What follows belongs to an exercise in optimizing a design on an open flow for small area, a short achievable clock period and few clock cycles per item; a production flow would make more cautious choices.
RTL that was checked went through simulation tests only; none was proved equivalent to the original.
Some runs may be left out. An edit can pass the tests and still lose a function that they never use.
No functional check of the RTL was part of runs 2 and 3.

===== design/flow/design.v =====
module gemm_mac (
  input             clock,
  input  [10:0]     neg,
  input  [10:0]     m1,
  input  [10:0]     m2,
  input  [10:0]     m3,
  input  [10:0]     m4,
  input  [31:0]     b,
  input  [31:0]     b3,
  input             clr,
  output [31:0]     sum
);
reg [31:0] r1;
reg [31:0] r2;
wire [31:0] acc = r2;
reg [120:0] cut;
reg [31:0] kx;
reg [30:0] kg;
wire pp1;
wire pp2;
wire pp3;
wire pp4;
wire pp5;
wire pp6;
wire pp7;
wire pp8;
wire pp9;
wire pp10;
wire pp11;
wire pp12;
wire pp13;
wire pp14;
wire pp15;
wire pp16;
wire pp17;
wire pp18;
wire pp19;
wire pp20;
wire pp21;
wire pp22;
wire pp23;
wire pp24;
wire pp25;
wire pp26;
wire pp27;
wire pp28;
wire pp29;
wire pp30;
wire pp31;
wire pp32;
wire pp33;
wire pp34;
wire pp35;
wire pp36;
wire pp37;
wire pp38;
wire pp39;
wire pp40;
wire pp41;
wire pp42;
wire pp43;
wire pp44;
wire pp45;
wire pp46;
wire pp47;
wire pp48;
wire pp49;
wire pp50;
wire pp51;
wire pp52;
wire pp53;
wire pp54;
wire pp55;
wire pp56;
wire pp57;
wire pp58;
wire pp59;
wire pp60;
wire pp61;
wire pp62;
wire pp63;
wire pp64;
wire pp65;
wire pp66;
wire pp67;
wire pp68;
wire pp69;
wire pp70;
wire pp71;
wire pp72;
wire pp73;
wire pp74;
wire pp75;
wire pp76;
wire pp77;
wire pp78;
wire pp79;
wire pp80;
wire pp81;
wire pp82;
wire pp83;
wire pp84;
wire pp85;
wire pp86;
wire pp87;
wire pp88;
wire pp89;
wire pp90;
wire pp91;
wire pp92;
wire pp93;
wire pp94;
wire pp95;
wire pp96;
wire pp97;
wire pp98;
wire pp99;
wire pp100;
wire pp101;
wire pp102;
wire pp103;
wire pp104;
wire pp105;
wire pp106;
wire pp107;
wire pp108;
wire pp109;
wire pp110;
wire pp111;
wire pp112;
wire pp113;
wire pp114;
wire pp115;
wire pp116;
wire pp117;
wire pp118;
wire pp119;
wire pp120;
wire pp121;
wire pp122;
wire pp123;
wire pp124;
wire pp125;
wire pp126;
wire pp127;
wire pp128;
wire pp129;
wire pp130;
wire pp131;
wire pp132;
wire pp133;
wire pp134;
wire pp135;
wire pp136;
wire pp137;
wire pp138;
wire pp139;
wire pp140;
wire pp141;
wire pp142;
wire pp143;
wire pp144;
wire pp145;
wire pp146;
wire pp147;
wire pp148;
wire pp149;
wire pp150;
wire pp151;
wire pp152;
wire pp153;
wire pp154;
wire pp155;
wire pp156;
wire pp157;
wire pp158;
wire pp159;
wire pp160;
wire pp161;
wire pp162;
wire pp163;
wire pp164;
wire pp165;
wire pp166;
wire pp167;
wire pp168;
wire pp169;
wire pp170;
wire pp171;
wire pp172;
wire pp173;
wire pp174;
wire pp175;
wire pp176;
wire pp177;
wire pp178;
wire pp179;
wire pp180;
wire pp181;
wire pp182;
wire pp183;
wire pp184;
wire pp185;
wire pp186;
wire pp187;
wire xs188;
wire xc189;
wire xs190;
wire xc191;
wire xs192;
wire xc193;
wire xs194;
wire xc195;
wire xs196;
wire xc197;
wire xs198;
wire xc199;
wire xs200;
wire xc201;
wire xs202;
wire xc203;
wire xs204;
wire xc205;
wire xs206;
wire xc207;
wire xs208;
wire xc209;
wire xs210;
wire xc211;
wire xs212;
wire xc213;
wire xs214;
wire xc215;
wire xs216;
wire xc217;
wire xs218;
wire xc219;
wire xs220;
wire xc221;
wire xs222;
wire xc223;
wire xs224;
wire xc225;
wire xs226;
wire xc227;
wire xs228;
wire xc229;
wire xs230;
wire xc231;
wire xs232;
wire xs233;
wire xs234;
wire xs235;
wire xs236;
wire xc237;
wire xs238;
wire xc239;
wire xs240;
wire xc241;
wire xs242;
wire xc243;
wire xs244;
wire xc245;
wire xs246;
wire xc247;
wire xs248;
wire xc249;
wire xs250;
wire xc251;
wire xs252;
wire xc253;
wire xs254;
wire xc255;
wire xs256;
wire xc257;
wire xs258;
wire xc259;
wire xs260;
wire xc261;
wire xs262;
wire xc263;
wire xs264;
wire xc265;
wire xs266;
wire xc267;
wire xs268;
wire xc269;
wire xs270;
wire xc271;
wire xs272;
wire xc273;
wire xs274;
wire xc275;
wire xs276;
wire xc277;
wire xs278;
wire xc279;
wire xs280;
wire xc281;
wire xs282;
wire xc283;
wire xs284;
wire xc285;
wire xs286;
wire xc287;
wire xs288;
wire xc289;
wire xs290;
wire xc291;
wire xs292;
wire xc293;
wire xs294;
wire xc295;
wire xs296;
wire xc297;
wire xs298;
wire xc299;
wire xs300;
wire xc301;
wire xs302;
wire xc303;
wire xs304;
wire xc305;
wire xs306;
wire xc307;
wire xs308;
wire xc309;
wire xs310;
wire xc311;
wire xs312;
wire xc313;
wire xs314;
wire xc315;
wire xs316;
wire xc317;
wire xs318;
wire xc319;
wire xs320;
wire xc321;
wire xs322;
wire xc323;
wire xs324;
wire xc325;
wire xs326;
wire xc327;
wire xs328;
wire xc329;
wire xs330;
wire xc331;
wire xs332;
wire xs333;
wire xs334;
wire xs335;
wire xc336;
wire xs337;
wire xc338;
wire xs339;
wire xc340;
wire xs341;
wire xc342;
wire xs343;
wire xc344;
wire xs345;
wire xc346;
wire xs347;
wire xc348;
wire xs349;
wire xc350;
wire xs351;
wire xc352;
wire xs353;
wire xc354;
wire xs355;
wire xc356;
wire xs357;
wire xc358;
wire xs359;
wire xc360;
wire xs361;
wire xc362;
wire xs363;
wire xc364;
wire xs365;
wire xc366;
wire xs367;
wire xc368;
wire xs369;
wire xc370;
wire xs371;
wire xc372;
wire xs373;
wire xc374;
wire xs375;
wire xc376;
wire xs377;
wire xc378;
wire xs379;
wire xc380;
wire xs381;
wire xc382;
wire xs383;
wire xc384;
wire xs385;
wire xc386;
wire xs387;
wire xc388;
wire xs389;
wire xc390;
wire xs391;
wire xc392;
wire xs393;
wire xc394;
wire xs395;
wire xc396;
wire xs397;
wire xc398;
wire xs399;
wire xc400;
wire xs401;
wire xc402;
wire xs403;
wire xc404;
wire xs405;
wire xc406;
wire xs407;
wire xc408;
wire xs409;
wire xc410;
wire xs411;
wire xc412;
wire xs413;
wire xc414;
wire xs415;
wire xc416;
wire xs417;
wire xc418;
wire xs419;
wire xc420;
wire xs421;
wire xc422;
wire xs423;
wire xc424;
wire xs425;
wire xc426;
wire xs427;
wire xc428;
wire xs429;
wire xs430;
wire ys431;
wire yc432;
wire ys433;
wire yc434;
wire ys435;
wire yc436;
wire ys437;
wire yc438;
wire ys439;
wire yc440;
wire ys441;
wire yc442;
wire ys443;
wire yc444;
wire ys445;
wire yc446;
wire ys447;
wire yc448;
wire ys449;
wire yc450;
wire ys451;
wire yc452;
wire ys453;
wire yc454;
wire ys455;
wire yc456;
wire ys457;
wire yc458;
wire ys459;
wire yc460;
wire ys461;
wire yc462;
wire ys463;
wire yc464;
wire ys465;
wire yc466;
wire ys467;
wire yc468;
wire ys469;
wire yc470;
wire ys471;
wire yc472;
wire ys473;
wire yc474;
wire ys475;
wire yc476;
wire ys477;
wire yc478;
wire ys479;
wire yc480;
wire ys481;
wire yc482;
wire ys483;
wire yc484;
wire ys485;
wire yc486;
wire ys487;
wire ys488;
wire yc489;
wire ys490;
wire yc491;
wire ys492;
wire yc493;
wire ys494;
wire yc495;
wire ys496;
wire yc497;
wire ys498;
wire yc499;
wire ys500;
wire yc501;
wire ys502;
wire yc503;
wire ys504;
wire yc505;
wire ys506;
wire yc507;
wire ys508;
wire yc509;
wire ys510;
wire yc511;
wire ys512;
wire yc513;
wire ys514;
wire yc515;
wire ys516;
wire yc517;
wire ys518;
wire yc519;
wire ys520;
wire yc521;
wire ys522;
wire yc523;
wire ys524;
wire yc525;
wire ys526;
wire yc527;
wire ys528;
wire yc529;
wire ys530;
wire yc531;
wire ys532;
wire yc533;
wire ys534;
wire yc535;
wire ys536;
wire yc537;
wire ys538;
wire yc539;
wire ys540;
wire yc541;
wire ys542;
wire yc543;
wire ys544;
wire yc545;
wire ys546;
wire yc547;
wire ys548;
wire yc549;
wire ys550;
wire g1_1;
wire p1_1;
wire g1_2;
wire p1_2;
wire g1_3;
wire p1_3;
wire g1_4;
wire p1_4;
wire g1_5;
wire p1_5;
wire g1_6;
wire p1_6;
wire g1_7;
wire p1_7;
wire g1_8;
wire p1_8;
wire g1_9;
wire p1_9;
wire g1_10;
wire p1_10;
wire g1_11;
wire p1_11;
wire g1_12;
wire p1_12;
wire g1_13;
wire p1_13;
wire g1_14;
wire p1_14;
wire g1_15;
wire p1_15;
wire g1_16;
wire p1_16;
wire g1_17;
wire p1_17;
wire g1_18;
wire p1_18;
wire g1_19;
wire p1_19;
wire g1_20;
wire p1_20;
wire g1_21;
wire p1_21;
wire g1_22;
wire p1_22;
wire g1_23;
wire p1_23;
wire g1_24;
wire p1_24;
wire g1_25;
wire p1_25;
wire g1_26;
wire p1_26;
wire g1_27;
wire p1_27;
wire g1_28;
wire p1_28;
wire g1_29;
wire p1_29;
wire g1_30;
wire p1_30;
wire g2_2;
wire p2_2;
wire g2_3;
wire p2_3;
wire g2_4;
wire p2_4;
wire g2_5;
wire p2_5;
wire g2_6;
wire p2_6;
wire g2_7;
wire p2_7;
wire g2_8;
wire p2_8;
wire g2_9;
wire p2_9;
wire g2_10;
wire p2_10;
wire g2_11;
wire p2_11;
wire g2_12;
wire p2_12;
wire g2_13;
wire p2_13;
wire g2_14;
wire p2_14;
wire g2_15;
wire p2_15;
wire g2_16;
wire p2_16;
wire g2_17;
wire p2_17;
wire g2_18;
wire p2_18;
wire g2_19;
wire p2_19;
wire g2_20;
wire p2_20;
wire g2_21;
wire p2_21;
wire g2_22;
wire p2_22;
wire g2_23;
wire p2_23;
wire g2_24;
wire p2_24;
wire g2_25;
wire p2_25;
wire g2_26;
wire p2_26;
wire g2_27;
wire p2_27;
wire g2_28;
wire p2_28;
wire g2_29;
wire p2_29;
wire g2_30;
wire p2_30;
wire g3_4;
wire p3_4;
wire g3_5;
wire p3_5;
wire g3_6;
wire p3_6;
wire g3_7;
wire p3_7;
wire g3_8;
wire p3_8;
wire g3_9;
wire p3_9;
wire g3_10;
wire p3_10;
wire g3_11;
wire p3_11;
wire g3_12;
wire p3_12;
wire g3_13;
wire p3_13;
wire g3_14;
wire p3_14;
wire g3_15;
wire p3_15;
wire g3_16;
wire p3_16;
wire g3_17;
wire p3_17;
wire g3_18;
wire p3_18;
wire g3_19;
wire p3_19;
wire g3_20;
wire p3_20;
wire g3_21;
wire p3_21;
wire g3_22;
wire p3_22;
wire g3_23;
wire p3_23;
wire g3_24;
wire p3_24;
wire g3_25;
wire p3_25;
wire g3_26;
wire p3_26;
wire g3_27;
wire p3_27;
wire g3_28;
wire p3_28;
wire g3_29;
wire p3_29;
wire g3_30;
wire p3_30;
wire g4_8;
wire p4_8;
wire g4_9;
wire p4_9;
wire g4_10;
wire p4_10;
wire g4_11;
wire p4_11;
wire g4_12;
wire p4_12;
wire g4_13;
wire p4_13;
wire g4_14;
wire p4_14;
wire g4_15;
wire p4_15;
wire g4_16;
wire p4_16;
wire g4_17;
wire p4_17;
wire g4_18;
wire p4_18;
wire g4_19;
wire p4_19;
wire g4_20;
wire p4_20;
wire g4_21;
wire p4_21;
wire g4_22;
wire p4_22;
wire g4_23;
wire p4_23;
wire g4_24;
wire p4_24;
wire g4_25;
wire p4_25;
wire g4_26;
wire p4_26;
wire g4_27;
wire p4_27;
wire g4_28;
wire p4_28;
wire g4_29;
wire p4_29;
wire g4_30;
wire p4_30;
wire g5_16;
wire p5_16;
wire g5_17;
wire p5_17;
wire g5_18;
wire p5_18;
wire g5_19;
wire p5_19;
wire g5_20;
wire p5_20;
wire g5_21;
wire p5_21;
wire g5_22;
wire p5_22;
wire g5_23;
wire p5_23;
wire g5_24;
wire p5_24;
wire g5_25;
wire p5_25;
wire g5_26;
wire p5_26;
wire g5_27;
wire p5_27;
wire g5_28;
wire p5_28;
wire g5_29;
wire p5_29;
wire g5_30;
wire p5_30;
wire [31:0] opa, opb, p0, g0;
assign pp1 = neg[0] ^ ((m1[0] & b[0]) | (m3[0] & b3[0]));
assign pp2 = neg[0] ^ ((m1[0] & b[1]) | (m3[0] & b3[1]) | (m2[0] & b[0]));
assign pp3 = neg[0] ^ ((m1[0] & b[2]) | (m3[0] & b3[2]) | (m2[0] & b[1]) | (m4[0] & b[0]));
assign pp4 = neg[0] ^ ((m1[0] & b[3]) | (m3[0] & b3[3]) | (m2[0] & b[2]) | (m4[0] & b[1]));
assign pp5 = neg[0] ^ ((m1[0] & b[4]) | (m3[0] & b3[4]) | (m2[0] & b[3]) | (m4[0] & b[2]));
assign pp6 = neg[0] ^ ((m1[0] & b[5]) | (m3[0] & b3[5]) | (m2[0] & b[4]) | (m4[0] & b[3]));
assign pp7 = neg[0] ^ ((m1[0] & b[6]) | (m3[0] & b3[6]) | (m2[0] & b[5]) | (m4[0] & b[4]));
assign pp8 = neg[0] ^ ((m1[0] & b[7]) | (m3[0] & b3[7]) | (m2[0] & b[6]) | (m4[0] & b[5]));
assign pp9 = neg[0] ^ ((m1[0] & b[8]) | (m3[0] & b3[8]) | (m2[0] & b[7]) | (m4[0] & b[6]));
assign pp10 = neg[0] ^ ((m1[0] & b[9]) | (m3[0] & b3[9]) | (m2[0] & b[8]) | (m4[0] & b[7]));
assign pp11 = neg[0] ^ ((m1[0] & b[10]) | (m3[0] & b3[10]) | (m2[0] & b[9]) | (m4[0] & b[8]));
assign pp12 = neg[0] ^ ((m1[0] & b[11]) | (m3[0] & b3[11]) | (m2[0] & b[10]) | (m4[0] & b[9]));
assign pp13 = neg[0] ^ ((m1[0] & b[12]) | (m3[0] & b3[12]) | (m2[0] & b[11]) | (m4[0] & b[10]));
assign pp14 = neg[0] ^ ((m1[0] & b[13]) | (m3[0] & b3[13]) | (m2[0] & b[12]) | (m4[0] & b[11]));
assign pp15 = neg[0] ^ ((m1[0] & b[14]) | (m3[0] & b3[14]) | (m2[0] & b[13]) | (m4[0] & b[12]));
assign pp16 = neg[0] ^ ((m1[0] & b[15]) | (m3[0] & b3[15]) | (m2[0] & b[14]) | (m4[0] & b[13]));
assign pp17 = neg[0] ^ ((m1[0] & b[16]) | (m3[0] & b3[16]) | (m2[0] & b[15]) | (m4[0] & b[14]));
assign pp18 = neg[0] ^ ((m1[0] & b[17]) | (m3[0] & b3[17]) | (m2[0] & b[16]) | (m4[0] & b[15]));
assign pp19 = neg[0] ^ ((m1[0] & b[18]) | (m3[0] & b3[18]) | (m2[0] & b[17]) | (m4[0] & b[16]));
assign pp20 = neg[0] ^ ((m1[0] & b[19]) | (m3[0] & b3[19]) | (m2[0] & b[18]) | (m4[0] & b[17]));
assign pp21 = neg[0] ^ ((m1[0] & b[20]) | (m3[0] & b3[20]) | (m2[0] & b[19]) | (m4[0] & b[18]));
assign pp22 = neg[0] ^ ((m1[0] & b[21]) | (m3[0] & b3[21]) | (m2[0] & b[20]) | (m4[0] & b[19]));
assign pp23 = neg[0] ^ ((m1[0] & b[22]) | (m3[0] & b3[22]) | (m2[0] & b[21]) | (m4[0] & b[20]));
assign pp24 = neg[0] ^ ((m1[0] & b[23]) | (m3[0] & b3[23]) | (m2[0] & b[22]) | (m4[0] & b[21]));
assign pp25 = neg[0] ^ ((m1[0] & b[24]) | (m3[0] & b3[24]) | (m2[0] & b[23]) | (m4[0] & b[22]));
assign pp26 = neg[0] ^ ((m1[0] & b[25]) | (m3[0] & b3[25]) | (m2[0] & b[24]) | (m4[0] & b[23]));
assign pp27 = neg[0] ^ ((m1[0] & b[26]) | (m3[0] & b3[26]) | (m2[0] & b[25]) | (m4[0] & b[24]));
assign pp28 = neg[0] ^ ((m1[0] & b[27]) | (m3[0] & b3[27]) | (m2[0] & b[26]) | (m4[0] & b[25]));
assign pp29 = neg[0] ^ ((m1[0] & b[28]) | (m3[0] & b3[28]) | (m2[0] & b[27]) | (m4[0] & b[26]));
assign pp30 = neg[0] ^ ((m1[0] & b[29]) | (m3[0] & b3[29]) | (m2[0] & b[28]) | (m4[0] & b[27]));
assign pp31 = neg[0] ^ ((m1[0] & b[30]) | (m3[0] & b3[30]) | (m2[0] & b[29]) | (m4[0] & b[28]));
assign pp32 = neg[0] ^ ((m1[0] & b[31]) | (m3[0] & b3[31]) | (m2[0] & b[30]) | (m4[0] & b[29]));
assign pp33 = neg[1] ^ ((m1[1] & b[0]) | (m3[1] & b3[0]));
assign pp34 = neg[1] ^ ((m1[1] & b[1]) | (m3[1] & b3[1]) | (m2[1] & b[0]));
assign pp35 = neg[1] ^ ((m1[1] & b[2]) | (m3[1] & b3[2]) | (m2[1] & b[1]) | (m4[1] & b[0]));
assign pp36 = neg[1] ^ ((m1[1] & b[3]) | (m3[1] & b3[3]) | (m2[1] & b[2]) | (m4[1] & b[1]));
assign pp37 = neg[1] ^ ((m1[1] & b[4]) | (m3[1] & b3[4]) | (m2[1] & b[3]) | (m4[1] & b[2]));
assign pp38 = neg[1] ^ ((m1[1] & b[5]) | (m3[1] & b3[5]) | (m2[1] & b[4]) | (m4[1] & b[3]));
assign pp39 = neg[1] ^ ((m1[1] & b[6]) | (m3[1] & b3[6]) | (m2[1] & b[5]) | (m4[1] & b[4]));
assign pp40 = neg[1] ^ ((m1[1] & b[7]) | (m3[1] & b3[7]) | (m2[1] & b[6]) | (m4[1] & b[5]));
assign pp41 = neg[1] ^ ((m1[1] & b[8]) | (m3[1] & b3[8]) | (m2[1] & b[7]) | (m4[1] & b[6]));
assign pp42 = neg[1] ^ ((m1[1] & b[9]) | (m3[1] & b3[9]) | (m2[1] & b[8]) | (m4[1] & b[7]));
assign pp43 = neg[1] ^ ((m1[1] & b[10]) | (m3[1] & b3[10]) | (m2[1] & b[9]) | (m4[1] & b[8]));
assign pp44 = neg[1] ^ ((m1[1] & b[11]) | (m3[1] & b3[11]) | (m2[1] & b[10]) | (m4[1] & b[9]));
assign pp45 = neg[1] ^ ((m1[1] & b[12]) | (m3[1] & b3[12]) | (m2[1] & b[11]) | (m4[1] & b[10]));
assign pp46 = neg[1] ^ ((m1[1] & b[13]) | (m3[1] & b3[13]) | (m2[1] & b[12]) | (m4[1] & b[11]));
assign pp47 = neg[1] ^ ((m1[1] & b[14]) | (m3[1] & b3[14]) | (m2[1] & b[13]) | (m4[1] & b[12]));
assign pp48 = neg[1] ^ ((m1[1] & b[15]) | (m3[1] & b3[15]) | (m2[1] & b[14]) | (m4[1] & b[13]));
assign pp49 = neg[1] ^ ((m1[1] & b[16]) | (m3[1] & b3[16]) | (m2[1] & b[15]) | (m4[1] & b[14]));
assign pp50 = neg[1] ^ ((m1[1] & b[17]) | (m3[1] & b3[17]) | (m2[1] & b[16]) | (m4[1] & b[15]));
assign pp51 = neg[1] ^ ((m1[1] & b[18]) | (m3[1] & b3[18]) | (m2[1] & b[17]) | (m4[1] & b[16]));
assign pp52 = neg[1] ^ ((m1[1] & b[19]) | (m3[1] & b3[19]) | (m2[1] & b[18]) | (m4[1] & b[17]));
assign pp53 = neg[1] ^ ((m1[1] & b[20]) | (m3[1] & b3[20]) | (m2[1] & b[19]) | (m4[1] & b[18]));
assign pp54 = neg[1] ^ ((m1[1] & b[21]) | (m3[1] & b3[21]) | (m2[1] & b[20]) | (m4[1] & b[19]));
assign pp55 = neg[1] ^ ((m1[1] & b[22]) | (m3[1] & b3[22]) | (m2[1] & b[21]) | (m4[1] & b[20]));
assign pp56 = neg[1] ^ ((m1[1] & b[23]) | (m3[1] & b3[23]) | (m2[1] & b[22]) | (m4[1] & b[21]));
assign pp57 = neg[1] ^ ((m1[1] & b[24]) | (m3[1] & b3[24]) | (m2[1] & b[23]) | (m4[1] & b[22]));
assign pp58 = neg[1] ^ ((m1[1] & b[25]) | (m3[1] & b3[25]) | (m2[1] & b[24]) | (m4[1] & b[23]));
assign pp59 = neg[1] ^ ((m1[1] & b[26]) | (m3[1] & b3[26]) | (m2[1] & b[25]) | (m4[1] & b[24]));
assign pp60 = neg[1] ^ ((m1[1] & b[27]) | (m3[1] & b3[27]) | (m2[1] & b[26]) | (m4[1] & b[25]));
assign pp61 = neg[1] ^ ((m1[1] & b[28]) | (m3[1] & b3[28]) | (m2[1] & b[27]) | (m4[1] & b[26]));
assign pp62 = neg[2] ^ ((m1[2] & b[0]) | (m3[2] & b3[0]));
assign pp63 = neg[2] ^ ((m1[2] & b[1]) | (m3[2] & b3[1]) | (m2[2] & b[0]));
assign pp64 = neg[2] ^ ((m1[2] & b[2]) | (m3[2] & b3[2]) | (m2[2] & b[1]) | (m4[2] & b[0]));
assign pp65 = neg[2] ^ ((m1[2] & b[3]) | (m3[2] & b3[3]) | (m2[2] & b[2]) | (m4[2] & b[1]));
assign pp66 = neg[2] ^ ((m1[2] & b[4]) | (m3[2] & b3[4]) | (m2[2] & b[3]) | (m4[2] & b[2]));
assign pp67 = neg[2] ^ ((m1[2] & b[5]) | (m3[2] & b3[5]) | (m2[2] & b[4]) | (m4[2] & b[3]));
assign pp68 = neg[2] ^ ((m1[2] & b[6]) | (m3[2] & b3[6]) | (m2[2] & b[5]) | (m4[2] & b[4]));
assign pp69 = neg[2] ^ ((m1[2] & b[7]) | (m3[2] & b3[7]) | (m2[2] & b[6]) | (m4[2] & b[5]));
assign pp70 = neg[2] ^ ((m1[2] & b[8]) | (m3[2] & b3[8]) | (m2[2] & b[7]) | (m4[2] & b[6]));
assign pp71 = neg[2] ^ ((m1[2] & b[9]) | (m3[2] & b3[9]) | (m2[2] & b[8]) | (m4[2] & b[7]));
assign pp72 = neg[2] ^ ((m1[2] & b[10]) | (m3[2] & b3[10]) | (m2[2] & b[9]) | (m4[2] & b[8]));
assign pp73 = neg[2] ^ ((m1[2] & b[11]) | (m3[2] & b3[11]) | (m2[2] & b[10]) | (m4[2] & b[9]));
assign pp74 = neg[2] ^ ((m1[2] & b[12]) | (m3[2] & b3[12]) | (m2[2] & b[11]) | (m4[2] & b[10]));
assign pp75 = neg[2] ^ ((m1[2] & b[13]) | (m3[2] & b3[13]) | (m2[2] & b[12]) | (m4[2] & b[11]));
assign pp76 = neg[2] ^ ((m1[2] & b[14]) | (m3[2] & b3[14]) | (m2[2] & b[13]) | (m4[2] & b[12]));
assign pp77 = neg[2] ^ ((m1[2] & b[15]) | (m3[2] & b3[15]) | (m2[2] & b[14]) | (m4[2] & b[13]));
assign pp78 = neg[2] ^ ((m1[2] & b[16]) | (m3[2] & b3[16]) | (m2[2] & b[15]) | (m4[2] & b[14]));
assign pp79 = neg[2] ^ ((m1[2] & b[17]) | (m3[2] & b3[17]) | (m2[2] & b[16]) | (m4[2] & b[15]));
assign pp80 = neg[2] ^ ((m1[2] & b[18]) | (m3[2] & b3[18]) | (m2[2] & b[17]) | (m4[2] & b[16]));
assign pp81 = neg[2] ^ ((m1[2] & b[19]) | (m3[2] & b3[19]) | (m2[2] & b[18]) | (m4[2] & b[17]));
assign pp82 = neg[2] ^ ((m1[2] & b[20]) | (m3[2] & b3[20]) | (m2[2] & b[19]) | (m4[2] & b[18]));
assign pp83 = neg[2] ^ ((m1[2] & b[21]) | (m3[2] & b3[21]) | (m2[2] & b[20]) | (m4[2] & b[19]));
assign pp84 = neg[2] ^ ((m1[2] & b[22]) | (m3[2] & b3[22]) | (m2[2] & b[21]) | (m4[2] & b[20]));
assign pp85 = neg[2] ^ ((m1[2] & b[23]) | (m3[2] & b3[23]) | (m2[2] & b[22]) | (m4[2] & b[21]));
assign pp86 = neg[2] ^ ((m1[2] & b[24]) | (m3[2] & b3[24]) | (m2[2] & b[23]) | (m4[2] & b[22]));
assign pp87 = neg[2] ^ ((m1[2] & b[25]) | (m3[2] & b3[25]) | (m2[2] & b[24]) | (m4[2] & b[23]));
assign pp88 = neg[3] ^ ((m1[3] & b[0]) | (m3[3] & b3[0]));
assign pp89 = neg[3] ^ ((m1[3] & b[1]) | (m3[3] & b3[1]) | (m2[3] & b[0]));
assign pp90 = neg[3] ^ ((m1[3] & b[2]) | (m3[3] & b3[2]) | (m2[3] & b[1]) | (m4[3] & b[0]));
assign pp91 = neg[3] ^ ((m1[3] & b[3]) | (m3[3] & b3[3]) | (m2[3] & b[2]) | (m4[3] & b[1]));
assign pp92 = neg[3] ^ ((m1[3] & b[4]) | (m3[3] & b3[4]) | (m2[3] & b[3]) | (m4[3] & b[2]));
assign pp93 = neg[3] ^ ((m1[3] & b[5]) | (m3[3] & b3[5]) | (m2[3] & b[4]) | (m4[3] & b[3]));
assign pp94 = neg[3] ^ ((m1[3] & b[6]) | (m3[3] & b3[6]) | (m2[3] & b[5]) | (m4[3] & b[4]));
assign pp95 = neg[3] ^ ((m1[3] & b[7]) | (m3[3] & b3[7]) | (m2[3] & b[6]) | (m4[3] & b[5]));
assign pp96 = neg[3] ^ ((m1[3] & b[8]) | (m3[3] & b3[8]) | (m2[3] & b[7]) | (m4[3] & b[6]));
assign pp97 = neg[3] ^ ((m1[3] & b[9]) | (m3[3] & b3[9]) | (m2[3] & b[8]) | (m4[3] & b[7]));
assign pp98 = neg[3] ^ ((m1[3] & b[10]) | (m3[3] & b3[10]) | (m2[3] & b[9]) | (m4[3] & b[8]));
assign pp99 = neg[3] ^ ((m1[3] & b[11]) | (m3[3] & b3[11]) | (m2[3] & b[10]) | (m4[3] & b[9]));
assign pp100 = neg[3] ^ ((m1[3] & b[12]) | (m3[3] & b3[12]) | (m2[3] & b[11]) | (m4[3] & b[10]));
assign pp101 = neg[3] ^ ((m1[3] & b[13]) | (m3[3] & b3[13]) | (m2[3] & b[12]) | (m4[3] & b[11]));
assign pp102 = neg[3] ^ ((m1[3] & b[14]) | (m3[3] & b3[14]) | (m2[3] & b[13]) | (m4[3] & b[12]));
assign pp103 = neg[3] ^ ((m1[3] & b[15]) | (m3[3] & b3[15]) | (m2[3] & b[14]) | (m4[3] & b[13]));
assign pp104 = neg[3] ^ ((m1[3] & b[16]) | (m3[3] & b3[16]) | (m2[3] & b[15]) | (m4[3] & b[14]));
assign pp105 = neg[3] ^ ((m1[3] & b[17]) | (m3[3] & b3[17]) | (m2[3] & b[16]) | (m4[3] & b[15]));
assign pp106 = neg[3] ^ ((m1[3] & b[18]) | (m3[3] & b3[18]) | (m2[3] & b[17]) | (m4[3] & b[16]));
assign pp107 = neg[3] ^ ((m1[3] & b[19]) | (m3[3] & b3[19]) | (m2[3] & b[18]) | (m4[3] & b[17]));
assign pp108 = neg[3] ^ ((m1[3] & b[20]) | (m3[3] & b3[20]) | (m2[3] & b[19]) | (m4[3] & b[18]));
assign pp109 = neg[3] ^ ((m1[3] & b[21]) | (m3[3] & b3[21]) | (m2[3] & b[20]) | (m4[3] & b[19]));
assign pp110 = neg[3] ^ ((m1[3] & b[22]) | (m3[3] & b3[22]) | (m2[3] & b[21]) | (m4[3] & b[20]));
assign pp111 = neg[4] ^ ((m1[4] & b[0]) | (m3[4] & b3[0]));
assign pp112 = neg[4] ^ ((m1[4] & b[1]) | (m3[4] & b3[1]) | (m2[4] & b[0]));
assign pp113 = neg[4] ^ ((m1[4] & b[2]) | (m3[4] & b3[2]) | (m2[4] & b[1]) | (m4[4] & b[0]));
assign pp114 = neg[4] ^ ((m1[4] & b[3]) | (m3[4] & b3[3]) | (m2[4] & b[2]) | (m4[4] & b[1]));
assign pp115 = neg[4] ^ ((m1[4] & b[4]) | (m3[4] & b3[4]) | (m2[4] & b[3]) | (m4[4] & b[2]));
assign pp116 = neg[4] ^ ((m1[4] & b[5]) | (m3[4] & b3[5]) | (m2[4] & b[4]) | (m4[4] & b[3]));
assign pp117 = neg[4] ^ ((m1[4] & b[6]) | (m3[4] & b3[6]) | (m2[4] & b[5]) | (m4[4] & b[4]));
assign pp118 = neg[4] ^ ((m1[4] & b[7]) | (m3[4] & b3[7]) | (m2[4] & b[6]) | (m4[4] & b[5]));
assign pp119 = neg[4] ^ ((m1[4] & b[8]) | (m3[4] & b3[8]) | (m2[4] & b[7]) | (m4[4] & b[6]));
assign pp120 = neg[4] ^ ((m1[4] & b[9]) | (m3[4] & b3[9]) | (m2[4] & b[8]) | (m4[4] & b[7]));
assign pp121 = neg[4] ^ ((m1[4] & b[10]) | (m3[4] & b3[10]) | (m2[4] & b[9]) | (m4[4] & b[8]));
assign pp122 = neg[4] ^ ((m1[4] & b[11]) | (m3[4] & b3[11]) | (m2[4] & b[10]) | (m4[4] & b[9]));
assign pp123 = neg[4] ^ ((m1[4] & b[12]) | (m3[4] & b3[12]) | (m2[4] & b[11]) | (m4[4] & b[10]));
assign pp124 = neg[4] ^ ((m1[4] & b[13]) | (m3[4] & b3[13]) | (m2[4] & b[12]) | (m4[4] & b[11]));
assign pp125 = neg[4] ^ ((m1[4] & b[14]) | (m3[4] & b3[14]) | (m2[4] & b[13]) | (m4[4] & b[12]));
assign pp126 = neg[4] ^ ((m1[4] & b[15]) | (m3[4] & b3[15]) | (m2[4] & b[14]) | (m4[4] & b[13]));
assign pp127 = neg[4] ^ ((m1[4] & b[16]) | (m3[4] & b3[16]) | (m2[4] & b[15]) | (m4[4] & b[14]));
assign pp128 = neg[4] ^ ((m1[4] & b[17]) | (m3[4] & b3[17]) | (m2[4] & b[16]) | (m4[4] & b[15]));
assign pp129 = neg[4] ^ ((m1[4] & b[18]) | (m3[4] & b3[18]) | (m2[4] & b[17]) | (m4[4] & b[16]));
assign pp130 = neg[4] ^ ((m1[4] & b[19]) | (m3[4] & b3[19]) | (m2[4] & b[18]) | (m4[4] & b[17]));
assign pp131 = neg[5] ^ ((m1[5] & b[0]) | (m3[5] & b3[0]));
assign pp132 = neg[5] ^ ((m1[5] & b[1]) | (m3[5] & b3[1]) | (m2[5] & b[0]));
assign pp133 = neg[5] ^ ((m1[5] & b[2]) | (m3[5] & b3[2]) | (m2[5] & b[1]) | (m4[5] & b[0]));
assign pp134 = neg[5] ^ ((m1[5] & b[3]) | (m3[5] & b3[3]) | (m2[5] & b[2]) | (m4[5] & b[1]));
assign pp135 = neg[5] ^ ((m1[5] & b[4]) | (m3[5] & b3[4]) | (m2[5] & b[3]) | (m4[5] & b[2]));
assign pp136 = neg[5] ^ ((m1[5] & b[5]) | (m3[5] & b3[5]) | (m2[5] & b[4]) | (m4[5] & b[3]));
assign pp137 = neg[5] ^ ((m1[5] & b[6]) | (m3[5] & b3[6]) | (m2[5] & b[5]) | (m4[5] & b[4]));
assign pp138 = neg[5] ^ ((m1[5] & b[7]) | (m3[5] & b3[7]) | (m2[5] & b[6]) | (m4[5] & b[5]));
assign pp139 = neg[5] ^ ((m1[5] & b[8]) | (m3[5] & b3[8]) | (m2[5] & b[7]) | (m4[5] & b[6]));
assign pp140 = neg[5] ^ ((m1[5] & b[9]) | (m3[5] & b3[9]) | (m2[5] & b[8]) | (m4[5] & b[7]));
assign pp141 = neg[5] ^ ((m1[5] & b[10]) | (m3[5] & b3[10]) | (m2[5] & b[9]) | (m4[5] & b[8]));
assign pp142 = neg[5] ^ ((m1[5] & b[11]) | (m3[5] & b3[11]) | (m2[5] & b[10]) | (m4[5] & b[9]));
assign pp143 = neg[5] ^ ((m1[5] & b[12]) | (m3[5] & b3[12]) | (m2[5] & b[11]) | (m4[5] & b[10]));
assign pp144 = neg[5] ^ ((m1[5] & b[13]) | (m3[5] & b3[13]) | (m2[5] & b[12]) | (m4[5] & b[11]));
assign pp145 = neg[5] ^ ((m1[5] & b[14]) | (m3[5] & b3[14]) | (m2[5] & b[13]) | (m4[5] & b[12]));
assign pp146 = neg[5] ^ ((m1[5] & b[15]) | (m3[5] & b3[15]) | (m2[5] & b[14]) | (m4[5] & b[13]));
assign pp147 = neg[5] ^ ((m1[5] & b[16]) | (m3[5] & b3[16]) | (m2[5] & b[15]) | (m4[5] & b[14]));
assign pp148 = neg[6] ^ ((m1[6] & b[0]) | (m3[6] & b3[0]));
assign pp149 = neg[6] ^ ((m1[6] & b[1]) | (m3[6] & b3[1]) | (m2[6] & b[0]));
assign pp150 = neg[6] ^ ((m1[6] & b[2]) | (m3[6] & b3[2]) | (m2[6] & b[1]) | (m4[6] & b[0]));
assign pp151 = neg[6] ^ ((m1[6] & b[3]) | (m3[6] & b3[3]) | (m2[6] & b[2]) | (m4[6] & b[1]));
assign pp152 = neg[6] ^ ((m1[6] & b[4]) | (m3[6] & b3[4]) | (m2[6] & b[3]) | (m4[6] & b[2]));
assign pp153 = neg[6] ^ ((m1[6] & b[5]) | (m3[6] & b3[5]) | (m2[6] & b[4]) | (m4[6] & b[3]));
assign pp154 = neg[6] ^ ((m1[6] & b[6]) | (m3[6] & b3[6]) | (m2[6] & b[5]) | (m4[6] & b[4]));
assign pp155 = neg[6] ^ ((m1[6] & b[7]) | (m3[6] & b3[7]) | (m2[6] & b[6]) | (m4[6] & b[5]));
assign pp156 = neg[6] ^ ((m1[6] & b[8]) | (m3[6] & b3[8]) | (m2[6] & b[7]) | (m4[6] & b[6]));
assign pp157 = neg[6] ^ ((m1[6] & b[9]) | (m3[6] & b3[9]) | (m2[6] & b[8]) | (m4[6] & b[7]));
assign pp158 = neg[6] ^ ((m1[6] & b[10]) | (m3[6] & b3[10]) | (m2[6] & b[9]) | (m4[6] & b[8]));
assign pp159 = neg[6] ^ ((m1[6] & b[11]) | (m3[6] & b3[11]) | (m2[6] & b[10]) | (m4[6] & b[9]));
assign pp160 = neg[6] ^ ((m1[6] & b[12]) | (m3[6] & b3[12]) | (m2[6] & b[11]) | (m4[6] & b[10]));
assign pp161 = neg[6] ^ ((m1[6] & b[13]) | (m3[6] & b3[13]) | (m2[6] & b[12]) | (m4[6] & b[11]));
assign pp162 = neg[7] ^ ((m1[7] & b[0]) | (m3[7] & b3[0]));
assign pp163 = neg[7] ^ ((m1[7] & b[1]) | (m3[7] & b3[1]) | (m2[7] & b[0]));
assign pp164 = neg[7] ^ ((m1[7] & b[2]) | (m3[7] & b3[2]) | (m2[7] & b[1]) | (m4[7] & b[0]));
assign pp165 = neg[7] ^ ((m1[7] & b[3]) | (m3[7] & b3[3]) | (m2[7] & b[2]) | (m4[7] & b[1]));
assign pp166 = neg[7] ^ ((m1[7] & b[4]) | (m3[7] & b3[4]) | (m2[7] & b[3]) | (m4[7] & b[2]));
assign pp167 = neg[7] ^ ((m1[7] & b[5]) | (m3[7] & b3[5]) | (m2[7] & b[4]) | (m4[7] & b[3]));
assign pp168 = neg[7] ^ ((m1[7] & b[6]) | (m3[7] & b3[6]) | (m2[7] & b[5]) | (m4[7] & b[4]));
assign pp169 = neg[7] ^ ((m1[7] & b[7]) | (m3[7] & b3[7]) | (m2[7] & b[6]) | (m4[7] & b[5]));
assign pp170 = neg[7] ^ ((m1[7] & b[8]) | (m3[7] & b3[8]) | (m2[7] & b[7]) | (m4[7] & b[6]));
assign pp171 = neg[7] ^ ((m1[7] & b[9]) | (m3[7] & b3[9]) | (m2[7] & b[8]) | (m4[7] & b[7]));
assign pp172 = neg[7] ^ ((m1[7] & b[10]) | (m3[7] & b3[10]) | (m2[7] & b[9]) | (m4[7] & b[8]));
assign pp173 = neg[8] ^ ((m1[8] & b[0]) | (m3[8] & b3[0]));
assign pp174 = neg[8] ^ ((m1[8] & b[1]) | (m3[8] & b3[1]) | (m2[8] & b[0]));
assign pp175 = neg[8] ^ ((m1[8] & b[2]) | (m3[8] & b3[2]) | (m2[8] & b[1]) | (m4[8] & b[0]));
assign pp176 = neg[8] ^ ((m1[8] & b[3]) | (m3[8] & b3[3]) | (m2[8] & b[2]) | (m4[8] & b[1]));
assign pp177 = neg[8] ^ ((m1[8] & b[4]) | (m3[8] & b3[4]) | (m2[8] & b[3]) | (m4[8] & b[2]));
assign pp178 = neg[8] ^ ((m1[8] & b[5]) | (m3[8] & b3[5]) | (m2[8] & b[4]) | (m4[8] & b[3]));
assign pp179 = neg[8] ^ ((m1[8] & b[6]) | (m3[8] & b3[6]) | (m2[8] & b[5]) | (m4[8] & b[4]));
assign pp180 = neg[8] ^ ((m1[8] & b[7]) | (m3[8] & b3[7]) | (m2[8] & b[6]) | (m4[8] & b[5]));
assign pp181 = neg[9] ^ ((m1[9] & b[0]) | (m3[9] & b3[0]));
assign pp182 = neg[9] ^ ((m1[9] & b[1]) | (m3[9] & b3[1]) | (m2[9] & b[0]));
assign pp183 = neg[9] ^ ((m1[9] & b[2]) | (m3[9] & b3[2]) | (m2[9] & b[1]) | (m4[9] & b[0]));
assign pp184 = neg[9] ^ ((m1[9] & b[3]) | (m3[9] & b3[3]) | (m2[9] & b[2]) | (m4[9] & b[1]));
assign pp185 = neg[9] ^ ((m1[9] & b[4]) | (m3[9] & b3[4]) | (m2[9] & b[3]) | (m4[9] & b[2]));
assign pp186 = neg[10] ^ ((m1[10] & b[0]) | (m3[10] & b3[0]));
assign pp187 = neg[10] ^ ((m1[10] & b[1]) | (m3[10] & b3[1]) | (m2[10] & b[0]));
assign xs188 = acc[21] ^ pp22;
assign xc189 = acc[21] & pp22;
assign xs190 = acc[22] ^ pp23;
assign xc191 = acc[22] & pp23;
assign xs192 = acc[23] ^ pp24;
assign xc193 = acc[23] & pp24;
assign xs194 = acc[24] ^ pp25 ^ pp54;
assign xc195 = (acc[24] & pp25) | (acc[24] & pp54) | (pp25 & pp54);
assign xs196 = pp80 ^ pp103;
assign xc197 = pp80 & pp103;
assign xs198 = acc[25] ^ pp26 ^ pp55;
assign xc199 = (acc[25] & pp26) | (acc[25] & pp55) | (pp26 & pp55);
assign xs200 = pp81 ^ pp104;
assign xc201 = pp81 & pp104;
assign xs202 = acc[26] ^ pp27 ^ pp56;
assign xc203 = (acc[26] & pp27) | (acc[26] & pp56) | (pp27 & pp56);
assign xs204 = pp82 ^ pp105;
assign xc205 = pp82 & pp105;
assign xs206 = acc[27] ^ pp28 ^ pp57;
assign xc207 = (acc[27] & pp28) | (acc[27] & pp57) | (pp28 & pp57);
assign xs208 = pp83 ^ pp106 ^ pp126;
assign xc209 = (pp83 & pp106) | (pp83 & pp126) | (pp106 & pp126);
assign xs210 = pp143 ^ pp157;
assign xc211 = pp143 & pp157;
assign xs212 = acc[28] ^ pp29 ^ pp58;
assign xc213 = (acc[28] & pp29) | (acc[28] & pp58) | (pp29 & pp58);
assign xs214 = pp84 ^ pp107 ^ pp127;
assign xc215 = (pp84 & pp107) | (pp84 & pp127) | (pp107 & pp127);
assign xs216 = pp144 ^ pp158;
assign xc217 = pp144 & pp158;
assign xs218 = acc[29] ^ pp30 ^ pp59;
assign xc219 = (acc[29] & pp30) | (acc[29] & pp59) | (pp30 & pp59);
assign xs220 = pp85 ^ pp108 ^ pp128;
assign xc221 = (pp85 & pp108) | (pp85 & pp128) | (pp108 & pp128);
assign xs222 = pp145 ^ pp159;
assign xc223 = pp145 & pp159;
assign xs224 = acc[30] ^ pp31 ^ pp60;
assign xc225 = (acc[30] & pp31) | (acc[30] & pp60) | (pp31 & pp60);
assign xs226 = pp86 ^ pp109 ^ pp129;
assign xc227 = (pp86 & pp109) | (pp86 & pp129) | (pp109 & pp129);
assign xs228 = pp146 ^ pp160 ^ pp171;
assign xc229 = (pp146 & pp160) | (pp146 & pp171) | (pp160 & pp171);
assign xs230 = pp179 ^ pp184;
assign xc231 = pp179 & pp184;
assign xs232 = acc[31] ^ pp32 ^ pp61;
assign xs233 = pp87 ^ pp110 ^ pp130;
assign xs234 = pp147 ^ pp161 ^ pp172;
assign xs235 = pp180 ^ pp185;
assign xs236 = acc[12] ^ pp13;
assign xc237 = acc[12] & pp13;
assign xs238 = acc[13] ^ pp14;
assign xc239 = acc[13] & pp14;
assign xs240 = acc[14] ^ pp15;
assign xc241 = acc[14] & pp15;
assign xs242 = acc[15] ^ pp16 ^ pp45;
assign xc243 = (acc[15] & pp16) | (acc[15] & pp45) | (pp16 & pp45);
assign xs244 = pp71 ^ pp94;
assign xc245 = pp71 & pp94;
assign xs246 = acc[16] ^ pp17 ^ pp46;
assign xc247 = (acc[16] & pp17) | (acc[16] & pp46) | (pp17 & pp46);
assign xs248 = pp72 ^ pp95;
assign xc249 = pp72 & pp95;
assign xs250 = acc[17] ^ pp18 ^ pp47;
assign xc251 = (acc[17] & pp18) | (acc[17] & pp47) | (pp18 & pp47);
assign xs252 = pp73 ^ pp96;
assign xc253 = pp73 & pp96;
assign xs254 = acc[18] ^ pp19 ^ pp48;
assign xc255 = (acc[18] & pp19) | (acc[18] & pp48) | (pp19 & pp48);
assign xs256 = pp74 ^ pp97 ^ pp117;
assign xc257 = (pp74 & pp97) | (pp74 & pp117) | (pp97 & pp117);
assign xs258 = pp134 ^ neg[6];
assign xc259 = pp134 & neg[6];
assign xs260 = acc[19] ^ pp20 ^ pp49;
assign xc261 = (acc[19] & pp20) | (acc[19] & pp49) | (pp20 & pp49);
assign xs262 = pp75 ^ pp98 ^ pp118;
assign xc263 = (pp75 & pp98) | (pp75 & pp118) | (pp98 & pp118);
assign xs264 = pp135 ^ pp149;
assign xc265 = pp135 & pp149;
assign xs266 = acc[20] ^ pp21 ^ pp50;
assign xc267 = (acc[20] & pp21) | (acc[20] & pp50) | (pp21 & pp50);
assign xs268 = pp76 ^ pp99 ^ pp119;
assign xc269 = (pp76 & pp99) | (pp76 & pp119) | (pp99 & pp119);
assign xs270 = pp136 ^ pp150;
assign xc271 = pp136 & pp150;
assign xs272 = pp51 ^ pp77 ^ pp100;
assign xc273 = (pp51 & pp77) | (pp51 & pp100) | (pp77 & pp100);
assign xs274 = pp120 ^ pp137 ^ pp151;
assign xc275 = (pp120 & pp137) | (pp120 & pp151) | (pp137 & pp151);
assign xs276 = neg[7] ^ pp162 ^ xs188;
assign xc277 = (neg[7] & pp162) | (neg[7] & xs188) | (pp162 & xs188);
assign xs278 = pp52 ^ pp78 ^ pp101;
assign xc279 = (pp52 & pp78) | (pp52 & pp101) | (pp78 & pp101);
assign xs280 = pp121 ^ pp138 ^ pp152;
assign xc281 = (pp121 & pp138) | (pp121 & pp152) | (pp138 & pp152);
assign xs282 = pp163 ^ xs190 ^ xc189;
assign xc283 = (pp163 & xs190) | (pp163 & xc189) | (xs190 & xc189);
assign xs284 = pp53 ^ pp79 ^ pp102;
assign xc285 = (pp53 & pp79) | (pp53 & pp102) | (pp79 & pp102);
assign xs286 = pp122 ^ pp139 ^ pp153;
assign xc287 = (pp122 & pp139) | (pp122 & pp153) | (pp139 & pp153);
assign xs288 = pp164 ^ xs192 ^ xc191;
assign xc289 = (pp164 & xs192) | (pp164 & xc191) | (xs192 & xc191);
assign xs290 = pp123 ^ pp140 ^ pp154;
assign xc291 = (pp123 & pp140) | (pp123 & pp154) | (pp140 & pp154);
assign xs292 = pp165 ^ neg[8] ^ pp173;
assign xc293 = (pp165 & neg[8]) | (pp165 & pp173) | (neg[8] & pp173);
assign xs294 = xs194 ^ xs196 ^ xc193;
assign xc295 = (xs194 & xs196) | (xs194 & xc193) | (xs196 & xc193);
assign xs296 = pp124 ^ pp141 ^ pp155;
assign xc297 = (pp124 & pp141) | (pp124 & pp155) | (pp141 & pp155);
assign xs298 = pp166 ^ pp174 ^ xs198;
assign xc299 = (pp166 & pp174) | (pp166 & xs198) | (pp174 & xs198);
assign xs300 = xs200 ^ xc195 ^ xc197;
assign xc301 = (xs200 & xc195) | (xs200 & xc197) | (xc195 & xc197);
assign xs302 = pp125 ^ pp142 ^ pp156;
assign xc303 = (pp125 & pp142) | (pp125 & pp156) | (pp142 & pp156);
assign xs304 = pp167 ^ pp175 ^ xs202;
assign xc305 = (pp167 & pp175) | (pp167 & xs202) | (pp175 & xs202);
assign xs306 = xs204 ^ xc199 ^ xc201;
assign xc307 = (xs204 & xc199) | (xs204 & xc201) | (xc199 & xc201);
assign xs308 = pp168 ^ pp176 ^ neg[9];
assign xc309 = (pp168 & pp176) | (pp168 & neg[9]) | (pp176 & neg[9]);
assign xs310 = pp181 ^ xs206 ^ xs208;
assign xc311 = (pp181 & xs206) | (pp181 & xs208) | (xs206 & xs208);
assign xs312 = xs210 ^ xc203 ^ xc205;
assign xc313 = (xs210 & xc203) | (xs210 & xc205) | (xc203 & xc205);
assign xs314 = pp169 ^ pp177 ^ pp182;
assign xc315 = (pp169 & pp177) | (pp169 & pp182) | (pp177 & pp182);
assign xs316 = xs212 ^ xs214 ^ xs216;
assign xc317 = (xs212 & xs214) | (xs212 & xs216) | (xs214 & xs216);
assign xs318 = xc207 ^ xc209 ^ xc211;
assign xc319 = (xc207 & xc209) | (xc207 & xc211) | (xc209 & xc211);
assign xs320 = pp170 ^ pp178 ^ pp183;
assign xc321 = (pp170 & pp178) | (pp170 & pp183) | (pp178 & pp183);
assign xs322 = xs218 ^ xs220 ^ xs222;
assign xc323 = (xs218 & xs220) | (xs218 & xs222) | (xs220 & xs222);
assign xs324 = xc213 ^ xc215 ^ xc217;
assign xc325 = (xc213 & xc215) | (xc213 & xc217) | (xc215 & xc217);
assign xs326 = neg[10] ^ pp186 ^ xs224;
assign xc327 = (neg[10] & pp186) | (neg[10] & xs224) | (pp186 & xs224);
assign xs328 = xs226 ^ xs228 ^ xs230;
assign xc329 = (xs226 & xs228) | (xs226 & xs230) | (xs228 & xs230);
assign xs330 = xc219 ^ xc221 ^ xc223;
assign xc331 = (xc219 & xc221) | (xc219 & xc223) | (xc221 & xc223);
assign xs332 = pp187 ^ xs232 ^ xs233;
assign xs333 = xs234 ^ xs235 ^ xc225;
assign xs334 = xc227 ^ xc229 ^ xc231;
assign xs335 = acc[6] ^ pp7;
assign xc336 = acc[6] & pp7;
assign xs337 = acc[7] ^ pp8;
assign xc338 = acc[7] & pp8;
assign xs339 = acc[8] ^ pp9;
assign xc340 = acc[8] & pp9;
assign xs341 = acc[9] ^ pp10 ^ pp39;
assign xc342 = (acc[9] & pp10) | (acc[9] & pp39) | (pp10 & pp39);
assign xs343 = pp65 ^ neg[3];
assign xc344 = pp65 & neg[3];
assign xs345 = acc[10] ^ pp11 ^ pp40;
assign xc346 = (acc[10] & pp11) | (acc[10] & pp40) | (pp11 & pp40);
assign xs347 = pp66 ^ pp89;
assign xc348 = pp66 & pp89;
assign xs349 = acc[11] ^ pp12 ^ pp41;
assign xc350 = (acc[11] & pp12) | (acc[11] & pp41) | (pp12 & pp41);
assign xs351 = pp67 ^ pp90;
assign xc352 = pp67 & pp90;
assign xs353 = pp42 ^ pp68 ^ pp91;
assign xc354 = (pp42 & pp68) | (pp42 & pp91) | (pp68 & pp91);
assign xs355 = neg[4] ^ pp111 ^ xs236;
assign xc356 = (neg[4] & pp111) | (neg[4] & xs236) | (pp111 & xs236);
assign xs357 = pp43 ^ pp69 ^ pp92;
assign xc358 = (pp43 & pp69) | (pp43 & pp92) | (pp69 & pp92);
assign xs359 = pp112 ^ xs238 ^ xc237;
assign xc360 = (pp112 & xs238) | (pp112 & xc237) | (xs238 & xc237);
assign xs361 = pp44 ^ pp70 ^ pp93;
assign xc362 = (pp44 & pp70) | (pp44 & pp93) | (pp70 & pp93);
assign xs363 = pp113 ^ xs240 ^ xc239;
assign xc364 = (pp113 & xs240) | (pp113 & xc239) | (xs240 & xc239);
assign xs365 = pp114 ^ neg[5] ^ pp131;
assign xc366 = (pp114 & neg[5]) | (pp114 & pp131) | (neg[5] & pp131);
assign xs367 = xs242 ^ xs244 ^ xc241;
assign xc368 = (xs242 & xs244) | (xs242 & xc241) | (xs244 & xc241);
assign xs369 = pp115 ^ pp132 ^ xs246;
assign xc370 = (pp115 & pp132) | (pp115 & xs246) | (pp132 & xs246);
assign xs371 = xs248 ^ xc243 ^ xc245;
assign xc372 = (xs248 & xc243) | (xs248 & xc245) | (xc243 & xc245);
assign xs373 = pp116 ^ pp133 ^ xs250;
assign xc374 = (pp116 & pp133) | (pp116 & xs250) | (pp133 & xs250);
assign xs375 = xs252 ^ xc247 ^ xc249;
assign xc376 = (xs252 & xc247) | (xs252 & xc249) | (xc247 & xc249);
assign xs377 = pp148 ^ xs254 ^ xs256;
assign xc378 = (pp148 & xs254) | (pp148 & xs256) | (xs254 & xs256);
assign xs379 = xs258 ^ xc251 ^ xc253;
assign xc380 = (xs258 & xc251) | (xs258 & xc253) | (xc251 & xc253);
assign xs381 = xs260 ^ xs262 ^ xs264;
assign xc382 = (xs260 & xs262) | (xs260 & xs264) | (xs262 & xs264);
assign xs383 = xc255 ^ xc257 ^ xc259;
assign xc384 = (xc255 & xc257) | (xc255 & xc259) | (xc257 & xc259);
assign xs385 = xs266 ^ xs268 ^ xs270;
assign xc386 = (xs266 & xs268) | (xs266 & xs270) | (xs268 & xs270);
assign xs387 = xc261 ^ xc263 ^ xc265;
assign xc388 = (xc261 & xc263) | (xc261 & xc265) | (xc263 & xc265);
assign xs389 = xs272 ^ xs274 ^ xs276;
assign xc390 = (xs272 & xs274) | (xs272 & xs276) | (xs274 & xs276);
assign xs391 = xc267 ^ xc269 ^ xc271;
assign xc392 = (xc267 & xc269) | (xc267 & xc271) | (xc269 & xc271);
assign xs393 = xs278 ^ xs280 ^ xs282;
assign xc394 = (xs278 & xs280) | (xs278 & xs282) | (xs280 & xs282);
assign xs395 = xc273 ^ xc275 ^ xc277;
assign xc396 = (xc273 & xc275) | (xc273 & xc277) | (xc275 & xc277);
assign xs397 = xs284 ^ xs286 ^ xs288;
assign xc398 = (xs284 & xs286) | (xs284 & xs288) | (xs286 & xs288);
assign xs399 = xc279 ^ xc281 ^ xc283;
assign xc400 = (xc279 & xc281) | (xc279 & xc283) | (xc281 & xc283);
assign xs401 = xs290 ^ xs292 ^ xs294;
assign xc402 = (xs290 & xs292) | (xs290 & xs294) | (xs292 & xs294);
assign xs403 = xc285 ^ xc287 ^ xc289;
assign xc404 = (xc285 & xc287) | (xc285 & xc289) | (xc287 & xc289);
assign xs405 = xs296 ^ xs298 ^ xs300;
assign xc406 = (xs296 & xs298) | (xs296 & xs300) | (xs298 & xs300);
assign xs407 = xc291 ^ xc293 ^ xc295;
assign xc408 = (xc291 & xc293) | (xc291 & xc295) | (xc293 & xc295);
assign xs409 = xs302 ^ xs304 ^ xs306;
assign xc410 = (xs302 & xs304) | (xs302 & xs306) | (xs304 & xs306);
assign xs411 = xc297 ^ xc299 ^ xc301;
assign xc412 = (xc297 & xc299) | (xc297 & xc301) | (xc299 & xc301);
assign xs413 = xs308 ^ xs310 ^ xs312;
assign xc414 = (xs308 & xs310) | (xs308 & xs312) | (xs310 & xs312);
assign xs415 = xc303 ^ xc305 ^ xc307;
assign xc416 = (xc303 & xc305) | (xc303 & xc307) | (xc305 & xc307);
assign xs417 = xs314 ^ xs316 ^ xs318;
assign xc418 = (xs314 & xs316) | (xs314 & xs318) | (xs316 & xs318);
assign xs419 = xc309 ^ xc311 ^ xc313;
assign xc420 = (xc309 & xc311) | (xc309 & xc313) | (xc311 & xc313);
assign xs421 = xs320 ^ xs322 ^ xs324;
assign xc422 = (xs320 & xs322) | (xs320 & xs324) | (xs322 & xs324);
assign xs423 = xc315 ^ xc317 ^ xc319;
assign xc424 = (xc315 & xc317) | (xc315 & xc319) | (xc317 & xc319);
assign xs425 = xs326 ^ xs328 ^ xs330;
assign xc426 = (xs326 & xs328) | (xs326 & xs330) | (xs328 & xs330);
assign xs427 = xc321 ^ xc323 ^ xc325;
assign xc428 = (xc321 & xc323) | (xc321 & xc325) | (xc323 & xc325);
assign xs429 = xs332 ^ xs333 ^ xs334;
assign xs430 = xc327 ^ xc329 ^ xc331;
assign ys431 = cut[7] ^ cut[8];
assign yc432 = cut[7] & cut[8];
assign ys433 = cut[11] ^ cut[12];
assign yc434 = cut[11] & cut[12];
assign ys435 = cut[14] ^ cut[15];
assign yc436 = cut[14] & cut[15];
assign ys437 = cut[17] ^ cut[18] ^ cut[19];
assign yc438 = (cut[17] & cut[18]) | (cut[17] & cut[19]) | (cut[18] & cut[19]);
assign ys439 = cut[21] ^ cut[22] ^ cut[23];
assign yc440 = (cut[21] & cut[22]) | (cut[21] & cut[23]) | (cut[22] & cut[23]);
assign ys441 = cut[25] ^ cut[26] ^ cut[27];
assign yc442 = (cut[25] & cut[26]) | (cut[25] & cut[27]) | (cut[26] & cut[27]);
assign ys443 = cut[29] ^ cut[30] ^ cut[31];
assign yc444 = (cut[29] & cut[30]) | (cut[29] & cut[31]) | (cut[30] & cut[31]);
assign ys445 = cut[33] ^ cut[34] ^ cut[35];
assign yc446 = (cut[33] & cut[34]) | (cut[33] & cut[35]) | (cut[34] & cut[35]);
assign ys447 = cut[37] ^ cut[38] ^ cut[39];
assign yc448 = (cut[37] & cut[38]) | (cut[37] & cut[39]) | (cut[38] & cut[39]);
assign ys449 = cut[41] ^ cut[42] ^ cut[43];
assign yc450 = (cut[41] & cut[42]) | (cut[41] & cut[43]) | (cut[42] & cut[43]);
assign ys451 = cut[45] ^ cut[46] ^ cut[47];
assign yc452 = (cut[45] & cut[46]) | (cut[45] & cut[47]) | (cut[46] & cut[47]);
assign ys453 = cut[49] ^ cut[50] ^ cut[51];
assign yc454 = (cut[49] & cut[50]) | (cut[49] & cut[51]) | (cut[50] & cut[51]);
assign ys455 = cut[53] ^ cut[54] ^ cut[55];
assign yc456 = (cut[53] & cut[54]) | (cut[53] & cut[55]) | (cut[54] & cut[55]);
assign ys457 = cut[57] ^ cut[58] ^ cut[59];
assign yc458 = (cut[57] & cut[58]) | (cut[57] & cut[59]) | (cut[58] & cut[59]);
assign ys459 = cut[61] ^ cut[62] ^ cut[63];
assign yc460 = (cut[61] & cut[62]) | (cut[61] & cut[63]) | (cut[62] & cut[63]);
assign ys461 = cut[65] ^ cut[66] ^ cut[67];
assign yc462 = (cut[65] & cut[66]) | (cut[65] & cut[67]) | (cut[66] & cut[67]);
assign ys463 = cut[69] ^ cut[70] ^ cut[71];
assign yc464 = (cut[69] & cut[70]) | (cut[69] & cut[71]) | (cut[70] & cut[71]);
assign ys465 = cut[73] ^ cut[74] ^ cut[75];
assign yc466 = (cut[73] & cut[74]) | (cut[73] & cut[75]) | (cut[74] & cut[75]);
assign ys467 = cut[77] ^ cut[78] ^ cut[79];
assign yc468 = (cut[77] & cut[78]) | (cut[77] & cut[79]) | (cut[78] & cut[79]);
assign ys469 = cut[81] ^ cut[82] ^ cut[83];
assign yc470 = (cut[81] & cut[82]) | (cut[81] & cut[83]) | (cut[82] & cut[83]);
assign ys471 = cut[85] ^ cut[86] ^ cut[87];
assign yc472 = (cut[85] & cut[86]) | (cut[85] & cut[87]) | (cut[86] & cut[87]);
assign ys473 = cut[89] ^ cut[90] ^ cut[91];
assign yc474 = (cut[89] & cut[90]) | (cut[89] & cut[91]) | (cut[90] & cut[91]);
assign ys475 = cut[93] ^ cut[94] ^ cut[95];
assign yc476 = (cut[93] & cut[94]) | (cut[93] & cut[95]) | (cut[94] & cut[95]);
assign ys477 = cut[97] ^ cut[98] ^ cut[99];
assign yc478 = (cut[97] & cut[98]) | (cut[97] & cut[99]) | (cut[98] & cut[99]);
assign ys479 = cut[101] ^ cut[102] ^ cut[103];
assign yc480 = (cut[101] & cut[102]) | (cut[101] & cut[103]) | (cut[102] & cut[103]);
assign ys481 = cut[105] ^ cut[106] ^ cut[107];
assign yc482 = (cut[105] & cut[106]) | (cut[105] & cut[107]) | (cut[106] & cut[107]);
assign ys483 = cut[109] ^ cut[110] ^ cut[111];
assign yc484 = (cut[109] & cut[110]) | (cut[109] & cut[111]) | (cut[110] & cut[111]);
assign ys485 = cut[113] ^ cut[114] ^ cut[115];
assign yc486 = (cut[113] & cut[114]) | (cut[113] & cut[115]) | (cut[114] & cut[115]);
assign ys487 = cut[117] ^ cut[118] ^ cut[119];
assign ys488 = cut[0] ^ cut[1];
assign yc489 = cut[0] & cut[1];
assign ys490 = cut[3] ^ cut[4];
assign yc491 = cut[3] & cut[4];
assign ys492 = cut[5] ^ cut[6];
assign yc493 = cut[5] & cut[6];
assign ys494 = cut[9] ^ cut[10] ^ ys431;
assign yc495 = (cut[9] & cut[10]) | (cut[9] & ys431) | (cut[10] & ys431);
assign ys496 = cut[13] ^ ys433 ^ yc432;
assign yc497 = (cut[13] & ys433) | (cut[13] & yc432) | (ys433 & yc432);
assign ys498 = cut[16] ^ ys435 ^ yc434;
assign yc499 = (cut[16] & ys435) | (cut[16] & yc434) | (ys435 & yc434);
assign ys500 = cut[20] ^ ys437 ^ yc436;
assign yc501 = (cut[20] & ys437) | (cut[20] & yc436) | (ys437 & yc436);
assign ys502 = cut[24] ^ ys439 ^ yc438;
assign yc503 = (cut[24] & ys439) | (cut[24] & yc438) | (ys439 & yc438);
assign ys504 = cut[28] ^ ys441 ^ yc440;
assign yc505 = (cut[28] & ys441) | (cut[28] & yc440) | (ys441 & yc440);
assign ys506 = cut[32] ^ ys443 ^ yc442;
assign yc507 = (cut[32] & ys443) | (cut[32] & yc442) | (ys443 & yc442);
assign ys508 = cut[36] ^ ys445 ^ yc444;
assign yc509 = (cut[36] & ys445) | (cut[36] & yc444) | (ys445 & yc444);
assign ys510 = cut[40] ^ ys447 ^ yc446;
assign yc511 = (cut[40] & ys447) | (cut[40] & yc446) | (ys447 & yc446);
assign ys512 = cut[44] ^ ys449 ^ yc448;
assign yc513 = (cut[44] & ys449) | (cut[44] & yc448) | (ys449 & yc448);
assign ys514 = cut[48] ^ ys451 ^ yc450;
assign yc515 = (cut[48] & ys451) | (cut[48] & yc450) | (ys451 & yc450);
assign ys516 = cut[52] ^ ys453 ^ yc452;
assign yc517 = (cut[52] & ys453) | (cut[52] & yc452) | (ys453 & yc452);
assign ys518 = cut[56] ^ ys455 ^ yc454;
assign yc519 = (cut[56] & ys455) | (cut[56] & yc454) | (ys455 & yc454);
assign ys520 = cut[60] ^ ys457 ^ yc456;
assign yc521 = (cut[60] & ys457) | (cut[60] & yc456) | (ys457 & yc456);
assign ys522 = cut[64] ^ ys459 ^ yc458;
assign yc523 = (cut[64] & ys459) | (cut[64] & yc458) | (ys459 & yc458);
assign ys524 = cut[68] ^ ys461 ^ yc460;
assign yc525 = (cut[68] & ys461) | (cut[68] & yc460) | (ys461 & yc460);
assign ys526 = cut[72] ^ ys463 ^ yc462;
assign yc527 = (cut[72] & ys463) | (cut[72] & yc462) | (ys463 & yc462);
assign ys528 = cut[76] ^ ys465 ^ yc464;
assign yc529 = (cut[76] & ys465) | (cut[76] & yc464) | (ys465 & yc464);
assign ys530 = cut[80] ^ ys467 ^ yc466;
assign yc531 = (cut[80] & ys467) | (cut[80] & yc466) | (ys467 & yc466);
assign ys532 = cut[84] ^ ys469 ^ yc468;
assign yc533 = (cut[84] & ys469) | (cut[84] & yc468) | (ys469 & yc468);
assign ys534 = cut[88] ^ ys471 ^ yc470;
assign yc535 = (cut[88] & ys471) | (cut[88] & yc470) | (ys471 & yc470);
assign ys536 = cut[92] ^ ys473 ^ yc472;
assign yc537 = (cut[92] & ys473) | (cut[92] & yc472) | (ys473 & yc472);
assign ys538 = cut[96] ^ ys475 ^ yc474;
assign yc539 = (cut[96] & ys475) | (cut[96] & yc474) | (ys475 & yc474);
assign ys540 = cut[100] ^ ys477 ^ yc476;
assign yc541 = (cut[100] & ys477) | (cut[100] & yc476) | (ys477 & yc476);
assign ys542 = cut[104] ^ ys479 ^ yc478;
assign yc543 = (cut[104] & ys479) | (cut[104] & yc478) | (ys479 & yc478);
assign ys544 = cut[108] ^ ys481 ^ yc480;
assign yc545 = (cut[108] & ys481) | (cut[108] & yc480) | (ys481 & yc480);
assign ys546 = cut[112] ^ ys483 ^ yc482;
assign yc547 = (cut[112] & ys483) | (cut[112] & yc482) | (ys483 & yc482);
assign ys548 = cut[116] ^ ys485 ^ yc484;
assign yc549 = (cut[116] & ys485) | (cut[116] & yc484) | (ys485 & yc484);
assign ys550 = cut[120] ^ ys487 ^ yc486;
assign opa = {ys550, ys548, ys546, ys544, ys542, ys540, ys538, ys536, ys534, ys532, ys530, ys528, ys526, ys524, ys522, ys520, ys518, ys516, ys514, ys512, ys510, ys508, ys506, ys504, ys502, ys500, ys498, ys496, ys494, ys492, ys490, cut[2]};
assign opb = {yc549, yc547, yc545, yc543, yc541, yc539, yc537, yc535, yc533, yc531, yc529, yc527, yc525, yc523, yc521, yc519, yc517, yc515, yc513, yc511, yc509, yc507, yc505, yc503, yc501, yc499, yc497, yc495, yc493, yc491, yc489, ys488};
assign p0 = opa ^ opb;
assign g0 = opa & opb;
assign g1_1 = kg[1] | (kx[1] & kg[0]);
assign p1_1 = kx[1] & kx[0];
assign g1_2 = kg[2] | (kx[2] & kg[1]);
assign p1_2 = kx[2] & kx[1];
assign g1_3 = kg[3] | (kx[3] & kg[2]);
assign p1_3 = kx[3] & kx[2];
assign g1_4 = kg[4] | (kx[4] & kg[3]);
assign p1_4 = kx[4] & kx[3];
assign g1_5 = kg[5] | (kx[5] & kg[4]);
assign p1_5 = kx[5] & kx[4];
assign g1_6 = kg[6] | (kx[6] & kg[5]);
assign p1_6 = kx[6] & kx[5];
assign g1_7 = kg[7] | (kx[7] & kg[6]);
assign p1_7 = kx[7] & kx[6];
assign g1_8 = kg[8] | (kx[8] & kg[7]);
assign p1_8 = kx[8] & kx[7];
assign g1_9 = kg[9] | (kx[9] & kg[8]);
assign p1_9 = kx[9] & kx[8];
assign g1_10 = kg[10] | (kx[10] & kg[9]);
assign p1_10 = kx[10] & kx[9];
assign g1_11 = kg[11] | (kx[11] & kg[10]);
assign p1_11 = kx[11] & kx[10];
assign g1_12 = kg[12] | (kx[12] & kg[11]);
assign p1_12 = kx[12] & kx[11];
assign g1_13 = kg[13] | (kx[13] & kg[12]);
assign p1_13 = kx[13] & kx[12];
assign g1_14 = kg[14] | (kx[14] & kg[13]);
assign p1_14 = kx[14] & kx[13];
assign g1_15 = kg[15] | (kx[15] & kg[14]);
assign p1_15 = kx[15] & kx[14];
assign g1_16 = kg[16] | (kx[16] & kg[15]);
assign p1_16 = kx[16] & kx[15];
assign g1_17 = kg[17] | (kx[17] & kg[16]);
assign p1_17 = kx[17] & kx[16];
assign g1_18 = kg[18] | (kx[18] & kg[17]);
assign p1_18 = kx[18] & kx[17];
assign g1_19 = kg[19] | (kx[19] & kg[18]);
assign p1_19 = kx[19] & kx[18];
assign g1_20 = kg[20] | (kx[20] & kg[19]);
assign p1_20 = kx[20] & kx[19];
assign g1_21 = kg[21] | (kx[21] & kg[20]);
assign p1_21 = kx[21] & kx[20];
assign g1_22 = kg[22] | (kx[22] & kg[21]);
assign p1_22 = kx[22] & kx[21];
assign g1_23 = kg[23] | (kx[23] & kg[22]);
assign p1_23 = kx[23] & kx[22];
assign g1_24 = kg[24] | (kx[24] & kg[23]);
assign p1_24 = kx[24] & kx[23];
assign g1_25 = kg[25] | (kx[25] & kg[24]);
assign p1_25 = kx[25] & kx[24];
assign g1_26 = kg[26] | (kx[26] & kg[25]);
assign p1_26 = kx[26] & kx[25];
assign g1_27 = kg[27] | (kx[27] & kg[26]);
assign p1_27 = kx[27] & kx[26];
assign g1_28 = kg[28] | (kx[28] & kg[27]);
assign p1_28 = kx[28] & kx[27];
assign g1_29 = kg[29] | (kx[29] & kg[28]);
assign p1_29 = kx[29] & kx[28];
assign g1_30 = kg[30] | (kx[30] & kg[29]);
assign p1_30 = kx[30] & kx[29];
assign g2_2 = g1_2 | (p1_2 & kg[0]);
assign p2_2 = p1_2 & kx[0];
assign g2_3 = g1_3 | (p1_3 & g1_1);
assign p2_3 = p1_3 & p1_1;
assign g2_4 = g1_4 | (p1_4 & g1_2);
assign p2_4 = p1_4 & p1_2;
assign g2_5 = g1_5 | (p1_5 & g1_3);
assign p2_5 = p1_5 & p1_3;
assign g2_6 = g1_6 | (p1_6 & g1_4);
assign p2_6 = p1_6 & p1_4;
assign g2_7 = g1_7 | (p1_7 & g1_5);
assign p2_7 = p1_7 & p1_5;
assign g2_8 = g1_8 | (p1_8 & g1_6);
assign p2_8 = p1_8 & p1_6;
assign g2_9 = g1_9 | (p1_9 & g1_7);
assign p2_9 = p1_9 & p1_7;
assign g2_10 = g1_10 | (p1_10 & g1_8);
assign p2_10 = p1_10 & p1_8;
assign g2_11 = g1_11 | (p1_11 & g1_9);
assign p2_11 = p1_11 & p1_9;
assign g2_12 = g1_12 | (p1_12 & g1_10);
assign p2_12 = p1_12 & p1_10;
assign g2_13 = g1_13 | (p1_13 & g1_11);
assign p2_13 = p1_13 & p1_11;
assign g2_14 = g1_14 | (p1_14 & g1_12);
assign p2_14 = p1_14 & p1_12;
assign g2_15 = g1_15 | (p1_15 & g1_13);
assign p2_15 = p1_15 & p1_13;
assign g2_16 = g1_16 | (p1_16 & g1_14);
assign p2_16 = p1_16 & p1_14;
assign g2_17 = g1_17 | (p1_17 & g1_15);
assign p2_17 = p1_17 & p1_15;
assign g2_18 = g1_18 | (p1_18 & g1_16);
assign p2_18 = p1_18 & p1_16;
assign g2_19 = g1_19 | (p1_19 & g1_17);
assign p2_19 = p1_19 & p1_17;
assign g2_20 = g1_20 | (p1_20 & g1_18);
assign p2_20 = p1_20 & p1_18;
assign g2_21 = g1_21 | (p1_21 & g1_19);
assign p2_21 = p1_21 & p1_19;
assign g2_22 = g1_22 | (p1_22 & g1_20);
assign p2_22 = p1_22 & p1_20;
assign g2_23 = g1_23 | (p1_23 & g1_21);
assign p2_23 = p1_23 & p1_21;
assign g2_24 = g1_24 | (p1_24 & g1_22);
assign p2_24 = p1_24 & p1_22;
assign g2_25 = g1_25 | (p1_25 & g1_23);
assign p2_25 = p1_25 & p1_23;
assign g2_26 = g1_26 | (p1_26 & g1_24);
assign p2_26 = p1_26 & p1_24;
assign g2_27 = g1_27 | (p1_27 & g1_25);
assign p2_27 = p1_27 & p1_25;
assign g2_28 = g1_28 | (p1_28 & g1_26);
assign p2_28 = p1_28 & p1_26;
assign g2_29 = g1_29 | (p1_29 & g1_27);
assign p2_29 = p1_29 & p1_27;
assign g2_30 = g1_30 | (p1_30 & g1_28);
assign p2_30 = p1_30 & p1_28;
assign g3_4 = g2_4 | (p2_4 & kg[0]);
assign p3_4 = p2_4 & kx[0];
assign g3_5 = g2_5 | (p2_5 & g1_1);
assign p3_5 = p2_5 & p1_1;
assign g3_6 = g2_6 | (p2_6 & g2_2);
assign p3_6 = p2_6 & p2_2;
assign g3_7 = g2_7 | (p2_7 & g2_3);
assign p3_7 = p2_7 & p2_3;
assign g3_8 = g2_8 | (p2_8 & g2_4);
assign p3_8 = p2_8 & p2_4;
assign g3_9 = g2_9 | (p2_9 & g2_5);
assign p3_9 = p2_9 & p2_5;
assign g3_10 = g2_10 | (p2_10 & g2_6);
assign p3_10 = p2_10 & p2_6;
assign g3_11 = g2_11 | (p2_11 & g2_7);
assign p3_11 = p2_11 & p2_7;
assign g3_12 = g2_12 | (p2_12 & g2_8);
assign p3_12 = p2_12 & p2_8;
assign g3_13 = g2_13 | (p2_13 & g2_9);
assign p3_13 = p2_13 & p2_9;
assign g3_14 = g2_14 | (p2_14 & g2_10);
assign p3_14 = p2_14 & p2_10;
assign g3_15 = g2_15 | (p2_15 & g2_11);
assign p3_15 = p2_15 & p2_11;
assign g3_16 = g2_16 | (p2_16 & g2_12);
assign p3_16 = p2_16 & p2_12;
assign g3_17 = g2_17 | (p2_17 & g2_13);
assign p3_17 = p2_17 & p2_13;
assign g3_18 = g2_18 | (p2_18 & g2_14);
assign p3_18 = p2_18 & p2_14;
assign g3_19 = g2_19 | (p2_19 & g2_15);
assign p3_19 = p2_19 & p2_15;
assign g3_20 = g2_20 | (p2_20 & g2_16);
assign p3_20 = p2_20 & p2_16;
assign g3_21 = g2_21 | (p2_21 & g2_17);
assign p3_21 = p2_21 & p2_17;
assign g3_22 = g2_22 | (p2_22 & g2_18);
assign p3_22 = p2_22 & p2_18;
assign g3_23 = g2_23 | (p2_23 & g2_19);
assign p3_23 = p2_23 & p2_19;
assign g3_24 = g2_24 | (p2_24 & g2_20);
assign p3_24 = p2_24 & p2_20;
assign g3_25 = g2_25 | (p2_25 & g2_21);
assign p3_25 = p2_25 & p2_21;
assign g3_26 = g2_26 | (p2_26 & g2_22);
assign p3_26 = p2_26 & p2_22;
assign g3_27 = g2_27 | (p2_27 & g2_23);
assign p3_27 = p2_27 & p2_23;
assign g3_28 = g2_28 | (p2_28 & g2_24);
assign p3_28 = p2_28 & p2_24;
assign g3_29 = g2_29 | (p2_29 & g2_25);
assign p3_29 = p2_29 & p2_25;
assign g3_30 = g2_30 | (p2_30 & g2_26);
assign p3_30 = p2_30 & p2_26;
assign g4_8 = g3_8 | (p3_8 & kg[0]);
assign p4_8 = p3_8 & kx[0];
assign g4_9 = g3_9 | (p3_9 & g1_1);
assign p4_9 = p3_9 & p1_1;
assign g4_10 = g3_10 | (p3_10 & g2_2);
assign p4_10 = p3_10 & p2_2;
assign g4_11 = g3_11 | (p3_11 & g2_3);
assign p4_11 = p3_11 & p2_3;
assign g4_12 = g3_12 | (p3_12 & g3_4);
assign p4_12 = p3_12 & p3_4;
assign g4_13 = g3_13 | (p3_13 & g3_5);
assign p4_13 = p3_13 & p3_5;
assign g4_14 = g3_14 | (p3_14 & g3_6);
assign p4_14 = p3_14 & p3_6;
assign g4_15 = g3_15 | (p3_15 & g3_7);
assign p4_15 = p3_15 & p3_7;
assign g4_16 = g3_16 | (p3_16 & g3_8);
assign p4_16 = p3_16 & p3_8;
assign g4_17 = g3_17 | (p3_17 & g3_9);
assign p4_17 = p3_17 & p3_9;
assign g4_18 = g3_18 | (p3_18 & g3_10);
assign p4_18 = p3_18 & p3_10;
assign g4_19 = g3_19 | (p3_19 & g3_11);
assign p4_19 = p3_19 & p3_11;
assign g4_20 = g3_20 | (p3_20 & g3_12);
assign p4_20 = p3_20 & p3_12;
assign g4_21 = g3_21 | (p3_21 & g3_13);
assign p4_21 = p3_21 & p3_13;
assign g4_22 = g3_22 | (p3_22 & g3_14);
assign p4_22 = p3_22 & p3_14;
assign g4_23 = g3_23 | (p3_23 & g3_15);
assign p4_23 = p3_23 & p3_15;
assign g4_24 = g3_24 | (p3_24 & g3_16);
assign p4_24 = p3_24 & p3_16;
assign g4_25 = g3_25 | (p3_25 & g3_17);
assign p4_25 = p3_25 & p3_17;
assign g4_26 = g3_26 | (p3_26 & g3_18);
assign p4_26 = p3_26 & p3_18;
assign g4_27 = g3_27 | (p3_27 & g3_19);
assign p4_27 = p3_27 & p3_19;
assign g4_28 = g3_28 | (p3_28 & g3_20);
assign p4_28 = p3_28 & p3_20;
assign g4_29 = g3_29 | (p3_29 & g3_21);
assign p4_29 = p3_29 & p3_21;
assign g4_30 = g3_30 | (p3_30 & g3_22);
assign p4_30 = p3_30 & p3_22;
assign g5_16 = g4_16 | (p4_16 & kg[0]);
assign p5_16 = p4_16 & kx[0];
assign g5_17 = g4_17 | (p4_17 & g1_1);
assign p5_17 = p4_17 & p1_1;
assign g5_18 = g4_18 | (p4_18 & g2_2);
assign p5_18 = p4_18 & p2_2;
assign g5_19 = g4_19 | (p4_19 & g2_3);
assign p5_19 = p4_19 & p2_3;
assign g5_20 = g4_20 | (p4_20 & g3_4);
assign p5_20 = p4_20 & p3_4;
assign g5_21 = g4_21 | (p4_21 & g3_5);
assign p5_21 = p4_21 & p3_5;
assign g5_22 = g4_22 | (p4_22 & g3_6);
assign p5_22 = p4_22 & p3_6;
assign g5_23 = g4_23 | (p4_23 & g3_7);
assign p5_23 = p4_23 & p3_7;
assign g5_24 = g4_24 | (p4_24 & g4_8);
assign p5_24 = p4_24 & p4_8;
assign g5_25 = g4_25 | (p4_25 & g4_9);
assign p5_25 = p4_25 & p4_9;
assign g5_26 = g4_26 | (p4_26 & g4_10);
assign p5_26 = p4_26 & p4_10;
assign g5_27 = g4_27 | (p4_27 & g4_11);
assign p5_27 = p4_27 & p4_11;
assign g5_28 = g4_28 | (p4_28 & g4_12);
assign p5_28 = p4_28 & p4_12;
assign g5_29 = g4_29 | (p4_29 & g4_13);
assign p5_29 = p4_29 & p4_13;
assign g5_30 = g4_30 | (p4_30 & g4_14);
assign p5_30 = p4_30 & p4_14;
assign sum[0] = kx[0];
assign sum[1] = kx[1] ^ kg[0];
assign sum[2] = kx[2] ^ g1_1;
assign sum[3] = kx[3] ^ g2_2;
assign sum[4] = kx[4] ^ g2_3;
assign sum[5] = kx[5] ^ g3_4;
assign sum[6] = kx[6] ^ g3_5;
assign sum[7] = kx[7] ^ g3_6;
assign sum[8] = kx[8] ^ g3_7;
assign sum[9] = kx[9] ^ g4_8;
assign sum[10] = kx[10] ^ g4_9;
assign sum[11] = kx[11] ^ g4_10;
assign sum[12] = kx[12] ^ g4_11;
assign sum[13] = kx[13] ^ g4_12;
assign sum[14] = kx[14] ^ g4_13;
assign sum[15] = kx[15] ^ g4_14;
assign sum[16] = kx[16] ^ g4_15;
assign sum[17] = kx[17] ^ g5_16;
assign sum[18] = kx[18] ^ g5_17;
assign sum[19] = kx[19] ^ g5_18;
assign sum[20] = kx[20] ^ g5_19;
assign sum[21] = kx[21] ^ g5_20;
assign sum[22] = kx[22] ^ g5_21;
assign sum[23] = kx[23] ^ g5_22;
assign sum[24] = kx[24] ^ g5_23;
assign sum[25] = kx[25] ^ g5_24;
assign sum[26] = kx[26] ^ g5_25;
assign sum[27] = kx[27] ^ g5_26;
assign sum[28] = kx[28] ^ g5_27;
assign sum[29] = kx[29] ^ g5_28;
assign sum[30] = kx[30] ^ g5_29;
assign sum[31] = kx[31] ^ g5_30;
always @(posedge clock) begin
    cut[0] <= acc[0];
    cut[1] <= neg[0];
    cut[2] <= pp1;
    cut[3] <= acc[1];
    cut[4] <= pp2;
    cut[5] <= acc[2];
    cut[6] <= pp3;
    cut[7] <= acc[3];
    cut[8] <= pp4;
    cut[9] <= neg[1];
    cut[10] <= pp33;
    cut[11] <= acc[4];
    cut[12] <= pp5;
    cut[13] <= pp34;
    cut[14] <= acc[5];
    cut[15] <= pp6;
    cut[16] <= pp35;
    cut[17] <= pp36;
    cut[18] <= neg[2];
    cut[19] <= pp62;
    cut[20] <= xs335;
    cut[21] <= pp37;
    cut[22] <= pp63;
    cut[23] <= xs337;
    cut[24] <= xc336;
    cut[25] <= pp38;
    cut[26] <= pp64;
    cut[27] <= xs339;
    cut[28] <= xc338;
    cut[29] <= pp88;
    cut[30] <= xs341;
    cut[31] <= xs343;
    cut[32] <= xc340;
    cut[33] <= xs345;
    cut[34] <= xs347;
    cut[35] <= xc342;
    cut[36] <= xc344;
    cut[37] <= xs349;
    cut[38] <= xs351;
    cut[39] <= xc346;
    cut[40] <= xc348;
    cut[41] <= xs353;
    cut[42] <= xs355;
    cut[43] <= xc350;
    cut[44] <= xc352;
    cut[45] <= xs357;
    cut[46] <= xs359;
    cut[47] <= xc354;
    cut[48] <= xc356;
    cut[49] <= xs361;
    cut[50] <= xs363;
    cut[51] <= xc358;
    cut[52] <= xc360;
    cut[53] <= xs365;
    cut[54] <= xs367;
    cut[55] <= xc362;
    cut[56] <= xc364;
    cut[57] <= xs369;
    cut[58] <= xs371;
    cut[59] <= xc366;
    cut[60] <= xc368;
    cut[61] <= xs373;
    cut[62] <= xs375;
    cut[63] <= xc370;
    cut[64] <= xc372;
    cut[65] <= xs377;
    cut[66] <= xs379;
    cut[67] <= xc374;
    cut[68] <= xc376;
    cut[69] <= xs381;
    cut[70] <= xs383;
    cut[71] <= xc378;
    cut[72] <= xc380;
    cut[73] <= xs385;
    cut[74] <= xs387;
    cut[75] <= xc382;
    cut[76] <= xc384;
    cut[77] <= xs389;
    cut[78] <= xs391;
    cut[79] <= xc386;
    cut[80] <= xc388;
    cut[81] <= xs393;
    cut[82] <= xs395;
    cut[83] <= xc390;
    cut[84] <= xc392;
    cut[85] <= xs397;
    cut[86] <= xs399;
    cut[87] <= xc394;
    cut[88] <= xc396;
    cut[89] <= xs401;
    cut[90] <= xs403;
    cut[91] <= xc398;
    cut[92] <= xc400;
    cut[93] <= xs405;
    cut[94] <= xs407;
    cut[95] <= xc402;
    cut[96] <= xc404;
    cut[97] <= xs409;
    cut[98] <= xs411;
    cut[99] <= xc406;
    cut[100] <= xc408;
    cut[101] <= xs413;
    cut[102] <= xs415;
    cut[103] <= xc410;
    cut[104] <= xc412;
    cut[105] <= xs417;
    cut[106] <= xs419;
    cut[107] <= xc414;
    cut[108] <= xc416;
    cut[109] <= xs421;
    cut[110] <= xs423;
    cut[111] <= xc418;
    cut[112] <= xc420;
    cut[113] <= xs425;
    cut[114] <= xs427;
    cut[115] <= xc422;
    cut[116] <= xc424;
    cut[117] <= xs429;
    cut[118] <= xs430;
    cut[119] <= xc426;
    cut[120] <= xc428;
    kx <= p0;
    kg[0] <= g0[0];
    kg[1] <= g0[1];
    kg[2] <= g0[2];
    kg[3] <= g0[3];
    kg[4] <= g0[4];
    kg[5] <= g0[5];
    kg[6] <= g0[6];
    kg[7] <= g0[7];
    kg[8] <= g0[8];
    kg[9] <= g0[9];
    kg[10] <= g0[10];
    kg[11] <= g0[11];
    kg[12] <= g0[12];
    kg[13] <= g0[13];
    kg[14] <= g0[14];
    kg[15] <= g0[15];
    kg[16] <= g0[16];
    kg[17] <= g0[17];
    kg[18] <= g0[18];
    kg[19] <= g0[19];
    kg[20] <= g0[20];
    kg[21] <= g0[21];
    kg[22] <= g0[22];
    kg[23] <= g0[23];
    kg[24] <= g0[24];
    kg[25] <= g0[25];
    kg[26] <= g0[26];
    kg[27] <= g0[27];
    kg[28] <= g0[28];
    kg[29] <= g0[29];
    kg[30] <= g0[30];
    r1 <= sum;
    r2 <= clr ? 32'd0 : r1;
end
endmodule
module gemm_array
#(
  parameter C_DATA_WIDTH = 32,
  parameter C_DIM = 4,
  parameter C_NUM_PE = 4,
  parameter C_RAM_IN_DELAY = 1,
  parameter C_RAM_OUT_DELAY = 1,
  parameter C_MAC_DELAY = 1,
  parameter C_RAM_STYLE = 1
)
(
  input                       clock,
  input                       i_reset,
  input [C_DATA_WIDTH-1: 0]   Ain_data,
  input [C_DATA_WIDTH-1: 0]   Bin_data,
  input                       Ain_valid,
  input                       Bin_valid,
  output [C_DATA_WIDTH-1: 0]  Aout_data,
  output [C_DATA_WIDTH-1: 0]  Bout_data,
  output                      Aout_valid,
  output                      Bout_valid,
  input                       i_rd_output,
  output                      o_rd_output
);
genvar j;
reg        r_reset;
reg        r_vld;        
reg        r_bvld;       
reg        r_rd;
reg [31:0] b1, b2, b3, b4;    
reg        bp2, bp3, bp4;     
wire [33:0] ax = {Ain_data[31], Ain_data, 1'b0};
reg  [10:0] a_neg, a_m1, a_m2, a_m3, a_m4;
reg  [4:0] icnt;
wire       a_use = Ain_valid & (icnt >= 5'd4);
always @(posedge clock)
begin
  if (r_reset)
    icnt <= 5'd0;
  else if (Ain_valid)
    icnt <= (icnt == 5'd19) ? 5'd0 : icnt + 5'd1;
end
genvar r;
generate
for (r = 0; r < 11; r = r + 1)
begin : aenc
  wire [2:0] y = ax[3*r +: 3] ^ {3{ax[3*r+3]}};
  always @(posedge clock)
  begin
    a_neg[r] <= a_use & ax[3*r+3];
    a_m1[r]  <= a_use & ~y[2] & (y[1] ^ y[0]);
    a_m2[r]  <= a_use & ((~y[2] & y[1] & y[0]) | (y[2] & ~y[1] & ~y[0]));
    a_m3[r]  <= a_use & y[2] & (y[1] ^ y[0]);
    a_m4[r]  <= a_use & y[2] & y[1] & y[0];
  end
end
endgenerate
always @(posedge clock)
begin
  r_reset <= i_reset;
  r_vld   <= Ain_valid;
  r_bvld  <= Bin_valid;
  r_rd    <= i_rd_output;
  b1 <= Bin_data;
  b2 <= b1;
  b3 <= b2;
  b4 <= b3;
end
reg [4:0] tcnt;
always @(posedge clock)
begin
  if (r_reset)
    tcnt <= 5'd0;
  else if (r_vld)
    tcnt <= (tcnt == 5'd19) ? 5'd0 : tcnt + 5'd1;
end
always @(posedge clock)
begin
  if (r_reset)
  begin
    bp2 <= 1'b0;
    bp3 <= 1'b0;
    bp4 <= 1'b0;
  end
  else
  begin
    bp2 <= r_bvld & (tcnt >= 5'd4);
    bp3 <= bp2;
    bp4 <= bp3;
  end
end
assign Bout_data  = b4;
assign Bout_valid = bp4;
reg  [16:0] t1;
reg  [31:0] y2, y3, y4;
wire [31:0] y1 = {b1[31:16] + {b1[30:16], b1[15]} + {15'd0, t1[16]}, t1[15:0]};
always @(posedge clock)
begin
  t1 <= {1'b0, Bin_data[15:0]} + {1'b0, Bin_data[14:0], 1'b0};
  y2 <= y1;
  y3 <= y2;
  y4 <= y3;
end
wire b_load = r_vld & (tcnt[1:0] == 2'd3);
wire [31:0] b_tap [0:3];
assign b_tap[0] = b4;
assign b_tap[1] = b3;
assign b_tap[2] = b2;
assign b_tap[3] = b1;
wire [31:0] y_tap [0:3];
assign y_tap[0] = y4;
assign y_tap[1] = y3;
assign y_tap[2] = y2;
assign y_tap[3] = y1;
wire acc_clr = r_vld & (tcnt >= 5'd3) & (tcnt <= 5'd6);
wire [31:0] col_sum [0:3];
generate
for (j = 0; j < 4; j = j + 1)
begin : col
  reg [31:0] bj;
  reg [31:0] b3j;
  always @(posedge clock)
  begin
    if (b_load)
    begin
      bj  <= b_tap[j];
      b3j <= y_tap[j];
    end
  end
  gemm_mac mac (
    .clock(clock),
    .neg(a_neg),
    .m1(a_m1),
    .m2(a_m2),
    .m3(a_m3),
    .m4(a_m4),
    .b(bj),
    .b3(b3j),
    .clr(acc_clr),
    .sum(col_sum[j])
  );
end
endgenerate
reg [1:0]  ph;
reg        ready;       
reg        active;      
reg        rd_ok;       
reg [3:0]  on;          
reg [31:0] r_out;
reg        r_out_vld;
reg        r_out_last;
wire deliver = ready & rd_ok & (ph == on[1:0]);
always @(posedge clock)
begin
  ph <= (r_vld && tcnt == 5'd0) ? 2'd3 : ph + 2'd1;
  r_out <= col_sum[on[3:2]];
end
always @(posedge clock)
begin
  if (r_reset)
  begin
    ready <= 1'b0;
    active <= 1'b0;
    rd_ok <= 1'b0;
    on <= 4'd0;
    r_out_vld <= 1'b0;
    r_out_last <= 1'b0;
  end
  else
  begin
    r_out_vld <= deliver;
    r_out_last <= deliver & (on == 4'd15);
    if (deliver)
      on <= on + 4'd1;
    if (deliver && on == 4'd15)
    begin
      ready <= 1'b0;
      active <= 1'b0;
      rd_ok <= 1'b0;
    end
    else
    begin
      if (r_vld && tcnt == 5'd17)
        ready <= 1'b1;
      if (r_vld)
        active <= 1'b1;
      if (r_rd && (active || r_vld))
        rd_ok <= 1'b1;
    end
  end
end
assign Aout_data   = r_out;
assign Aout_valid  = r_out_vld;
assign o_rd_output = r_out_last;
endmodule

===== design/flow/standard.sh =====
#!/bin/bash
# synth_recipe.tcl (not shown) runs the flow's synth.tcl, then flattens the netlist and writes it again
# the make line also repeats each setting of config.mk as NAME=value (left out here)
make -C /OpenROAD-flow-scripts/flow DESIGN_CONFIG=/design/flow/config.mk WORK_HOME=/design/flow/orfs CLKGATE_MAP_FILE= SYNTH_SCRIPT=/design/flow/synth_recipe.tcl "${@:-finish}"

===== design/flow/config.mk =====
export PLATFORM = sky130hd
export DESIGN_NAME = gemm_array
export DESIGN_NICKNAME = gemm_array
export VERILOG_FILES = /design/flow/design.v
export SDC_FILE = /design/flow/constraint.sdc
export NUM_CORES = 4
export LEC_CHECK = 0
export CAP_MARGIN = 20
export CORE_MARGIN = 2
export CORE_UTILIZATION = 40
export CTS_CLUSTER_DIAMETER = 60
export CTS_CLUSTER_SIZE = 30
export SLEW_MARGIN = 20

===== design/flow/flow/run.sh =====
#!/bin/bash
set -euo pipefail
bash standard.sh SETUP_SLACK_MARGIN=5.6 finish > make_standard.log 2>&1

===== design/flow/constraint.sdc =====
create_clock -name core_clock -period 8.5 [get_ports {clock}]
set_input_delay 1.7000 -clock core_clock [delete_from_list [all_inputs] [get_ports {clock}]]
set_output_delay 1.7000 -clock core_clock [all_outputs]
set_load 0.01 [all_outputs]

==> impl_results.html, run 1 <==
<table>
<tr><th>Metric</th><th>Value</th></tr>
<tr><th colspan="2">Placed design</th></tr>
<tr><td>Number of port buffers</td><td>135</td></tr>
<tr><td>Placed Area</td><td>around 85000 µm²</td></tr>
<tr><td>Hpwl dp</td><td>about 200 mm</td></tr>
<tr><td>Placer's final routability congestion estimate</td><td>1.015</td></tr>
<tr><th colspan="2">Finish</th></tr>
<tr><td>Proportion of layout cells with a drive suffix above 1</td><td>23.31%</td></tr>
<tr><td>Area delta synth-&gt;final</td><td>23.21%</td></tr>
<tr><td>Final core utilization</td><td>49.71%</td></tr>
<tr><td>Area of all placed cells without fillers</td><td>between 90000 and 100000 µm²</td></tr>
<tr><td>Post-layout nets</td><td>8065</td></tr>
<tr><th colspan="2">Yosys</th></tr>
<tr><td>Asr flop ratio synth</td><td>0%</td></tr>
<tr><td>Largest cells by area after synthesis</td><td>dfxtp_1 33%, fa_1 14%, edfxtp_1 9.4%</td></tr>
<tr><td>Synthesized area</td><td>80720 µm²</td></tr>
<tr><td>Count of state elements after synthesis</td><td>1585</td></tr>
<tr><td>Sequential share of the synthesized area</td><td>42.43%</td></tr>
<tr><td>Number of warnings issued by yosys</td><td>2</td></tr>
<tr><td>Top-area cell type share of the netlist area</td><td>33.06%</td></tr>
<tr><td>Number of instances in the synthesized netlist</td><td>6945</td></tr>
<tr><td>Post-synth top cells</td><td>1333 x dfxtp_1, 719 x xnor2_1, 666 x a221oi_1, 661 x a22o_1, 563 x fa_1</td></tr>
<tr><td>Mean post-synth cell area</td><td>around 12 µm²</td></tr>
<tr><td>Netlist cell types</td><td>85</td></tr>
<tr><td>Cell taking the most area after synthesis</td><td>dfxtp_1</td></tr>
<tr><td>Post-synth EDFFs</td><td>~250</td></tr>
<tr><td>Number of nets in the synthesized netlist</td><td>7865</td></tr>
<tr><td>Commonest register cell after synthesis</td><td>dfxtp_1</td></tr>
<tr><td>Library cell with the highest instance count after synthesis</td><td>dfxtp_1</td></tr>
<tr><th colspan="2">Worst hold path</th></tr>
<tr><td>Type of the tightest min-delay check</td><td>flop to flop</td></tr>
<tr><td>HP Start</td><td>col[3].mac.r2[2]</td></tr>
<tr><th colspan="2">Critical path</th></tr>
<tr><td>Data required time of the critical path</td><td>9.31 ns</td></tr>
<tr><td>Crit. Startpoint</td><td>a_m4[7]</td></tr>
<tr><td>Crit start category</td><td>flop</td></tr>
<tr><td>Type of the setup path with the least slack</td><td>flop to flop</td></tr>
<tr><td>Worst path cell trace</td><td>buf_6 -&gt; a22o_1 -&gt; a221oi_2 -&gt; xor2_1 -&gt; fa_2 -&gt; fa_1 -&gt; inv_1 -&gt; fa_2</td></tr>
<tr><td>Critical path data arrival time</td><td>about 4.0 ns</td></tr>
<tr><td>Critical Path Sink Type</td><td>flop</td></tr>
<tr><td>Slowest-stage cell, CP</td><td>fa_2</td></tr>
<tr><td>Worst Path Buf+Inv</td><td>2</td></tr>
<tr><td>Launch point of the worst reg-to-reg path</td><td>a_m4[7]</td></tr>
<tr><td>Crit path max fanout</td><td>36</td></tr>
<tr><td>Largest delay contributor family on the critical path</td><td>adder cells</td></tr>
<tr><td>Largest stage delay, worst path</td><td>0.61 ns</td></tr>
<tr><td>Cell type with the highest occurrence count on the critical path</td><td>fa_2</td></tr>
<tr><th colspan="2">STA</th></tr>
<tr><td>Setup violators final</td><td>0</td></tr>
<tr><td>Period Utilization, post-route</td><td>37.10%</td></tr>
<tr><td>Final-report hold violation count</td><td>0</td></tr>
<tr><td>Setup repair after global routing missed its margin</td><td>yes</td></tr>
<tr><td>Crit path time final</td><td>3.153 ns</td></tr>
<tr><td>Total negative slack for setup checks</td><td>0 ns</td></tr>
<tr><td>Worst Max-Slew Pin Slew</td><td>1.235 ns</td></tr>
<tr><td>Max Fclk</td><td>around 0.32 GHz</td></tr>
<tr><td>Final number of max-transition violations</td><td>0</td></tr>
<tr><td>Setup skew after layout</td><td>0.05430 ns</td></tr>
<tr><td>Max transition margin</td><td>17.09%</td></tr>
<tr><th colspan="2">Clock tree</th></tr>
<tr><td>Clock Sinks</td><td>approximately 1600</td></tr>
<tr><td>Buffer levels on the longest clock path</td><td>3</td></tr>
<tr><td>Inserted Clock Buffers</td><td>130</td></tr>
<tr><td>CTS-repair resized insts</td><td>983</td></tr>
<tr><td>Clk pin slew, worst setup/hold paths</td><td>roughly 0.090 ns</td></tr>
<tr><td>Clock network latency to the later pin of the worst-skew pair</td><td>roughly 0.87 ns</td></tr>
<tr><td>Number of H-tree branching levels</td><td>4</td></tr>
<tr><td>Count of buffers added by post-CTS timing repair for setup</td><td>348</td></tr>
<tr><td>Root Buffer</td><td>clkbuf_16</td></tr>
<tr><td>Cts hold-fix bufs</td><td>0</td></tr>
<tr><td>Clock tree from TritonCTS</td><td>yes</td></tr>
<tr><th colspan="2">Die</th></tr>
<tr><td>Initial cell density of the core</td><td>40.35%</td></tr>
<tr><td>Die Ht</td><td>453.2 µm</td></tr>
<tr><td>Core Box Area</td><td>200100 µm²</td></tr>
<tr><td>Row Count</td><td>164</td></tr>
<tr><td>I/O pin count</td><td>136</td></tr>
<tr><td>Die Outline Area</td><td>roughly 210000 µm²</td></tr>
<tr><td>Die outline width</td><td>453.2 µm</td></tr>
<tr><th colspan="2">Global route</th></tr>
<tr><td>Layer with the highest usage</td><td>met2</td></tr>
<tr><td>Leftover overflow at the end of global routing</td><td>0</td></tr>
<tr><td>Met1 track demand over resource</td><td>38.62%</td></tr>
<tr><td>GR met2 Demand/Resource</td><td>45.34%</td></tr>
<tr><td>Number of antenna violations at the first check in global routing</td><td>46</td></tr>
<tr><td>Maximum number of pins on one net before global-route repair</td><td>130</td></tr>
<tr><td>GRT Overall Usage</td><td>31.79%</td></tr>
<tr><td>Number of global-route vias before repair</td><td>62400</td></tr>
<tr><td>Wire length of the first global-routing pass</td><td>464.5 mm</td></tr>
<tr><th colspan="2">Detailed routing</th></tr>
<tr><td>Highest signal layer in the routed design</td><td>met5</td></tr>
<tr><td>Met3 wire length</td><td>between 40 and 50 mm</td></tr>
<tr><td>Number of vias after detailed routing</td><td>63900</td></tr>
<tr><td>Post-DR vias/cell</td><td>6.422</td></tr>
<tr><td>Number of DRC markers after the initial detailed-route iteration</td><td>between 9000 and 10000</td></tr>
<tr><td>DRC violations left</td><td>0</td></tr>
<tr><td>Amount of wire on met2 after detailed routing</td><td>about 140 mm</td></tr>
<tr><td>Metal-1 WL</td><td>120.9 mm</td></tr>
<tr><td>Wire length reported by the detailed router</td><td>335.9 mm</td></tr>
<tr><td>First drt pass iteration count</td><td>14</td></tr>
<tr><td>Remaining antenna violation count after routing</td><td>0</td></tr>
<tr><th colspan="2">Outcome</th></tr>
<tr><td>Run status</td><td>timing/DRC/antenna clean</td></tr>
<tr><th colspan="2">Run</th></tr>
<tr><td>Count of maximum capacitance violations</td><td>0</td></tr>
</table>
Testbench counts for the RTL of run 1, summed over its fixed seeds: cycles 8,960, matrices 256.
==> run 1: path summary, 6_finish.rpt <==
check                         to  slack, ns  depth (start not counted)
max          col[1].mac.cut[113]       5.35                          8
min            col[3].mac.cut[5]       0.33                          0
max reg2reg  col[1].mac.cut[113]       5.35                          8
min reg2reg    col[3].mac.cut[5]       0.33                          0
==> run 1: area by class of cell <==
type | count | area, µm²
multi-input cells | 4254 | 45920
fillers | 17260 | 100600
well taps | 2656 | 3323
flip-flops and latches | 1585 | 34570
inverters | 425 | 1600
repair buffers | 749 | 9010
clock buffers | 139 | 3368
clock inverters | 101 | 1555
diodes | 41 | 102.6
==> run 1: state kept, by name, summed over array words and instances, names as in the netlist, 4 cells and up <==
register and cells:
y2 31, col.bj 128, r_out 32, t1 16
y3 31, b1 32, b4 32, b2 32
b3 32, col.b3j 124, tcnt 5, icnt 5
a_m3 10, a_m2 11, a_neg 11, col.mac.r1 128
a_m4 10, y4 31, col.mac.cut 475, on 4
a_m1 11, col.mac.kx 128, col.mac.kg 124, col.mac.r2 128
==> run 1: cell families (layout without fill, tap and decap cells) <==
group,count (synthesis),count (layout),share of synthesized area [%]
compound gates,1847,1847,18.70
xor+xnor,977,977,10.60
fa+ha+maj,851,851,18.43
buf+inv,1108,1414,5.157
flops,1585,1585,42.43
mux,54,54,1.099
other cells,0,41,0
simple gates,523,525,3.578
==> run 1: metrics by stage <==
step | instances | setup WS, ns | hold WS (ns)
after CTS | 9819 | 5.343 | 0.3270
after floorplan | 6945 | 3.744 | 0.3096
after global placement | 9189 | 3.883 | 0.3105
after global routing | 9915 | 5.278 | 0.3311
final | 9950 | 5.347 | 0.3256
after detailed placement | 9189 | 4.056 | 0.3121
==> run 1: cell usage in the layout, fill, tap and decap left out, drive strengths merged, types with 40 or more instances in the layout <==
cell / n
a22o: 661
a221oi: 667
ha: 288
diode: 41
fa: 563
inv: 472
and2: 147
nand2: 81
a21o: 68
a222oi: 40
clkdlybuf4s50: 62
nor2: 105
clkbuf: 145
xnor2: 719
o21ai: 107
clkinv: 40
a21oi: 143
buf: 641
dfxtp: 1333
edfxtp: 252
xor2: 258
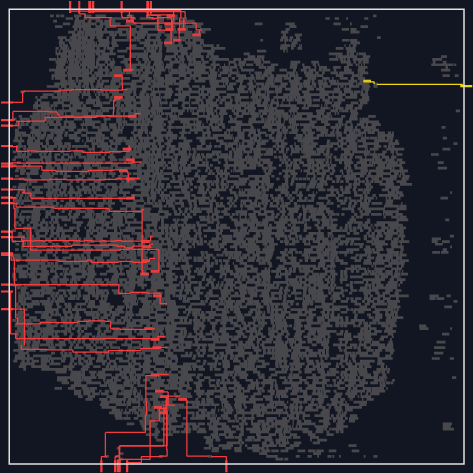
*Nets reached from selected ports, run 1*
Scale: 1 px per µm.
`Bout_data` -> red  # bits 32, direction output, edge 17 left, 9 top, 6 bottom, end cells 32, buffers 32, wire 4370 µm
`Aout_valid` -> yellow  # bits 1, direction output, edge right, end cells 1, buffers 1, wire 93.6 µm

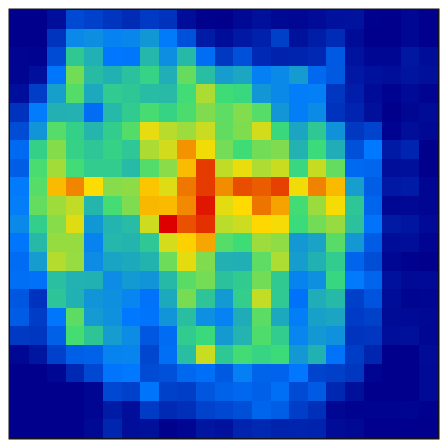
*Wiring heat map, run 1*
The die is cut into 23 by 23 equal tiles; dark blue is low, red is high, scaled to the fullest tile. Values are wire area over tile area, all layers added.
fullest tile = 1.0
tiles over half the peak = 22%
mean over tiles = 0.30

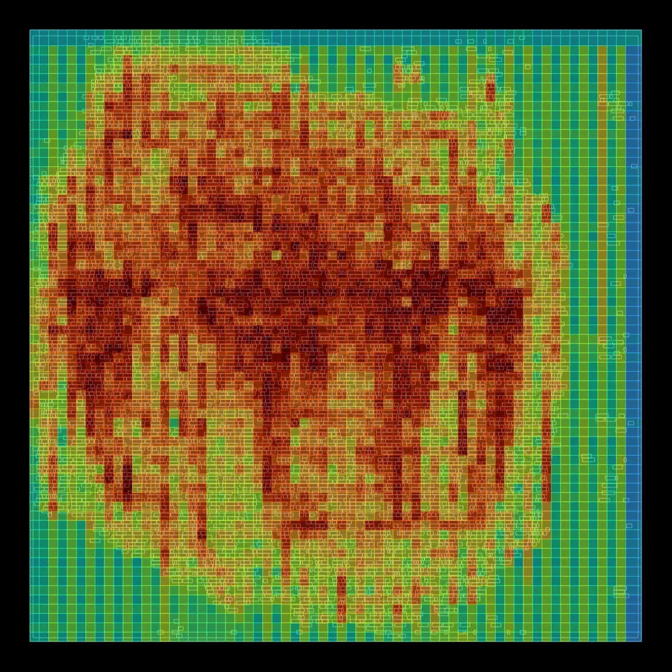
*Track usage over the die, run 1*
met3 capacity usage during global routing: 13.01%
wire length per cell after detailed routing: 33.76 µm

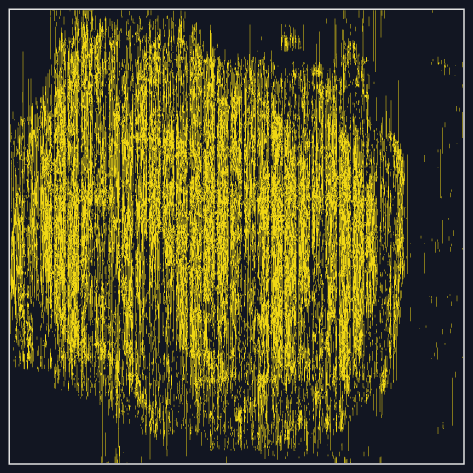
*Metal 2, run 1*
Scale: 1 px per µm.
longest straight run = 145 µm
nets with wire on the layer = 6814
wire length on this layer = 136 mm
share of all routed wire = 41%

==> run 2: a larger rewrite; changed files in full <==
removed: design/flow/flow/run.sh
removed: design/flow/standard.sh
==> design/flow/design.v <==
module gemm_mac (
  input             clock,
  input  [10:0]     neg,
  input  [10:0]     m1,
  input  [10:0]     m2,
  input  [10:0]     m3,
  input  [10:0]     m4,
  input  [31:0]     b,
  input  [31:0]     b3,
  input             clr,
  output [31:0]     sum
);
reg [31:0] r1;
reg [31:0] r2;
reg [31:0] sa;
reg [31:0] sb;
wire [31:0] acc = r2;
reg [165:0] cut;
wire pp1;
wire pp2;
wire pp3;
wire pp4;
wire pp5;
wire pp6;
wire pp7;
wire pp8;
wire pp9;
wire pp10;
wire pp11;
wire pp12;
wire pp13;
wire pp14;
wire pp15;
wire pp16;
wire pp17;
wire pp18;
wire pp19;
wire pp20;
wire pp21;
wire pp22;
wire pp23;
wire pp24;
wire pp25;
wire pp26;
wire pp27;
wire pp28;
wire pp29;
wire pp30;
wire pp31;
wire pp32;
wire pp33;
wire pp34;
wire pp35;
wire pp36;
wire pp37;
wire pp38;
wire pp39;
wire pp40;
wire pp41;
wire pp42;
wire pp43;
wire pp44;
wire pp45;
wire pp46;
wire pp47;
wire pp48;
wire pp49;
wire pp50;
wire pp51;
wire pp52;
wire pp53;
wire pp54;
wire pp55;
wire pp56;
wire pp57;
wire pp58;
wire pp59;
wire pp60;
wire pp61;
wire pp62;
wire pp63;
wire pp64;
wire pp65;
wire pp66;
wire pp67;
wire pp68;
wire pp69;
wire pp70;
wire pp71;
wire pp72;
wire pp73;
wire pp74;
wire pp75;
wire pp76;
wire pp77;
wire pp78;
wire pp79;
wire pp80;
wire pp81;
wire pp82;
wire pp83;
wire pp84;
wire pp85;
wire pp86;
wire pp87;
wire pp88;
wire pp89;
wire pp90;
wire pp91;
wire pp92;
wire pp93;
wire pp94;
wire pp95;
wire pp96;
wire pp97;
wire pp98;
wire pp99;
wire pp100;
wire pp101;
wire pp102;
wire pp103;
wire pp104;
wire pp105;
wire pp106;
wire pp107;
wire pp108;
wire pp109;
wire pp110;
wire pp111;
wire pp112;
wire pp113;
wire pp114;
wire pp115;
wire pp116;
wire pp117;
wire pp118;
wire pp119;
wire pp120;
wire pp121;
wire pp122;
wire pp123;
wire pp124;
wire pp125;
wire pp126;
wire pp127;
wire pp128;
wire pp129;
wire pp130;
wire pp131;
wire pp132;
wire pp133;
wire pp134;
wire pp135;
wire pp136;
wire pp137;
wire pp138;
wire pp139;
wire pp140;
wire pp141;
wire pp142;
wire pp143;
wire pp144;
wire pp145;
wire pp146;
wire pp147;
wire pp148;
wire pp149;
wire pp150;
wire pp151;
wire pp152;
wire pp153;
wire pp154;
wire pp155;
wire pp156;
wire pp157;
wire pp158;
wire pp159;
wire pp160;
wire pp161;
wire pp162;
wire pp163;
wire pp164;
wire pp165;
wire pp166;
wire pp167;
wire pp168;
wire pp169;
wire pp170;
wire pp171;
wire pp172;
wire pp173;
wire pp174;
wire pp175;
wire pp176;
wire pp177;
wire pp178;
wire pp179;
wire pp180;
wire pp181;
wire pp182;
wire pp183;
wire pp184;
wire pp185;
wire pp186;
wire pp187;
wire xs188;
wire xc189;
wire xs190;
wire xc191;
wire xs192;
wire xc193;
wire xs194;
wire xc195;
wire xs196;
wire xc197;
wire xs198;
wire xc199;
wire xs200;
wire xc201;
wire xs202;
wire xc203;
wire xs204;
wire xc205;
wire xs206;
wire xc207;
wire xs208;
wire xc209;
wire xs210;
wire xc211;
wire xs212;
wire xc213;
wire xs214;
wire xc215;
wire xs216;
wire xc217;
wire xs218;
wire xc219;
wire xs220;
wire xc221;
wire xs222;
wire xc223;
wire xs224;
wire xc225;
wire xs226;
wire xc227;
wire xs228;
wire xc229;
wire xs230;
wire xc231;
wire xs232;
wire xs233;
wire xs234;
wire xs235;
wire xs236;
wire xc237;
wire xs238;
wire xc239;
wire xs240;
wire xc241;
wire xs242;
wire xc243;
wire xs244;
wire xc245;
wire xs246;
wire xc247;
wire xs248;
wire xc249;
wire xs250;
wire xc251;
wire xs252;
wire xc253;
wire xs254;
wire xc255;
wire xs256;
wire xc257;
wire xs258;
wire xc259;
wire xs260;
wire xc261;
wire xs262;
wire xc263;
wire xs264;
wire xc265;
wire xs266;
wire xc267;
wire xs268;
wire xc269;
wire xs270;
wire xc271;
wire xs272;
wire xc273;
wire xs274;
wire xc275;
wire xs276;
wire xc277;
wire xs278;
wire xc279;
wire xs280;
wire xc281;
wire xs282;
wire xc283;
wire xs284;
wire xc285;
wire xs286;
wire xc287;
wire xs288;
wire xc289;
wire xs290;
wire xc291;
wire xs292;
wire xc293;
wire xs294;
wire xc295;
wire xs296;
wire xc297;
wire xs298;
wire xc299;
wire xs300;
wire xc301;
wire xs302;
wire xc303;
wire xs304;
wire xc305;
wire xs306;
wire xc307;
wire xs308;
wire xc309;
wire xs310;
wire xc311;
wire xs312;
wire xc313;
wire xs314;
wire xc315;
wire xs316;
wire xc317;
wire xs318;
wire xc319;
wire xs320;
wire xc321;
wire xs322;
wire xc323;
wire xs324;
wire xc325;
wire xs326;
wire xc327;
wire xs328;
wire xc329;
wire xs330;
wire xc331;
wire xs332;
wire xs333;
wire xs334;
wire ys335;
wire yc336;
wire ys337;
wire yc338;
wire ys339;
wire yc340;
wire ys341;
wire yc342;
wire ys343;
wire yc344;
wire ys345;
wire yc346;
wire ys347;
wire yc348;
wire ys349;
wire yc350;
wire ys351;
wire yc352;
wire ys353;
wire yc354;
wire ys355;
wire yc356;
wire ys357;
wire yc358;
wire ys359;
wire yc360;
wire ys361;
wire yc362;
wire ys363;
wire yc364;
wire ys365;
wire yc366;
wire ys367;
wire yc368;
wire ys369;
wire yc370;
wire ys371;
wire yc372;
wire ys373;
wire yc374;
wire ys375;
wire yc376;
wire ys377;
wire yc378;
wire ys379;
wire yc380;
wire ys381;
wire yc382;
wire ys383;
wire yc384;
wire ys385;
wire yc386;
wire ys387;
wire yc388;
wire ys389;
wire yc390;
wire ys391;
wire yc392;
wire ys393;
wire yc394;
wire ys395;
wire yc396;
wire ys397;
wire yc398;
wire ys399;
wire yc400;
wire ys401;
wire yc402;
wire ys403;
wire yc404;
wire ys405;
wire yc406;
wire ys407;
wire yc408;
wire ys409;
wire yc410;
wire ys411;
wire yc412;
wire ys413;
wire yc414;
wire ys415;
wire yc416;
wire ys417;
wire yc418;
wire ys419;
wire yc420;
wire ys421;
wire yc422;
wire ys423;
wire yc424;
wire ys425;
wire yc426;
wire ys427;
wire yc428;
wire ys429;
wire ys430;
wire ys431;
wire yc432;
wire ys433;
wire yc434;
wire ys435;
wire yc436;
wire ys437;
wire yc438;
wire ys439;
wire yc440;
wire ys441;
wire yc442;
wire ys443;
wire yc444;
wire ys445;
wire yc446;
wire ys447;
wire yc448;
wire ys449;
wire yc450;
wire ys451;
wire yc452;
wire ys453;
wire yc454;
wire ys455;
wire yc456;
wire ys457;
wire yc458;
wire ys459;
wire yc460;
wire ys461;
wire yc462;
wire ys463;
wire yc464;
wire ys465;
wire yc466;
wire ys467;
wire yc468;
wire ys469;
wire yc470;
wire ys471;
wire yc472;
wire ys473;
wire yc474;
wire ys475;
wire yc476;
wire ys477;
wire yc478;
wire ys479;
wire yc480;
wire ys481;
wire yc482;
wire ys483;
wire yc484;
wire ys485;
wire yc486;
wire ys487;
wire ys488;
wire yc489;
wire ys490;
wire yc491;
wire ys492;
wire yc493;
wire ys494;
wire yc495;
wire ys496;
wire yc497;
wire ys498;
wire yc499;
wire ys500;
wire yc501;
wire ys502;
wire yc503;
wire ys504;
wire yc505;
wire ys506;
wire yc507;
wire ys508;
wire yc509;
wire ys510;
wire yc511;
wire ys512;
wire yc513;
wire ys514;
wire yc515;
wire ys516;
wire yc517;
wire ys518;
wire yc519;
wire ys520;
wire yc521;
wire ys522;
wire yc523;
wire ys524;
wire yc525;
wire ys526;
wire yc527;
wire ys528;
wire yc529;
wire ys530;
wire yc531;
wire ys532;
wire yc533;
wire ys534;
wire yc535;
wire ys536;
wire yc537;
wire ys538;
wire yc539;
wire ys540;
wire yc541;
wire ys542;
wire yc543;
wire ys544;
wire yc545;
wire ys546;
wire yc547;
wire ys548;
wire yc549;
wire ys550;
wire [31:0] opa, opb;
assign pp1 = neg[0] ^ ((m1[0] & b[0]) | (m3[0] & b3[0]));
assign pp2 = neg[0] ^ ((m1[0] & b[1]) | (m3[0] & b3[1]) | (m2[0] & b[0]));
assign pp3 = neg[0] ^ ((m1[0] & b[2]) | (m3[0] & b3[2]) | (m2[0] & b[1]) | (m4[0] & b[0]));
assign pp4 = neg[0] ^ ((m1[0] & b[3]) | (m3[0] & b3[3]) | (m2[0] & b[2]) | (m4[0] & b[1]));
assign pp5 = neg[0] ^ ((m1[0] & b[4]) | (m3[0] & b3[4]) | (m2[0] & b[3]) | (m4[0] & b[2]));
assign pp6 = neg[0] ^ ((m1[0] & b[5]) | (m3[0] & b3[5]) | (m2[0] & b[4]) | (m4[0] & b[3]));
assign pp7 = neg[0] ^ ((m1[0] & b[6]) | (m3[0] & b3[6]) | (m2[0] & b[5]) | (m4[0] & b[4]));
assign pp8 = neg[0] ^ ((m1[0] & b[7]) | (m3[0] & b3[7]) | (m2[0] & b[6]) | (m4[0] & b[5]));
assign pp9 = neg[0] ^ ((m1[0] & b[8]) | (m3[0] & b3[8]) | (m2[0] & b[7]) | (m4[0] & b[6]));
assign pp10 = neg[0] ^ ((m1[0] & b[9]) | (m3[0] & b3[9]) | (m2[0] & b[8]) | (m4[0] & b[7]));
assign pp11 = neg[0] ^ ((m1[0] & b[10]) | (m3[0] & b3[10]) | (m2[0] & b[9]) | (m4[0] & b[8]));
assign pp12 = neg[0] ^ ((m1[0] & b[11]) | (m3[0] & b3[11]) | (m2[0] & b[10]) | (m4[0] & b[9]));
assign pp13 = neg[0] ^ ((m1[0] & b[12]) | (m3[0] & b3[12]) | (m2[0] & b[11]) | (m4[0] & b[10]));
assign pp14 = neg[0] ^ ((m1[0] & b[13]) | (m3[0] & b3[13]) | (m2[0] & b[12]) | (m4[0] & b[11]));
assign pp15 = neg[0] ^ ((m1[0] & b[14]) | (m3[0] & b3[14]) | (m2[0] & b[13]) | (m4[0] & b[12]));
assign pp16 = neg[0] ^ ((m1[0] & b[15]) | (m3[0] & b3[15]) | (m2[0] & b[14]) | (m4[0] & b[13]));
assign pp17 = neg[0] ^ ((m1[0] & b[16]) | (m3[0] & b3[16]) | (m2[0] & b[15]) | (m4[0] & b[14]));
assign pp18 = neg[0] ^ ((m1[0] & b[17]) | (m3[0] & b3[17]) | (m2[0] & b[16]) | (m4[0] & b[15]));
assign pp19 = neg[0] ^ ((m1[0] & b[18]) | (m3[0] & b3[18]) | (m2[0] & b[17]) | (m4[0] & b[16]));
assign pp20 = neg[0] ^ ((m1[0] & b[19]) | (m3[0] & b3[19]) | (m2[0] & b[18]) | (m4[0] & b[17]));
assign pp21 = neg[0] ^ ((m1[0] & b[20]) | (m3[0] & b3[20]) | (m2[0] & b[19]) | (m4[0] & b[18]));
assign pp22 = neg[0] ^ ((m1[0] & b[21]) | (m3[0] & b3[21]) | (m2[0] & b[20]) | (m4[0] & b[19]));
assign pp23 = neg[0] ^ ((m1[0] & b[22]) | (m3[0] & b3[22]) | (m2[0] & b[21]) | (m4[0] & b[20]));
assign pp24 = neg[0] ^ ((m1[0] & b[23]) | (m3[0] & b3[23]) | (m2[0] & b[22]) | (m4[0] & b[21]));
assign pp25 = neg[0] ^ ((m1[0] & b[24]) | (m3[0] & b3[24]) | (m2[0] & b[23]) | (m4[0] & b[22]));
assign pp26 = neg[0] ^ ((m1[0] & b[25]) | (m3[0] & b3[25]) | (m2[0] & b[24]) | (m4[0] & b[23]));
assign pp27 = neg[0] ^ ((m1[0] & b[26]) | (m3[0] & b3[26]) | (m2[0] & b[25]) | (m4[0] & b[24]));
assign pp28 = neg[0] ^ ((m1[0] & b[27]) | (m3[0] & b3[27]) | (m2[0] & b[26]) | (m4[0] & b[25]));
assign pp29 = neg[0] ^ ((m1[0] & b[28]) | (m3[0] & b3[28]) | (m2[0] & b[27]) | (m4[0] & b[26]));
assign pp30 = neg[0] ^ ((m1[0] & b[29]) | (m3[0] & b3[29]) | (m2[0] & b[28]) | (m4[0] & b[27]));
assign pp31 = neg[0] ^ ((m1[0] & b[30]) | (m3[0] & b3[30]) | (m2[0] & b[29]) | (m4[0] & b[28]));
assign pp32 = neg[0] ^ ((m1[0] & b[31]) | (m3[0] & b3[31]) | (m2[0] & b[30]) | (m4[0] & b[29]));
assign pp33 = neg[1] ^ ((m1[1] & b[0]) | (m3[1] & b3[0]));
assign pp34 = neg[1] ^ ((m1[1] & b[1]) | (m3[1] & b3[1]) | (m2[1] & b[0]));
assign pp35 = neg[1] ^ ((m1[1] & b[2]) | (m3[1] & b3[2]) | (m2[1] & b[1]) | (m4[1] & b[0]));
assign pp36 = neg[1] ^ ((m1[1] & b[3]) | (m3[1] & b3[3]) | (m2[1] & b[2]) | (m4[1] & b[1]));
assign pp37 = neg[1] ^ ((m1[1] & b[4]) | (m3[1] & b3[4]) | (m2[1] & b[3]) | (m4[1] & b[2]));
assign pp38 = neg[1] ^ ((m1[1] & b[5]) | (m3[1] & b3[5]) | (m2[1] & b[4]) | (m4[1] & b[3]));
assign pp39 = neg[1] ^ ((m1[1] & b[6]) | (m3[1] & b3[6]) | (m2[1] & b[5]) | (m4[1] & b[4]));
assign pp40 = neg[1] ^ ((m1[1] & b[7]) | (m3[1] & b3[7]) | (m2[1] & b[6]) | (m4[1] & b[5]));
assign pp41 = neg[1] ^ ((m1[1] & b[8]) | (m3[1] & b3[8]) | (m2[1] & b[7]) | (m4[1] & b[6]));
assign pp42 = neg[1] ^ ((m1[1] & b[9]) | (m3[1] & b3[9]) | (m2[1] & b[8]) | (m4[1] & b[7]));
assign pp43 = neg[1] ^ ((m1[1] & b[10]) | (m3[1] & b3[10]) | (m2[1] & b[9]) | (m4[1] & b[8]));
assign pp44 = neg[1] ^ ((m1[1] & b[11]) | (m3[1] & b3[11]) | (m2[1] & b[10]) | (m4[1] & b[9]));
assign pp45 = neg[1] ^ ((m1[1] & b[12]) | (m3[1] & b3[12]) | (m2[1] & b[11]) | (m4[1] & b[10]));
assign pp46 = neg[1] ^ ((m1[1] & b[13]) | (m3[1] & b3[13]) | (m2[1] & b[12]) | (m4[1] & b[11]));
assign pp47 = neg[1] ^ ((m1[1] & b[14]) | (m3[1] & b3[14]) | (m2[1] & b[13]) | (m4[1] & b[12]));
assign pp48 = neg[1] ^ ((m1[1] & b[15]) | (m3[1] & b3[15]) | (m2[1] & b[14]) | (m4[1] & b[13]));
assign pp49 = neg[1] ^ ((m1[1] & b[16]) | (m3[1] & b3[16]) | (m2[1] & b[15]) | (m4[1] & b[14]));
assign pp50 = neg[1] ^ ((m1[1] & b[17]) | (m3[1] & b3[17]) | (m2[1] & b[16]) | (m4[1] & b[15]));
assign pp51 = neg[1] ^ ((m1[1] & b[18]) | (m3[1] & b3[18]) | (m2[1] & b[17]) | (m4[1] & b[16]));
assign pp52 = neg[1] ^ ((m1[1] & b[19]) | (m3[1] & b3[19]) | (m2[1] & b[18]) | (m4[1] & b[17]));
assign pp53 = neg[1] ^ ((m1[1] & b[20]) | (m3[1] & b3[20]) | (m2[1] & b[19]) | (m4[1] & b[18]));
assign pp54 = neg[1] ^ ((m1[1] & b[21]) | (m3[1] & b3[21]) | (m2[1] & b[20]) | (m4[1] & b[19]));
assign pp55 = neg[1] ^ ((m1[1] & b[22]) | (m3[1] & b3[22]) | (m2[1] & b[21]) | (m4[1] & b[20]));
assign pp56 = neg[1] ^ ((m1[1] & b[23]) | (m3[1] & b3[23]) | (m2[1] & b[22]) | (m4[1] & b[21]));
assign pp57 = neg[1] ^ ((m1[1] & b[24]) | (m3[1] & b3[24]) | (m2[1] & b[23]) | (m4[1] & b[22]));
assign pp58 = neg[1] ^ ((m1[1] & b[25]) | (m3[1] & b3[25]) | (m2[1] & b[24]) | (m4[1] & b[23]));
assign pp59 = neg[1] ^ ((m1[1] & b[26]) | (m3[1] & b3[26]) | (m2[1] & b[25]) | (m4[1] & b[24]));
assign pp60 = neg[1] ^ ((m1[1] & b[27]) | (m3[1] & b3[27]) | (m2[1] & b[26]) | (m4[1] & b[25]));
assign pp61 = neg[1] ^ ((m1[1] & b[28]) | (m3[1] & b3[28]) | (m2[1] & b[27]) | (m4[1] & b[26]));
assign pp62 = neg[2] ^ ((m1[2] & b[0]) | (m3[2] & b3[0]));
assign pp63 = neg[2] ^ ((m1[2] & b[1]) | (m3[2] & b3[1]) | (m2[2] & b[0]));
assign pp64 = neg[2] ^ ((m1[2] & b[2]) | (m3[2] & b3[2]) | (m2[2] & b[1]) | (m4[2] & b[0]));
assign pp65 = neg[2] ^ ((m1[2] & b[3]) | (m3[2] & b3[3]) | (m2[2] & b[2]) | (m4[2] & b[1]));
assign pp66 = neg[2] ^ ((m1[2] & b[4]) | (m3[2] & b3[4]) | (m2[2] & b[3]) | (m4[2] & b[2]));
assign pp67 = neg[2] ^ ((m1[2] & b[5]) | (m3[2] & b3[5]) | (m2[2] & b[4]) | (m4[2] & b[3]));
assign pp68 = neg[2] ^ ((m1[2] & b[6]) | (m3[2] & b3[6]) | (m2[2] & b[5]) | (m4[2] & b[4]));
assign pp69 = neg[2] ^ ((m1[2] & b[7]) | (m3[2] & b3[7]) | (m2[2] & b[6]) | (m4[2] & b[5]));
assign pp70 = neg[2] ^ ((m1[2] & b[8]) | (m3[2] & b3[8]) | (m2[2] & b[7]) | (m4[2] & b[6]));
assign pp71 = neg[2] ^ ((m1[2] & b[9]) | (m3[2] & b3[9]) | (m2[2] & b[8]) | (m4[2] & b[7]));
assign pp72 = neg[2] ^ ((m1[2] & b[10]) | (m3[2] & b3[10]) | (m2[2] & b[9]) | (m4[2] & b[8]));
assign pp73 = neg[2] ^ ((m1[2] & b[11]) | (m3[2] & b3[11]) | (m2[2] & b[10]) | (m4[2] & b[9]));
assign pp74 = neg[2] ^ ((m1[2] & b[12]) | (m3[2] & b3[12]) | (m2[2] & b[11]) | (m4[2] & b[10]));
assign pp75 = neg[2] ^ ((m1[2] & b[13]) | (m3[2] & b3[13]) | (m2[2] & b[12]) | (m4[2] & b[11]));
assign pp76 = neg[2] ^ ((m1[2] & b[14]) | (m3[2] & b3[14]) | (m2[2] & b[13]) | (m4[2] & b[12]));
assign pp77 = neg[2] ^ ((m1[2] & b[15]) | (m3[2] & b3[15]) | (m2[2] & b[14]) | (m4[2] & b[13]));
assign pp78 = neg[2] ^ ((m1[2] & b[16]) | (m3[2] & b3[16]) | (m2[2] & b[15]) | (m4[2] & b[14]));
assign pp79 = neg[2] ^ ((m1[2] & b[17]) | (m3[2] & b3[17]) | (m2[2] & b[16]) | (m4[2] & b[15]));
assign pp80 = neg[2] ^ ((m1[2] & b[18]) | (m3[2] & b3[18]) | (m2[2] & b[17]) | (m4[2] & b[16]));
assign pp81 = neg[2] ^ ((m1[2] & b[19]) | (m3[2] & b3[19]) | (m2[2] & b[18]) | (m4[2] & b[17]));
assign pp82 = neg[2] ^ ((m1[2] & b[20]) | (m3[2] & b3[20]) | (m2[2] & b[19]) | (m4[2] & b[18]));
assign pp83 = neg[2] ^ ((m1[2] & b[21]) | (m3[2] & b3[21]) | (m2[2] & b[20]) | (m4[2] & b[19]));
assign pp84 = neg[2] ^ ((m1[2] & b[22]) | (m3[2] & b3[22]) | (m2[2] & b[21]) | (m4[2] & b[20]));
assign pp85 = neg[2] ^ ((m1[2] & b[23]) | (m3[2] & b3[23]) | (m2[2] & b[22]) | (m4[2] & b[21]));
assign pp86 = neg[2] ^ ((m1[2] & b[24]) | (m3[2] & b3[24]) | (m2[2] & b[23]) | (m4[2] & b[22]));
assign pp87 = neg[2] ^ ((m1[2] & b[25]) | (m3[2] & b3[25]) | (m2[2] & b[24]) | (m4[2] & b[23]));
assign pp88 = neg[3] ^ ((m1[3] & b[0]) | (m3[3] & b3[0]));
assign pp89 = neg[3] ^ ((m1[3] & b[1]) | (m3[3] & b3[1]) | (m2[3] & b[0]));
assign pp90 = neg[3] ^ ((m1[3] & b[2]) | (m3[3] & b3[2]) | (m2[3] & b[1]) | (m4[3] & b[0]));
assign pp91 = neg[3] ^ ((m1[3] & b[3]) | (m3[3] & b3[3]) | (m2[3] & b[2]) | (m4[3] & b[1]));
assign pp92 = neg[3] ^ ((m1[3] & b[4]) | (m3[3] & b3[4]) | (m2[3] & b[3]) | (m4[3] & b[2]));
assign pp93 = neg[3] ^ ((m1[3] & b[5]) | (m3[3] & b3[5]) | (m2[3] & b[4]) | (m4[3] & b[3]));
assign pp94 = neg[3] ^ ((m1[3] & b[6]) | (m3[3] & b3[6]) | (m2[3] & b[5]) | (m4[3] & b[4]));
assign pp95 = neg[3] ^ ((m1[3] & b[7]) | (m3[3] & b3[7]) | (m2[3] & b[6]) | (m4[3] & b[5]));
assign pp96 = neg[3] ^ ((m1[3] & b[8]) | (m3[3] & b3[8]) | (m2[3] & b[7]) | (m4[3] & b[6]));
assign pp97 = neg[3] ^ ((m1[3] & b[9]) | (m3[3] & b3[9]) | (m2[3] & b[8]) | (m4[3] & b[7]));
assign pp98 = neg[3] ^ ((m1[3] & b[10]) | (m3[3] & b3[10]) | (m2[3] & b[9]) | (m4[3] & b[8]));
assign pp99 = neg[3] ^ ((m1[3] & b[11]) | (m3[3] & b3[11]) | (m2[3] & b[10]) | (m4[3] & b[9]));
assign pp100 = neg[3] ^ ((m1[3] & b[12]) | (m3[3] & b3[12]) | (m2[3] & b[11]) | (m4[3] & b[10]));
assign pp101 = neg[3] ^ ((m1[3] & b[13]) | (m3[3] & b3[13]) | (m2[3] & b[12]) | (m4[3] & b[11]));
assign pp102 = neg[3] ^ ((m1[3] & b[14]) | (m3[3] & b3[14]) | (m2[3] & b[13]) | (m4[3] & b[12]));
assign pp103 = neg[3] ^ ((m1[3] & b[15]) | (m3[3] & b3[15]) | (m2[3] & b[14]) | (m4[3] & b[13]));
assign pp104 = neg[3] ^ ((m1[3] & b[16]) | (m3[3] & b3[16]) | (m2[3] & b[15]) | (m4[3] & b[14]));
assign pp105 = neg[3] ^ ((m1[3] & b[17]) | (m3[3] & b3[17]) | (m2[3] & b[16]) | (m4[3] & b[15]));
assign pp106 = neg[3] ^ ((m1[3] & b[18]) | (m3[3] & b3[18]) | (m2[3] & b[17]) | (m4[3] & b[16]));
assign pp107 = neg[3] ^ ((m1[3] & b[19]) | (m3[3] & b3[19]) | (m2[3] & b[18]) | (m4[3] & b[17]));
assign pp108 = neg[3] ^ ((m1[3] & b[20]) | (m3[3] & b3[20]) | (m2[3] & b[19]) | (m4[3] & b[18]));
assign pp109 = neg[3] ^ ((m1[3] & b[21]) | (m3[3] & b3[21]) | (m2[3] & b[20]) | (m4[3] & b[19]));
assign pp110 = neg[3] ^ ((m1[3] & b[22]) | (m3[3] & b3[22]) | (m2[3] & b[21]) | (m4[3] & b[20]));
assign pp111 = neg[4] ^ ((m1[4] & b[0]) | (m3[4] & b3[0]));
assign pp112 = neg[4] ^ ((m1[4] & b[1]) | (m3[4] & b3[1]) | (m2[4] & b[0]));
assign pp113 = neg[4] ^ ((m1[4] & b[2]) | (m3[4] & b3[2]) | (m2[4] & b[1]) | (m4[4] & b[0]));
assign pp114 = neg[4] ^ ((m1[4] & b[3]) | (m3[4] & b3[3]) | (m2[4] & b[2]) | (m4[4] & b[1]));
assign pp115 = neg[4] ^ ((m1[4] & b[4]) | (m3[4] & b3[4]) | (m2[4] & b[3]) | (m4[4] & b[2]));
assign pp116 = neg[4] ^ ((m1[4] & b[5]) | (m3[4] & b3[5]) | (m2[4] & b[4]) | (m4[4] & b[3]));
assign pp117 = neg[4] ^ ((m1[4] & b[6]) | (m3[4] & b3[6]) | (m2[4] & b[5]) | (m4[4] & b[4]));
assign pp118 = neg[4] ^ ((m1[4] & b[7]) | (m3[4] & b3[7]) | (m2[4] & b[6]) | (m4[4] & b[5]));
assign pp119 = neg[4] ^ ((m1[4] & b[8]) | (m3[4] & b3[8]) | (m2[4] & b[7]) | (m4[4] & b[6]));
assign pp120 = neg[4] ^ ((m1[4] & b[9]) | (m3[4] & b3[9]) | (m2[4] & b[8]) | (m4[4] & b[7]));
assign pp121 = neg[4] ^ ((m1[4] & b[10]) | (m3[4] & b3[10]) | (m2[4] & b[9]) | (m4[4] & b[8]));
assign pp122 = neg[4] ^ ((m1[4] & b[11]) | (m3[4] & b3[11]) | (m2[4] & b[10]) | (m4[4] & b[9]));
assign pp123 = neg[4] ^ ((m1[4] & b[12]) | (m3[4] & b3[12]) | (m2[4] & b[11]) | (m4[4] & b[10]));
assign pp124 = neg[4] ^ ((m1[4] & b[13]) | (m3[4] & b3[13]) | (m2[4] & b[12]) | (m4[4] & b[11]));
assign pp125 = neg[4] ^ ((m1[4] & b[14]) | (m3[4] & b3[14]) | (m2[4] & b[13]) | (m4[4] & b[12]));
assign pp126 = neg[4] ^ ((m1[4] & b[15]) | (m3[4] & b3[15]) | (m2[4] & b[14]) | (m4[4] & b[13]));
assign pp127 = neg[4] ^ ((m1[4] & b[16]) | (m3[4] & b3[16]) | (m2[4] & b[15]) | (m4[4] & b[14]));
assign pp128 = neg[4] ^ ((m1[4] & b[17]) | (m3[4] & b3[17]) | (m2[4] & b[16]) | (m4[4] & b[15]));
assign pp129 = neg[4] ^ ((m1[4] & b[18]) | (m3[4] & b3[18]) | (m2[4] & b[17]) | (m4[4] & b[16]));
assign pp130 = neg[4] ^ ((m1[4] & b[19]) | (m3[4] & b3[19]) | (m2[4] & b[18]) | (m4[4] & b[17]));
assign pp131 = neg[5] ^ ((m1[5] & b[0]) | (m3[5] & b3[0]));
assign pp132 = neg[5] ^ ((m1[5] & b[1]) | (m3[5] & b3[1]) | (m2[5] & b[0]));
assign pp133 = neg[5] ^ ((m1[5] & b[2]) | (m3[5] & b3[2]) | (m2[5] & b[1]) | (m4[5] & b[0]));
assign pp134 = neg[5] ^ ((m1[5] & b[3]) | (m3[5] & b3[3]) | (m2[5] & b[2]) | (m4[5] & b[1]));
assign pp135 = neg[5] ^ ((m1[5] & b[4]) | (m3[5] & b3[4]) | (m2[5] & b[3]) | (m4[5] & b[2]));
assign pp136 = neg[5] ^ ((m1[5] & b[5]) | (m3[5] & b3[5]) | (m2[5] & b[4]) | (m4[5] & b[3]));
assign pp137 = neg[5] ^ ((m1[5] & b[6]) | (m3[5] & b3[6]) | (m2[5] & b[5]) | (m4[5] & b[4]));
assign pp138 = neg[5] ^ ((m1[5] & b[7]) | (m3[5] & b3[7]) | (m2[5] & b[6]) | (m4[5] & b[5]));
assign pp139 = neg[5] ^ ((m1[5] & b[8]) | (m3[5] & b3[8]) | (m2[5] & b[7]) | (m4[5] & b[6]));
assign pp140 = neg[5] ^ ((m1[5] & b[9]) | (m3[5] & b3[9]) | (m2[5] & b[8]) | (m4[5] & b[7]));
assign pp141 = neg[5] ^ ((m1[5] & b[10]) | (m3[5] & b3[10]) | (m2[5] & b[9]) | (m4[5] & b[8]));
assign pp142 = neg[5] ^ ((m1[5] & b[11]) | (m3[5] & b3[11]) | (m2[5] & b[10]) | (m4[5] & b[9]));
assign pp143 = neg[5] ^ ((m1[5] & b[12]) | (m3[5] & b3[12]) | (m2[5] & b[11]) | (m4[5] & b[10]));
assign pp144 = neg[5] ^ ((m1[5] & b[13]) | (m3[5] & b3[13]) | (m2[5] & b[12]) | (m4[5] & b[11]));
assign pp145 = neg[5] ^ ((m1[5] & b[14]) | (m3[5] & b3[14]) | (m2[5] & b[13]) | (m4[5] & b[12]));
assign pp146 = neg[5] ^ ((m1[5] & b[15]) | (m3[5] & b3[15]) | (m2[5] & b[14]) | (m4[5] & b[13]));
assign pp147 = neg[5] ^ ((m1[5] & b[16]) | (m3[5] & b3[16]) | (m2[5] & b[15]) | (m4[5] & b[14]));
assign pp148 = neg[6] ^ ((m1[6] & b[0]) | (m3[6] & b3[0]));
assign pp149 = neg[6] ^ ((m1[6] & b[1]) | (m3[6] & b3[1]) | (m2[6] & b[0]));
assign pp150 = neg[6] ^ ((m1[6] & b[2]) | (m3[6] & b3[2]) | (m2[6] & b[1]) | (m4[6] & b[0]));
assign pp151 = neg[6] ^ ((m1[6] & b[3]) | (m3[6] & b3[3]) | (m2[6] & b[2]) | (m4[6] & b[1]));
assign pp152 = neg[6] ^ ((m1[6] & b[4]) | (m3[6] & b3[4]) | (m2[6] & b[3]) | (m4[6] & b[2]));
assign pp153 = neg[6] ^ ((m1[6] & b[5]) | (m3[6] & b3[5]) | (m2[6] & b[4]) | (m4[6] & b[3]));
assign pp154 = neg[6] ^ ((m1[6] & b[6]) | (m3[6] & b3[6]) | (m2[6] & b[5]) | (m4[6] & b[4]));
assign pp155 = neg[6] ^ ((m1[6] & b[7]) | (m3[6] & b3[7]) | (m2[6] & b[6]) | (m4[6] & b[5]));
assign pp156 = neg[6] ^ ((m1[6] & b[8]) | (m3[6] & b3[8]) | (m2[6] & b[7]) | (m4[6] & b[6]));
assign pp157 = neg[6] ^ ((m1[6] & b[9]) | (m3[6] & b3[9]) | (m2[6] & b[8]) | (m4[6] & b[7]));
assign pp158 = neg[6] ^ ((m1[6] & b[10]) | (m3[6] & b3[10]) | (m2[6] & b[9]) | (m4[6] & b[8]));
assign pp159 = neg[6] ^ ((m1[6] & b[11]) | (m3[6] & b3[11]) | (m2[6] & b[10]) | (m4[6] & b[9]));
assign pp160 = neg[6] ^ ((m1[6] & b[12]) | (m3[6] & b3[12]) | (m2[6] & b[11]) | (m4[6] & b[10]));
assign pp161 = neg[6] ^ ((m1[6] & b[13]) | (m3[6] & b3[13]) | (m2[6] & b[12]) | (m4[6] & b[11]));
assign pp162 = neg[7] ^ ((m1[7] & b[0]) | (m3[7] & b3[0]));
assign pp163 = neg[7] ^ ((m1[7] & b[1]) | (m3[7] & b3[1]) | (m2[7] & b[0]));
assign pp164 = neg[7] ^ ((m1[7] & b[2]) | (m3[7] & b3[2]) | (m2[7] & b[1]) | (m4[7] & b[0]));
assign pp165 = neg[7] ^ ((m1[7] & b[3]) | (m3[7] & b3[3]) | (m2[7] & b[2]) | (m4[7] & b[1]));
assign pp166 = neg[7] ^ ((m1[7] & b[4]) | (m3[7] & b3[4]) | (m2[7] & b[3]) | (m4[7] & b[2]));
assign pp167 = neg[7] ^ ((m1[7] & b[5]) | (m3[7] & b3[5]) | (m2[7] & b[4]) | (m4[7] & b[3]));
assign pp168 = neg[7] ^ ((m1[7] & b[6]) | (m3[7] & b3[6]) | (m2[7] & b[5]) | (m4[7] & b[4]));
assign pp169 = neg[7] ^ ((m1[7] & b[7]) | (m3[7] & b3[7]) | (m2[7] & b[6]) | (m4[7] & b[5]));
assign pp170 = neg[7] ^ ((m1[7] & b[8]) | (m3[7] & b3[8]) | (m2[7] & b[7]) | (m4[7] & b[6]));
assign pp171 = neg[7] ^ ((m1[7] & b[9]) | (m3[7] & b3[9]) | (m2[7] & b[8]) | (m4[7] & b[7]));
assign pp172 = neg[7] ^ ((m1[7] & b[10]) | (m3[7] & b3[10]) | (m2[7] & b[9]) | (m4[7] & b[8]));
assign pp173 = neg[8] ^ ((m1[8] & b[0]) | (m3[8] & b3[0]));
assign pp174 = neg[8] ^ ((m1[8] & b[1]) | (m3[8] & b3[1]) | (m2[8] & b[0]));
assign pp175 = neg[8] ^ ((m1[8] & b[2]) | (m3[8] & b3[2]) | (m2[8] & b[1]) | (m4[8] & b[0]));
assign pp176 = neg[8] ^ ((m1[8] & b[3]) | (m3[8] & b3[3]) | (m2[8] & b[2]) | (m4[8] & b[1]));
assign pp177 = neg[8] ^ ((m1[8] & b[4]) | (m3[8] & b3[4]) | (m2[8] & b[3]) | (m4[8] & b[2]));
assign pp178 = neg[8] ^ ((m1[8] & b[5]) | (m3[8] & b3[5]) | (m2[8] & b[4]) | (m4[8] & b[3]));
assign pp179 = neg[8] ^ ((m1[8] & b[6]) | (m3[8] & b3[6]) | (m2[8] & b[5]) | (m4[8] & b[4]));
assign pp180 = neg[8] ^ ((m1[8] & b[7]) | (m3[8] & b3[7]) | (m2[8] & b[6]) | (m4[8] & b[5]));
assign pp181 = neg[9] ^ ((m1[9] & b[0]) | (m3[9] & b3[0]));
assign pp182 = neg[9] ^ ((m1[9] & b[1]) | (m3[9] & b3[1]) | (m2[9] & b[0]));
assign pp183 = neg[9] ^ ((m1[9] & b[2]) | (m3[9] & b3[2]) | (m2[9] & b[1]) | (m4[9] & b[0]));
assign pp184 = neg[9] ^ ((m1[9] & b[3]) | (m3[9] & b3[3]) | (m2[9] & b[2]) | (m4[9] & b[1]));
assign pp185 = neg[9] ^ ((m1[9] & b[4]) | (m3[9] & b3[4]) | (m2[9] & b[3]) | (m4[9] & b[2]));
assign pp186 = neg[10] ^ ((m1[10] & b[0]) | (m3[10] & b3[0]));
assign pp187 = neg[10] ^ ((m1[10] & b[1]) | (m3[10] & b3[1]) | (m2[10] & b[0]));
assign xs188 = acc[21] ^ pp22;
assign xc189 = acc[21] & pp22;
assign xs190 = acc[22] ^ pp23;
assign xc191 = acc[22] & pp23;
assign xs192 = acc[23] ^ pp24;
assign xc193 = acc[23] & pp24;
assign xs194 = acc[24] ^ pp25 ^ pp54;
assign xc195 = (acc[24] & pp25) | (acc[24] & pp54) | (pp25 & pp54);
assign xs196 = pp80 ^ pp103;
assign xc197 = pp80 & pp103;
assign xs198 = acc[25] ^ pp26 ^ pp55;
assign xc199 = (acc[25] & pp26) | (acc[25] & pp55) | (pp26 & pp55);
assign xs200 = pp81 ^ pp104;
assign xc201 = pp81 & pp104;
assign xs202 = acc[26] ^ pp27 ^ pp56;
assign xc203 = (acc[26] & pp27) | (acc[26] & pp56) | (pp27 & pp56);
assign xs204 = pp82 ^ pp105;
assign xc205 = pp82 & pp105;
assign xs206 = acc[27] ^ pp28 ^ pp57;
assign xc207 = (acc[27] & pp28) | (acc[27] & pp57) | (pp28 & pp57);
assign xs208 = pp83 ^ pp106 ^ pp126;
assign xc209 = (pp83 & pp106) | (pp83 & pp126) | (pp106 & pp126);
assign xs210 = pp143 ^ pp157;
assign xc211 = pp143 & pp157;
assign xs212 = acc[28] ^ pp29 ^ pp58;
assign xc213 = (acc[28] & pp29) | (acc[28] & pp58) | (pp29 & pp58);
assign xs214 = pp84 ^ pp107 ^ pp127;
assign xc215 = (pp84 & pp107) | (pp84 & pp127) | (pp107 & pp127);
assign xs216 = pp144 ^ pp158;
assign xc217 = pp144 & pp158;
assign xs218 = acc[29] ^ pp30 ^ pp59;
assign xc219 = (acc[29] & pp30) | (acc[29] & pp59) | (pp30 & pp59);
assign xs220 = pp85 ^ pp108 ^ pp128;
assign xc221 = (pp85 & pp108) | (pp85 & pp128) | (pp108 & pp128);
assign xs222 = pp145 ^ pp159;
assign xc223 = pp145 & pp159;
assign xs224 = acc[30] ^ pp31 ^ pp60;
assign xc225 = (acc[30] & pp31) | (acc[30] & pp60) | (pp31 & pp60);
assign xs226 = pp86 ^ pp109 ^ pp129;
assign xc227 = (pp86 & pp109) | (pp86 & pp129) | (pp109 & pp129);
assign xs228 = pp146 ^ pp160 ^ pp171;
assign xc229 = (pp146 & pp160) | (pp146 & pp171) | (pp160 & pp171);
assign xs230 = pp179 ^ pp184;
assign xc231 = pp179 & pp184;
assign xs232 = acc[31] ^ pp32 ^ pp61;
assign xs233 = pp87 ^ pp110 ^ pp130;
assign xs234 = pp147 ^ pp161 ^ pp172;
assign xs235 = pp180 ^ pp185;
assign xs236 = acc[12] ^ pp13;
assign xc237 = acc[12] & pp13;
assign xs238 = acc[13] ^ pp14;
assign xc239 = acc[13] & pp14;
assign xs240 = acc[14] ^ pp15;
assign xc241 = acc[14] & pp15;
assign xs242 = acc[15] ^ pp16 ^ pp45;
assign xc243 = (acc[15] & pp16) | (acc[15] & pp45) | (pp16 & pp45);
assign xs244 = pp71 ^ pp94;
assign xc245 = pp71 & pp94;
assign xs246 = acc[16] ^ pp17 ^ pp46;
assign xc247 = (acc[16] & pp17) | (acc[16] & pp46) | (pp17 & pp46);
assign xs248 = pp72 ^ pp95;
assign xc249 = pp72 & pp95;
assign xs250 = acc[17] ^ pp18 ^ pp47;
assign xc251 = (acc[17] & pp18) | (acc[17] & pp47) | (pp18 & pp47);
assign xs252 = pp73 ^ pp96;
assign xc253 = pp73 & pp96;
assign xs254 = acc[18] ^ pp19 ^ pp48;
assign xc255 = (acc[18] & pp19) | (acc[18] & pp48) | (pp19 & pp48);
assign xs256 = pp74 ^ pp97 ^ pp117;
assign xc257 = (pp74 & pp97) | (pp74 & pp117) | (pp97 & pp117);
assign xs258 = pp134 ^ neg[6];
assign xc259 = pp134 & neg[6];
assign xs260 = acc[19] ^ pp20 ^ pp49;
assign xc261 = (acc[19] & pp20) | (acc[19] & pp49) | (pp20 & pp49);
assign xs262 = pp75 ^ pp98 ^ pp118;
assign xc263 = (pp75 & pp98) | (pp75 & pp118) | (pp98 & pp118);
assign xs264 = pp135 ^ pp149;
assign xc265 = pp135 & pp149;
assign xs266 = acc[20] ^ pp21 ^ pp50;
assign xc267 = (acc[20] & pp21) | (acc[20] & pp50) | (pp21 & pp50);
assign xs268 = pp76 ^ pp99 ^ pp119;
assign xc269 = (pp76 & pp99) | (pp76 & pp119) | (pp99 & pp119);
assign xs270 = pp136 ^ pp150;
assign xc271 = pp136 & pp150;
assign xs272 = pp51 ^ pp77 ^ pp100;
assign xc273 = (pp51 & pp77) | (pp51 & pp100) | (pp77 & pp100);
assign xs274 = pp120 ^ pp137 ^ pp151;
assign xc275 = (pp120 & pp137) | (pp120 & pp151) | (pp137 & pp151);
assign xs276 = neg[7] ^ pp162 ^ xs188;
assign xc277 = (neg[7] & pp162) | (neg[7] & xs188) | (pp162 & xs188);
assign xs278 = pp52 ^ pp78 ^ pp101;
assign xc279 = (pp52 & pp78) | (pp52 & pp101) | (pp78 & pp101);
assign xs280 = pp121 ^ pp138 ^ pp152;
assign xc281 = (pp121 & pp138) | (pp121 & pp152) | (pp138 & pp152);
assign xs282 = pp163 ^ xs190 ^ xc189;
assign xc283 = (pp163 & xs190) | (pp163 & xc189) | (xs190 & xc189);
assign xs284 = pp53 ^ pp79 ^ pp102;
assign xc285 = (pp53 & pp79) | (pp53 & pp102) | (pp79 & pp102);
assign xs286 = pp122 ^ pp139 ^ pp153;
assign xc287 = (pp122 & pp139) | (pp122 & pp153) | (pp139 & pp153);
assign xs288 = pp164 ^ xs192 ^ xc191;
assign xc289 = (pp164 & xs192) | (pp164 & xc191) | (xs192 & xc191);
assign xs290 = pp123 ^ pp140 ^ pp154;
assign xc291 = (pp123 & pp140) | (pp123 & pp154) | (pp140 & pp154);
assign xs292 = pp165 ^ neg[8] ^ pp173;
assign xc293 = (pp165 & neg[8]) | (pp165 & pp173) | (neg[8] & pp173);
assign xs294 = xs194 ^ xs196 ^ xc193;
assign xc295 = (xs194 & xs196) | (xs194 & xc193) | (xs196 & xc193);
assign xs296 = pp124 ^ pp141 ^ pp155;
assign xc297 = (pp124 & pp141) | (pp124 & pp155) | (pp141 & pp155);
assign xs298 = pp166 ^ pp174 ^ xs198;
assign xc299 = (pp166 & pp174) | (pp166 & xs198) | (pp174 & xs198);
assign xs300 = xs200 ^ xc195 ^ xc197;
assign xc301 = (xs200 & xc195) | (xs200 & xc197) | (xc195 & xc197);
assign xs302 = pp125 ^ pp142 ^ pp156;
assign xc303 = (pp125 & pp142) | (pp125 & pp156) | (pp142 & pp156);
assign xs304 = pp167 ^ pp175 ^ xs202;
assign xc305 = (pp167 & pp175) | (pp167 & xs202) | (pp175 & xs202);
assign xs306 = xs204 ^ xc199 ^ xc201;
assign xc307 = (xs204 & xc199) | (xs204 & xc201) | (xc199 & xc201);
assign xs308 = pp168 ^ pp176 ^ neg[9];
assign xc309 = (pp168 & pp176) | (pp168 & neg[9]) | (pp176 & neg[9]);
assign xs310 = pp181 ^ xs206 ^ xs208;
assign xc311 = (pp181 & xs206) | (pp181 & xs208) | (xs206 & xs208);
assign xs312 = xs210 ^ xc203 ^ xc205;
assign xc313 = (xs210 & xc203) | (xs210 & xc205) | (xc203 & xc205);
assign xs314 = pp169 ^ pp177 ^ pp182;
assign xc315 = (pp169 & pp177) | (pp169 & pp182) | (pp177 & pp182);
assign xs316 = xs212 ^ xs214 ^ xs216;
assign xc317 = (xs212 & xs214) | (xs212 & xs216) | (xs214 & xs216);
assign xs318 = xc207 ^ xc209 ^ xc211;
assign xc319 = (xc207 & xc209) | (xc207 & xc211) | (xc209 & xc211);
assign xs320 = pp170 ^ pp178 ^ pp183;
assign xc321 = (pp170 & pp178) | (pp170 & pp183) | (pp178 & pp183);
assign xs322 = xs218 ^ xs220 ^ xs222;
assign xc323 = (xs218 & xs220) | (xs218 & xs222) | (xs220 & xs222);
assign xs324 = xc213 ^ xc215 ^ xc217;
assign xc325 = (xc213 & xc215) | (xc213 & xc217) | (xc215 & xc217);
assign xs326 = neg[10] ^ pp186 ^ xs224;
assign xc327 = (neg[10] & pp186) | (neg[10] & xs224) | (pp186 & xs224);
assign xs328 = xs226 ^ xs228 ^ xs230;
assign xc329 = (xs226 & xs228) | (xs226 & xs230) | (xs228 & xs230);
assign xs330 = xc219 ^ xc221 ^ xc223;
assign xc331 = (xc219 & xc221) | (xc219 & xc223) | (xc221 & xc223);
assign xs332 = pp187 ^ xs232 ^ xs233;
assign xs333 = xs234 ^ xs235 ^ xc225;
assign xs334 = xc227 ^ xc229 ^ xc231;
assign ys335 = cut[17] ^ cut[18];
assign yc336 = cut[17] & cut[18];
assign ys337 = cut[22] ^ cut[23];
assign yc338 = cut[22] & cut[23];
assign ys339 = cut[26] ^ cut[27];
assign yc340 = cut[26] & cut[27];
assign ys341 = cut[30] ^ cut[31] ^ cut[32];
assign yc342 = (cut[30] & cut[31]) | (cut[30] & cut[32]) | (cut[31] & cut[32]);
assign ys343 = cut[33] ^ cut[34];
assign yc344 = cut[33] & cut[34];
assign ys345 = cut[36] ^ cut[37] ^ cut[38];
assign yc346 = (cut[36] & cut[37]) | (cut[36] & cut[38]) | (cut[37] & cut[38]);
assign ys347 = cut[39] ^ cut[40];
assign yc348 = cut[39] & cut[40];
assign ys349 = cut[41] ^ cut[42] ^ cut[43];
assign yc350 = (cut[41] & cut[42]) | (cut[41] & cut[43]) | (cut[42] & cut[43]);
assign ys351 = cut[44] ^ cut[45];
assign yc352 = cut[44] & cut[45];
assign ys353 = cut[46] ^ cut[47] ^ cut[48];
assign yc354 = (cut[46] & cut[47]) | (cut[46] & cut[48]) | (cut[47] & cut[48]);
assign ys355 = cut[49] ^ cut[50] ^ cut[51];
assign yc356 = (cut[49] & cut[50]) | (cut[49] & cut[51]) | (cut[50] & cut[51]);
assign ys357 = cut[52] ^ cut[53] ^ cut[54];
assign yc358 = (cut[52] & cut[53]) | (cut[52] & cut[54]) | (cut[53] & cut[54]);
assign ys359 = cut[55] ^ cut[56] ^ cut[57];
assign yc360 = (cut[55] & cut[56]) | (cut[55] & cut[57]) | (cut[56] & cut[57]);
assign ys361 = cut[58] ^ cut[59] ^ cut[60];
assign yc362 = (cut[58] & cut[59]) | (cut[58] & cut[60]) | (cut[59] & cut[60]);
assign ys363 = cut[61] ^ cut[62] ^ cut[63];
assign yc364 = (cut[61] & cut[62]) | (cut[61] & cut[63]) | (cut[62] & cut[63]);
assign ys365 = cut[64] ^ cut[65] ^ cut[66];
assign yc366 = (cut[64] & cut[65]) | (cut[64] & cut[66]) | (cut[65] & cut[66]);
assign ys367 = cut[67] ^ cut[68] ^ cut[69];
assign yc368 = (cut[67] & cut[68]) | (cut[67] & cut[69]) | (cut[68] & cut[69]);
assign ys369 = cut[70] ^ cut[71] ^ cut[72];
assign yc370 = (cut[70] & cut[71]) | (cut[70] & cut[72]) | (cut[71] & cut[72]);
assign ys371 = cut[73] ^ cut[74] ^ cut[75];
assign yc372 = (cut[73] & cut[74]) | (cut[73] & cut[75]) | (cut[74] & cut[75]);
assign ys373 = cut[76] ^ cut[77] ^ cut[78];
assign yc374 = (cut[76] & cut[77]) | (cut[76] & cut[78]) | (cut[77] & cut[78]);
assign ys375 = cut[79] ^ cut[80] ^ cut[81];
assign yc376 = (cut[79] & cut[80]) | (cut[79] & cut[81]) | (cut[80] & cut[81]);
assign ys377 = cut[82] ^ cut[83] ^ cut[84];
assign yc378 = (cut[82] & cut[83]) | (cut[82] & cut[84]) | (cut[83] & cut[84]);
assign ys379 = cut[85] ^ cut[86] ^ cut[87];
assign yc380 = (cut[85] & cut[86]) | (cut[85] & cut[87]) | (cut[86] & cut[87]);
assign ys381 = cut[88] ^ cut[89] ^ cut[90];
assign yc382 = (cut[88] & cut[89]) | (cut[88] & cut[90]) | (cut[89] & cut[90]);
assign ys383 = cut[91] ^ cut[92] ^ cut[93];
assign yc384 = (cut[91] & cut[92]) | (cut[91] & cut[93]) | (cut[92] & cut[93]);
assign ys385 = cut[94] ^ cut[95] ^ cut[96];
assign yc386 = (cut[94] & cut[95]) | (cut[94] & cut[96]) | (cut[95] & cut[96]);
assign ys387 = cut[97] ^ cut[98] ^ cut[99];
assign yc388 = (cut[97] & cut[98]) | (cut[97] & cut[99]) | (cut[98] & cut[99]);
assign ys389 = cut[100] ^ cut[101] ^ cut[102];
assign yc390 = (cut[100] & cut[101]) | (cut[100] & cut[102]) | (cut[101] & cut[102]);
assign ys391 = cut[103] ^ cut[104] ^ cut[105];
assign yc392 = (cut[103] & cut[104]) | (cut[103] & cut[105]) | (cut[104] & cut[105]);
assign ys393 = cut[106] ^ cut[107] ^ cut[108];
assign yc394 = (cut[106] & cut[107]) | (cut[106] & cut[108]) | (cut[107] & cut[108]);
assign ys395 = cut[109] ^ cut[110] ^ cut[111];
assign yc396 = (cut[109] & cut[110]) | (cut[109] & cut[111]) | (cut[110] & cut[111]);
assign ys397 = cut[112] ^ cut[113] ^ cut[114];
assign yc398 = (cut[112] & cut[113]) | (cut[112] & cut[114]) | (cut[113] & cut[114]);
assign ys399 = cut[115] ^ cut[116] ^ cut[117];
assign yc400 = (cut[115] & cut[116]) | (cut[115] & cut[117]) | (cut[116] & cut[117]);
assign ys401 = cut[118] ^ cut[119] ^ cut[120];
assign yc402 = (cut[118] & cut[119]) | (cut[118] & cut[120]) | (cut[119] & cut[120]);
assign ys403 = cut[121] ^ cut[122] ^ cut[123];
assign yc404 = (cut[121] & cut[122]) | (cut[121] & cut[123]) | (cut[122] & cut[123]);
assign ys405 = cut[124] ^ cut[125] ^ cut[126];
assign yc406 = (cut[124] & cut[125]) | (cut[124] & cut[126]) | (cut[125] & cut[126]);
assign ys407 = cut[127] ^ cut[128] ^ cut[129];
assign yc408 = (cut[127] & cut[128]) | (cut[127] & cut[129]) | (cut[128] & cut[129]);
assign ys409 = cut[130] ^ cut[131] ^ cut[132];
assign yc410 = (cut[130] & cut[131]) | (cut[130] & cut[132]) | (cut[131] & cut[132]);
assign ys411 = cut[133] ^ cut[134] ^ cut[135];
assign yc412 = (cut[133] & cut[134]) | (cut[133] & cut[135]) | (cut[134] & cut[135]);
assign ys413 = cut[136] ^ cut[137] ^ cut[138];
assign yc414 = (cut[136] & cut[137]) | (cut[136] & cut[138]) | (cut[137] & cut[138]);
assign ys415 = cut[139] ^ cut[140] ^ cut[141];
assign yc416 = (cut[139] & cut[140]) | (cut[139] & cut[141]) | (cut[140] & cut[141]);
assign ys417 = cut[142] ^ cut[143] ^ cut[144];
assign yc418 = (cut[142] & cut[143]) | (cut[142] & cut[144]) | (cut[143] & cut[144]);
assign ys419 = cut[145] ^ cut[146] ^ cut[147];
assign yc420 = (cut[145] & cut[146]) | (cut[145] & cut[147]) | (cut[146] & cut[147]);
assign ys421 = cut[148] ^ cut[149] ^ cut[150];
assign yc422 = (cut[148] & cut[149]) | (cut[148] & cut[150]) | (cut[149] & cut[150]);
assign ys423 = cut[151] ^ cut[152] ^ cut[153];
assign yc424 = (cut[151] & cut[152]) | (cut[151] & cut[153]) | (cut[152] & cut[153]);
assign ys425 = cut[154] ^ cut[155] ^ cut[156];
assign yc426 = (cut[154] & cut[155]) | (cut[154] & cut[156]) | (cut[155] & cut[156]);
assign ys427 = cut[157] ^ cut[158] ^ cut[159];
assign yc428 = (cut[157] & cut[158]) | (cut[157] & cut[159]) | (cut[158] & cut[159]);
assign ys429 = cut[160] ^ cut[161] ^ cut[162];
assign ys430 = cut[163] ^ cut[164] ^ cut[165];
assign ys431 = cut[7] ^ cut[8];
assign yc432 = cut[7] & cut[8];
assign ys433 = cut[11] ^ cut[12];
assign yc434 = cut[11] & cut[12];
assign ys435 = cut[14] ^ cut[15];
assign yc436 = cut[14] & cut[15];
assign ys437 = cut[19] ^ cut[20] ^ cut[21];
assign yc438 = (cut[19] & cut[20]) | (cut[19] & cut[21]) | (cut[20] & cut[21]);
assign ys439 = cut[24] ^ cut[25] ^ ys337;
assign yc440 = (cut[24] & cut[25]) | (cut[24] & ys337) | (cut[25] & ys337);
assign ys441 = cut[28] ^ cut[29] ^ ys339;
assign yc442 = (cut[28] & cut[29]) | (cut[28] & ys339) | (cut[29] & ys339);
assign ys443 = cut[35] ^ ys341 ^ ys343;
assign yc444 = (cut[35] & ys341) | (cut[35] & ys343) | (ys341 & ys343);
assign ys445 = ys345 ^ ys347 ^ yc342;
assign yc446 = (ys345 & ys347) | (ys345 & yc342) | (ys347 & yc342);
assign ys447 = ys349 ^ ys351 ^ yc346;
assign yc448 = (ys349 & ys351) | (ys349 & yc346) | (ys351 & yc346);
assign ys449 = ys353 ^ ys355 ^ yc350;
assign yc450 = (ys353 & ys355) | (ys353 & yc350) | (ys355 & yc350);
assign ys451 = ys357 ^ ys359 ^ yc354;
assign yc452 = (ys357 & ys359) | (ys357 & yc354) | (ys359 & yc354);
assign ys453 = ys361 ^ ys363 ^ yc358;
assign yc454 = (ys361 & ys363) | (ys361 & yc358) | (ys363 & yc358);
assign ys455 = ys365 ^ ys367 ^ yc362;
assign yc456 = (ys365 & ys367) | (ys365 & yc362) | (ys367 & yc362);
assign ys457 = ys369 ^ ys371 ^ yc366;
assign yc458 = (ys369 & ys371) | (ys369 & yc366) | (ys371 & yc366);
assign ys459 = ys373 ^ ys375 ^ yc370;
assign yc460 = (ys373 & ys375) | (ys373 & yc370) | (ys375 & yc370);
assign ys461 = ys377 ^ ys379 ^ yc374;
assign yc462 = (ys377 & ys379) | (ys377 & yc374) | (ys379 & yc374);
assign ys463 = ys381 ^ ys383 ^ yc378;
assign yc464 = (ys381 & ys383) | (ys381 & yc378) | (ys383 & yc378);
assign ys465 = ys385 ^ ys387 ^ yc382;
assign yc466 = (ys385 & ys387) | (ys385 & yc382) | (ys387 & yc382);
assign ys467 = ys389 ^ ys391 ^ yc386;
assign yc468 = (ys389 & ys391) | (ys389 & yc386) | (ys391 & yc386);
assign ys469 = ys393 ^ ys395 ^ yc390;
assign yc470 = (ys393 & ys395) | (ys393 & yc390) | (ys395 & yc390);
assign ys471 = ys397 ^ ys399 ^ yc394;
assign yc472 = (ys397 & ys399) | (ys397 & yc394) | (ys399 & yc394);
assign ys473 = ys401 ^ ys403 ^ yc398;
assign yc474 = (ys401 & ys403) | (ys401 & yc398) | (ys403 & yc398);
assign ys475 = ys405 ^ ys407 ^ yc402;
assign yc476 = (ys405 & ys407) | (ys405 & yc402) | (ys407 & yc402);
assign ys477 = ys409 ^ ys411 ^ yc406;
assign yc478 = (ys409 & ys411) | (ys409 & yc406) | (ys411 & yc406);
assign ys479 = ys413 ^ ys415 ^ yc410;
assign yc480 = (ys413 & ys415) | (ys413 & yc410) | (ys415 & yc410);
assign ys481 = ys417 ^ ys419 ^ yc414;
assign yc482 = (ys417 & ys419) | (ys417 & yc414) | (ys419 & yc414);
assign ys483 = ys421 ^ ys423 ^ yc418;
assign yc484 = (ys421 & ys423) | (ys421 & yc418) | (ys423 & yc418);
assign ys485 = ys425 ^ ys427 ^ yc422;
assign yc486 = (ys425 & ys427) | (ys425 & yc422) | (ys427 & yc422);
assign ys487 = ys429 ^ ys430 ^ yc426;
assign ys488 = cut[0] ^ cut[1];
assign yc489 = cut[0] & cut[1];
assign ys490 = cut[3] ^ cut[4];
assign yc491 = cut[3] & cut[4];
assign ys492 = cut[5] ^ cut[6];
assign yc493 = cut[5] & cut[6];
assign ys494 = cut[9] ^ cut[10] ^ ys431;
assign yc495 = (cut[9] & cut[10]) | (cut[9] & ys431) | (cut[10] & ys431);
assign ys496 = cut[13] ^ ys433 ^ yc432;
assign yc497 = (cut[13] & ys433) | (cut[13] & yc432) | (ys433 & yc432);
assign ys498 = cut[16] ^ ys435 ^ yc434;
assign yc499 = (cut[16] & ys435) | (cut[16] & yc434) | (ys435 & yc434);
assign ys500 = ys335 ^ ys437 ^ yc436;
assign yc501 = (ys335 & ys437) | (ys335 & yc436) | (ys437 & yc436);
assign ys502 = yc336 ^ ys439 ^ yc438;
assign yc503 = (yc336 & ys439) | (yc336 & yc438) | (ys439 & yc438);
assign ys504 = yc338 ^ ys441 ^ yc440;
assign yc505 = (yc338 & ys441) | (yc338 & yc440) | (ys441 & yc440);
assign ys506 = yc340 ^ ys443 ^ yc442;
assign yc507 = (yc340 & ys443) | (yc340 & yc442) | (ys443 & yc442);
assign ys508 = yc344 ^ ys445 ^ yc444;
assign yc509 = (yc344 & ys445) | (yc344 & yc444) | (ys445 & yc444);
assign ys510 = yc348 ^ ys447 ^ yc446;
assign yc511 = (yc348 & ys447) | (yc348 & yc446) | (ys447 & yc446);
assign ys512 = yc352 ^ ys449 ^ yc448;
assign yc513 = (yc352 & ys449) | (yc352 & yc448) | (ys449 & yc448);
assign ys514 = yc356 ^ ys451 ^ yc450;
assign yc515 = (yc356 & ys451) | (yc356 & yc450) | (ys451 & yc450);
assign ys516 = yc360 ^ ys453 ^ yc452;
assign yc517 = (yc360 & ys453) | (yc360 & yc452) | (ys453 & yc452);
assign ys518 = yc364 ^ ys455 ^ yc454;
assign yc519 = (yc364 & ys455) | (yc364 & yc454) | (ys455 & yc454);
assign ys520 = yc368 ^ ys457 ^ yc456;
assign yc521 = (yc368 & ys457) | (yc368 & yc456) | (ys457 & yc456);
assign ys522 = yc372 ^ ys459 ^ yc458;
assign yc523 = (yc372 & ys459) | (yc372 & yc458) | (ys459 & yc458);
assign ys524 = yc376 ^ ys461 ^ yc460;
assign yc525 = (yc376 & ys461) | (yc376 & yc460) | (ys461 & yc460);
assign ys526 = yc380 ^ ys463 ^ yc462;
assign yc527 = (yc380 & ys463) | (yc380 & yc462) | (ys463 & yc462);
assign ys528 = yc384 ^ ys465 ^ yc464;
assign yc529 = (yc384 & ys465) | (yc384 & yc464) | (ys465 & yc464);
assign ys530 = yc388 ^ ys467 ^ yc466;
assign yc531 = (yc388 & ys467) | (yc388 & yc466) | (ys467 & yc466);
assign ys532 = yc392 ^ ys469 ^ yc468;
assign yc533 = (yc392 & ys469) | (yc392 & yc468) | (ys469 & yc468);
assign ys534 = yc396 ^ ys471 ^ yc470;
assign yc535 = (yc396 & ys471) | (yc396 & yc470) | (ys471 & yc470);
assign ys536 = yc400 ^ ys473 ^ yc472;
assign yc537 = (yc400 & ys473) | (yc400 & yc472) | (ys473 & yc472);
assign ys538 = yc404 ^ ys475 ^ yc474;
assign yc539 = (yc404 & ys475) | (yc404 & yc474) | (ys475 & yc474);
assign ys540 = yc408 ^ ys477 ^ yc476;
assign yc541 = (yc408 & ys477) | (yc408 & yc476) | (ys477 & yc476);
assign ys542 = yc412 ^ ys479 ^ yc478;
assign yc543 = (yc412 & ys479) | (yc412 & yc478) | (ys479 & yc478);
assign ys544 = yc416 ^ ys481 ^ yc480;
assign yc545 = (yc416 & ys481) | (yc416 & yc480) | (ys481 & yc480);
assign ys546 = yc420 ^ ys483 ^ yc482;
assign yc547 = (yc420 & ys483) | (yc420 & yc482) | (ys483 & yc482);
assign ys548 = yc424 ^ ys485 ^ yc484;
assign yc549 = (yc424 & ys485) | (yc424 & yc484) | (ys485 & yc484);
assign ys550 = yc428 ^ ys487 ^ yc486;
assign opa = {ys550, ys548, ys546, ys544, ys542, ys540, ys538, ys536, ys534, ys532, ys530, ys528, ys526, ys524, ys522, ys520, ys518, ys516, ys514, ys512, ys510, ys508, ys506, ys504, ys502, ys500, ys498, ys496, ys494, ys492, ys490, cut[2]};
assign opb = {yc549, yc547, yc545, yc543, yc541, yc539, yc537, yc535, yc533, yc531, yc529, yc527, yc525, yc523, yc521, yc519, yc517, yc515, yc513, yc511, yc509, yc507, yc505, yc503, yc501, yc499, yc497, yc495, yc493, yc491, yc489, ys488};
assign sum = sa + sb;
always @(posedge clock) begin
    cut[0] <= acc[0];
    cut[1] <= neg[0];
    cut[2] <= pp1;
    cut[3] <= acc[1];
    cut[4] <= pp2;
    cut[5] <= acc[2];
    cut[6] <= pp3;
    cut[7] <= acc[3];
    cut[8] <= pp4;
    cut[9] <= neg[1];
    cut[10] <= pp33;
    cut[11] <= acc[4];
    cut[12] <= pp5;
    cut[13] <= pp34;
    cut[14] <= acc[5];
    cut[15] <= pp6;
    cut[16] <= pp35;
    cut[17] <= acc[6];
    cut[18] <= pp7;
    cut[19] <= pp36;
    cut[20] <= neg[2];
    cut[21] <= pp62;
    cut[22] <= acc[7];
    cut[23] <= pp8;
    cut[24] <= pp37;
    cut[25] <= pp63;
    cut[26] <= acc[8];
    cut[27] <= pp9;
    cut[28] <= pp38;
    cut[29] <= pp64;
    cut[30] <= acc[9];
    cut[31] <= pp10;
    cut[32] <= pp39;
    cut[33] <= pp65;
    cut[34] <= neg[3];
    cut[35] <= pp88;
    cut[36] <= acc[10];
    cut[37] <= pp11;
    cut[38] <= pp40;
    cut[39] <= pp66;
    cut[40] <= pp89;
    cut[41] <= acc[11];
    cut[42] <= pp12;
    cut[43] <= pp41;
    cut[44] <= pp67;
    cut[45] <= pp90;
    cut[46] <= pp42;
    cut[47] <= pp68;
    cut[48] <= pp91;
    cut[49] <= neg[4];
    cut[50] <= pp111;
    cut[51] <= xs236;
    cut[52] <= pp43;
    cut[53] <= pp69;
    cut[54] <= pp92;
    cut[55] <= pp112;
    cut[56] <= xs238;
    cut[57] <= xc237;
    cut[58] <= pp44;
    cut[59] <= pp70;
    cut[60] <= pp93;
    cut[61] <= pp113;
    cut[62] <= xs240;
    cut[63] <= xc239;
    cut[64] <= pp114;
    cut[65] <= neg[5];
    cut[66] <= pp131;
    cut[67] <= xs242;
    cut[68] <= xs244;
    cut[69] <= xc241;
    cut[70] <= pp115;
    cut[71] <= pp132;
    cut[72] <= xs246;
    cut[73] <= xs248;
    cut[74] <= xc243;
    cut[75] <= xc245;
    cut[76] <= pp116;
    cut[77] <= pp133;
    cut[78] <= xs250;
    cut[79] <= xs252;
    cut[80] <= xc247;
    cut[81] <= xc249;
    cut[82] <= pp148;
    cut[83] <= xs254;
    cut[84] <= xs256;
    cut[85] <= xs258;
    cut[86] <= xc251;
    cut[87] <= xc253;
    cut[88] <= xs260;
    cut[89] <= xs262;
    cut[90] <= xs264;
    cut[91] <= xc255;
    cut[92] <= xc257;
    cut[93] <= xc259;
    cut[94] <= xs266;
    cut[95] <= xs268;
    cut[96] <= xs270;
    cut[97] <= xc261;
    cut[98] <= xc263;
    cut[99] <= xc265;
    cut[100] <= xs272;
    cut[101] <= xs274;
    cut[102] <= xs276;
    cut[103] <= xc267;
    cut[104] <= xc269;
    cut[105] <= xc271;
    cut[106] <= xs278;
    cut[107] <= xs280;
    cut[108] <= xs282;
    cut[109] <= xc273;
    cut[110] <= xc275;
    cut[111] <= xc277;
    cut[112] <= xs284;
    cut[113] <= xs286;
    cut[114] <= xs288;
    cut[115] <= xc279;
    cut[116] <= xc281;
    cut[117] <= xc283;
    cut[118] <= xs290;
    cut[119] <= xs292;
    cut[120] <= xs294;
    cut[121] <= xc285;
    cut[122] <= xc287;
    cut[123] <= xc289;
    cut[124] <= xs296;
    cut[125] <= xs298;
    cut[126] <= xs300;
    cut[127] <= xc291;
    cut[128] <= xc293;
    cut[129] <= xc295;
    cut[130] <= xs302;
    cut[131] <= xs304;
    cut[132] <= xs306;
    cut[133] <= xc297;
    cut[134] <= xc299;
    cut[135] <= xc301;
    cut[136] <= xs308;
    cut[137] <= xs310;
    cut[138] <= xs312;
    cut[139] <= xc303;
    cut[140] <= xc305;
    cut[141] <= xc307;
    cut[142] <= xs314;
    cut[143] <= xs316;
    cut[144] <= xs318;
    cut[145] <= xc309;
    cut[146] <= xc311;
    cut[147] <= xc313;
    cut[148] <= xs320;
    cut[149] <= xs322;
    cut[150] <= xs324;
    cut[151] <= xc315;
    cut[152] <= xc317;
    cut[153] <= xc319;
    cut[154] <= xs326;
    cut[155] <= xs328;
    cut[156] <= xs330;
    cut[157] <= xc321;
    cut[158] <= xc323;
    cut[159] <= xc325;
    cut[160] <= xs332;
    cut[161] <= xs333;
    cut[162] <= xs334;
    cut[163] <= xc327;
    cut[164] <= xc329;
    cut[165] <= xc331;
    sa <= opa;
    sb <= opb;
    r1 <= sum;
    r2 <= clr ? 32'd0 : r1;
end
endmodule
module gemm_array
#(
  parameter C_DATA_WIDTH = 32,
  parameter C_DIM = 4,
  parameter C_NUM_PE = 4,
  parameter C_RAM_IN_DELAY = 1,
  parameter C_RAM_OUT_DELAY = 1,
  parameter C_MAC_DELAY = 1,
  parameter C_RAM_STYLE = 1
)
(
  input                       clock,
  input                       i_reset,
  input [C_DATA_WIDTH-1: 0]   Ain_data,
  input [C_DATA_WIDTH-1: 0]   Bin_data,
  input                       Ain_valid,
  input                       Bin_valid,
  output [C_DATA_WIDTH-1: 0]  Aout_data,
  output [C_DATA_WIDTH-1: 0]  Bout_data,
  output                      Aout_valid,
  output                      Bout_valid,
  input                       i_rd_output,
  output                      o_rd_output
);
genvar j;
reg        r_reset;
reg        r_vld;        
reg        r_bvld;       
reg        r_rd;
reg [31:0] b1, b2, b3, b4;    
reg        bp2, bp3, bp4;     
wire [33:0] ax = {Ain_data[31], Ain_data, 1'b0};
reg  [10:0] a_neg, a_m1, a_m2, a_m3, a_m4;
genvar r;
generate
for (r = 0; r < 11; r = r + 1)
begin : aenc
  wire [2:0] y = ax[3*r +: 3] ^ {3{ax[3*r+3]}};
  always @(posedge clock)
  begin
    a_neg[r] <= ax[3*r+3];
    a_m1[r]  <= ~y[2] & (y[1] ^ y[0]);
    a_m2[r]  <= (~y[2] & y[1] & y[0]) | (y[2] & ~y[1] & ~y[0]);
    a_m3[r]  <= y[2] & (y[1] ^ y[0]);
    a_m4[r]  <= y[2] & y[1] & y[0];
  end
end
endgenerate
always @(posedge clock)
begin
  r_reset <= i_reset;
  r_vld   <= Ain_valid;
  r_bvld  <= Bin_valid;
  r_rd    <= i_rd_output;
  b1 <= Bin_data;
  b2 <= b1;
  b3 <= b2;
  b4 <= b3;
end
reg [4:0] tcnt;
always @(posedge clock)
begin
  if (r_reset)
    tcnt <= 5'd0;
  else if (r_vld)
    tcnt <= (tcnt == 5'd19) ? 5'd0 : tcnt + 5'd1;
end
always @(posedge clock)
begin
  if (r_reset)
  begin
    bp2 <= 1'b0;
    bp3 <= 1'b0;
    bp4 <= 1'b0;
  end
  else
  begin
    bp2 <= r_bvld & (tcnt >= 5'd4);
    bp3 <= bp2;
    bp4 <= bp3;
  end
end
assign Bout_data  = b4;
assign Bout_valid = bp4;
wire b_load = r_vld & (tcnt[1:0] == 2'd3);
wire b_zero = r_reset | (r_vld & (tcnt == 5'd19));
wire [31:0] b_tap [0:3];
assign b_tap[0] = b4;
assign b_tap[1] = b3;
assign b_tap[2] = b2;
assign b_tap[3] = b1;
wire acc_clr = r_vld & (tcnt >= 5'd3) & (tcnt <= 5'd6);
wire [31:0] col_sum [0:3];
generate
for (j = 0; j < 4; j = j + 1)
begin : col
  reg [31:0] bj;
  reg [31:0] b3j;
  always @(posedge clock)
  begin
    if (b_zero)
    begin
      bj  <= 32'd0;
      b3j <= 32'd0;
    end
    else if (b_load)
    begin
      bj  <= b_tap[j];
      b3j <= b_tap[j] + {b_tap[j][30:0], 1'b0};
    end
  end
  gemm_mac mac (
    .clock(clock),
    .neg(a_neg),
    .m1(a_m1),
    .m2(a_m2),
    .m3(a_m3),
    .m4(a_m4),
    .b(bj),
    .b3(b3j),
    .clr(acc_clr),
    .sum(col_sum[j])
  );
end
endgenerate
reg [1:0]  ph;
reg        ready;       
reg        active;      
reg        rd_ok;       
reg [3:0]  on;          
reg [31:0] r_out;
reg        r_out_vld;
reg        r_out_last;
wire deliver = ready & rd_ok & (ph == on[1:0]);
always @(posedge clock)
begin
  ph <= (r_vld && tcnt == 5'd0) ? 2'd3 : ph + 2'd1;
  r_out <= col_sum[on[3:2]];
end
always @(posedge clock)
begin
  if (r_reset)
  begin
    ready <= 1'b0;
    active <= 1'b0;
    rd_ok <= 1'b0;
    on <= 4'd0;
    r_out_vld <= 1'b0;
    r_out_last <= 1'b0;
  end
  else
  begin
    r_out_vld <= deliver;
    r_out_last <= deliver & (on == 4'd15);
    if (deliver)
      on <= on + 4'd1;
    if (deliver && on == 4'd15)
    begin
      ready <= 1'b0;
      active <= 1'b0;
      rd_ok <= 1'b0;
    end
    else
    begin
      if (r_vld && tcnt == 5'd17)
        ready <= 1'b1;
      if (r_vld)
        active <= 1'b1;
      if (r_rd && (active || r_vld))
        rd_ok <= 1'b1;
    end
  end
end
assign Aout_data   = r_out;
assign Aout_valid  = r_out_vld;
assign o_rd_output = r_out_last;
endmodule
==> design/flow/run.sh <==
#!/bin/bash
# synth_recipe.tcl (not shown) runs the flow's synth.tcl, then flattens the netlist and writes it again
# the make line also repeats each setting of config.mk as NAME=value (left out here)
make -C /OpenROAD-flow-scripts/flow DESIGN_CONFIG=/design/flow/config.mk WORK_HOME=/design/flow/orfs CLKGATE_MAP_FILE= SYNTH_SCRIPT=/design/flow/synth_recipe.tcl finish
==> design/flow/config.mk <==
export PLATFORM = sky130hd
export DESIGN_NAME = gemm_array
export DESIGN_NICKNAME = gemm_array
export VERILOG_FILES = /design/flow/design.v
export SDC_FILE = /design/flow/constraint.sdc
export NUM_CORES = 4
export LEC_CHECK = 0
export ABC_CLOCK_PERIOD_IN_PS = 2000
export CAP_MARGIN = 20
export CORE_MARGIN = 2
export CORE_UTILIZATION = 50
export SETUP_SLACK_MARGIN = 5
export SLEW_MARGIN = 20
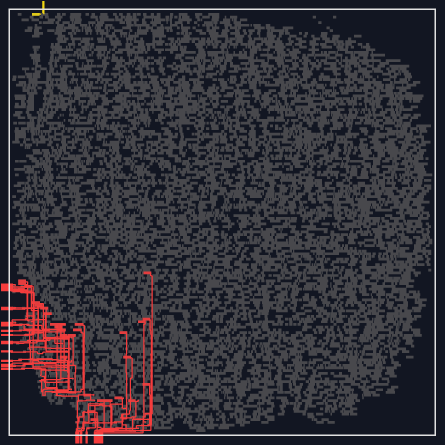
*Nets reached from selected ports, run 2*
Scale: 1 px per µm.
`Bout_data` -> red  # bits 32, direction output, edge 19 left, 13 bottom, end cells 32, buffers 32, wire 3880 µm
`Aout_valid` -> yellow  # bits 1, direction output, edge top, end cells 1, buffers 1, wire 6.70 µm

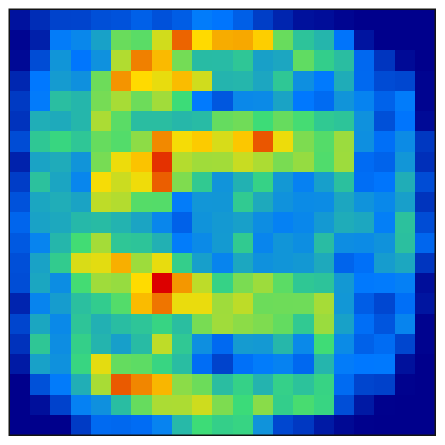
*Wiring heat map, run 2*
Scale: 1 px per µm. The die is cut into 21 by 21 equal tiles; dark blue is low, red is high, scaled to the fullest tile. Values are wire area over tile area, all layers added.
fullest tile = 0.81
mean over tiles = 0.30
nearly empty tiles = 7.0%
tiles over half the peak = 27%

==> run 2 against run 1 <==
  * Global-route usage up 1.8 points
  * Utilization increased by 5.8 points
  * Still clean
  * Sequential cell count rose by 61
  * Critical path type unchanged
  * Critical endpoint is now col[3].mac.cut[155]
==> impl_results.html, run 2 <==
<table>
<tr><th>Metric</th><th>Value</th></tr>
<tr><th colspan="2">Outcome</th></tr>
<tr><td>Run status</td><td>timing/DRC/antenna clean</td></tr>
<tr><th colspan="2">Detailed routing</th></tr>
<tr><td>Wire length per cell after detailed routing</td><td>28.36 µm (-16%)</td></tr>
<tr><td>Number of vias after detailed routing</td><td>69230 (+8.3%)</td></tr>
<tr><td>DRC violations left</td><td>0 (unchanged)</td></tr>
<tr><td>Post-DR vias/cell</td><td>6.337 (-1.3%)</td></tr>
<tr><td>Wire length reported by the detailed router</td><td>309.9 mm (-7.8%)</td></tr>
<tr><td>First drt pass iteration count</td><td>9 (-5)</td></tr>
<tr><th colspan="2">Critical path</th></tr>
<tr><td>Data required time of the critical path</td><td>9.23 ns (-0.08 ns)</td></tr>
<tr><td>Launch point of the worst reg-to-reg path</td><td>a_m1[5]</td></tr>
<tr><td>Critical Path Sink Type</td><td>flop</td></tr>
<tr><td>Largest stage delay, worst path</td><td>1.11 ns (+0.50 ns)</td></tr>
<tr><td>Crit. Startpoint</td><td>a_m1[5]</td></tr>
<tr><td>Critical path data arrival time</td><td>4.30 ns (+0.34 ns)</td></tr>
<tr><td>Crit path max fanout</td><td>35 (-2.8%)</td></tr>
<tr><td>Worst path cell trace</td><td>buf_4 -&gt; a221oi_1 -&gt; xor2_1 -&gt; fa_1 -&gt; inv_1 -&gt; fa_1</td></tr>
<tr><td>Largest delay contributor family on the critical path</td><td>flip-flops</td></tr>
<tr><td>Type of the setup path with the least slack</td><td>flop to flop</td></tr>
<tr><td>Worst Path Buf+Inv</td><td>2 (unchanged)</td></tr>
<tr><td>Cell type with the highest occurrence count on the critical path</td><td>fa_1</td></tr>
<tr><th colspan="2">Die</th></tr>
<tr><td>Die Ht</td><td>424.6 µm (-6.3%)</td></tr>
<tr><td>I/O pin count</td><td>136 (unchanged)</td></tr>
<tr><td>Row Count</td><td>154 (-6.1%)</td></tr>
<tr><td>Die outline width</td><td>424.6 µm (-6.3%)</td></tr>
<tr><td>Initial cell density of the core</td><td>50.29% (+9.9 points)</td></tr>
<tr><td>Core Box Area</td><td>175900 µm² (-12%)</td></tr>
<tr><th colspan="2">STA</th></tr>
<tr><td>Max Fclk</td><td>0.2803 GHz (-12%)</td></tr>
<tr><td>Total negative slack for setup checks</td><td>0 ns (unchanged)</td></tr>
<tr><td>Crit path time final</td><td>3.568 ns (+0.4146 ns)</td></tr>
<tr><td>Period Utilization, post-route</td><td>41.98% (+4.9 points)</td></tr>
<tr><td>Setup violators final</td><td>0 (unchanged)</td></tr>
<tr><td>Worst Max-Slew Pin Slew</td><td>1.323 ns (+0.08860 ns)</td></tr>
<tr><td>Setup repair after global routing missed its margin</td><td>yes</td></tr>
<tr><td>Max transition margin</td><td>11.78% (-5.3 points)</td></tr>
<tr><td>Final number of max-transition violations</td><td>0 (unchanged)</td></tr>
<tr><td>Setup skew after layout</td><td>0.02847 ns (-0.02583 ns)</td></tr>
<tr><th colspan="2">Yosys</th></tr>
<tr><td>Post-synthesis share of cell area spent on and, or, nand and nor gates</td><td>6.304% (+2.7 points)</td></tr>
<tr><td>Asr flop ratio synth</td><td>0% (unchanged)</td></tr>
<tr><td>Post-synth top cells</td><td>1646 x dfxtp_1, 905 x xnor2_1, 791 x inv_1, 663 x a22o_1, 662 x a221oi_1</td></tr>
<tr><td>Largest family of logic cells by synthesized area</td><td>compound AO/OA/AOI/OAI gates</td></tr>
<tr><td>Number of instances in the synthesized netlist</td><td>8766 (+26%)</td></tr>
<tr><td>Top-area cell type share of the netlist area</td><td>37.25% (+4.2 points)</td></tr>
<tr><td>Sequential share of the synthesized area</td><td>37.25% (-5.2 points)</td></tr>
<tr><td>Share of cell area taken by muxes after synthesis</td><td>0.8896% (-0.21 points)</td></tr>
<tr><td>Synthesized area</td><td>88460 µm² (+9.6%)</td></tr>
<tr><td>Number of warnings issued by yosys</td><td>2 (unchanged)</td></tr>
<tr><td>Synth Area in Compound Gates</td><td>20.17% (+1.5 points)</td></tr>
<tr><td>Synthesized-area fraction occupied by xor and xnor cells</td><td>10.36% (-0.24 points)</td></tr>
<tr><td>Mean post-synth cell area</td><td>10.09 µm² (-13%)</td></tr>
<tr><td>Adder-cell share of the synthesized area</td><td>18.31% (-0.12 points)</td></tr>
<tr><td>Post-synth EDFFs</td><td>0 (-100%)</td></tr>
<tr><td>Count of state elements after synthesis</td><td>1646 (+3.8%)</td></tr>
<tr><td>Commonest register cell after synthesis</td><td>dfxtp_1</td></tr>
<tr><th colspan="2">Clock tree</th></tr>
<tr><td>Clock network latency to the later pin of the worst-skew pair</td><td>0.85 ns (-0.02 ns)</td></tr>
<tr><td>Clk pin slew, worst setup/hold paths</td><td>0.06 ns (-0.03 ns)</td></tr>
<tr><td>Clock tree from TritonCTS</td><td>yes</td></tr>
<tr><td>Cts hold-fix bufs</td><td>0 (unchanged)</td></tr>
<tr><td>Clock Sinks</td><td>1646 (+3.8%)</td></tr>
<tr><td>Root Buffer</td><td>clkbuf_16</td></tr>
<tr><td>Buffer levels on the longest clock path</td><td>3 (unchanged)</td></tr>
<tr><th colspan="2">Global route</th></tr>
<tr><td>Wire length of the first global-routing pass</td><td>451.0 mm (-2.9%)</td></tr>
<tr><td>Maximum number of pins on one net before global-route repair</td><td>115 (-12%)</td></tr>
<tr><td>Number of global-route vias before repair</td><td>67990 (+8.9%)</td></tr>
<tr><td>Leftover overflow at the end of global routing</td><td>0 (unchanged)</td></tr>
<tr><th colspan="2">Run</th></tr>
<tr><td>Count of maximum capacitance violations</td><td>0 (unchanged)</td></tr>
<tr><th colspan="2">Placed design</th></tr>
<tr><td>Placer's final routability congestion estimate</td><td>0.9380 (-7.6%)</td></tr>
<tr><td>Placed Area</td><td>90790 µm² (+7.4%)</td></tr>
<tr><th colspan="2">Finish</th></tr>
<tr><td>Max FFs per register</td><td>646 (+36%)</td></tr>
<tr><td>Post-layout nets</td><td>9446 (+17%)</td></tr>
<tr><td>Final core utilization</td><td>55.56% (+5.8 points)</td></tr>
<tr><td>Filler cells</td><td>15480 (-10%)</td></tr>
<tr><td>Area of the multi-input gates</td><td>49910 µm² (+8.7%)</td></tr>
<tr><td>Area delta synth-&gt;final</td><td>10.48%</td></tr>
<tr><td>Proportion of layout cells with a drive suffix above 1</td><td>7.748% (-16 points)</td></tr>
<tr><td>Most common library cell in the layout ignoring fill and taps</td><td>dfxtp_1</td></tr>
<tr><td>Area of all placed cells without fillers</td><td>97730 µm² (-1.7%)</td></tr>
<tr><td>Highest-count cells in the layout ignoring fill and taps</td><td>1551 x dfxtp_1, 902 x xnor2_1, 790 x inv_1</td></tr>
<tr><td>Register Area</td><td>33160 µm² (-4.1%)</td></tr>
</table>
run 2: cell types whose count changed in the layout (fill, tap and decap cells not counted), moves of 78 or more:
cell / previous run / this run
nand2_1: 77 / 555
inv_1: 349 / 790
dfxtp_1: 1207 / 1551
a21oi_1: 118 / 404
buf_4: 386 / 124
edfxtp_1: 252 / 0
xnor2_1: 659 / 902
a221oi_1: 470 / 662
a221oi_2: 168 / 0
buf_6: 123 / 8
ha_1: 274 / 372
xor2_1: 236 / 140
fa_1: 482 / 573
fa_2: 81 / 3
run 2: final cells by class:
cell class / instances / share of cell area [%]
clock inverters: 87 / 1.146
clock buffers: 251 / 5.345
multi-input cells: 5536 / 51.07
diodes: 2 / 0.005121
repair buffers: 271 / 2.475
flip-flops and latches: 1646 / 33.92
well taps: 2340 / 2.996
inverters: 792 / 3.042
run 2: metal layers:
layer	up-vias	global-route usage, %	routed length (µm)
met1	33870	45.45	125900
met4	10	17.31	18250
met5	-	0.1852	103
met2	4562	47.99	127200
li1	29810	-	-
met3	981	10.52	38430
run 2: path summary, 6_finish.rpt:
check / end / slack, ns / cells after the start
worst min register to register: col[0].mac.cut[5] / 0.32 / 0
worst max-delay path: col[3].mac.cut[155] / 4.93 / 6
worst max register to register: col[3].mac.cut[155] / 4.93 / 6
worst min-delay path: col[0].mac.cut[5] / 0.32 / 0
run 2: cell families after synthesis:
kind of cell	Yosys count
buffers and inverters	1584
XOR/XNOR	1046
multiplexers	47
AND/OR/NAND/NOR	1181
flip-flops	1646
adder cells (fa/ha/maj)	949
AO/OA/AOI/OAI	2313
run 2: timing repair:
| item | CTS | global route |
|---|---|---|
| setup buffers | 4 | 17 |
| hold endpoints to repair | 0 | 0 |
| setup endpoints to repair | 75 | 80 |
| pin swaps | 8 | 27 |
| gates resized for setup | 110 | 71 |
run 2: through the flow:
step	hold WS, ns	setup slack [ns]	cells
detailed placement	0.3132	4.582	10560
finish	0.3217	4.932	10930
global placement	0.3116	4.581	10560
global route	0.3317	4.903	10920
CTS	0.3256	4.811	10910
floorplan	0.3096	5.384	8766
### Track usage over the die, run 2

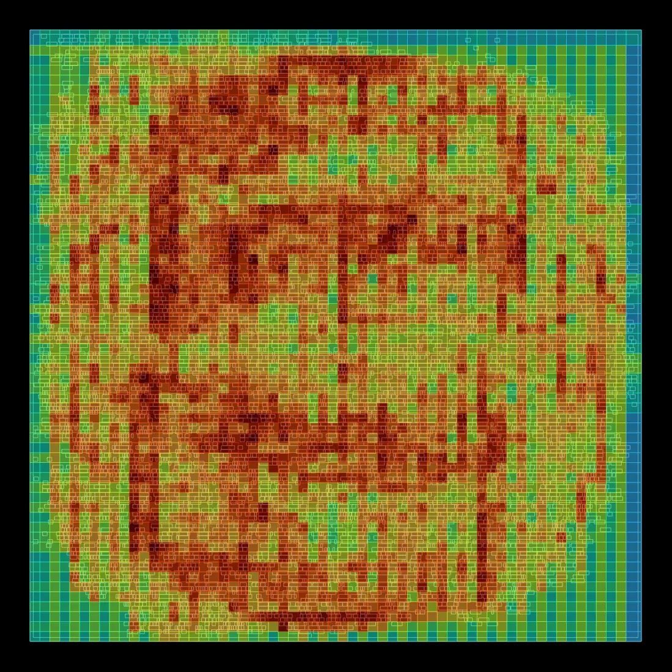

==> run 3: changes to the inputs <==
==> design/flow/flow/run.sh (new file) <==
#!/bin/bash
set -euo pipefail
bash standard.sh SETUP_SLACK_MARGIN=6 finish > make_standard.log 2>&1
==> design/flow/standard.sh (new file) <==
#!/bin/bash
# synth_recipe.tcl (not shown) runs the flow's synth.tcl, then flattens the netlist and writes it again
# the make line also repeats each setting of config.mk as NAME=value (left out here)
make -C /OpenROAD-flow-scripts/flow DESIGN_CONFIG=/design/flow/config.mk WORK_HOME=/design/flow/orfs CLKGATE_MAP_FILE= SYNTH_SCRIPT=/design/flow/synth_recipe.tcl "${@:-finish}"
--- a/design/flow/config.mk
+++ b/design/flow/config.mk
@@ -9,5 +9,4 @@
 export CAP_MARGIN = 20
 export CORE_MARGIN = 2
-export CORE_UTILIZATION = 50
-export SETUP_SLACK_MARGIN = 5
+export CORE_UTILIZATION = 45
 export SLEW_MARGIN = 20
removed: design/flow/run.sh
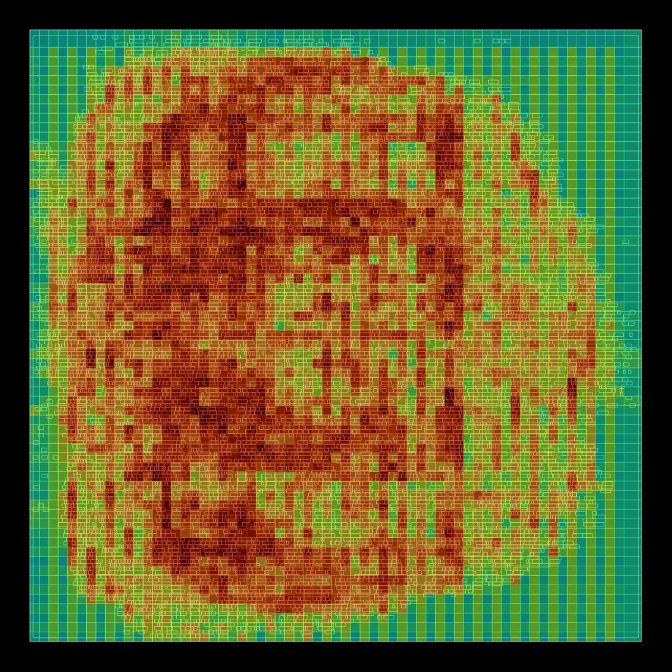
*Track usage over the die, run 3*
final core utilization: 54.51%
met1 track demand over resource: 43.22%

==> run 3 against run 2 <==
  * Still clean on timing, DRC and antenna
  * Non-clock buffer count is 355 higher
  * Synthesized cell count stayed put
==> impl_results.html, run 3 <==
<table>
<tr><th>Metric</th><th>Value</th></tr>
<tr><th colspan="2">Yosys</th></tr>
<tr><td>Netlist cell types</td><td>84</td></tr>
<tr><td>Library cell with the highest instance count after synthesis</td><td>dfxtp_1</td></tr>
<tr><td>Mean post-synth cell area</td><td>10.09 µm² (unchanged)</td></tr>
<tr><td>Number of instances in the synthesized netlist</td><td>8766 (unchanged)</td></tr>
<tr><td>Number of nets in the synthesized netlist</td><td>just under 10000</td></tr>
<tr><td>Number of warnings issued by yosys</td><td>2 (unchanged)</td></tr>
<tr><td>Asr flop ratio synth</td><td>0% (unchanged)</td></tr>
<tr><td>Commonest register cell after synthesis</td><td>dfxtp_1</td></tr>
<tr><td>Post-synth top cells</td><td>1646 x dfxtp_1, 905 x xnor2_1, 791 x inv_1, 663 x a22o_1, 662 x a221oi_1</td></tr>
<tr><td>Cell taking the most area after synthesis</td><td>dfxtp_1</td></tr>
<tr><td>Count of state elements after synthesis</td><td>1646 (unchanged)</td></tr>
<tr><td>Top-area cell type share of the netlist area</td><td>37.25% (unchanged)</td></tr>
<tr><td>Sequential share of the synthesized area</td><td>37.25% (unchanged)</td></tr>
<tr><td>Largest cells by area after synthesis</td><td>dfxtp_1 37%, fa_1 13%, xnor2_1 9.0%</td></tr>
<tr><td>Post-synth EDFFs</td><td>0 (unchanged)</td></tr>
<tr><td>Synthesized area</td><td>88460 µm² (unchanged)</td></tr>
<tr><th colspan="2">Critical path</th></tr>
<tr><td>Type of the setup path with the least slack</td><td>flop to flop</td></tr>
<tr><td>Data required time of the critical path</td><td>9.21 ns (-0.02 ns)</td></tr>
<tr><td>Largest stage delay, worst path</td><td>0.48 ns (-0.63 ns)</td></tr>
<tr><td>Launch point of the worst reg-to-reg path</td><td>col[1].mac.sb[0]</td></tr>
<tr><td>Crit. Startpoint</td><td>col[1].mac.sb[0]</td></tr>
<tr><td>Slowest-stage cell, CP</td><td>mux4_2</td></tr>
<tr><td>Worst path cell trace</td><td>ha_4 -&gt; fa_2 -&gt; a211oi_4 -&gt; o21ai_2 -&gt; a211o_1 -&gt; o21ai_4 -&gt; a21boi_4 -&gt; a2111oi_4 -&gt; o31ai_2 -&gt; xor2_1 -&gt; mux4_2</td></tr>
<tr><td>Crit path max fanout</td><td>4 (-89%)</td></tr>
<tr><td>Crit start category</td><td>flop</td></tr>
<tr><td>Critical path data arrival time</td><td>4.05 ns (-0.25 ns)</td></tr>
<tr><td>Critical Path Sink Type</td><td>flop</td></tr>
<tr><td>Largest delay contributor family on the critical path</td><td>compound AO/OA/AOI/OAI gates</td></tr>
<tr><td>Worst Path Buf+Inv</td><td>0 (-2)</td></tr>
<tr><th colspan="2">Finish</th></tr>
<tr><td>Most common library cell in the layout ignoring fill and taps</td><td>dfxtp_1</td></tr>
<tr><td>Post-layout nets</td><td>9803 (+3.8%)</td></tr>
<tr><td>Top reg by flops</td><td>col.mac.cut</td></tr>
<tr><td>Max FFs per register</td><td>646 (unchanged)</td></tr>
<tr><td>Highest-count cells in the layout ignoring fill and taps</td><td>1439 x dfxtp_1, 860 x xnor2_1, 781 x inv_1</td></tr>
<tr><td>Register Area</td><td>33480 µm² (+0.97%)</td></tr>
<tr><td>Proportion of layout cells with a drive suffix above 1</td><td>18.18% (+10 points)</td></tr>
<tr><td>Filler cells</td><td>16680 (+7.7%)</td></tr>
<tr><td>Area delta synth-&gt;final</td><td>20.27%</td></tr>
<tr><td>Area of the multi-input gates</td><td>53230 µm² (+6.7%)</td></tr>
<tr><th colspan="2">Clock tree</th></tr>
<tr><td>Clock network latency to the later pin of the worst-skew pair</td><td>0.88 ns (+0.03 ns)</td></tr>
<tr><td>Clk pin slew, worst setup/hold paths</td><td>0.06 ns (about the same)</td></tr>
<tr><td>Inserted Clock Buffers</td><td>180</td></tr>
<tr><td>Number of H-tree branching levels</td><td>4</td></tr>
<tr><td>Cts hold-fix bufs</td><td>0 (unchanged)</td></tr>
<tr><td>Root Buffer</td><td>clkbuf_16</td></tr>
<tr><td>Clock tree from TritonCTS</td><td>yes</td></tr>
<tr><td>Clock Sinks</td><td>1646 (unchanged)</td></tr>
<tr><td>Buffer levels on the longest clock path</td><td>3 (unchanged)</td></tr>
<tr><th colspan="2">Placed design</th></tr>
<tr><td>Hpwl dp</td><td>210.4 mm</td></tr>
<tr><td>Number of port buffers</td><td>135</td></tr>
<tr><td>Placer's final routability congestion estimate</td><td>0.9504 (+1.3%)</td></tr>
<tr><td>Setup WS pre-CTS</td><td>4.830 ns (+0.2487 ns)</td></tr>
<tr><th colspan="2">STA</th></tr>
<tr><td>Setup repair after global routing missed its margin</td><td>yes</td></tr>
<tr><td>Setup skew after layout</td><td>0.05408 ns (+0.02561 ns)</td></tr>
<tr><td>Total negative slack for setup checks</td><td>0 ns (unchanged)</td></tr>
<tr><td>Final-report hold violation count</td><td>0</td></tr>
<tr><td>Tightest hold margin</td><td>0.3208 ns (-0.0009070 ns)</td></tr>
<tr><td>Period Utilization, post-route</td><td>39.31% (-2.7 points)</td></tr>
<tr><td>Worst Max-Slew Pin Slew</td><td>1.114 ns (-0.2098 ns)</td></tr>
<tr><td>Max Fclk</td><td>0.2993 GHz (+6.8%)</td></tr>
<tr><td>Setup violators final</td><td>0 (unchanged)</td></tr>
<tr><td>Max transition margin</td><td>25.67% (+14 points)</td></tr>
<tr><td>Final worst setup slack</td><td>5.159 ns (+0.2270 ns)</td></tr>
<tr><td>Crit path time final</td><td>3.341 ns (-0.2270 ns)</td></tr>
<tr><td>Final number of max-transition violations</td><td>0 (unchanged)</td></tr>
<tr><th colspan="2">Die</th></tr>
<tr><td>I/O pin count</td><td>136 (unchanged)</td></tr>
<tr><td>Die Outline Area</td><td>200100 µm²</td></tr>
<tr><td>Die Ht</td><td>447.4 µm (+5.4%)</td></tr>
<tr><td>Core Box Area</td><td>195200 µm² (+11%)</td></tr>
<tr><td>Row Count</td><td>162 (+5.2%)</td></tr>
<tr><td>Die outline width</td><td>447.4 µm (+5.4%)</td></tr>
<tr><td>Initial cell density of the core</td><td>45.32% (-5.0 points)</td></tr>
<tr><th colspan="2">Worst hold path</th></tr>
<tr><td>Type of the tightest min-delay check</td><td>flop to flop</td></tr>
<tr><td>HP Start</td><td>col[0].mac.r2[9]</td></tr>
<tr><th colspan="2">Global route</th></tr>
<tr><td>Layer with the highest usage</td><td>met2</td></tr>
<tr><td>Met3 capacity usage during global routing</td><td>12.46% (+1.9 points)</td></tr>
<tr><td>Maximum number of pins on one net before global-route repair</td><td>94 (-18%)</td></tr>
<tr><td>Wire length of the first global-routing pass</td><td>488.0 mm (+8.2%)</td></tr>
<tr><td>Leftover overflow at the end of global routing</td><td>0 (unchanged)</td></tr>
<tr><td>GRT Overall Usage</td><td>about a third</td></tr>
<tr><td>Number of antenna violations at the first check in global routing</td><td>17</td></tr>
<tr><td>GR met2 Demand/Resource</td><td>46.65% (-1.3 points)</td></tr>
<tr><td>Number of global-route vias before repair</td><td>70690 (+4.0%)</td></tr>
<tr><th colspan="2">Detailed routing</th></tr>
<tr><td>Post-DR vias/cell</td><td>6.262 (-1.2%)</td></tr>
<tr><td>DRC violations left</td><td>0 (unchanged)</td></tr>
<tr><td>Number of DRC markers after the initial detailed-route iteration</td><td>10240</td></tr>
<tr><td>Number of vias after detailed routing</td><td>72430 (+4.6%)</td></tr>
<tr><td>Wire length reported by the detailed router</td><td>346.8 mm (+12%)</td></tr>
<tr><td>Remaining antenna violation count after routing</td><td>0</td></tr>
<tr><td>First drt pass iteration count</td><td>9 (unchanged)</td></tr>
<tr><td>Wire length per cell after detailed routing</td><td>29.98 µm (+5.7%)</td></tr>
<tr><th colspan="2">Outcome</th></tr>
<tr><td>Run status</td><td>timing/DRC/antenna clean</td></tr>
<tr><th colspan="2">Run</th></tr>
<tr><td>Count of maximum capacitance violations</td><td>0 (unchanged)</td></tr>
</table>
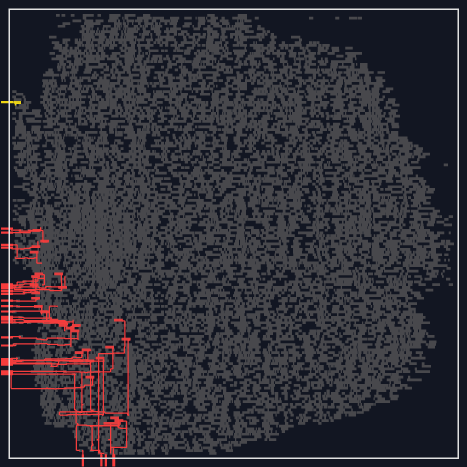
*Nets reached from selected ports, run 3*
Scale: 1 px per µm.
`Bout_data` -> red  # bits 32, direction output, edge 27 left, 5 bottom, end cells 32, buffers 32, wire 2690 µm
`Aout_valid` -> yellow  # bits 1, direction output, edge left, end cells 1, buffers 1, wire 15.5 µm

run 3: cell counts after synthesis:
No cell type changed its count.
run 3: cell type report:
| type | count | share of cell area (%) |
|---|---|---|
| tap | 2624 | 3.086 |
| clock inverter | 76 | 0.8690 |
| multi-input combinational | 5539 | 50.03 |
| timing repair buffer | 626 | 6.768 |
| inverter | 792 | 2.798 |
| antenna | 4 | 0.009408 |
| clock buffer | 259 | 4.977 |
| sequential | 1646 | 31.46 |
run 3: logic make-up (layout without fill, tap and decap cells):
logic type,after synthesis,in the layout,share of synthesized area [%]
AO/OA/AOI/OAI,2313,2313,20.17
XOR/XNOR,1046,1046,10.36
adder cells (fa/ha/maj),949,949,18.31
buffers and inverters,1584,1753,6.724
flip-flops,1646,1646,37.25
multiplexers,47,47,0.8897
other,0,4,0
AND/OR/NAND/NOR,1181,1184,6.304
run 3: timing repair:
item                       CTS  global route
gates cloned                 9            11
gates resized for setup    932           369
setup buffers              214           149
setup endpoints to repair  768           446
pin swaps                  221           254
hold endpoints to repair     0             0
run 3: worst paths after layout:
path / to / slack (ns) / cells after the start
max: r_out[26] / 5.16 / 11
min: col[0].mac.cut[30] / 0.32 / 0
max reg2reg: r_out[26] / 5.16 / 11
min reg2reg: col[0].mac.cut[30] / 0.32 / 0
run 3: through the flow:
step / area (µm²) / cells / utilization (%)
2_1_floorplan: 89130 / 8766 / -
3_3_place_gp: 91660 / 10840 / 46.96
3_5_place_dp: 91660 / 10840 / 46.96
4_1_cts: 103100 / 11400 / 52.80
5_1_grt: 106400 / 11560 / 54.51
6_report: 106400 / 11570 / 54.51
run 3: routing by layer:
metal / share of wire, % / up-vias
li1: - / 30500
met1: 39 / 35300
met2: 40 / 5210
met3: 14 / 1397
met4: 7.9 / 20
met5: 0.15 / -
### Metal 2, run 3

Scale: 1 px per µm.
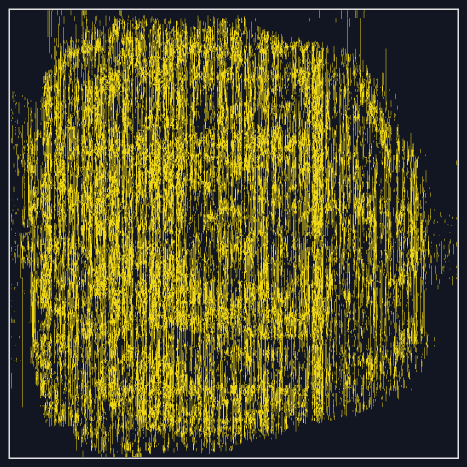

--- run 4: outline of the changes from run 3 ---
design/flow/design.v: 1472 -> 1967 lines; modules unchanged: 0
  gemm_mac: edited, 1295 -> 1775 lines
  gemm_array: edited, 177 -> 192 lines
==> module gemm_array as of run 4 <==
module gemm_array
#(
  parameter C_DATA_WIDTH = 32,
  parameter C_DIM = 4,
  parameter C_NUM_PE = 4,
  parameter C_RAM_IN_DELAY = 1,
  parameter C_RAM_OUT_DELAY = 1,
  parameter C_MAC_DELAY = 1,
  parameter C_RAM_STYLE = 1
)
(
  input                       clock,
  input                       i_reset,
  input [C_DATA_WIDTH-1: 0]   Ain_data,
  input [C_DATA_WIDTH-1: 0]   Bin_data,
  input                       Ain_valid,
  input                       Bin_valid,
  output [C_DATA_WIDTH-1: 0]  Aout_data,
  output [C_DATA_WIDTH-1: 0]  Bout_data,
  output                      Aout_valid,
  output                      Bout_valid,
  input                       i_rd_output,
  output                      o_rd_output
);
genvar j;
reg        r_reset;
reg        r_vld;        
reg        r_bvld;       
reg        r_rd;
reg [31:0] b1, b2, b3, b4;    
reg        bp2, bp3, bp4;     
wire [33:0] ax = {Ain_data[31], Ain_data, 1'b0};
reg  [10:0] a_neg, a_m1, a_m2, a_m3, a_m4;
genvar r;
generate
for (r = 0; r < 11; r = r + 1)
begin : aenc
  wire [2:0] y = ax[3*r +: 3] ^ {3{ax[3*r+3]}};
  always @(posedge clock)
  begin
    a_neg[r] <= ax[3*r+3];
    a_m1[r]  <= ~y[2] & (y[1] ^ y[0]);
    a_m2[r]  <= (~y[2] & y[1] & y[0]) | (y[2] & ~y[1] & ~y[0]);
    a_m3[r]  <= y[2] & (y[1] ^ y[0]);
    a_m4[r]  <= y[2] & y[1] & y[0];
  end
end
endgenerate
always @(posedge clock)
begin
  r_reset <= i_reset;
  r_vld   <= Ain_valid;
  r_bvld  <= Bin_valid;
  r_rd    <= i_rd_output;
  b1 <= Bin_data;
  b2 <= b1;
  b3 <= b2;
  b4 <= b3;
end
reg [4:0] tcnt;
always @(posedge clock)
begin
  if (r_reset)
    tcnt <= 5'd0;
  else if (r_vld)
    tcnt <= (tcnt == 5'd19) ? 5'd0 : tcnt + 5'd1;
end
always @(posedge clock)
begin
  if (r_reset)
  begin
    bp2 <= 1'b0;
    bp3 <= 1'b0;
    bp4 <= 1'b0;
  end
  else
  begin
    bp2 <= r_bvld & (tcnt >= 5'd4);
    bp3 <= bp2;
    bp4 <= bp3;
  end
end
assign Bout_data  = b4;
assign Bout_valid = bp4;
reg  [8:0]  t1;
reg  [31:0] y2, y3, y4;
wire [31:0] y1 = {b1[31:8] + {b1[30:8], b1[7]} + {23'd0, t1[8]}, t1[7:0]};
always @(posedge clock)
begin
  t1 <= {1'b0, Bin_data[7:0]} + {1'b0, Bin_data[6:0], 1'b0};
  y2 <= y1;
  y3 <= y2;
  y4 <= y3;
end
wire b_load = r_vld & (tcnt[1:0] == 2'd3);
wire b_zero = r_reset | (r_vld & (tcnt == 5'd19));
wire [31:0] b_tap [0:3];
assign b_tap[0] = b4;
assign b_tap[1] = b3;
assign b_tap[2] = b2;
assign b_tap[3] = b1;
wire [31:0] y_tap [0:3];
assign y_tap[0] = y4;
assign y_tap[1] = y3;
assign y_tap[2] = y2;
assign y_tap[3] = y1;
wire acc_clr = r_vld & (tcnt >= 5'd3) & (tcnt <= 5'd6);
wire [31:0] col_sum [0:3];
generate
for (j = 0; j < 4; j = j + 1)
begin : col
  reg [31:0] bj;
  reg [31:0] b3j;
  always @(posedge clock)
  begin
    if (b_zero)
    begin
      bj  <= 32'd0;
      b3j <= 32'd0;
    end
    else if (b_load)
    begin
      bj  <= b_tap[j];
      b3j <= y_tap[j];
    end
  end
  gemm_mac mac (
    .clock(clock),
    .neg(a_neg),
    .m1(a_m1),
    .m2(a_m2),
    .m3(a_m3),
    .m4(a_m4),
    .b(bj),
    .b3(b3j),
    .clr(acc_clr),
    .sum(col_sum[j])
  );
end
endgenerate
reg [1:0]  ph;
reg        ready;       
reg        active;      
reg        rd_ok;       
reg [3:0]  on;          
reg [31:0] r_out;
reg        r_out_vld;
reg        r_out_last;
wire deliver = ready & rd_ok & (ph == on[1:0]);
always @(posedge clock)
begin
  ph <= (r_vld && tcnt == 5'd0) ? 2'd3 : ph + 2'd1;
  r_out <= col_sum[on[3:2]];
end
always @(posedge clock)
begin
  if (r_reset)
  begin
    ready <= 1'b0;
    active <= 1'b0;
    rd_ok <= 1'b0;
    on <= 4'd0;
    r_out_vld <= 1'b0;
    r_out_last <= 1'b0;
  end
  else
  begin
    r_out_vld <= deliver;
    r_out_last <= deliver & (on == 4'd15);
    if (deliver)
      on <= on + 4'd1;
    if (deliver && on == 4'd15)
    begin
      ready <= 1'b0;
      active <= 1'b0;
      rd_ok <= 1'b0;
    end
    else
    begin
      if (r_vld && tcnt == 5'd17)
        ready <= 1'b1;
      if (r_vld)
        active <= 1'b1;
      if (r_rd && (active || r_vld))
        rd_ok <= 1'b1;
    end
  end
end
assign Aout_data   = r_out;
assign Aout_valid  = r_out_vld;
assign o_rd_output = r_out_last;
endmodule
==> design/flow/run.sh (new file) <==
#!/bin/bash
# synth_recipe.tcl (not shown) runs the flow's synth.tcl, then flattens the netlist and writes it again
# the make line also repeats each setting of config.mk as NAME=value (left out here)
make -C /OpenROAD-flow-scripts/flow DESIGN_CONFIG=/design/flow/config.mk WORK_HOME=/design/flow/orfs CLKGATE_MAP_FILE= SYNTH_SCRIPT=/design/flow/synth_recipe.tcl finish
--- a/design/flow/config.mk
+++ b/design/flow/config.mk
@@ -6,7 +6,9 @@
 export NUM_CORES = 4
 export LEC_CHECK = 0
-export ABC_CLOCK_PERIOD_IN_PS = 2000
 export CAP_MARGIN = 20
 export CORE_MARGIN = 2
-export CORE_UTILIZATION = 45
+export CORE_UTILIZATION = 40
+export CTS_CLUSTER_DIAMETER = 60
+export CTS_CLUSTER_SIZE = 30
+export SETUP_SLACK_MARGIN = 5
 export SLEW_MARGIN = 20
removed: design/flow/flow/run.sh
removed: design/flow/standard.sh
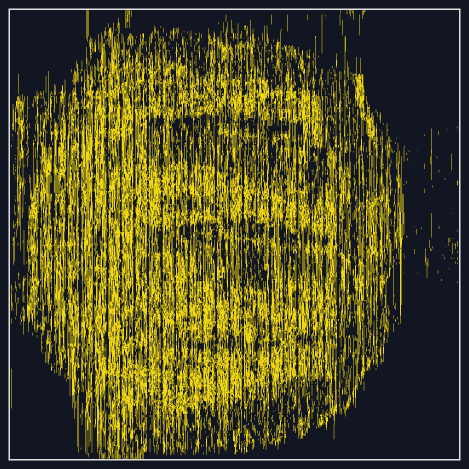
*Metal 2, run 4*
Scale: 1 px per µm.
longest straight run = 117 µm
share of all routed wire = 40%
wire length on this layer = 125 mm
nets with wire on the layer = 6849
main direction = vertical

==> run 4 against run 3 <==
  * Still clean on timing, DRC and antenna
  * Global-route usage fell by 3.7 points
  * Die area rose by 0.73%
  * Wire length fell by 10%
  * Cell area fell by 17%
  * Synthesized cell count fell by 10%
  * Maximum frequency fell by 5.9%
  * Hold slack improved by 0.014 ns
  * Critical path type unchanged
  * Largest cell class unchanged
==> impl_results.html, run 4 <==
<table>
<tr><th>Metric</th><th>Value</th></tr>
<tr><th colspan="2">Critical path</th></tr>
<tr><td>Largest stage delay, worst path</td><td>1.08 ns (+0.60 ns)</td></tr>
<tr><td>Minimum setup slack among reg-to-reg paths</td><td>4.95 ns (-0.21 ns)</td></tr>
<tr><td>Slowest-stage cell, CP</td><td>dfxtp_1</td></tr>
<tr><td>Endpoint of the worst-slack reg-to-reg timing path</td><td>col[0].mac.cut[32]</td></tr>
<tr><td>Crit path max fanout</td><td>19 (+15)</td></tr>
<tr><td>Type of the setup path with the least slack</td><td>flop to flop</td></tr>
<tr><td>Crit start category</td><td>flop</td></tr>
<tr><td>Cell type with the highest occurrence count on the critical path</td><td>fa_1</td></tr>
<tr><td>Reg2Reg Depth</td><td>8 (-3)</td></tr>
<tr><td>Worst path cell trace</td><td>a22o_1 -&gt; a221oi_1 -&gt; xnor2_1 -&gt; fa_1 -&gt; inv_1 -&gt; fa_1 -&gt; inv_1 -&gt; fa_1</td></tr>
<tr><td>Critical path data arrival time</td><td>4.24 ns (+0.19 ns)</td></tr>
<tr><td>Data required time of the critical path</td><td>9.19 ns (-0.02 ns)</td></tr>
<tr><td>Launch point of the worst reg-to-reg path</td><td>col[0].bj[14]</td></tr>
<tr><td>Critical Path Sink Type</td><td>flop</td></tr>
<tr><th colspan="2">Detailed routing</th></tr>
<tr><td>Remaining antenna violation count after routing</td><td>0 (unchanged)</td></tr>
<tr><td>Number of DRC markers after the initial detailed-route iteration</td><td>9519 (-7.0%)</td></tr>
<tr><td>Number of vias after detailed routing</td><td>64260 (-11%)</td></tr>
<tr><td>Post-DR vias/cell</td><td>6.253 (-0.14%)</td></tr>
<tr><td>First drt pass iteration count</td><td>13 (+4)</td></tr>
<tr><td>Wire length reported by the detailed router</td><td>312.0 mm (-10%)</td></tr>
<tr><td>Wire length per cell after detailed routing</td><td>30.36 µm (+1.3%)</td></tr>
<tr><td>DRC violations left</td><td>0 (unchanged)</td></tr>
<tr><th colspan="2">Yosys</th></tr>
<tr><td>Post-synth top cells</td><td>1433 x dfxtp_1, 735 x inv_1, 663 x a221oi_1, 661 x a22o_1, 639 x clkbuf_1</td></tr>
<tr><td>Netlist cell types</td><td>79 (-6.0%)</td></tr>
<tr><td>Top-area cell type share of the netlist area</td><td>36.22% (-1.0 points)</td></tr>
<tr><td>Number of instances in the synthesized netlist</td><td>7889 (-10%)</td></tr>
<tr><td>Largest cells by area after synthesis</td><td>dfxtp_1 36%, fa_1 14%, a221oi_1 7.3%</td></tr>
<tr><td>Cell taking the most area after synthesis</td><td>dfxtp_1</td></tr>
<tr><td>Post-synth EDFFs</td><td>0 (unchanged)</td></tr>
<tr><td>Number of nets in the synthesized netlist</td><td>8787 (-10%)</td></tr>
<tr><td>Sequential share of the synthesized area</td><td>36.22% (-1.0 points)</td></tr>
<tr><td>Synthesized area</td><td>79210 µm² (-10%)</td></tr>
<tr><td>Commonest register cell after synthesis</td><td>dfxtp_1</td></tr>
<tr><td>Library cell with the highest instance count after synthesis</td><td>dfxtp_1</td></tr>
<tr><td>Number of warnings issued by yosys</td><td>2 (unchanged)</td></tr>
<tr><td>Count of state elements after synthesis</td><td>1433 (-13%)</td></tr>
<tr><td>Asr flop ratio synth</td><td>0% (unchanged)</td></tr>
<tr><td>Mean post-synth cell area</td><td>10.04 µm² (-0.51%)</td></tr>
<tr><th colspan="2">STA</th></tr>
<tr><td>Setup repair after global routing missed its margin</td><td>yes</td></tr>
<tr><td>Setup skew after layout</td><td>0.05139 ns (-0.002697 ns)</td></tr>
<tr><td>Crit path time final</td><td>3.550 ns (+0.2092 ns)</td></tr>
<tr><td>Max Fclk</td><td>0.2817 GHz (-5.9%)</td></tr>
<tr><td>Setup violators final</td><td>0 (unchanged)</td></tr>
<tr><td>Final number of max-transition violations</td><td>0 (unchanged)</td></tr>
<tr><td>Final worst setup slack</td><td>4.950 ns (-0.2092 ns)</td></tr>
<tr><td>Period Utilization, post-route</td><td>41.77% (+2.5 points)</td></tr>
<tr><td>Max transition margin</td><td>17.11% (-8.6 points)</td></tr>
<tr><td>Worst Max-Slew Pin Slew</td><td>1.242 ns (+0.1281 ns)</td></tr>
<tr><td>Total negative slack for setup checks</td><td>0 ns (unchanged)</td></tr>
<tr><td>Final-report hold violation count</td><td>0 (unchanged)</td></tr>
<tr><th colspan="2">Finish</th></tr>
<tr><td>Highest-count cells in the layout ignoring fill and taps</td><td>1366 x dfxtp_1, 734 x inv_1, 661 x a22o_1</td></tr>
<tr><td>Filler cells</td><td>18640 (+12%)</td></tr>
<tr><td>Area delta synth-&gt;final</td><td>11.18%</td></tr>
<tr><td>Post-layout nets</td><td>8425 (-14%)</td></tr>
<tr><td>Proportion of layout cells with a drive suffix above 1</td><td>7.762% (-10 points)</td></tr>
<tr><td>Top reg by flops</td><td>col.mac.cut</td></tr>
<tr><td>Most common library cell in the layout ignoring fill and taps</td><td>dfxtp_1</td></tr>
<tr><td>Max FFs per register</td><td>348 (-46%)</td></tr>
<tr><th colspan="2">Die</th></tr>
<tr><td>Initial cell density of the core</td><td>40.21% (-5.1 points)</td></tr>
<tr><td>Core Box Area</td><td>197000 µm² (+0.93%)</td></tr>
<tr><td>Row Count</td><td>163 (+0.62%)</td></tr>
<tr><td>Die Ht</td><td>449.0 µm (+0.36%)</td></tr>
<tr><td>I/O pin count</td><td>136 (unchanged)</td></tr>
<tr><td>Die outline width</td><td>449.0 µm (+0.36%)</td></tr>
<tr><td>Die Outline Area</td><td>201600 µm² (+0.73%)</td></tr>
<tr><th colspan="2">Placed design</th></tr>
<tr><td>Placer's final routability congestion estimate</td><td>0.9444 (-0.63%)</td></tr>
<tr><td>Number of port buffers</td><td>135 (unchanged)</td></tr>
<tr><td>Hpwl dp</td><td>202.7 mm (-3.7%)</td></tr>
<tr><td>Setup WS pre-CTS</td><td>4.266 ns (-0.5643 ns)</td></tr>
<tr><th colspan="2">Clock tree</th></tr>
<tr><td>Clk pin slew, worst setup/hold paths</td><td>0.10 ns (+0.04 ns)</td></tr>
<tr><td>Clock network latency to the later pin of the worst-skew pair</td><td>0.83 ns (-0.05 ns)</td></tr>
<tr><td>Root Buffer</td><td>clkbuf_16</td></tr>
<tr><td>Cts hold-fix bufs</td><td>0 (unchanged)</td></tr>
<tr><td>Clock Sinks</td><td>1433 (-13%)</td></tr>
<tr><td>Inserted Clock Buffers</td><td>113 (-37%)</td></tr>
<tr><td>Clock tree from TritonCTS</td><td>yes</td></tr>
<tr><td>Number of H-tree branching levels</td><td>3 (-1)</td></tr>
<tr><td>Buffer levels on the longest clock path</td><td>3 (unchanged)</td></tr>
<tr><th colspan="2">Worst hold path</th></tr>
<tr><td>Count of cells along the worst hold path</td><td>0 (unchanged)</td></tr>
<tr><td>Type of the tightest min-delay check</td><td>flop to flop</td></tr>
<tr><td>Worst Hold End</td><td>col[1].mac.kx[2]</td></tr>
<tr><td>HP Start</td><td>col[1].mac.cut[2]</td></tr>
<tr><th colspan="2">Outcome</th></tr>
<tr><td>Run status</td><td>timing/DRC/antenna clean</td></tr>
<tr><th colspan="2">Run</th></tr>
<tr><td>Count of maximum capacitance violations</td><td>0 (unchanged)</td></tr>
<tr><th colspan="2">Global route</th></tr>
<tr><td>Leftover overflow at the end of global routing</td><td>0 (unchanged)</td></tr>
<tr><td>Number of antenna violations at the first check in global routing</td><td>12 (-5)</td></tr>
<tr><td>Wire length of the first global-routing pass</td><td>441.2 mm (-9.6%)</td></tr>
<tr><td>Maximum number of pins on one net before global-route repair</td><td>97 (+3.2%)</td></tr>
<tr><td>Number of global-route vias before repair</td><td>63100 (-11%)</td></tr>
</table>
Testbench counts for the RTL of run 4, summed over its fixed seeds: cycles 8,960, matrices 256.
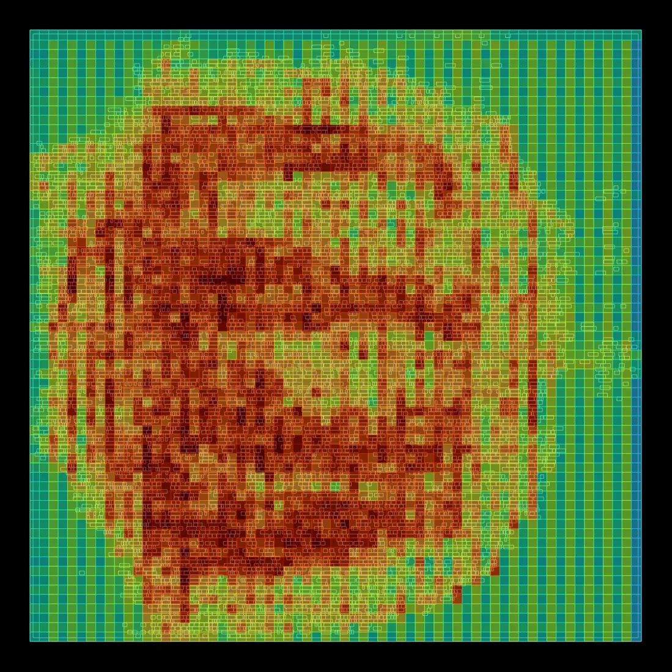
*Track usage over the die, run 4*
final core utilization: 44.70%
GRT Overall Usage: 29.62%

## run 4: kinds of logic (layout without fill, tap and decap cells)
logic type / after synthesis / after routing / synth area share, %
fa+ha+maj: 829 / 829 / 18.47
xor+xnor: 961 / 961 / 10.63
other cells: 0 / 9 / 0
buf+inv: 1527 / 1263 / 7.246
compound gates: 2020 / 2021 / 20.11
flops: 1433 / 1433 / 36.22
mux: 68 / 68 / 1.297
simple gates: 1051 / 1052 / 6.039
## run 4: worst max-delay path, delay by kind of cell, from the launching register on
kind	cells	cell delay [ns]
buffers and inverters	2	0.16
flip-flops	1	1.08
adder cells (fa/ha/maj)	3	1.31
XOR/XNOR	1	0.52
AO/OA/AOI/OAI	2	0.33
## run 4: worst max path at each step
stage                        startpoint            endpoint  slack, ns  depth (start not counted)
after floorplan                a_neg[2]  col[0].mac.cut[73]       5.18                          9
after global placement          a_m2[0]  col[3].mac.cut[69]       4.31                          9
after detailed placement        a_m2[0]  col[3].mac.cut[76]       4.27                          9
after CTS                       a_m2[0]  col[3].mac.cut[84]       4.96                         11
after global routing            a_m4[0]  col[3].mac.cut[84]       4.96                         11
final                     col[0].bj[14]  col[0].mac.cut[32]       4.95                          8
## run 4: timing repair
action / CTS / global route
gates resized for setup: 107 / 66
buffers inserted: 21 / 23
setup endpoints to repair: 380 / 169
cloned: 3 / 0
pin swaps: 2 / 2
## run 4: through the flow
step	util, %	std cells	instance area, µm²	hold slack, ns
after CTS	44.36	10240	87400	0.3359
after global placement	41.64	10010	82030	0.3111
final	44.70	10280	88060	0.3350
after floorplan	-	7889	79210	0.3096
after global routing	44.69	10270	88040	0.3389
after detailed placement	41.64	10010	82040	0.3132
## run 4: routing by layer
metal / share of wire, % / vias up / track usage [%]
li1: - / 26580 / -
met1: 37 / 31360 / 36.95
met2: 40 / 4980 / 41.91
met3: 13 / 1333 / 10.40
met4: 9.5 / 10 / 22.17
met5: 0.034 / - / 0.1657
## run 4: area by class of cell
class / instances / area [µm²] / area share [%]
inverter: 737 / 2769 / 3.144
clock buffer: 120 / 2948 / 3.347
multi-input combinational: 4931 / 45120 / 51.24
clock inverter: 95 / 1645 / 1.868
antenna: 9 / 22.52 / 0.02557
tap: 2640 / 3303 / 3.751
timing repair buffer: 311 / 3396 / 3.856
sequential: 1433 / 28850 / 32.77
### Nets reached from selected ports, run 4

Scale: 1 px per µm.
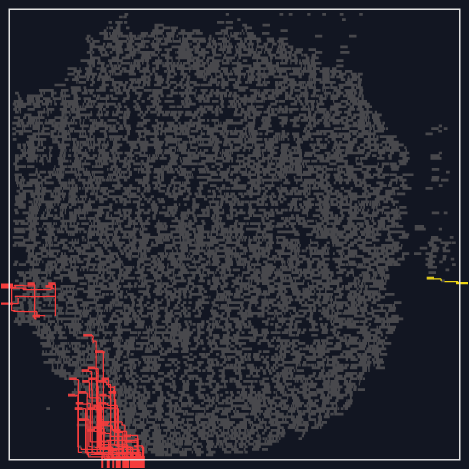

==> run 5: changes to the inputs <==
==> design/flow/flow/run.sh (new file) <==
#!/bin/bash
set -euo pipefail
bash standard.sh SETUP_SLACK_MARGIN=5.6 finish > make_standard.log 2>&1
==> design/flow/standard.sh (new file) <==
#!/bin/bash
# synth_recipe.tcl (not shown) runs the flow's synth.tcl, then flattens the netlist and writes it again
# the make line also repeats each setting of config.mk as NAME=value (left out here)
make -C /OpenROAD-flow-scripts/flow DESIGN_CONFIG=/design/flow/config.mk WORK_HOME=/design/flow/orfs CLKGATE_MAP_FILE= SYNTH_SCRIPT=/design/flow/synth_recipe.tcl "${@:-finish}"
--- a/design/flow/config.mk
+++ b/design/flow/config.mk
@@ -11,4 +11,3 @@
 export CTS_CLUSTER_DIAMETER = 60
 export CTS_CLUSTER_SIZE = 30
-export SETUP_SLACK_MARGIN = 5
 export SLEW_MARGIN = 20
removed: design/flow/run.sh
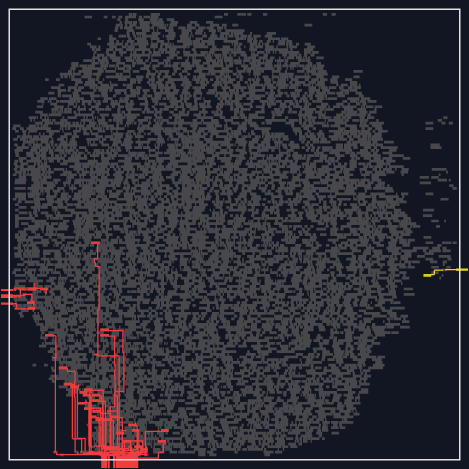
*Nets reached from selected ports, run 5*
Scale: 1 px per µm.
`Bout_data` -> red  # bits 32, direction output, edge 28 bottom, 4 left, end cells 32, buffers 32, wire 2550 µm
`Aout_valid` -> yellow  # bits 1, direction output, edge right, end cells 1, buffers 1, wire 29.7 µm

==> run 5 against run 4 <==
  * Utilization grew 4.7 points
  * Synthesized area is the same
  * Final cell count grew 2.4%
  * Critical endpoint is now col[3].mac.cut[41]
  * Largest cell class unchanged
==> impl_results.html, run 5 <==
<table>
<tr><th>Metric</th><th>Value</th></tr>
<tr><th colspan="2">Yosys</th></tr>
<tr><td>Number of nets in the synthesized netlist</td><td>8787 (unchanged)</td></tr>
<tr><td>Cell taking the most area after synthesis</td><td>dfxtp_1</td></tr>
<tr><td>Largest cells by area after synthesis</td><td>dfxtp_1 36%, fa_1 14%, a221oi_1 7.3%</td></tr>
<tr><td>Commonest register cell after synthesis</td><td>dfxtp_1</td></tr>
<tr><td>Count of state elements after synthesis</td><td>1433 (unchanged)</td></tr>
<tr><td>Mean post-synth cell area</td><td>10.04 µm² (unchanged)</td></tr>
<tr><td>Number of instances in the synthesized netlist</td><td>7889 (unchanged)</td></tr>
<tr><td>Post-synth EDFFs</td><td>0 (unchanged)</td></tr>
<tr><td>Synthesized area</td><td>79210 µm² (unchanged)</td></tr>
<tr><td>Number of warnings issued by yosys</td><td>2 (unchanged)</td></tr>
<tr><td>Post-synth top cells</td><td>1433 x dfxtp_1, 735 x inv_1, 663 x a221oi_1, 661 x a22o_1, 639 x clkbuf_1</td></tr>
<tr><td>Sequential share of the synthesized area</td><td>36.22% (unchanged)</td></tr>
<tr><td>Top-area cell type share of the netlist area</td><td>36.22% (unchanged)</td></tr>
<tr><td>Netlist cell types</td><td>79 (unchanged)</td></tr>
<tr><td>Library cell with the highest instance count after synthesis</td><td>dfxtp_1</td></tr>
<tr><td>Asr flop ratio synth</td><td>0% (unchanged)</td></tr>
<tr><th colspan="2">STA</th></tr>
<tr><td>Worst Max-Slew Pin Slew</td><td>1.179 ns (-0.06215 ns)</td></tr>
<tr><td>Final-report hold violation count</td><td>0 (unchanged)</td></tr>
<tr><td>Setup repair after global routing missed its margin</td><td>yes</td></tr>
<tr><td>Final number of max-transition violations</td><td>0 (unchanged)</td></tr>
<tr><td>Setup skew after layout</td><td>0.06343 ns (+0.01205 ns)</td></tr>
<tr><td>Max Fclk</td><td>0.3031 GHz (+7.6%)</td></tr>
<tr><td>Tightest hold margin</td><td>0.3344 ns (-0.0006240 ns)</td></tr>
<tr><td>Crit path time final</td><td>3.299 ns (-0.2508 ns)</td></tr>
<tr><td>Total negative slack for setup checks</td><td>0 ns (unchanged)</td></tr>
<tr><td>Max transition margin</td><td>21.37% (+4.3 points)</td></tr>
<tr><td>Setup violators final</td><td>0 (unchanged)</td></tr>
<tr><td>Period Utilization, post-route</td><td>38.82% (-3.0 points)</td></tr>
<tr><th colspan="2">Critical path</th></tr>
<tr><td>Worst Path Buf+Inv</td><td>2 (unchanged)</td></tr>
<tr><td>Worst path cell trace</td><td>buf_16 -&gt; a221oi_2 -&gt; xor2_1 -&gt; fa_1 -&gt; fa_1 -&gt; inv_2 -&gt; fa_2</td></tr>
<tr><td>Critical Path Sink Type</td><td>flop</td></tr>
<tr><td>Critical path data arrival time</td><td>4.05 ns (-0.19 ns)</td></tr>
<tr><td>Crit start category</td><td>flop</td></tr>
<tr><td>Largest delay contributor family on the critical path</td><td>adder cells</td></tr>
<tr><td>Cell type with the highest occurrence count on the critical path</td><td>fa_1</td></tr>
<tr><td>Data required time of the critical path</td><td>9.25 ns (+0.06 ns)</td></tr>
<tr><td>Slowest-stage cell, CP</td><td>a221oi_2</td></tr>
<tr><td>Type of the setup path with the least slack</td><td>flop to flop</td></tr>
<tr><td>Crit path max fanout</td><td>49 (+30)</td></tr>
<tr><td>Largest stage delay, worst path</td><td>0.53 ns (-0.55 ns)</td></tr>
<tr><th colspan="2">Die</th></tr>
<tr><td>Row Count</td><td>163 (unchanged)</td></tr>
<tr><td>Die Outline Area</td><td>201600 µm² (unchanged)</td></tr>
<tr><td>Initial cell density of the core</td><td>40.21% (unchanged)</td></tr>
<tr><td>Die outline width</td><td>449.0 µm (unchanged)</td></tr>
<tr><td>I/O pin count</td><td>136 (unchanged)</td></tr>
<tr><td>Core Box Area</td><td>197000 µm² (unchanged)</td></tr>
<tr><td>Die Ht</td><td>449.0 µm (unchanged)</td></tr>
<tr><th colspan="2">Finish</th></tr>
<tr><td>Post-layout nets</td><td>8647 (+2.6%)</td></tr>
<tr><td>Filler cells</td><td>17680 (-5.1%)</td></tr>
<tr><td>Area delta synth-&gt;final</td><td>22.75%</td></tr>
<tr><td>Max FFs per register</td><td>348 (unchanged)</td></tr>
<tr><td>Top reg by flops</td><td>col.mac.cut</td></tr>
<tr><td>Number of standard cells in the final layout excluding fillers</td><td>10520 (+2.4%)</td></tr>
<tr><td>Most common library cell in the layout ignoring fill and taps</td><td>dfxtp_1</td></tr>
<tr><td>Highest-count cells in the layout ignoring fill and taps</td><td>1246 x dfxtp_1, 649 x a22o_1, 635 x inv_1</td></tr>
<tr><td>Register Area</td><td>29080 µm² (+0.78%)</td></tr>
<tr><td>Area of the multi-input gates</td><td>49820 µm² (+10%)</td></tr>
<tr><td>Proportion of layout cells with a drive suffix above 1</td><td>22.82% (+15 points)</td></tr>
<tr><th colspan="2">Global route</th></tr>
<tr><td>Number of antenna violations at the first check in global routing</td><td>26 (+14)</td></tr>
<tr><td>Leftover overflow at the end of global routing</td><td>0 (unchanged)</td></tr>
<tr><td>Number of global-route vias before repair</td><td>63940 (+1.3%)</td></tr>
<tr><td>Maximum number of pins on one net before global-route repair</td><td>204 (+110%)</td></tr>
<tr><td>Wire length of the first global-routing pass</td><td>471.2 mm (+6.8%)</td></tr>
<tr><th colspan="2">Worst hold path</th></tr>
<tr><td>Type of the tightest min-delay check</td><td>flop to flop</td></tr>
<tr><th colspan="2">Detailed routing</th></tr>
<tr><td>DRC violations left</td><td>0 (unchanged)</td></tr>
<tr><td>Number of DRC markers after the initial detailed-route iteration</td><td>10340 (+8.7%)</td></tr>
<tr><td>Post-DR vias/cell</td><td>6.445 (+3.1%)</td></tr>
<tr><td>Remaining antenna violation count after routing</td><td>0 (unchanged)</td></tr>
<tr><td>First drt pass iteration count</td><td>10 (-3)</td></tr>
<tr><td>Number of vias after detailed routing</td><td>67800 (+5.5%)</td></tr>
<tr><td>Wire length reported by the detailed router</td><td>349.5 mm (+12%)</td></tr>
<tr><th colspan="2">Placed design</th></tr>
<tr><td>Number of port buffers</td><td>135 (unchanged)</td></tr>
<tr><td>Placer's final routability congestion estimate</td><td>0.9212 (-2.5%)</td></tr>
<tr><td>Hpwl dp</td><td>200.6 mm (-1.1%)</td></tr>
<tr><td>Placed instance count</td><td>10000 (-0.030%)</td></tr>
<tr><th colspan="2">Clock tree</th></tr>
<tr><td>Root Buffer</td><td>clkbuf_16</td></tr>
<tr><td>Clk pin slew, worst setup/hold paths</td><td>0.09 ns (about the same)</td></tr>
<tr><td>Clock Sinks</td><td>1433 (unchanged)</td></tr>
<tr><td>Buffer levels on the longest clock path</td><td>3 (unchanged)</td></tr>
<tr><td>Number of H-tree branching levels</td><td>3 (unchanged)</td></tr>
<tr><td>Inserted Clock Buffers</td><td>117 (+3.5%)</td></tr>
<tr><td>Cts hold-fix bufs</td><td>0 (unchanged)</td></tr>
<tr><td>Clock network latency to the later pin of the worst-skew pair</td><td>0.85 ns (+0.02 ns)</td></tr>
<tr><td>Clock tree from TritonCTS</td><td>yes</td></tr>
<tr><th colspan="2">Run</th></tr>
<tr><td>Count of maximum capacitance violations</td><td>0 (unchanged)</td></tr>
<tr><th colspan="2">Outcome</th></tr>
<tr><td>Run status</td><td>timing/DRC/antenna clean</td></tr>
</table>
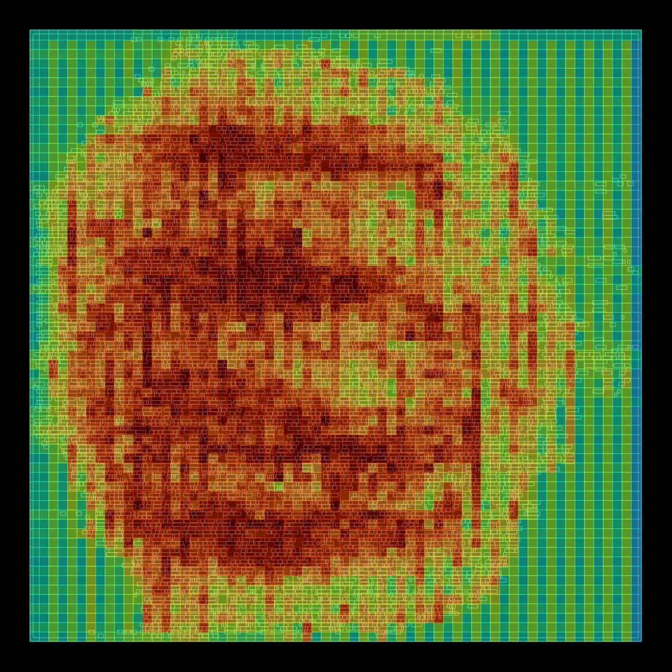
*Track usage over the die, run 5*
GRT Overall Usage: 32.14%
met1 track demand over resource: 39.59%
GR met2 Demand/Resource: 43.93%
wire length per cell after detailed routing: 33.22 µm
met3 capacity usage during global routing: 13.07%

## run 5: cell count changes in the layout (fill, tap and decap cells not counted), moves of 63 or more
cell      previous run  this run
a221oi_1           642       242
a221oi_2            20       375
buf_16               9        72
buf_6               15        93
dfxtp_1           1366      1246
dfxtp_2             34       124
fa_1               567       442
fa_2                 0       125
inv_1              734       635
inv_2                2       100
xnor2_1            570       503
xnor2_2              4        70
## run 5: logic make-up after synthesis
kind of cell,after synthesis,share of synthesized area (%)
xor gates and xnor gates,961,10.63
and+or+nand+nor,1051,6.039
muxes,68,1.297
AOI/OAI and AO/OA,2020,20.11
adders and majority gates,829,18.47
DFF,1433,36.22
buffers and inverters,1527,7.246
## run 5: stage by stage
| stage | utilization, % | setup slack, ns | area [µm²] |
|---|---|---|---|
| after global routing | 49.32 | 5.240 | 97170 |
| after global placement | 42.48 | 4.229 | 83700 |
| after floorplan | - | 5.556 | 81790 |
| after detailed placement | 42.49 | 4.200 | 83710 |
| after CTS | 47.81 | 5.364 | 94190 |
| final | 49.35 | 5.201 | 97230 |
## run 5: layout make-up
| class | instances | area share [%] |
|---|---|---|
| Antenna cell | 28 | 0.07206 |
| Clock buffer | 130 | 3.168 |
| Clock inverter | 93 | 1.479 |
| Inverter | 737 | 2.853 |
| Multi-Input combinational cell | 4929 | 51.23 |
| Sequential cell | 1433 | 29.91 |
| Tap cell | 2640 | 3.397 |
| Timing Repair Buffer | 531 | 7.888 |
## run 5: path summary, 6_finish.rpt
check / startpoint / slack (ns) / cells past startpoint / endpoint
max: a_m1[0] / 5.20 / 7 / col[3].mac.cut[41]
min: col[3].mac.cut[1] / 0.33 / 0 / col[3].mac.kx[1]
max reg2reg: a_m1[0] / 5.20 / 7 / col[3].mac.cut[41]
min reg2reg: col[3].mac.cut[1] / 0.33 / 0 / col[3].mac.kx[1]
## run 5: layer usage
metal	track usage, %	share of wire [%]	vias up
li1	-	-	27170
met1	39.59	36	33030
met2	43.93	39	5709
met3	13.07	14	1862
met4	25.53	10	39
met5	1.184	0.28	-
## run 5: what timing repair did
action	CTS	global route
gates cloned	40	27
pin swaps	283	345
endpoints found under the setup margin	671	399
resized for setup	1050	410
buffers inserted	154	47
hold endpoints to repair	0	0
### Metal 2, run 5

Scale: 1 px per µm.
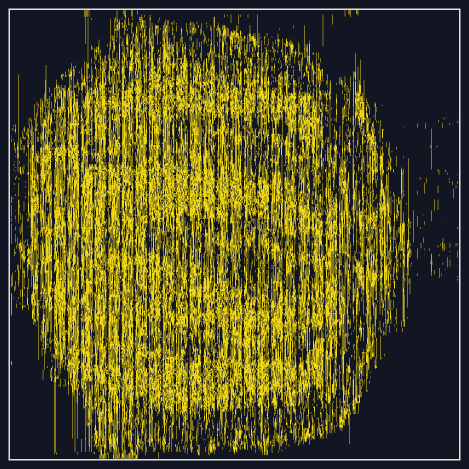

==> run 6: too many edits to list; what changed since run 5 <==
design/flow/design.v: 1967 -> 1966 lines; modules unchanged: 1
  gemm_mac: edited, 1775 -> 1774 lines
==> design/flow/flow/run.sh (replaced) <==
#!/bin/bash
set -euo pipefail
bash standard.sh SETUP_SLACK_MARGIN=5.45 finish > make_standard.log 2>&1
--- a/design/flow/config.mk
+++ b/design/flow/config.mk
@@ -6,4 +6,5 @@
 export NUM_CORES = 4
 export LEC_CHECK = 0
+export ABC_AREA = 1
 export CAP_MARGIN = 20
 export CORE_MARGIN = 2
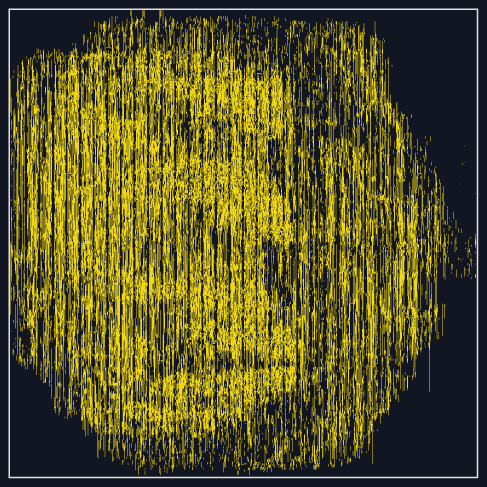
*Metal 2, run 6*
Scale: 1 px per µm.
nets with wire on the layer = 8513
wire length on this layer = 154 mm

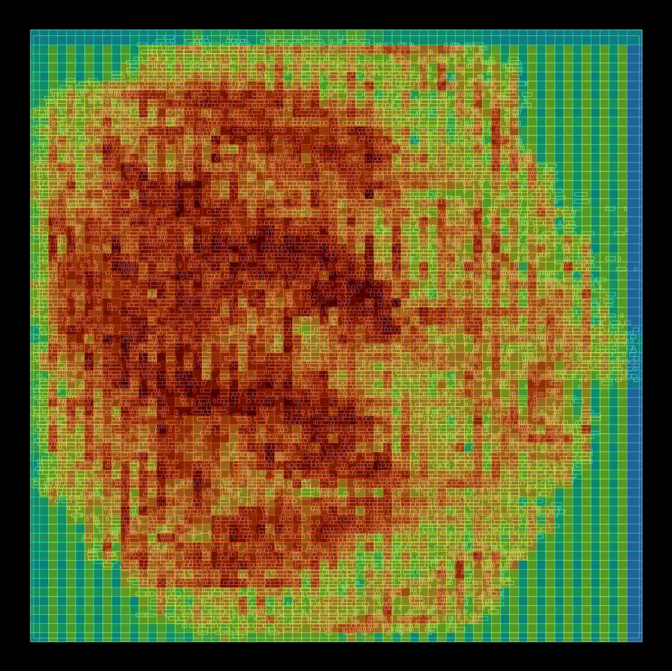
*Track usage over the die, run 6*
met3 capacity usage during global routing: 13.97%
met1 track demand over resource: 45.26%
final core utilization: 45.04%
wire length per cell after detailed routing: 31.80 µm
GRT Overall Usage: 35.36%

==> run 6 against run 5 <==
  * Still clean on timing, DRC and antenna
  * Final cell count rose by 19%
  * Worst setup slack improved by 0.15 ns
  * Global-route usage rose by 3.2 points
  * Clock skew fell by 0.0049 ns
  * Critical path type unchanged
==> impl_results.html, run 6 <==
<table>
<tr><th>Metric</th><th>Value</th></tr>
<tr><th colspan="2">Clock tree</th></tr>
<tr><td>Cts hold-fix bufs</td><td>0 (unchanged)</td></tr>
<tr><td>Inserted Clock Buffers</td><td>132 (+13%)</td></tr>
<tr><td>Clock tree from TritonCTS</td><td>yes</td></tr>
<tr><td>Buffer levels on the longest clock path</td><td>3 (unchanged)</td></tr>
<tr><td>Clk pin slew, worst setup/hold paths</td><td>0.10 ns (about the same)</td></tr>
<tr><td>Root Buffer</td><td>clkbuf_16</td></tr>
<tr><td>Clock Sinks</td><td>1557 (+8.7%)</td></tr>
<tr><td>Clock network latency to the later pin of the worst-skew pair</td><td>0.86 ns (about the same)</td></tr>
<tr><td>Number of H-tree branching levels</td><td>4 (+1)</td></tr>
<tr><th colspan="2">Die</th></tr>
<tr><td>Core Box Area</td><td>212500 µm² (+7.9%)</td></tr>
<tr><td>Die Outline Area</td><td>217900 µm² (+8.1%)</td></tr>
<tr><td>Row Count</td><td>169 (+3.7%)</td></tr>
<tr><td>I/O pin count</td><td>136 (unchanged)</td></tr>
<tr><td>Initial cell density of the core</td><td>40.32% (+0.11 points)</td></tr>
<tr><td>Die Ht</td><td>466.8 µm (+4.0%)</td></tr>
<tr><td>Die outline width</td><td>466.8 µm (+4.0%)</td></tr>
<tr><th colspan="2">Global route</th></tr>
<tr><td>Number of global-route vias before repair</td><td>72020 (+13%)</td></tr>
<tr><td>Leftover overflow at the end of global routing</td><td>0 (unchanged)</td></tr>
<tr><td>Number of antenna violations at the first check in global routing</td><td>27 (+3.8%)</td></tr>
<tr><td>Maximum number of pins on one net before global-route repair</td><td>127 (-38%)</td></tr>
<tr><td>Wire length of the first global-routing pass</td><td>547.0 mm (+16%)</td></tr>
<tr><th colspan="2">STA</th></tr>
<tr><td>Final-report hold violation count</td><td>0 (unchanged)</td></tr>
<tr><td>Setup violators final</td><td>0 (unchanged)</td></tr>
<tr><td>Crit path time final</td><td>3.150 ns (-0.1492 ns)</td></tr>
<tr><td>Period Utilization, post-route</td><td>37.06% (-1.8 points)</td></tr>
<tr><td>Setup repair after global routing missed its margin</td><td>yes</td></tr>
<tr><td>Max transition margin</td><td>18.33% (-3.0 points)</td></tr>
<tr><td>Max Fclk</td><td>0.3174 GHz (+4.7%)</td></tr>
<tr><td>Final number of max-transition violations</td><td>0 (unchanged)</td></tr>
<tr><td>Worst Max-Slew Pin Slew</td><td>1.225 ns (+0.04561 ns)</td></tr>
<tr><td>Total negative slack for setup checks</td><td>0 ns (unchanged)</td></tr>
<tr><td>Setup skew after layout</td><td>0.05850 ns (-0.004930 ns)</td></tr>
<tr><th colspan="2">Detailed routing</th></tr>
<tr><td>First drt pass iteration count</td><td>13 (+3)</td></tr>
<tr><td>DRC violations left</td><td>0 (unchanged)</td></tr>
<tr><td>Number of DRC markers after the initial detailed-route iteration</td><td>11600 (+12%)</td></tr>
<tr><td>Post-DR vias/cell</td><td>6.006 (-6.8%)</td></tr>
<tr><td>Remaining antenna violation count after routing</td><td>0 (unchanged)</td></tr>
<tr><td>Number of vias after detailed routing</td><td>75340 (+11%)</td></tr>
<tr><td>Wire length reported by the detailed router</td><td>398.9 mm (+14%)</td></tr>
<tr><th colspan="2">Critical path</th></tr>
<tr><td>Worst Path Buf+Inv</td><td>3 (+1)</td></tr>
<tr><td>WP depth</td><td>8 (+1)</td></tr>
<tr><td>Crit start category</td><td>flop</td></tr>
<tr><td>Critical path data arrival time</td><td>3.84 ns (-0.21 ns)</td></tr>
<tr><td>Crit path max fanout</td><td>28 (-43%)</td></tr>
<tr><td>Worst path cell trace</td><td>clkbuf_8 -&gt; clkinv_16 -&gt; buf_16 -&gt; o22ai_1 -&gt; a221oi_2 -&gt; xor2_1 -&gt; fa_1 -&gt; fa_1</td></tr>
<tr><td>Largest delay contributor family on the critical path</td><td>adder cells</td></tr>
<tr><td>Data required time of the critical path</td><td>9.19 ns (-0.06 ns)</td></tr>
<tr><td>Reg2Reg Depth</td><td>8 (+1)</td></tr>
<tr><td>Slowest-stage cell, CP</td><td>fa_1</td></tr>
<tr><td>Type of the setup path with the least slack</td><td>flop to flop</td></tr>
<tr><td>Critical Path Sink Type</td><td>flop</td></tr>
<tr><td>Largest stage delay, worst path</td><td>0.60 ns (+0.07 ns)</td></tr>
<tr><td>Cell type with the highest occurrence count on the critical path</td><td>fa_1</td></tr>
<tr><th colspan="2">Worst hold path</th></tr>
<tr><td>Type of the tightest min-delay check</td><td>flop to flop</td></tr>
<tr><td>Count of cells along the worst hold path</td><td>0 (unchanged)</td></tr>
<tr><th colspan="2">Yosys</th></tr>
<tr><td>Number of nets in the synthesized netlist</td><td>10660 (+21%)</td></tr>
<tr><td>Number of instances in the synthesized netlist</td><td>9754 (+24%)</td></tr>
<tr><td>Adder-cell share of the synthesized area</td><td>17.13% (-1.3 points)</td></tr>
<tr><td>Share of cell area taken by muxes after synthesis</td><td>0.06134% (-1.2 points)</td></tr>
<tr><td>Mean post-synth cell area</td><td>8.784 µm² (-13%)</td></tr>
<tr><td>Largest family of logic cells by synthesized area</td><td>adder cells</td></tr>
<tr><td>Netlist cell types</td><td>52 (-34%)</td></tr>
<tr><td>Commonest register cell after synthesis</td><td>dfxtp_1</td></tr>
<tr><td>Post-synth top cells</td><td>1604 x nand2_1, 1557 x dfxtp_1, 1436 x inv_1, 796 x xor2_1, 686 x o22ai_1</td></tr>
<tr><td>Library cell with the highest instance count after synthesis</td><td>nand2_1</td></tr>
<tr><td>Synthesized area</td><td>85680 µm² (+8.2%)</td></tr>
<tr><td>Synth Area in Compound Gates</td><td>15.46% (-4.6 points)</td></tr>
<tr><td>Number of warnings issued by yosys</td><td>2 (unchanged)</td></tr>
<tr><td>Count of state elements after synthesis</td><td>1557 (+8.7%)</td></tr>
<tr><td>Asr flop ratio synth</td><td>0% (unchanged)</td></tr>
<tr><td>Sequential share of the synthesized area</td><td>36.38% (+0.16 points)</td></tr>
<tr><td>Largest cells by area after synthesis</td><td>dfxtp_1 36%, fa_1 13%, xor2_1 8.1%</td></tr>
<tr><td>Post-synthesis share of cell area spent on and, or, nand and nor gates</td><td>11.61% (+5.6 points)</td></tr>
<tr><td>Cell taking the most area after synthesis</td><td>dfxtp_1</td></tr>
<tr><td>Top-area cell type share of the netlist area</td><td>36.38% (+0.16 points)</td></tr>
<tr><td>Post-synth EDFFs</td><td>0 (unchanged)</td></tr>
<tr><td>Synthesized-area fraction occupied by xor and xnor cells</td><td>9.059% (-1.6 points)</td></tr>
<tr><th colspan="2">Run</th></tr>
<tr><td>Count of maximum capacitance violations</td><td>0 (unchanged)</td></tr>
<tr><th colspan="2">Finish</th></tr>
<tr><td>Area of the multi-input gates</td><td>46030 µm² (-7.6%)</td></tr>
<tr><td>Post-layout nets</td><td>10500 (+21%)</td></tr>
<tr><td>Filler cells</td><td>20770 (+17%)</td></tr>
<tr><td>Top reg by flops</td><td>col.mac.cut</td></tr>
<tr><td>Most common library cell in the layout ignoring fill and taps</td><td>nand2_1</td></tr>
<tr><td>Register Area</td><td>31420 µm² (+8.0%)</td></tr>
<tr><td>Area delta synth-&gt;final</td><td>11.73%</td></tr>
<tr><td>Proportion of layout cells with a drive suffix above 1</td><td>8.787% (-14 points)</td></tr>
<tr><td>Max FFs per register</td><td>464 (+33%)</td></tr>
<tr><td>Highest-count cells in the layout ignoring fill and taps</td><td>1602 x nand2_1, 1458 x dfxtp_1, 1417 x inv_1</td></tr>
<tr><th colspan="2">Placed design</th></tr>
<tr><td>Number of port buffers</td><td>135 (unchanged)</td></tr>
<tr><td>Hpwl dp</td><td>279.4 mm (+39%)</td></tr>
<tr><td>Placer's final routability congestion estimate</td><td>1.039 (+13%)</td></tr>
<tr><th colspan="2">Outcome</th></tr>
<tr><td>Run status</td><td>timing/DRC/antenna clean</td></tr>
</table>
Testbench counts for the RTL of run 6, summed over its fixed seeds: cycles 8,960, matrices 256.
run 6: cell count changes after synthesis, moves of 75 or more:
| cell | before | now |
|---|---|---|
| buf_1 | 147 | 31 |
| inv_1 | 735 | 1436 |
| a221oi_1 | 663 | 535 |
| xor2_1 | 387 | 796 |
| a22o_1 | 661 | 0 |
| a221oi_2 | 1 | 76 |
| o22ai_1 | 3 | 686 |
| dfxtp_1 | 1433 | 1557 |
| nor2_1 | 117 | 438 |
| clkbuf_1 | 639 | 232 |
| nand2_1 | 595 | 1604 |
| nand3_1 | 35 | 217 |
| buf_2 | 2 | 286 |
| xnor2_1 | 574 | 82 |
run 6: final cells by class:
cell class | instances | share of cell area, %
antenna | 15 | 0.03921
clock buffer | 145 | 3.710
clock inverter | 96 | 1.571
inverter | 1526 | 6.300
multi-input combinational | 6038 | 48.09
sequential | 1557 | 32.82
tap | 2821 | 3.687
timing repair buffer | 340 | 3.727
timing repair inverter | 6 | 0.05490
run 6: path summary, 6_finish.rpt:
kind | startpoint | endpoint | slack, ns
worst min register to register | col[3].mac.cut[0] | col[3].mac.sa[0] | 0.32
worst max-delay path | a_m3[0] | col[3].mac.cut[55] | 5.35
worst min-delay path | col[3].mac.cut[0] | col[3].mac.sa[0] | 0.32
worst max register to register | a_m3[0] | col[3].mac.cut[55] | 5.35
run 6: metrics by stage:
stage               std cells  utilization [%]  hold WS [ns]  cell area (µm²)  setup WS [ns]
finish                  12540            45.04        0.3238            95720          5.350
global route            12530            45.03        0.3264            95690          5.367
CTS                     12490            44.64        0.3186            94870          5.359
detailed placement      12200            41.67        0.3121            88560          4.330
global placement        12200            41.67        0.3102            88560          4.331
floorplan                9754                -        0.3096            85680          5.501
run 6: layer usage:
layer	track usage [%]	share of wire [%]
met1	45.26	38
met2	48.45	39
met3	13.97	14
met4	23.71	9.0
met5	2.152	0.21
run 6: repair_timing:
item,4_1_cts,5_1_grt
setup buffers,39,33
pin swaps,1,4
gates resized for setup,547,102
gates cloned,8,3
setup endpoints to repair,709,438
### Nets reached from selected ports, run 6

Scale: 1 px per µm.
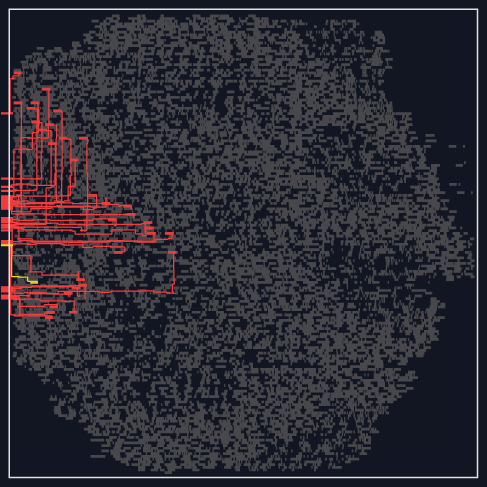

==> run 7: changes to the inputs <==
--- a/design/flow/config.mk
+++ b/design/flow/config.mk
@@ -9,5 +9,5 @@
 export CAP_MARGIN = 20
 export CORE_MARGIN = 2
-export CORE_UTILIZATION = 40
+export CORE_UTILIZATION = 50
 export CTS_CLUSTER_DIAMETER = 60
 export CTS_CLUSTER_SIZE = 30
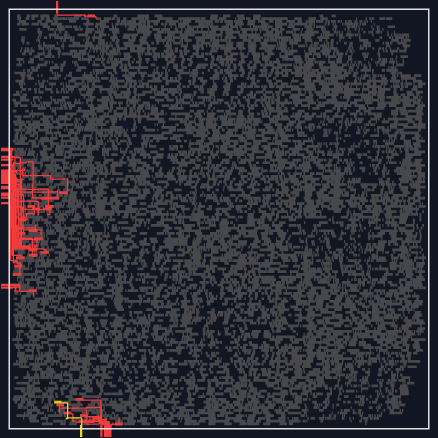
*Nets reached from selected ports, run 7*
Scale: 1 px per µm.
`Aout_valid` -> yellow  # bits 1, direction output, edge bottom, end cells 1, buffers 1, wire 48.8 µm
`Bout_data` -> red  # bits 32, direction output, edge 23 left, 8 bottom, 1 top, end cells 32, buffers 32, wire 2250 µm

==> run 7 against run 6 <==
  * Still clean
  * Wire length down 7.0%
  * Synthesized area is the same
  * Via count shrank 1.7%
  * Critical path depth down 4
  * Cell area decreased by 2.0%
  * Non-clock buffer count fell by 22
  * Maximum frequency down 1.7%
  * Sequential share of layout area is 0.61 points higher
  * Clock-buffer cell count fell by 19
  * Die area shrank 20%
  * Critical path type unchanged
  * Critical endpoint is now col[3].mac.cut[21]
  * Largest cell class unchanged
==> impl_results.html, run 7 <==
<table>
<tr><th>Metric</th><th>Value</th></tr>
<tr><th colspan="2">Outcome</th></tr>
<tr><td>Run status</td><td>timing/DRC/antenna clean</td></tr>
<tr><th colspan="2">Die</th></tr>
<tr><td>Die outline width</td><td>418.0 µm (-10%)</td></tr>
<tr><td>Row Count</td><td>151 (-11%)</td></tr>
<tr><td>Die Ht</td><td>418.0 µm (-10%)</td></tr>
<tr><td>Initial cell density of the core</td><td>50.44% (+10 points)</td></tr>
<tr><td>Core Box Area</td><td>169800 µm² (-20%)</td></tr>
<tr><td>Die Outline Area</td><td>174700 µm² (-20%)</td></tr>
<tr><th colspan="2">Yosys</th></tr>
<tr><td>Asr flop ratio synth</td><td>0% (unchanged)</td></tr>
<tr><td>Post-synth EDFFs</td><td>0 (unchanged)</td></tr>
<tr><td>Synth Area in Compound Gates</td><td>15.46% (unchanged)</td></tr>
<tr><td>Post-synth top cells</td><td>1604 x nand2_1, 1557 x dfxtp_1, 1436 x inv_1, 796 x xor2_1, 686 x o22ai_1</td></tr>
<tr><td>Synthesized area</td><td>85680 µm² (unchanged)</td></tr>
<tr><td>Commonest register cell after synthesis</td><td>dfxtp_1</td></tr>
<tr><td>Post-synthesis share of cell area spent on and, or, nand and nor gates</td><td>11.61% (unchanged)</td></tr>
<tr><td>Library cell with the highest instance count after synthesis</td><td>nand2_1</td></tr>
<tr><td>Largest family of logic cells by synthesized area</td><td>adder cells</td></tr>
<tr><td>Cell taking the most area after synthesis</td><td>dfxtp_1</td></tr>
<tr><td>Netlist cell types</td><td>52 (unchanged)</td></tr>
<tr><td>Largest cells by area after synthesis</td><td>dfxtp_1 36%, fa_1 13%, xor2_1 8.1%</td></tr>
<tr><td>Sequential share of the synthesized area</td><td>36.38% (unchanged)</td></tr>
<tr><td>Number of nets in the synthesized netlist</td><td>10660 (unchanged)</td></tr>
<tr><td>Share of cell area taken by muxes after synthesis</td><td>0.06134% (unchanged)</td></tr>
<tr><td>Number of warnings issued by yosys</td><td>2 (unchanged)</td></tr>
<tr><th colspan="2">Finish</th></tr>
<tr><td>Filler cells</td><td>15560 (-25%)</td></tr>
<tr><td>Highest-count cells in the layout ignoring fill and taps</td><td>1602 x nand2_1, 1475 x dfxtp_1, 1426 x inv_1</td></tr>
<tr><td>Number of standard cells in the final layout excluding fillers</td><td>11880 (-5.3%)</td></tr>
<tr><td>Proportion of layout cells with a drive suffix above 1</td><td>7.797% (-0.99 points)</td></tr>
<tr><td>Top reg by flops</td><td>col.mac.cut</td></tr>
<tr><td>Area delta synth-&gt;final</td><td>9.450%</td></tr>
<tr><td>Final core utilization</td><td>55.21% (+10 points)</td></tr>
<tr><td>Max FFs per register</td><td>464 (unchanged)</td></tr>
<tr><th colspan="2">STA</th></tr>
<tr><td>Crit path time final</td><td>3.205 ns (+0.05519 ns)</td></tr>
<tr><td>Period Utilization, post-route</td><td>37.71% (+0.65 points)</td></tr>
<tr><td>Setup violators final</td><td>0 (unchanged)</td></tr>
<tr><td>Max Fclk</td><td>0.3120 GHz (-1.7%)</td></tr>
<tr><td>Setup repair after global routing missed its margin</td><td>yes</td></tr>
<tr><td>Setup skew after layout</td><td>0.08285 ns (+0.02435 ns)</td></tr>
<tr><td>Final-report hold violation count</td><td>0 (unchanged)</td></tr>
<tr><td>Worst Max-Slew Pin Slew</td><td>1.258 ns (+0.03323 ns)</td></tr>
<tr><td>Max transition margin</td><td>15.80% (-2.5 points)</td></tr>
<tr><th colspan="2">Detailed routing</th></tr>
<tr><td>DRC violations left</td><td>0 (unchanged)</td></tr>
<tr><td>Number of DRC markers after the initial detailed-route iteration</td><td>11970 (+3.1%)</td></tr>
<tr><td>Remaining antenna violation count after routing</td><td>0 (unchanged)</td></tr>
<tr><td>First drt pass iteration count</td><td>17 (+4)</td></tr>
<tr><td>Post-DR vias/cell</td><td>6.234 (+3.8%)</td></tr>
<tr><td>Wire length reported by the detailed router</td><td>370.8 mm (-7.0%)</td></tr>
<tr><th colspan="2">Clock tree</th></tr>
<tr><td>Clock Sinks</td><td>1557 (unchanged)</td></tr>
<tr><td>Clk pin slew, worst setup/hold paths</td><td>0.11 ns (about the same)</td></tr>
<tr><td>Inserted Clock Buffers</td><td>114 (-14%)</td></tr>
<tr><td>Clock tree from TritonCTS</td><td>yes</td></tr>
<tr><td>Buffer levels on the longest clock path</td><td>3 (unchanged)</td></tr>
<tr><td>Cts hold-fix bufs</td><td>0 (unchanged)</td></tr>
<tr><th colspan="2">Critical path</th></tr>
<tr><td>Crit start category</td><td>flop</td></tr>
<tr><td>Launch point of the worst reg-to-reg path</td><td>col[3].b3j[1]</td></tr>
<tr><td>Crit path max fanout</td><td>11 (-61%)</td></tr>
<tr><td>Data required time of the critical path</td><td>9.16 ns (-0.03 ns)</td></tr>
<tr><td>Crit. Startpoint</td><td>col[3].b3j[1]</td></tr>
<tr><td>Type of the setup path with the least slack</td><td>flop to flop</td></tr>
<tr><td>Critical path data arrival time</td><td>3.86 ns (+0.02 ns)</td></tr>
<tr><th colspan="2">Placed design</th></tr>
<tr><td>Number of port buffers</td><td>135 (unchanged)</td></tr>
<tr><td>Placer's final routability congestion estimate</td><td>1.014 (-2.4%)</td></tr>
<tr><td>Placed instance count</td><td>11610 (-4.9%)</td></tr>
<tr><th colspan="2">Global route</th></tr>
<tr><td>Number of antenna violations at the first check in global routing</td><td>14 (-48%)</td></tr>
<tr><td>Maximum number of pins on one net before global-route repair</td><td>160 (+26%)</td></tr>
<tr><th colspan="2">Worst hold path</th></tr>
<tr><td>HP Start</td><td>col[3].mac.cut[4]</td></tr>
<tr><td>Type of the tightest min-delay check</td><td>flop to flop</td></tr>
</table>
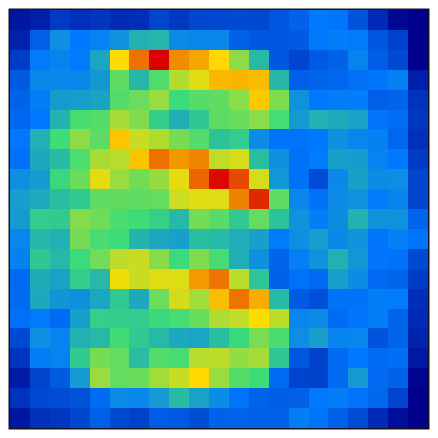
*Wiring heat map, run 7*
Scale: 1 px per µm. The die is cut into 21 by 21 equal tiles; dark blue is low, red is high, scaled to the fullest tile. Values are wire area over tile area, all layers added.
mean over tiles = 0.39
tiles over half the peak = 28%
nearly empty tiles = 1.6%

## run 7: changes by cell type in the layout (fill, tap and decap cells not counted), moves of 8 or more
cell        before   now
clkinvlp_4      27    16
buf_6           63    31
buf_4          139   124
inv_1         1417  1426
a221oi_2       108   100
dfxtp_4         50    33
clkbuf_16      140   121
dfxtp_1       1458  1475
a221oi_1       503   511
inv_6           25    17
buf_2           19    48
## run 7: kinds of logic (layout without fill, tap and decap cells)
family	after synthesis	after routing
AOI/OAI and AO/OA	1866	1866
muxes	5	5
and+or+nand+nor	2452	2452
adders and majority gates	833	833
xor gates and xnor gates	881	881
buffers and inverters	2160	2063
DFF	1557	1557
other	0	8
## run 7: layout make-up
class	count	area, µm²	share of cell area [%]
clock inverter	90	1520	1.621
tap	2218	2775	2.959
sequential	1557	31360	33.44
timing repair inverter	3	21.27	0.02268
multi-input combinational	6037	45940	48.99
clock buffer	126	3003	3.202
timing repair buffer	318	3178	3.389
inverter	1526	5961	6.356
antenna	8	20.02	0.02135
## run 7: critical path: stages (launching register included)
cell      delay [ns]
dfxtp_1         1.16
nand2_1         0.59
o221ai_1        0.24
xor2_1          0.50
fa_1            0.52
## run 7: what timing repair did
action	4_1_cts	5_1_grt
setup buffers	32	11
gates cloned	6	3
gates resized for setup	463	91
endpoints found under the hold margin	0	0
endpoints found under the setup margin	687	376
## run 7: metrics by stage
step	setup slack, ns	area [µm²]	hold WS [ns]
6_report	5.295	93770	0.3320
5_1_grt	5.403	93750	0.3394
4_1_cts	5.433	93270	0.3353
3_5_place_dp	4.235	87890	0.3121
3_3_place_gp	4.150	87880	0.3116
2_1_floorplan	5.501	85680	0.3096
## run 7: metal layers
layer	vias to the layer above	share of wire, %
met4	21	8.3
met2	5682	37
met3	1557	14
met5	-	0.11
li1	31610	-
met1	35210	40
## run 7: path summary, 6_finish.rpt
check / to / slack (ns) / depth (start not counted)
worst min-delay path: col[3].mac.sa[2] / 0.33 / 0
worst max register to register: col[3].mac.cut[21] / 5.29 / 4
worst min register to register: col[3].mac.sa[2] / 0.33 / 0
worst max-delay path: col[3].mac.cut[21] / 5.29 / 4

==> layout pictures side by side <==
Wiring heat map.
shot_01.png
The die is cut into 22 by 22 equal tiles; dark blue is low, red is high, scaled to the fullest tile. Values are wire area over tile area, all layers added.
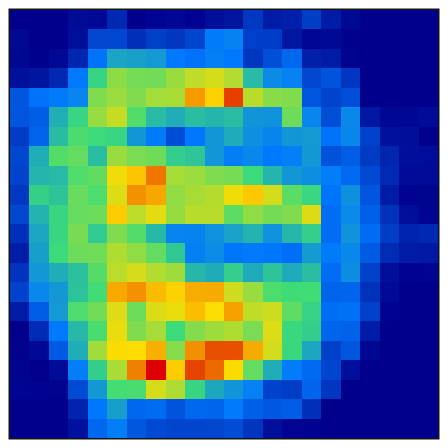
shot_02.png
The die is cut into 23 by 23 equal tiles; dark blue is low, red is high, scaled to the fullest tile. Values are wire area over tile area, all layers added.
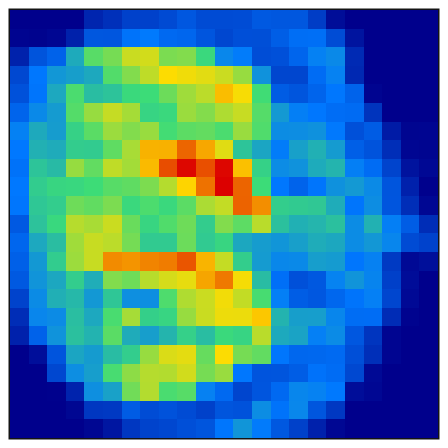
shot_03.png
The die is cut into 22 by 22 equal tiles; dark blue is low, red is high, scaled to the fullest tile. Values are wire area over tile area, all layers added.
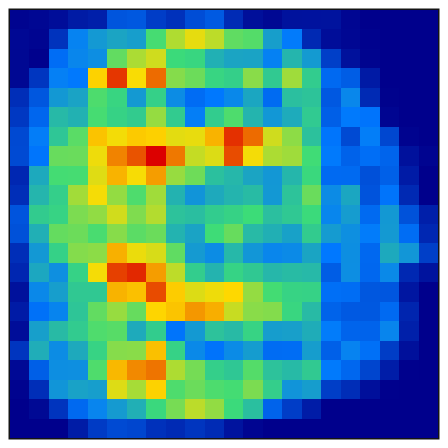
shot_01.png is run 4.
shot_02.png is run 6.
shot_03.png is run 3.

Key to shot_03.png:
fullest tile = 0.92
mean over tiles = 0.32
tiles over half the peak = 26%

## afterwards: timing with drivers on the ports
How much do the figures lean on ideal ports? The routed layouts below were timed once more, with nothing changed but the port constraints.
Step 1: set_driving_cell puts a clkbuf_16 on clock and a buf_2 on each other input, an assumption about the parent block.
Step 2 times the ports against the registers' clock, not the clock port: input delays grow and output delays shrink by t, the midpoint of the rising clock arrivals with the driver on.
Slacks: ideal ports / drivers / drivers and shift; pairs: ideal ports / drivers.
run	t (ns)	slack for setup (ns)	worst hold slack (ns)	pins driven straight from the clock port
run 1	0.932	5.347 / 5.293 / 4.698	0.326 / 0.326 / 0.326	1
run 2	0.930	4.932 / 4.932 / 4.932	0.322 / 0.322 / 0.322	1
run 3	0.939	5.159 / 5.159 / 5.159	0.321 / 0.321 / 0.321	1
run 4	0.901	4.950 / 4.942 / 4.847	0.335 / 0.335 / 0.335	1
run 5	0.908	5.201 / 5.201 / 4.826	0.334 / 0.334 / 0.334	1
run 6	0.928	5.350 / 5.303 / 4.812	0.324 / 0.324 / 0.324	1
run 7	0.897	5.295 / 5.295 / 4.780	0.332 / 0.332 / 0.332	1
After both steps every run listed still meets setup and hold. The setup slack of run 1, which loses most, moves by -0.054 ns with the drivers and by -0.649 ns with both steps.
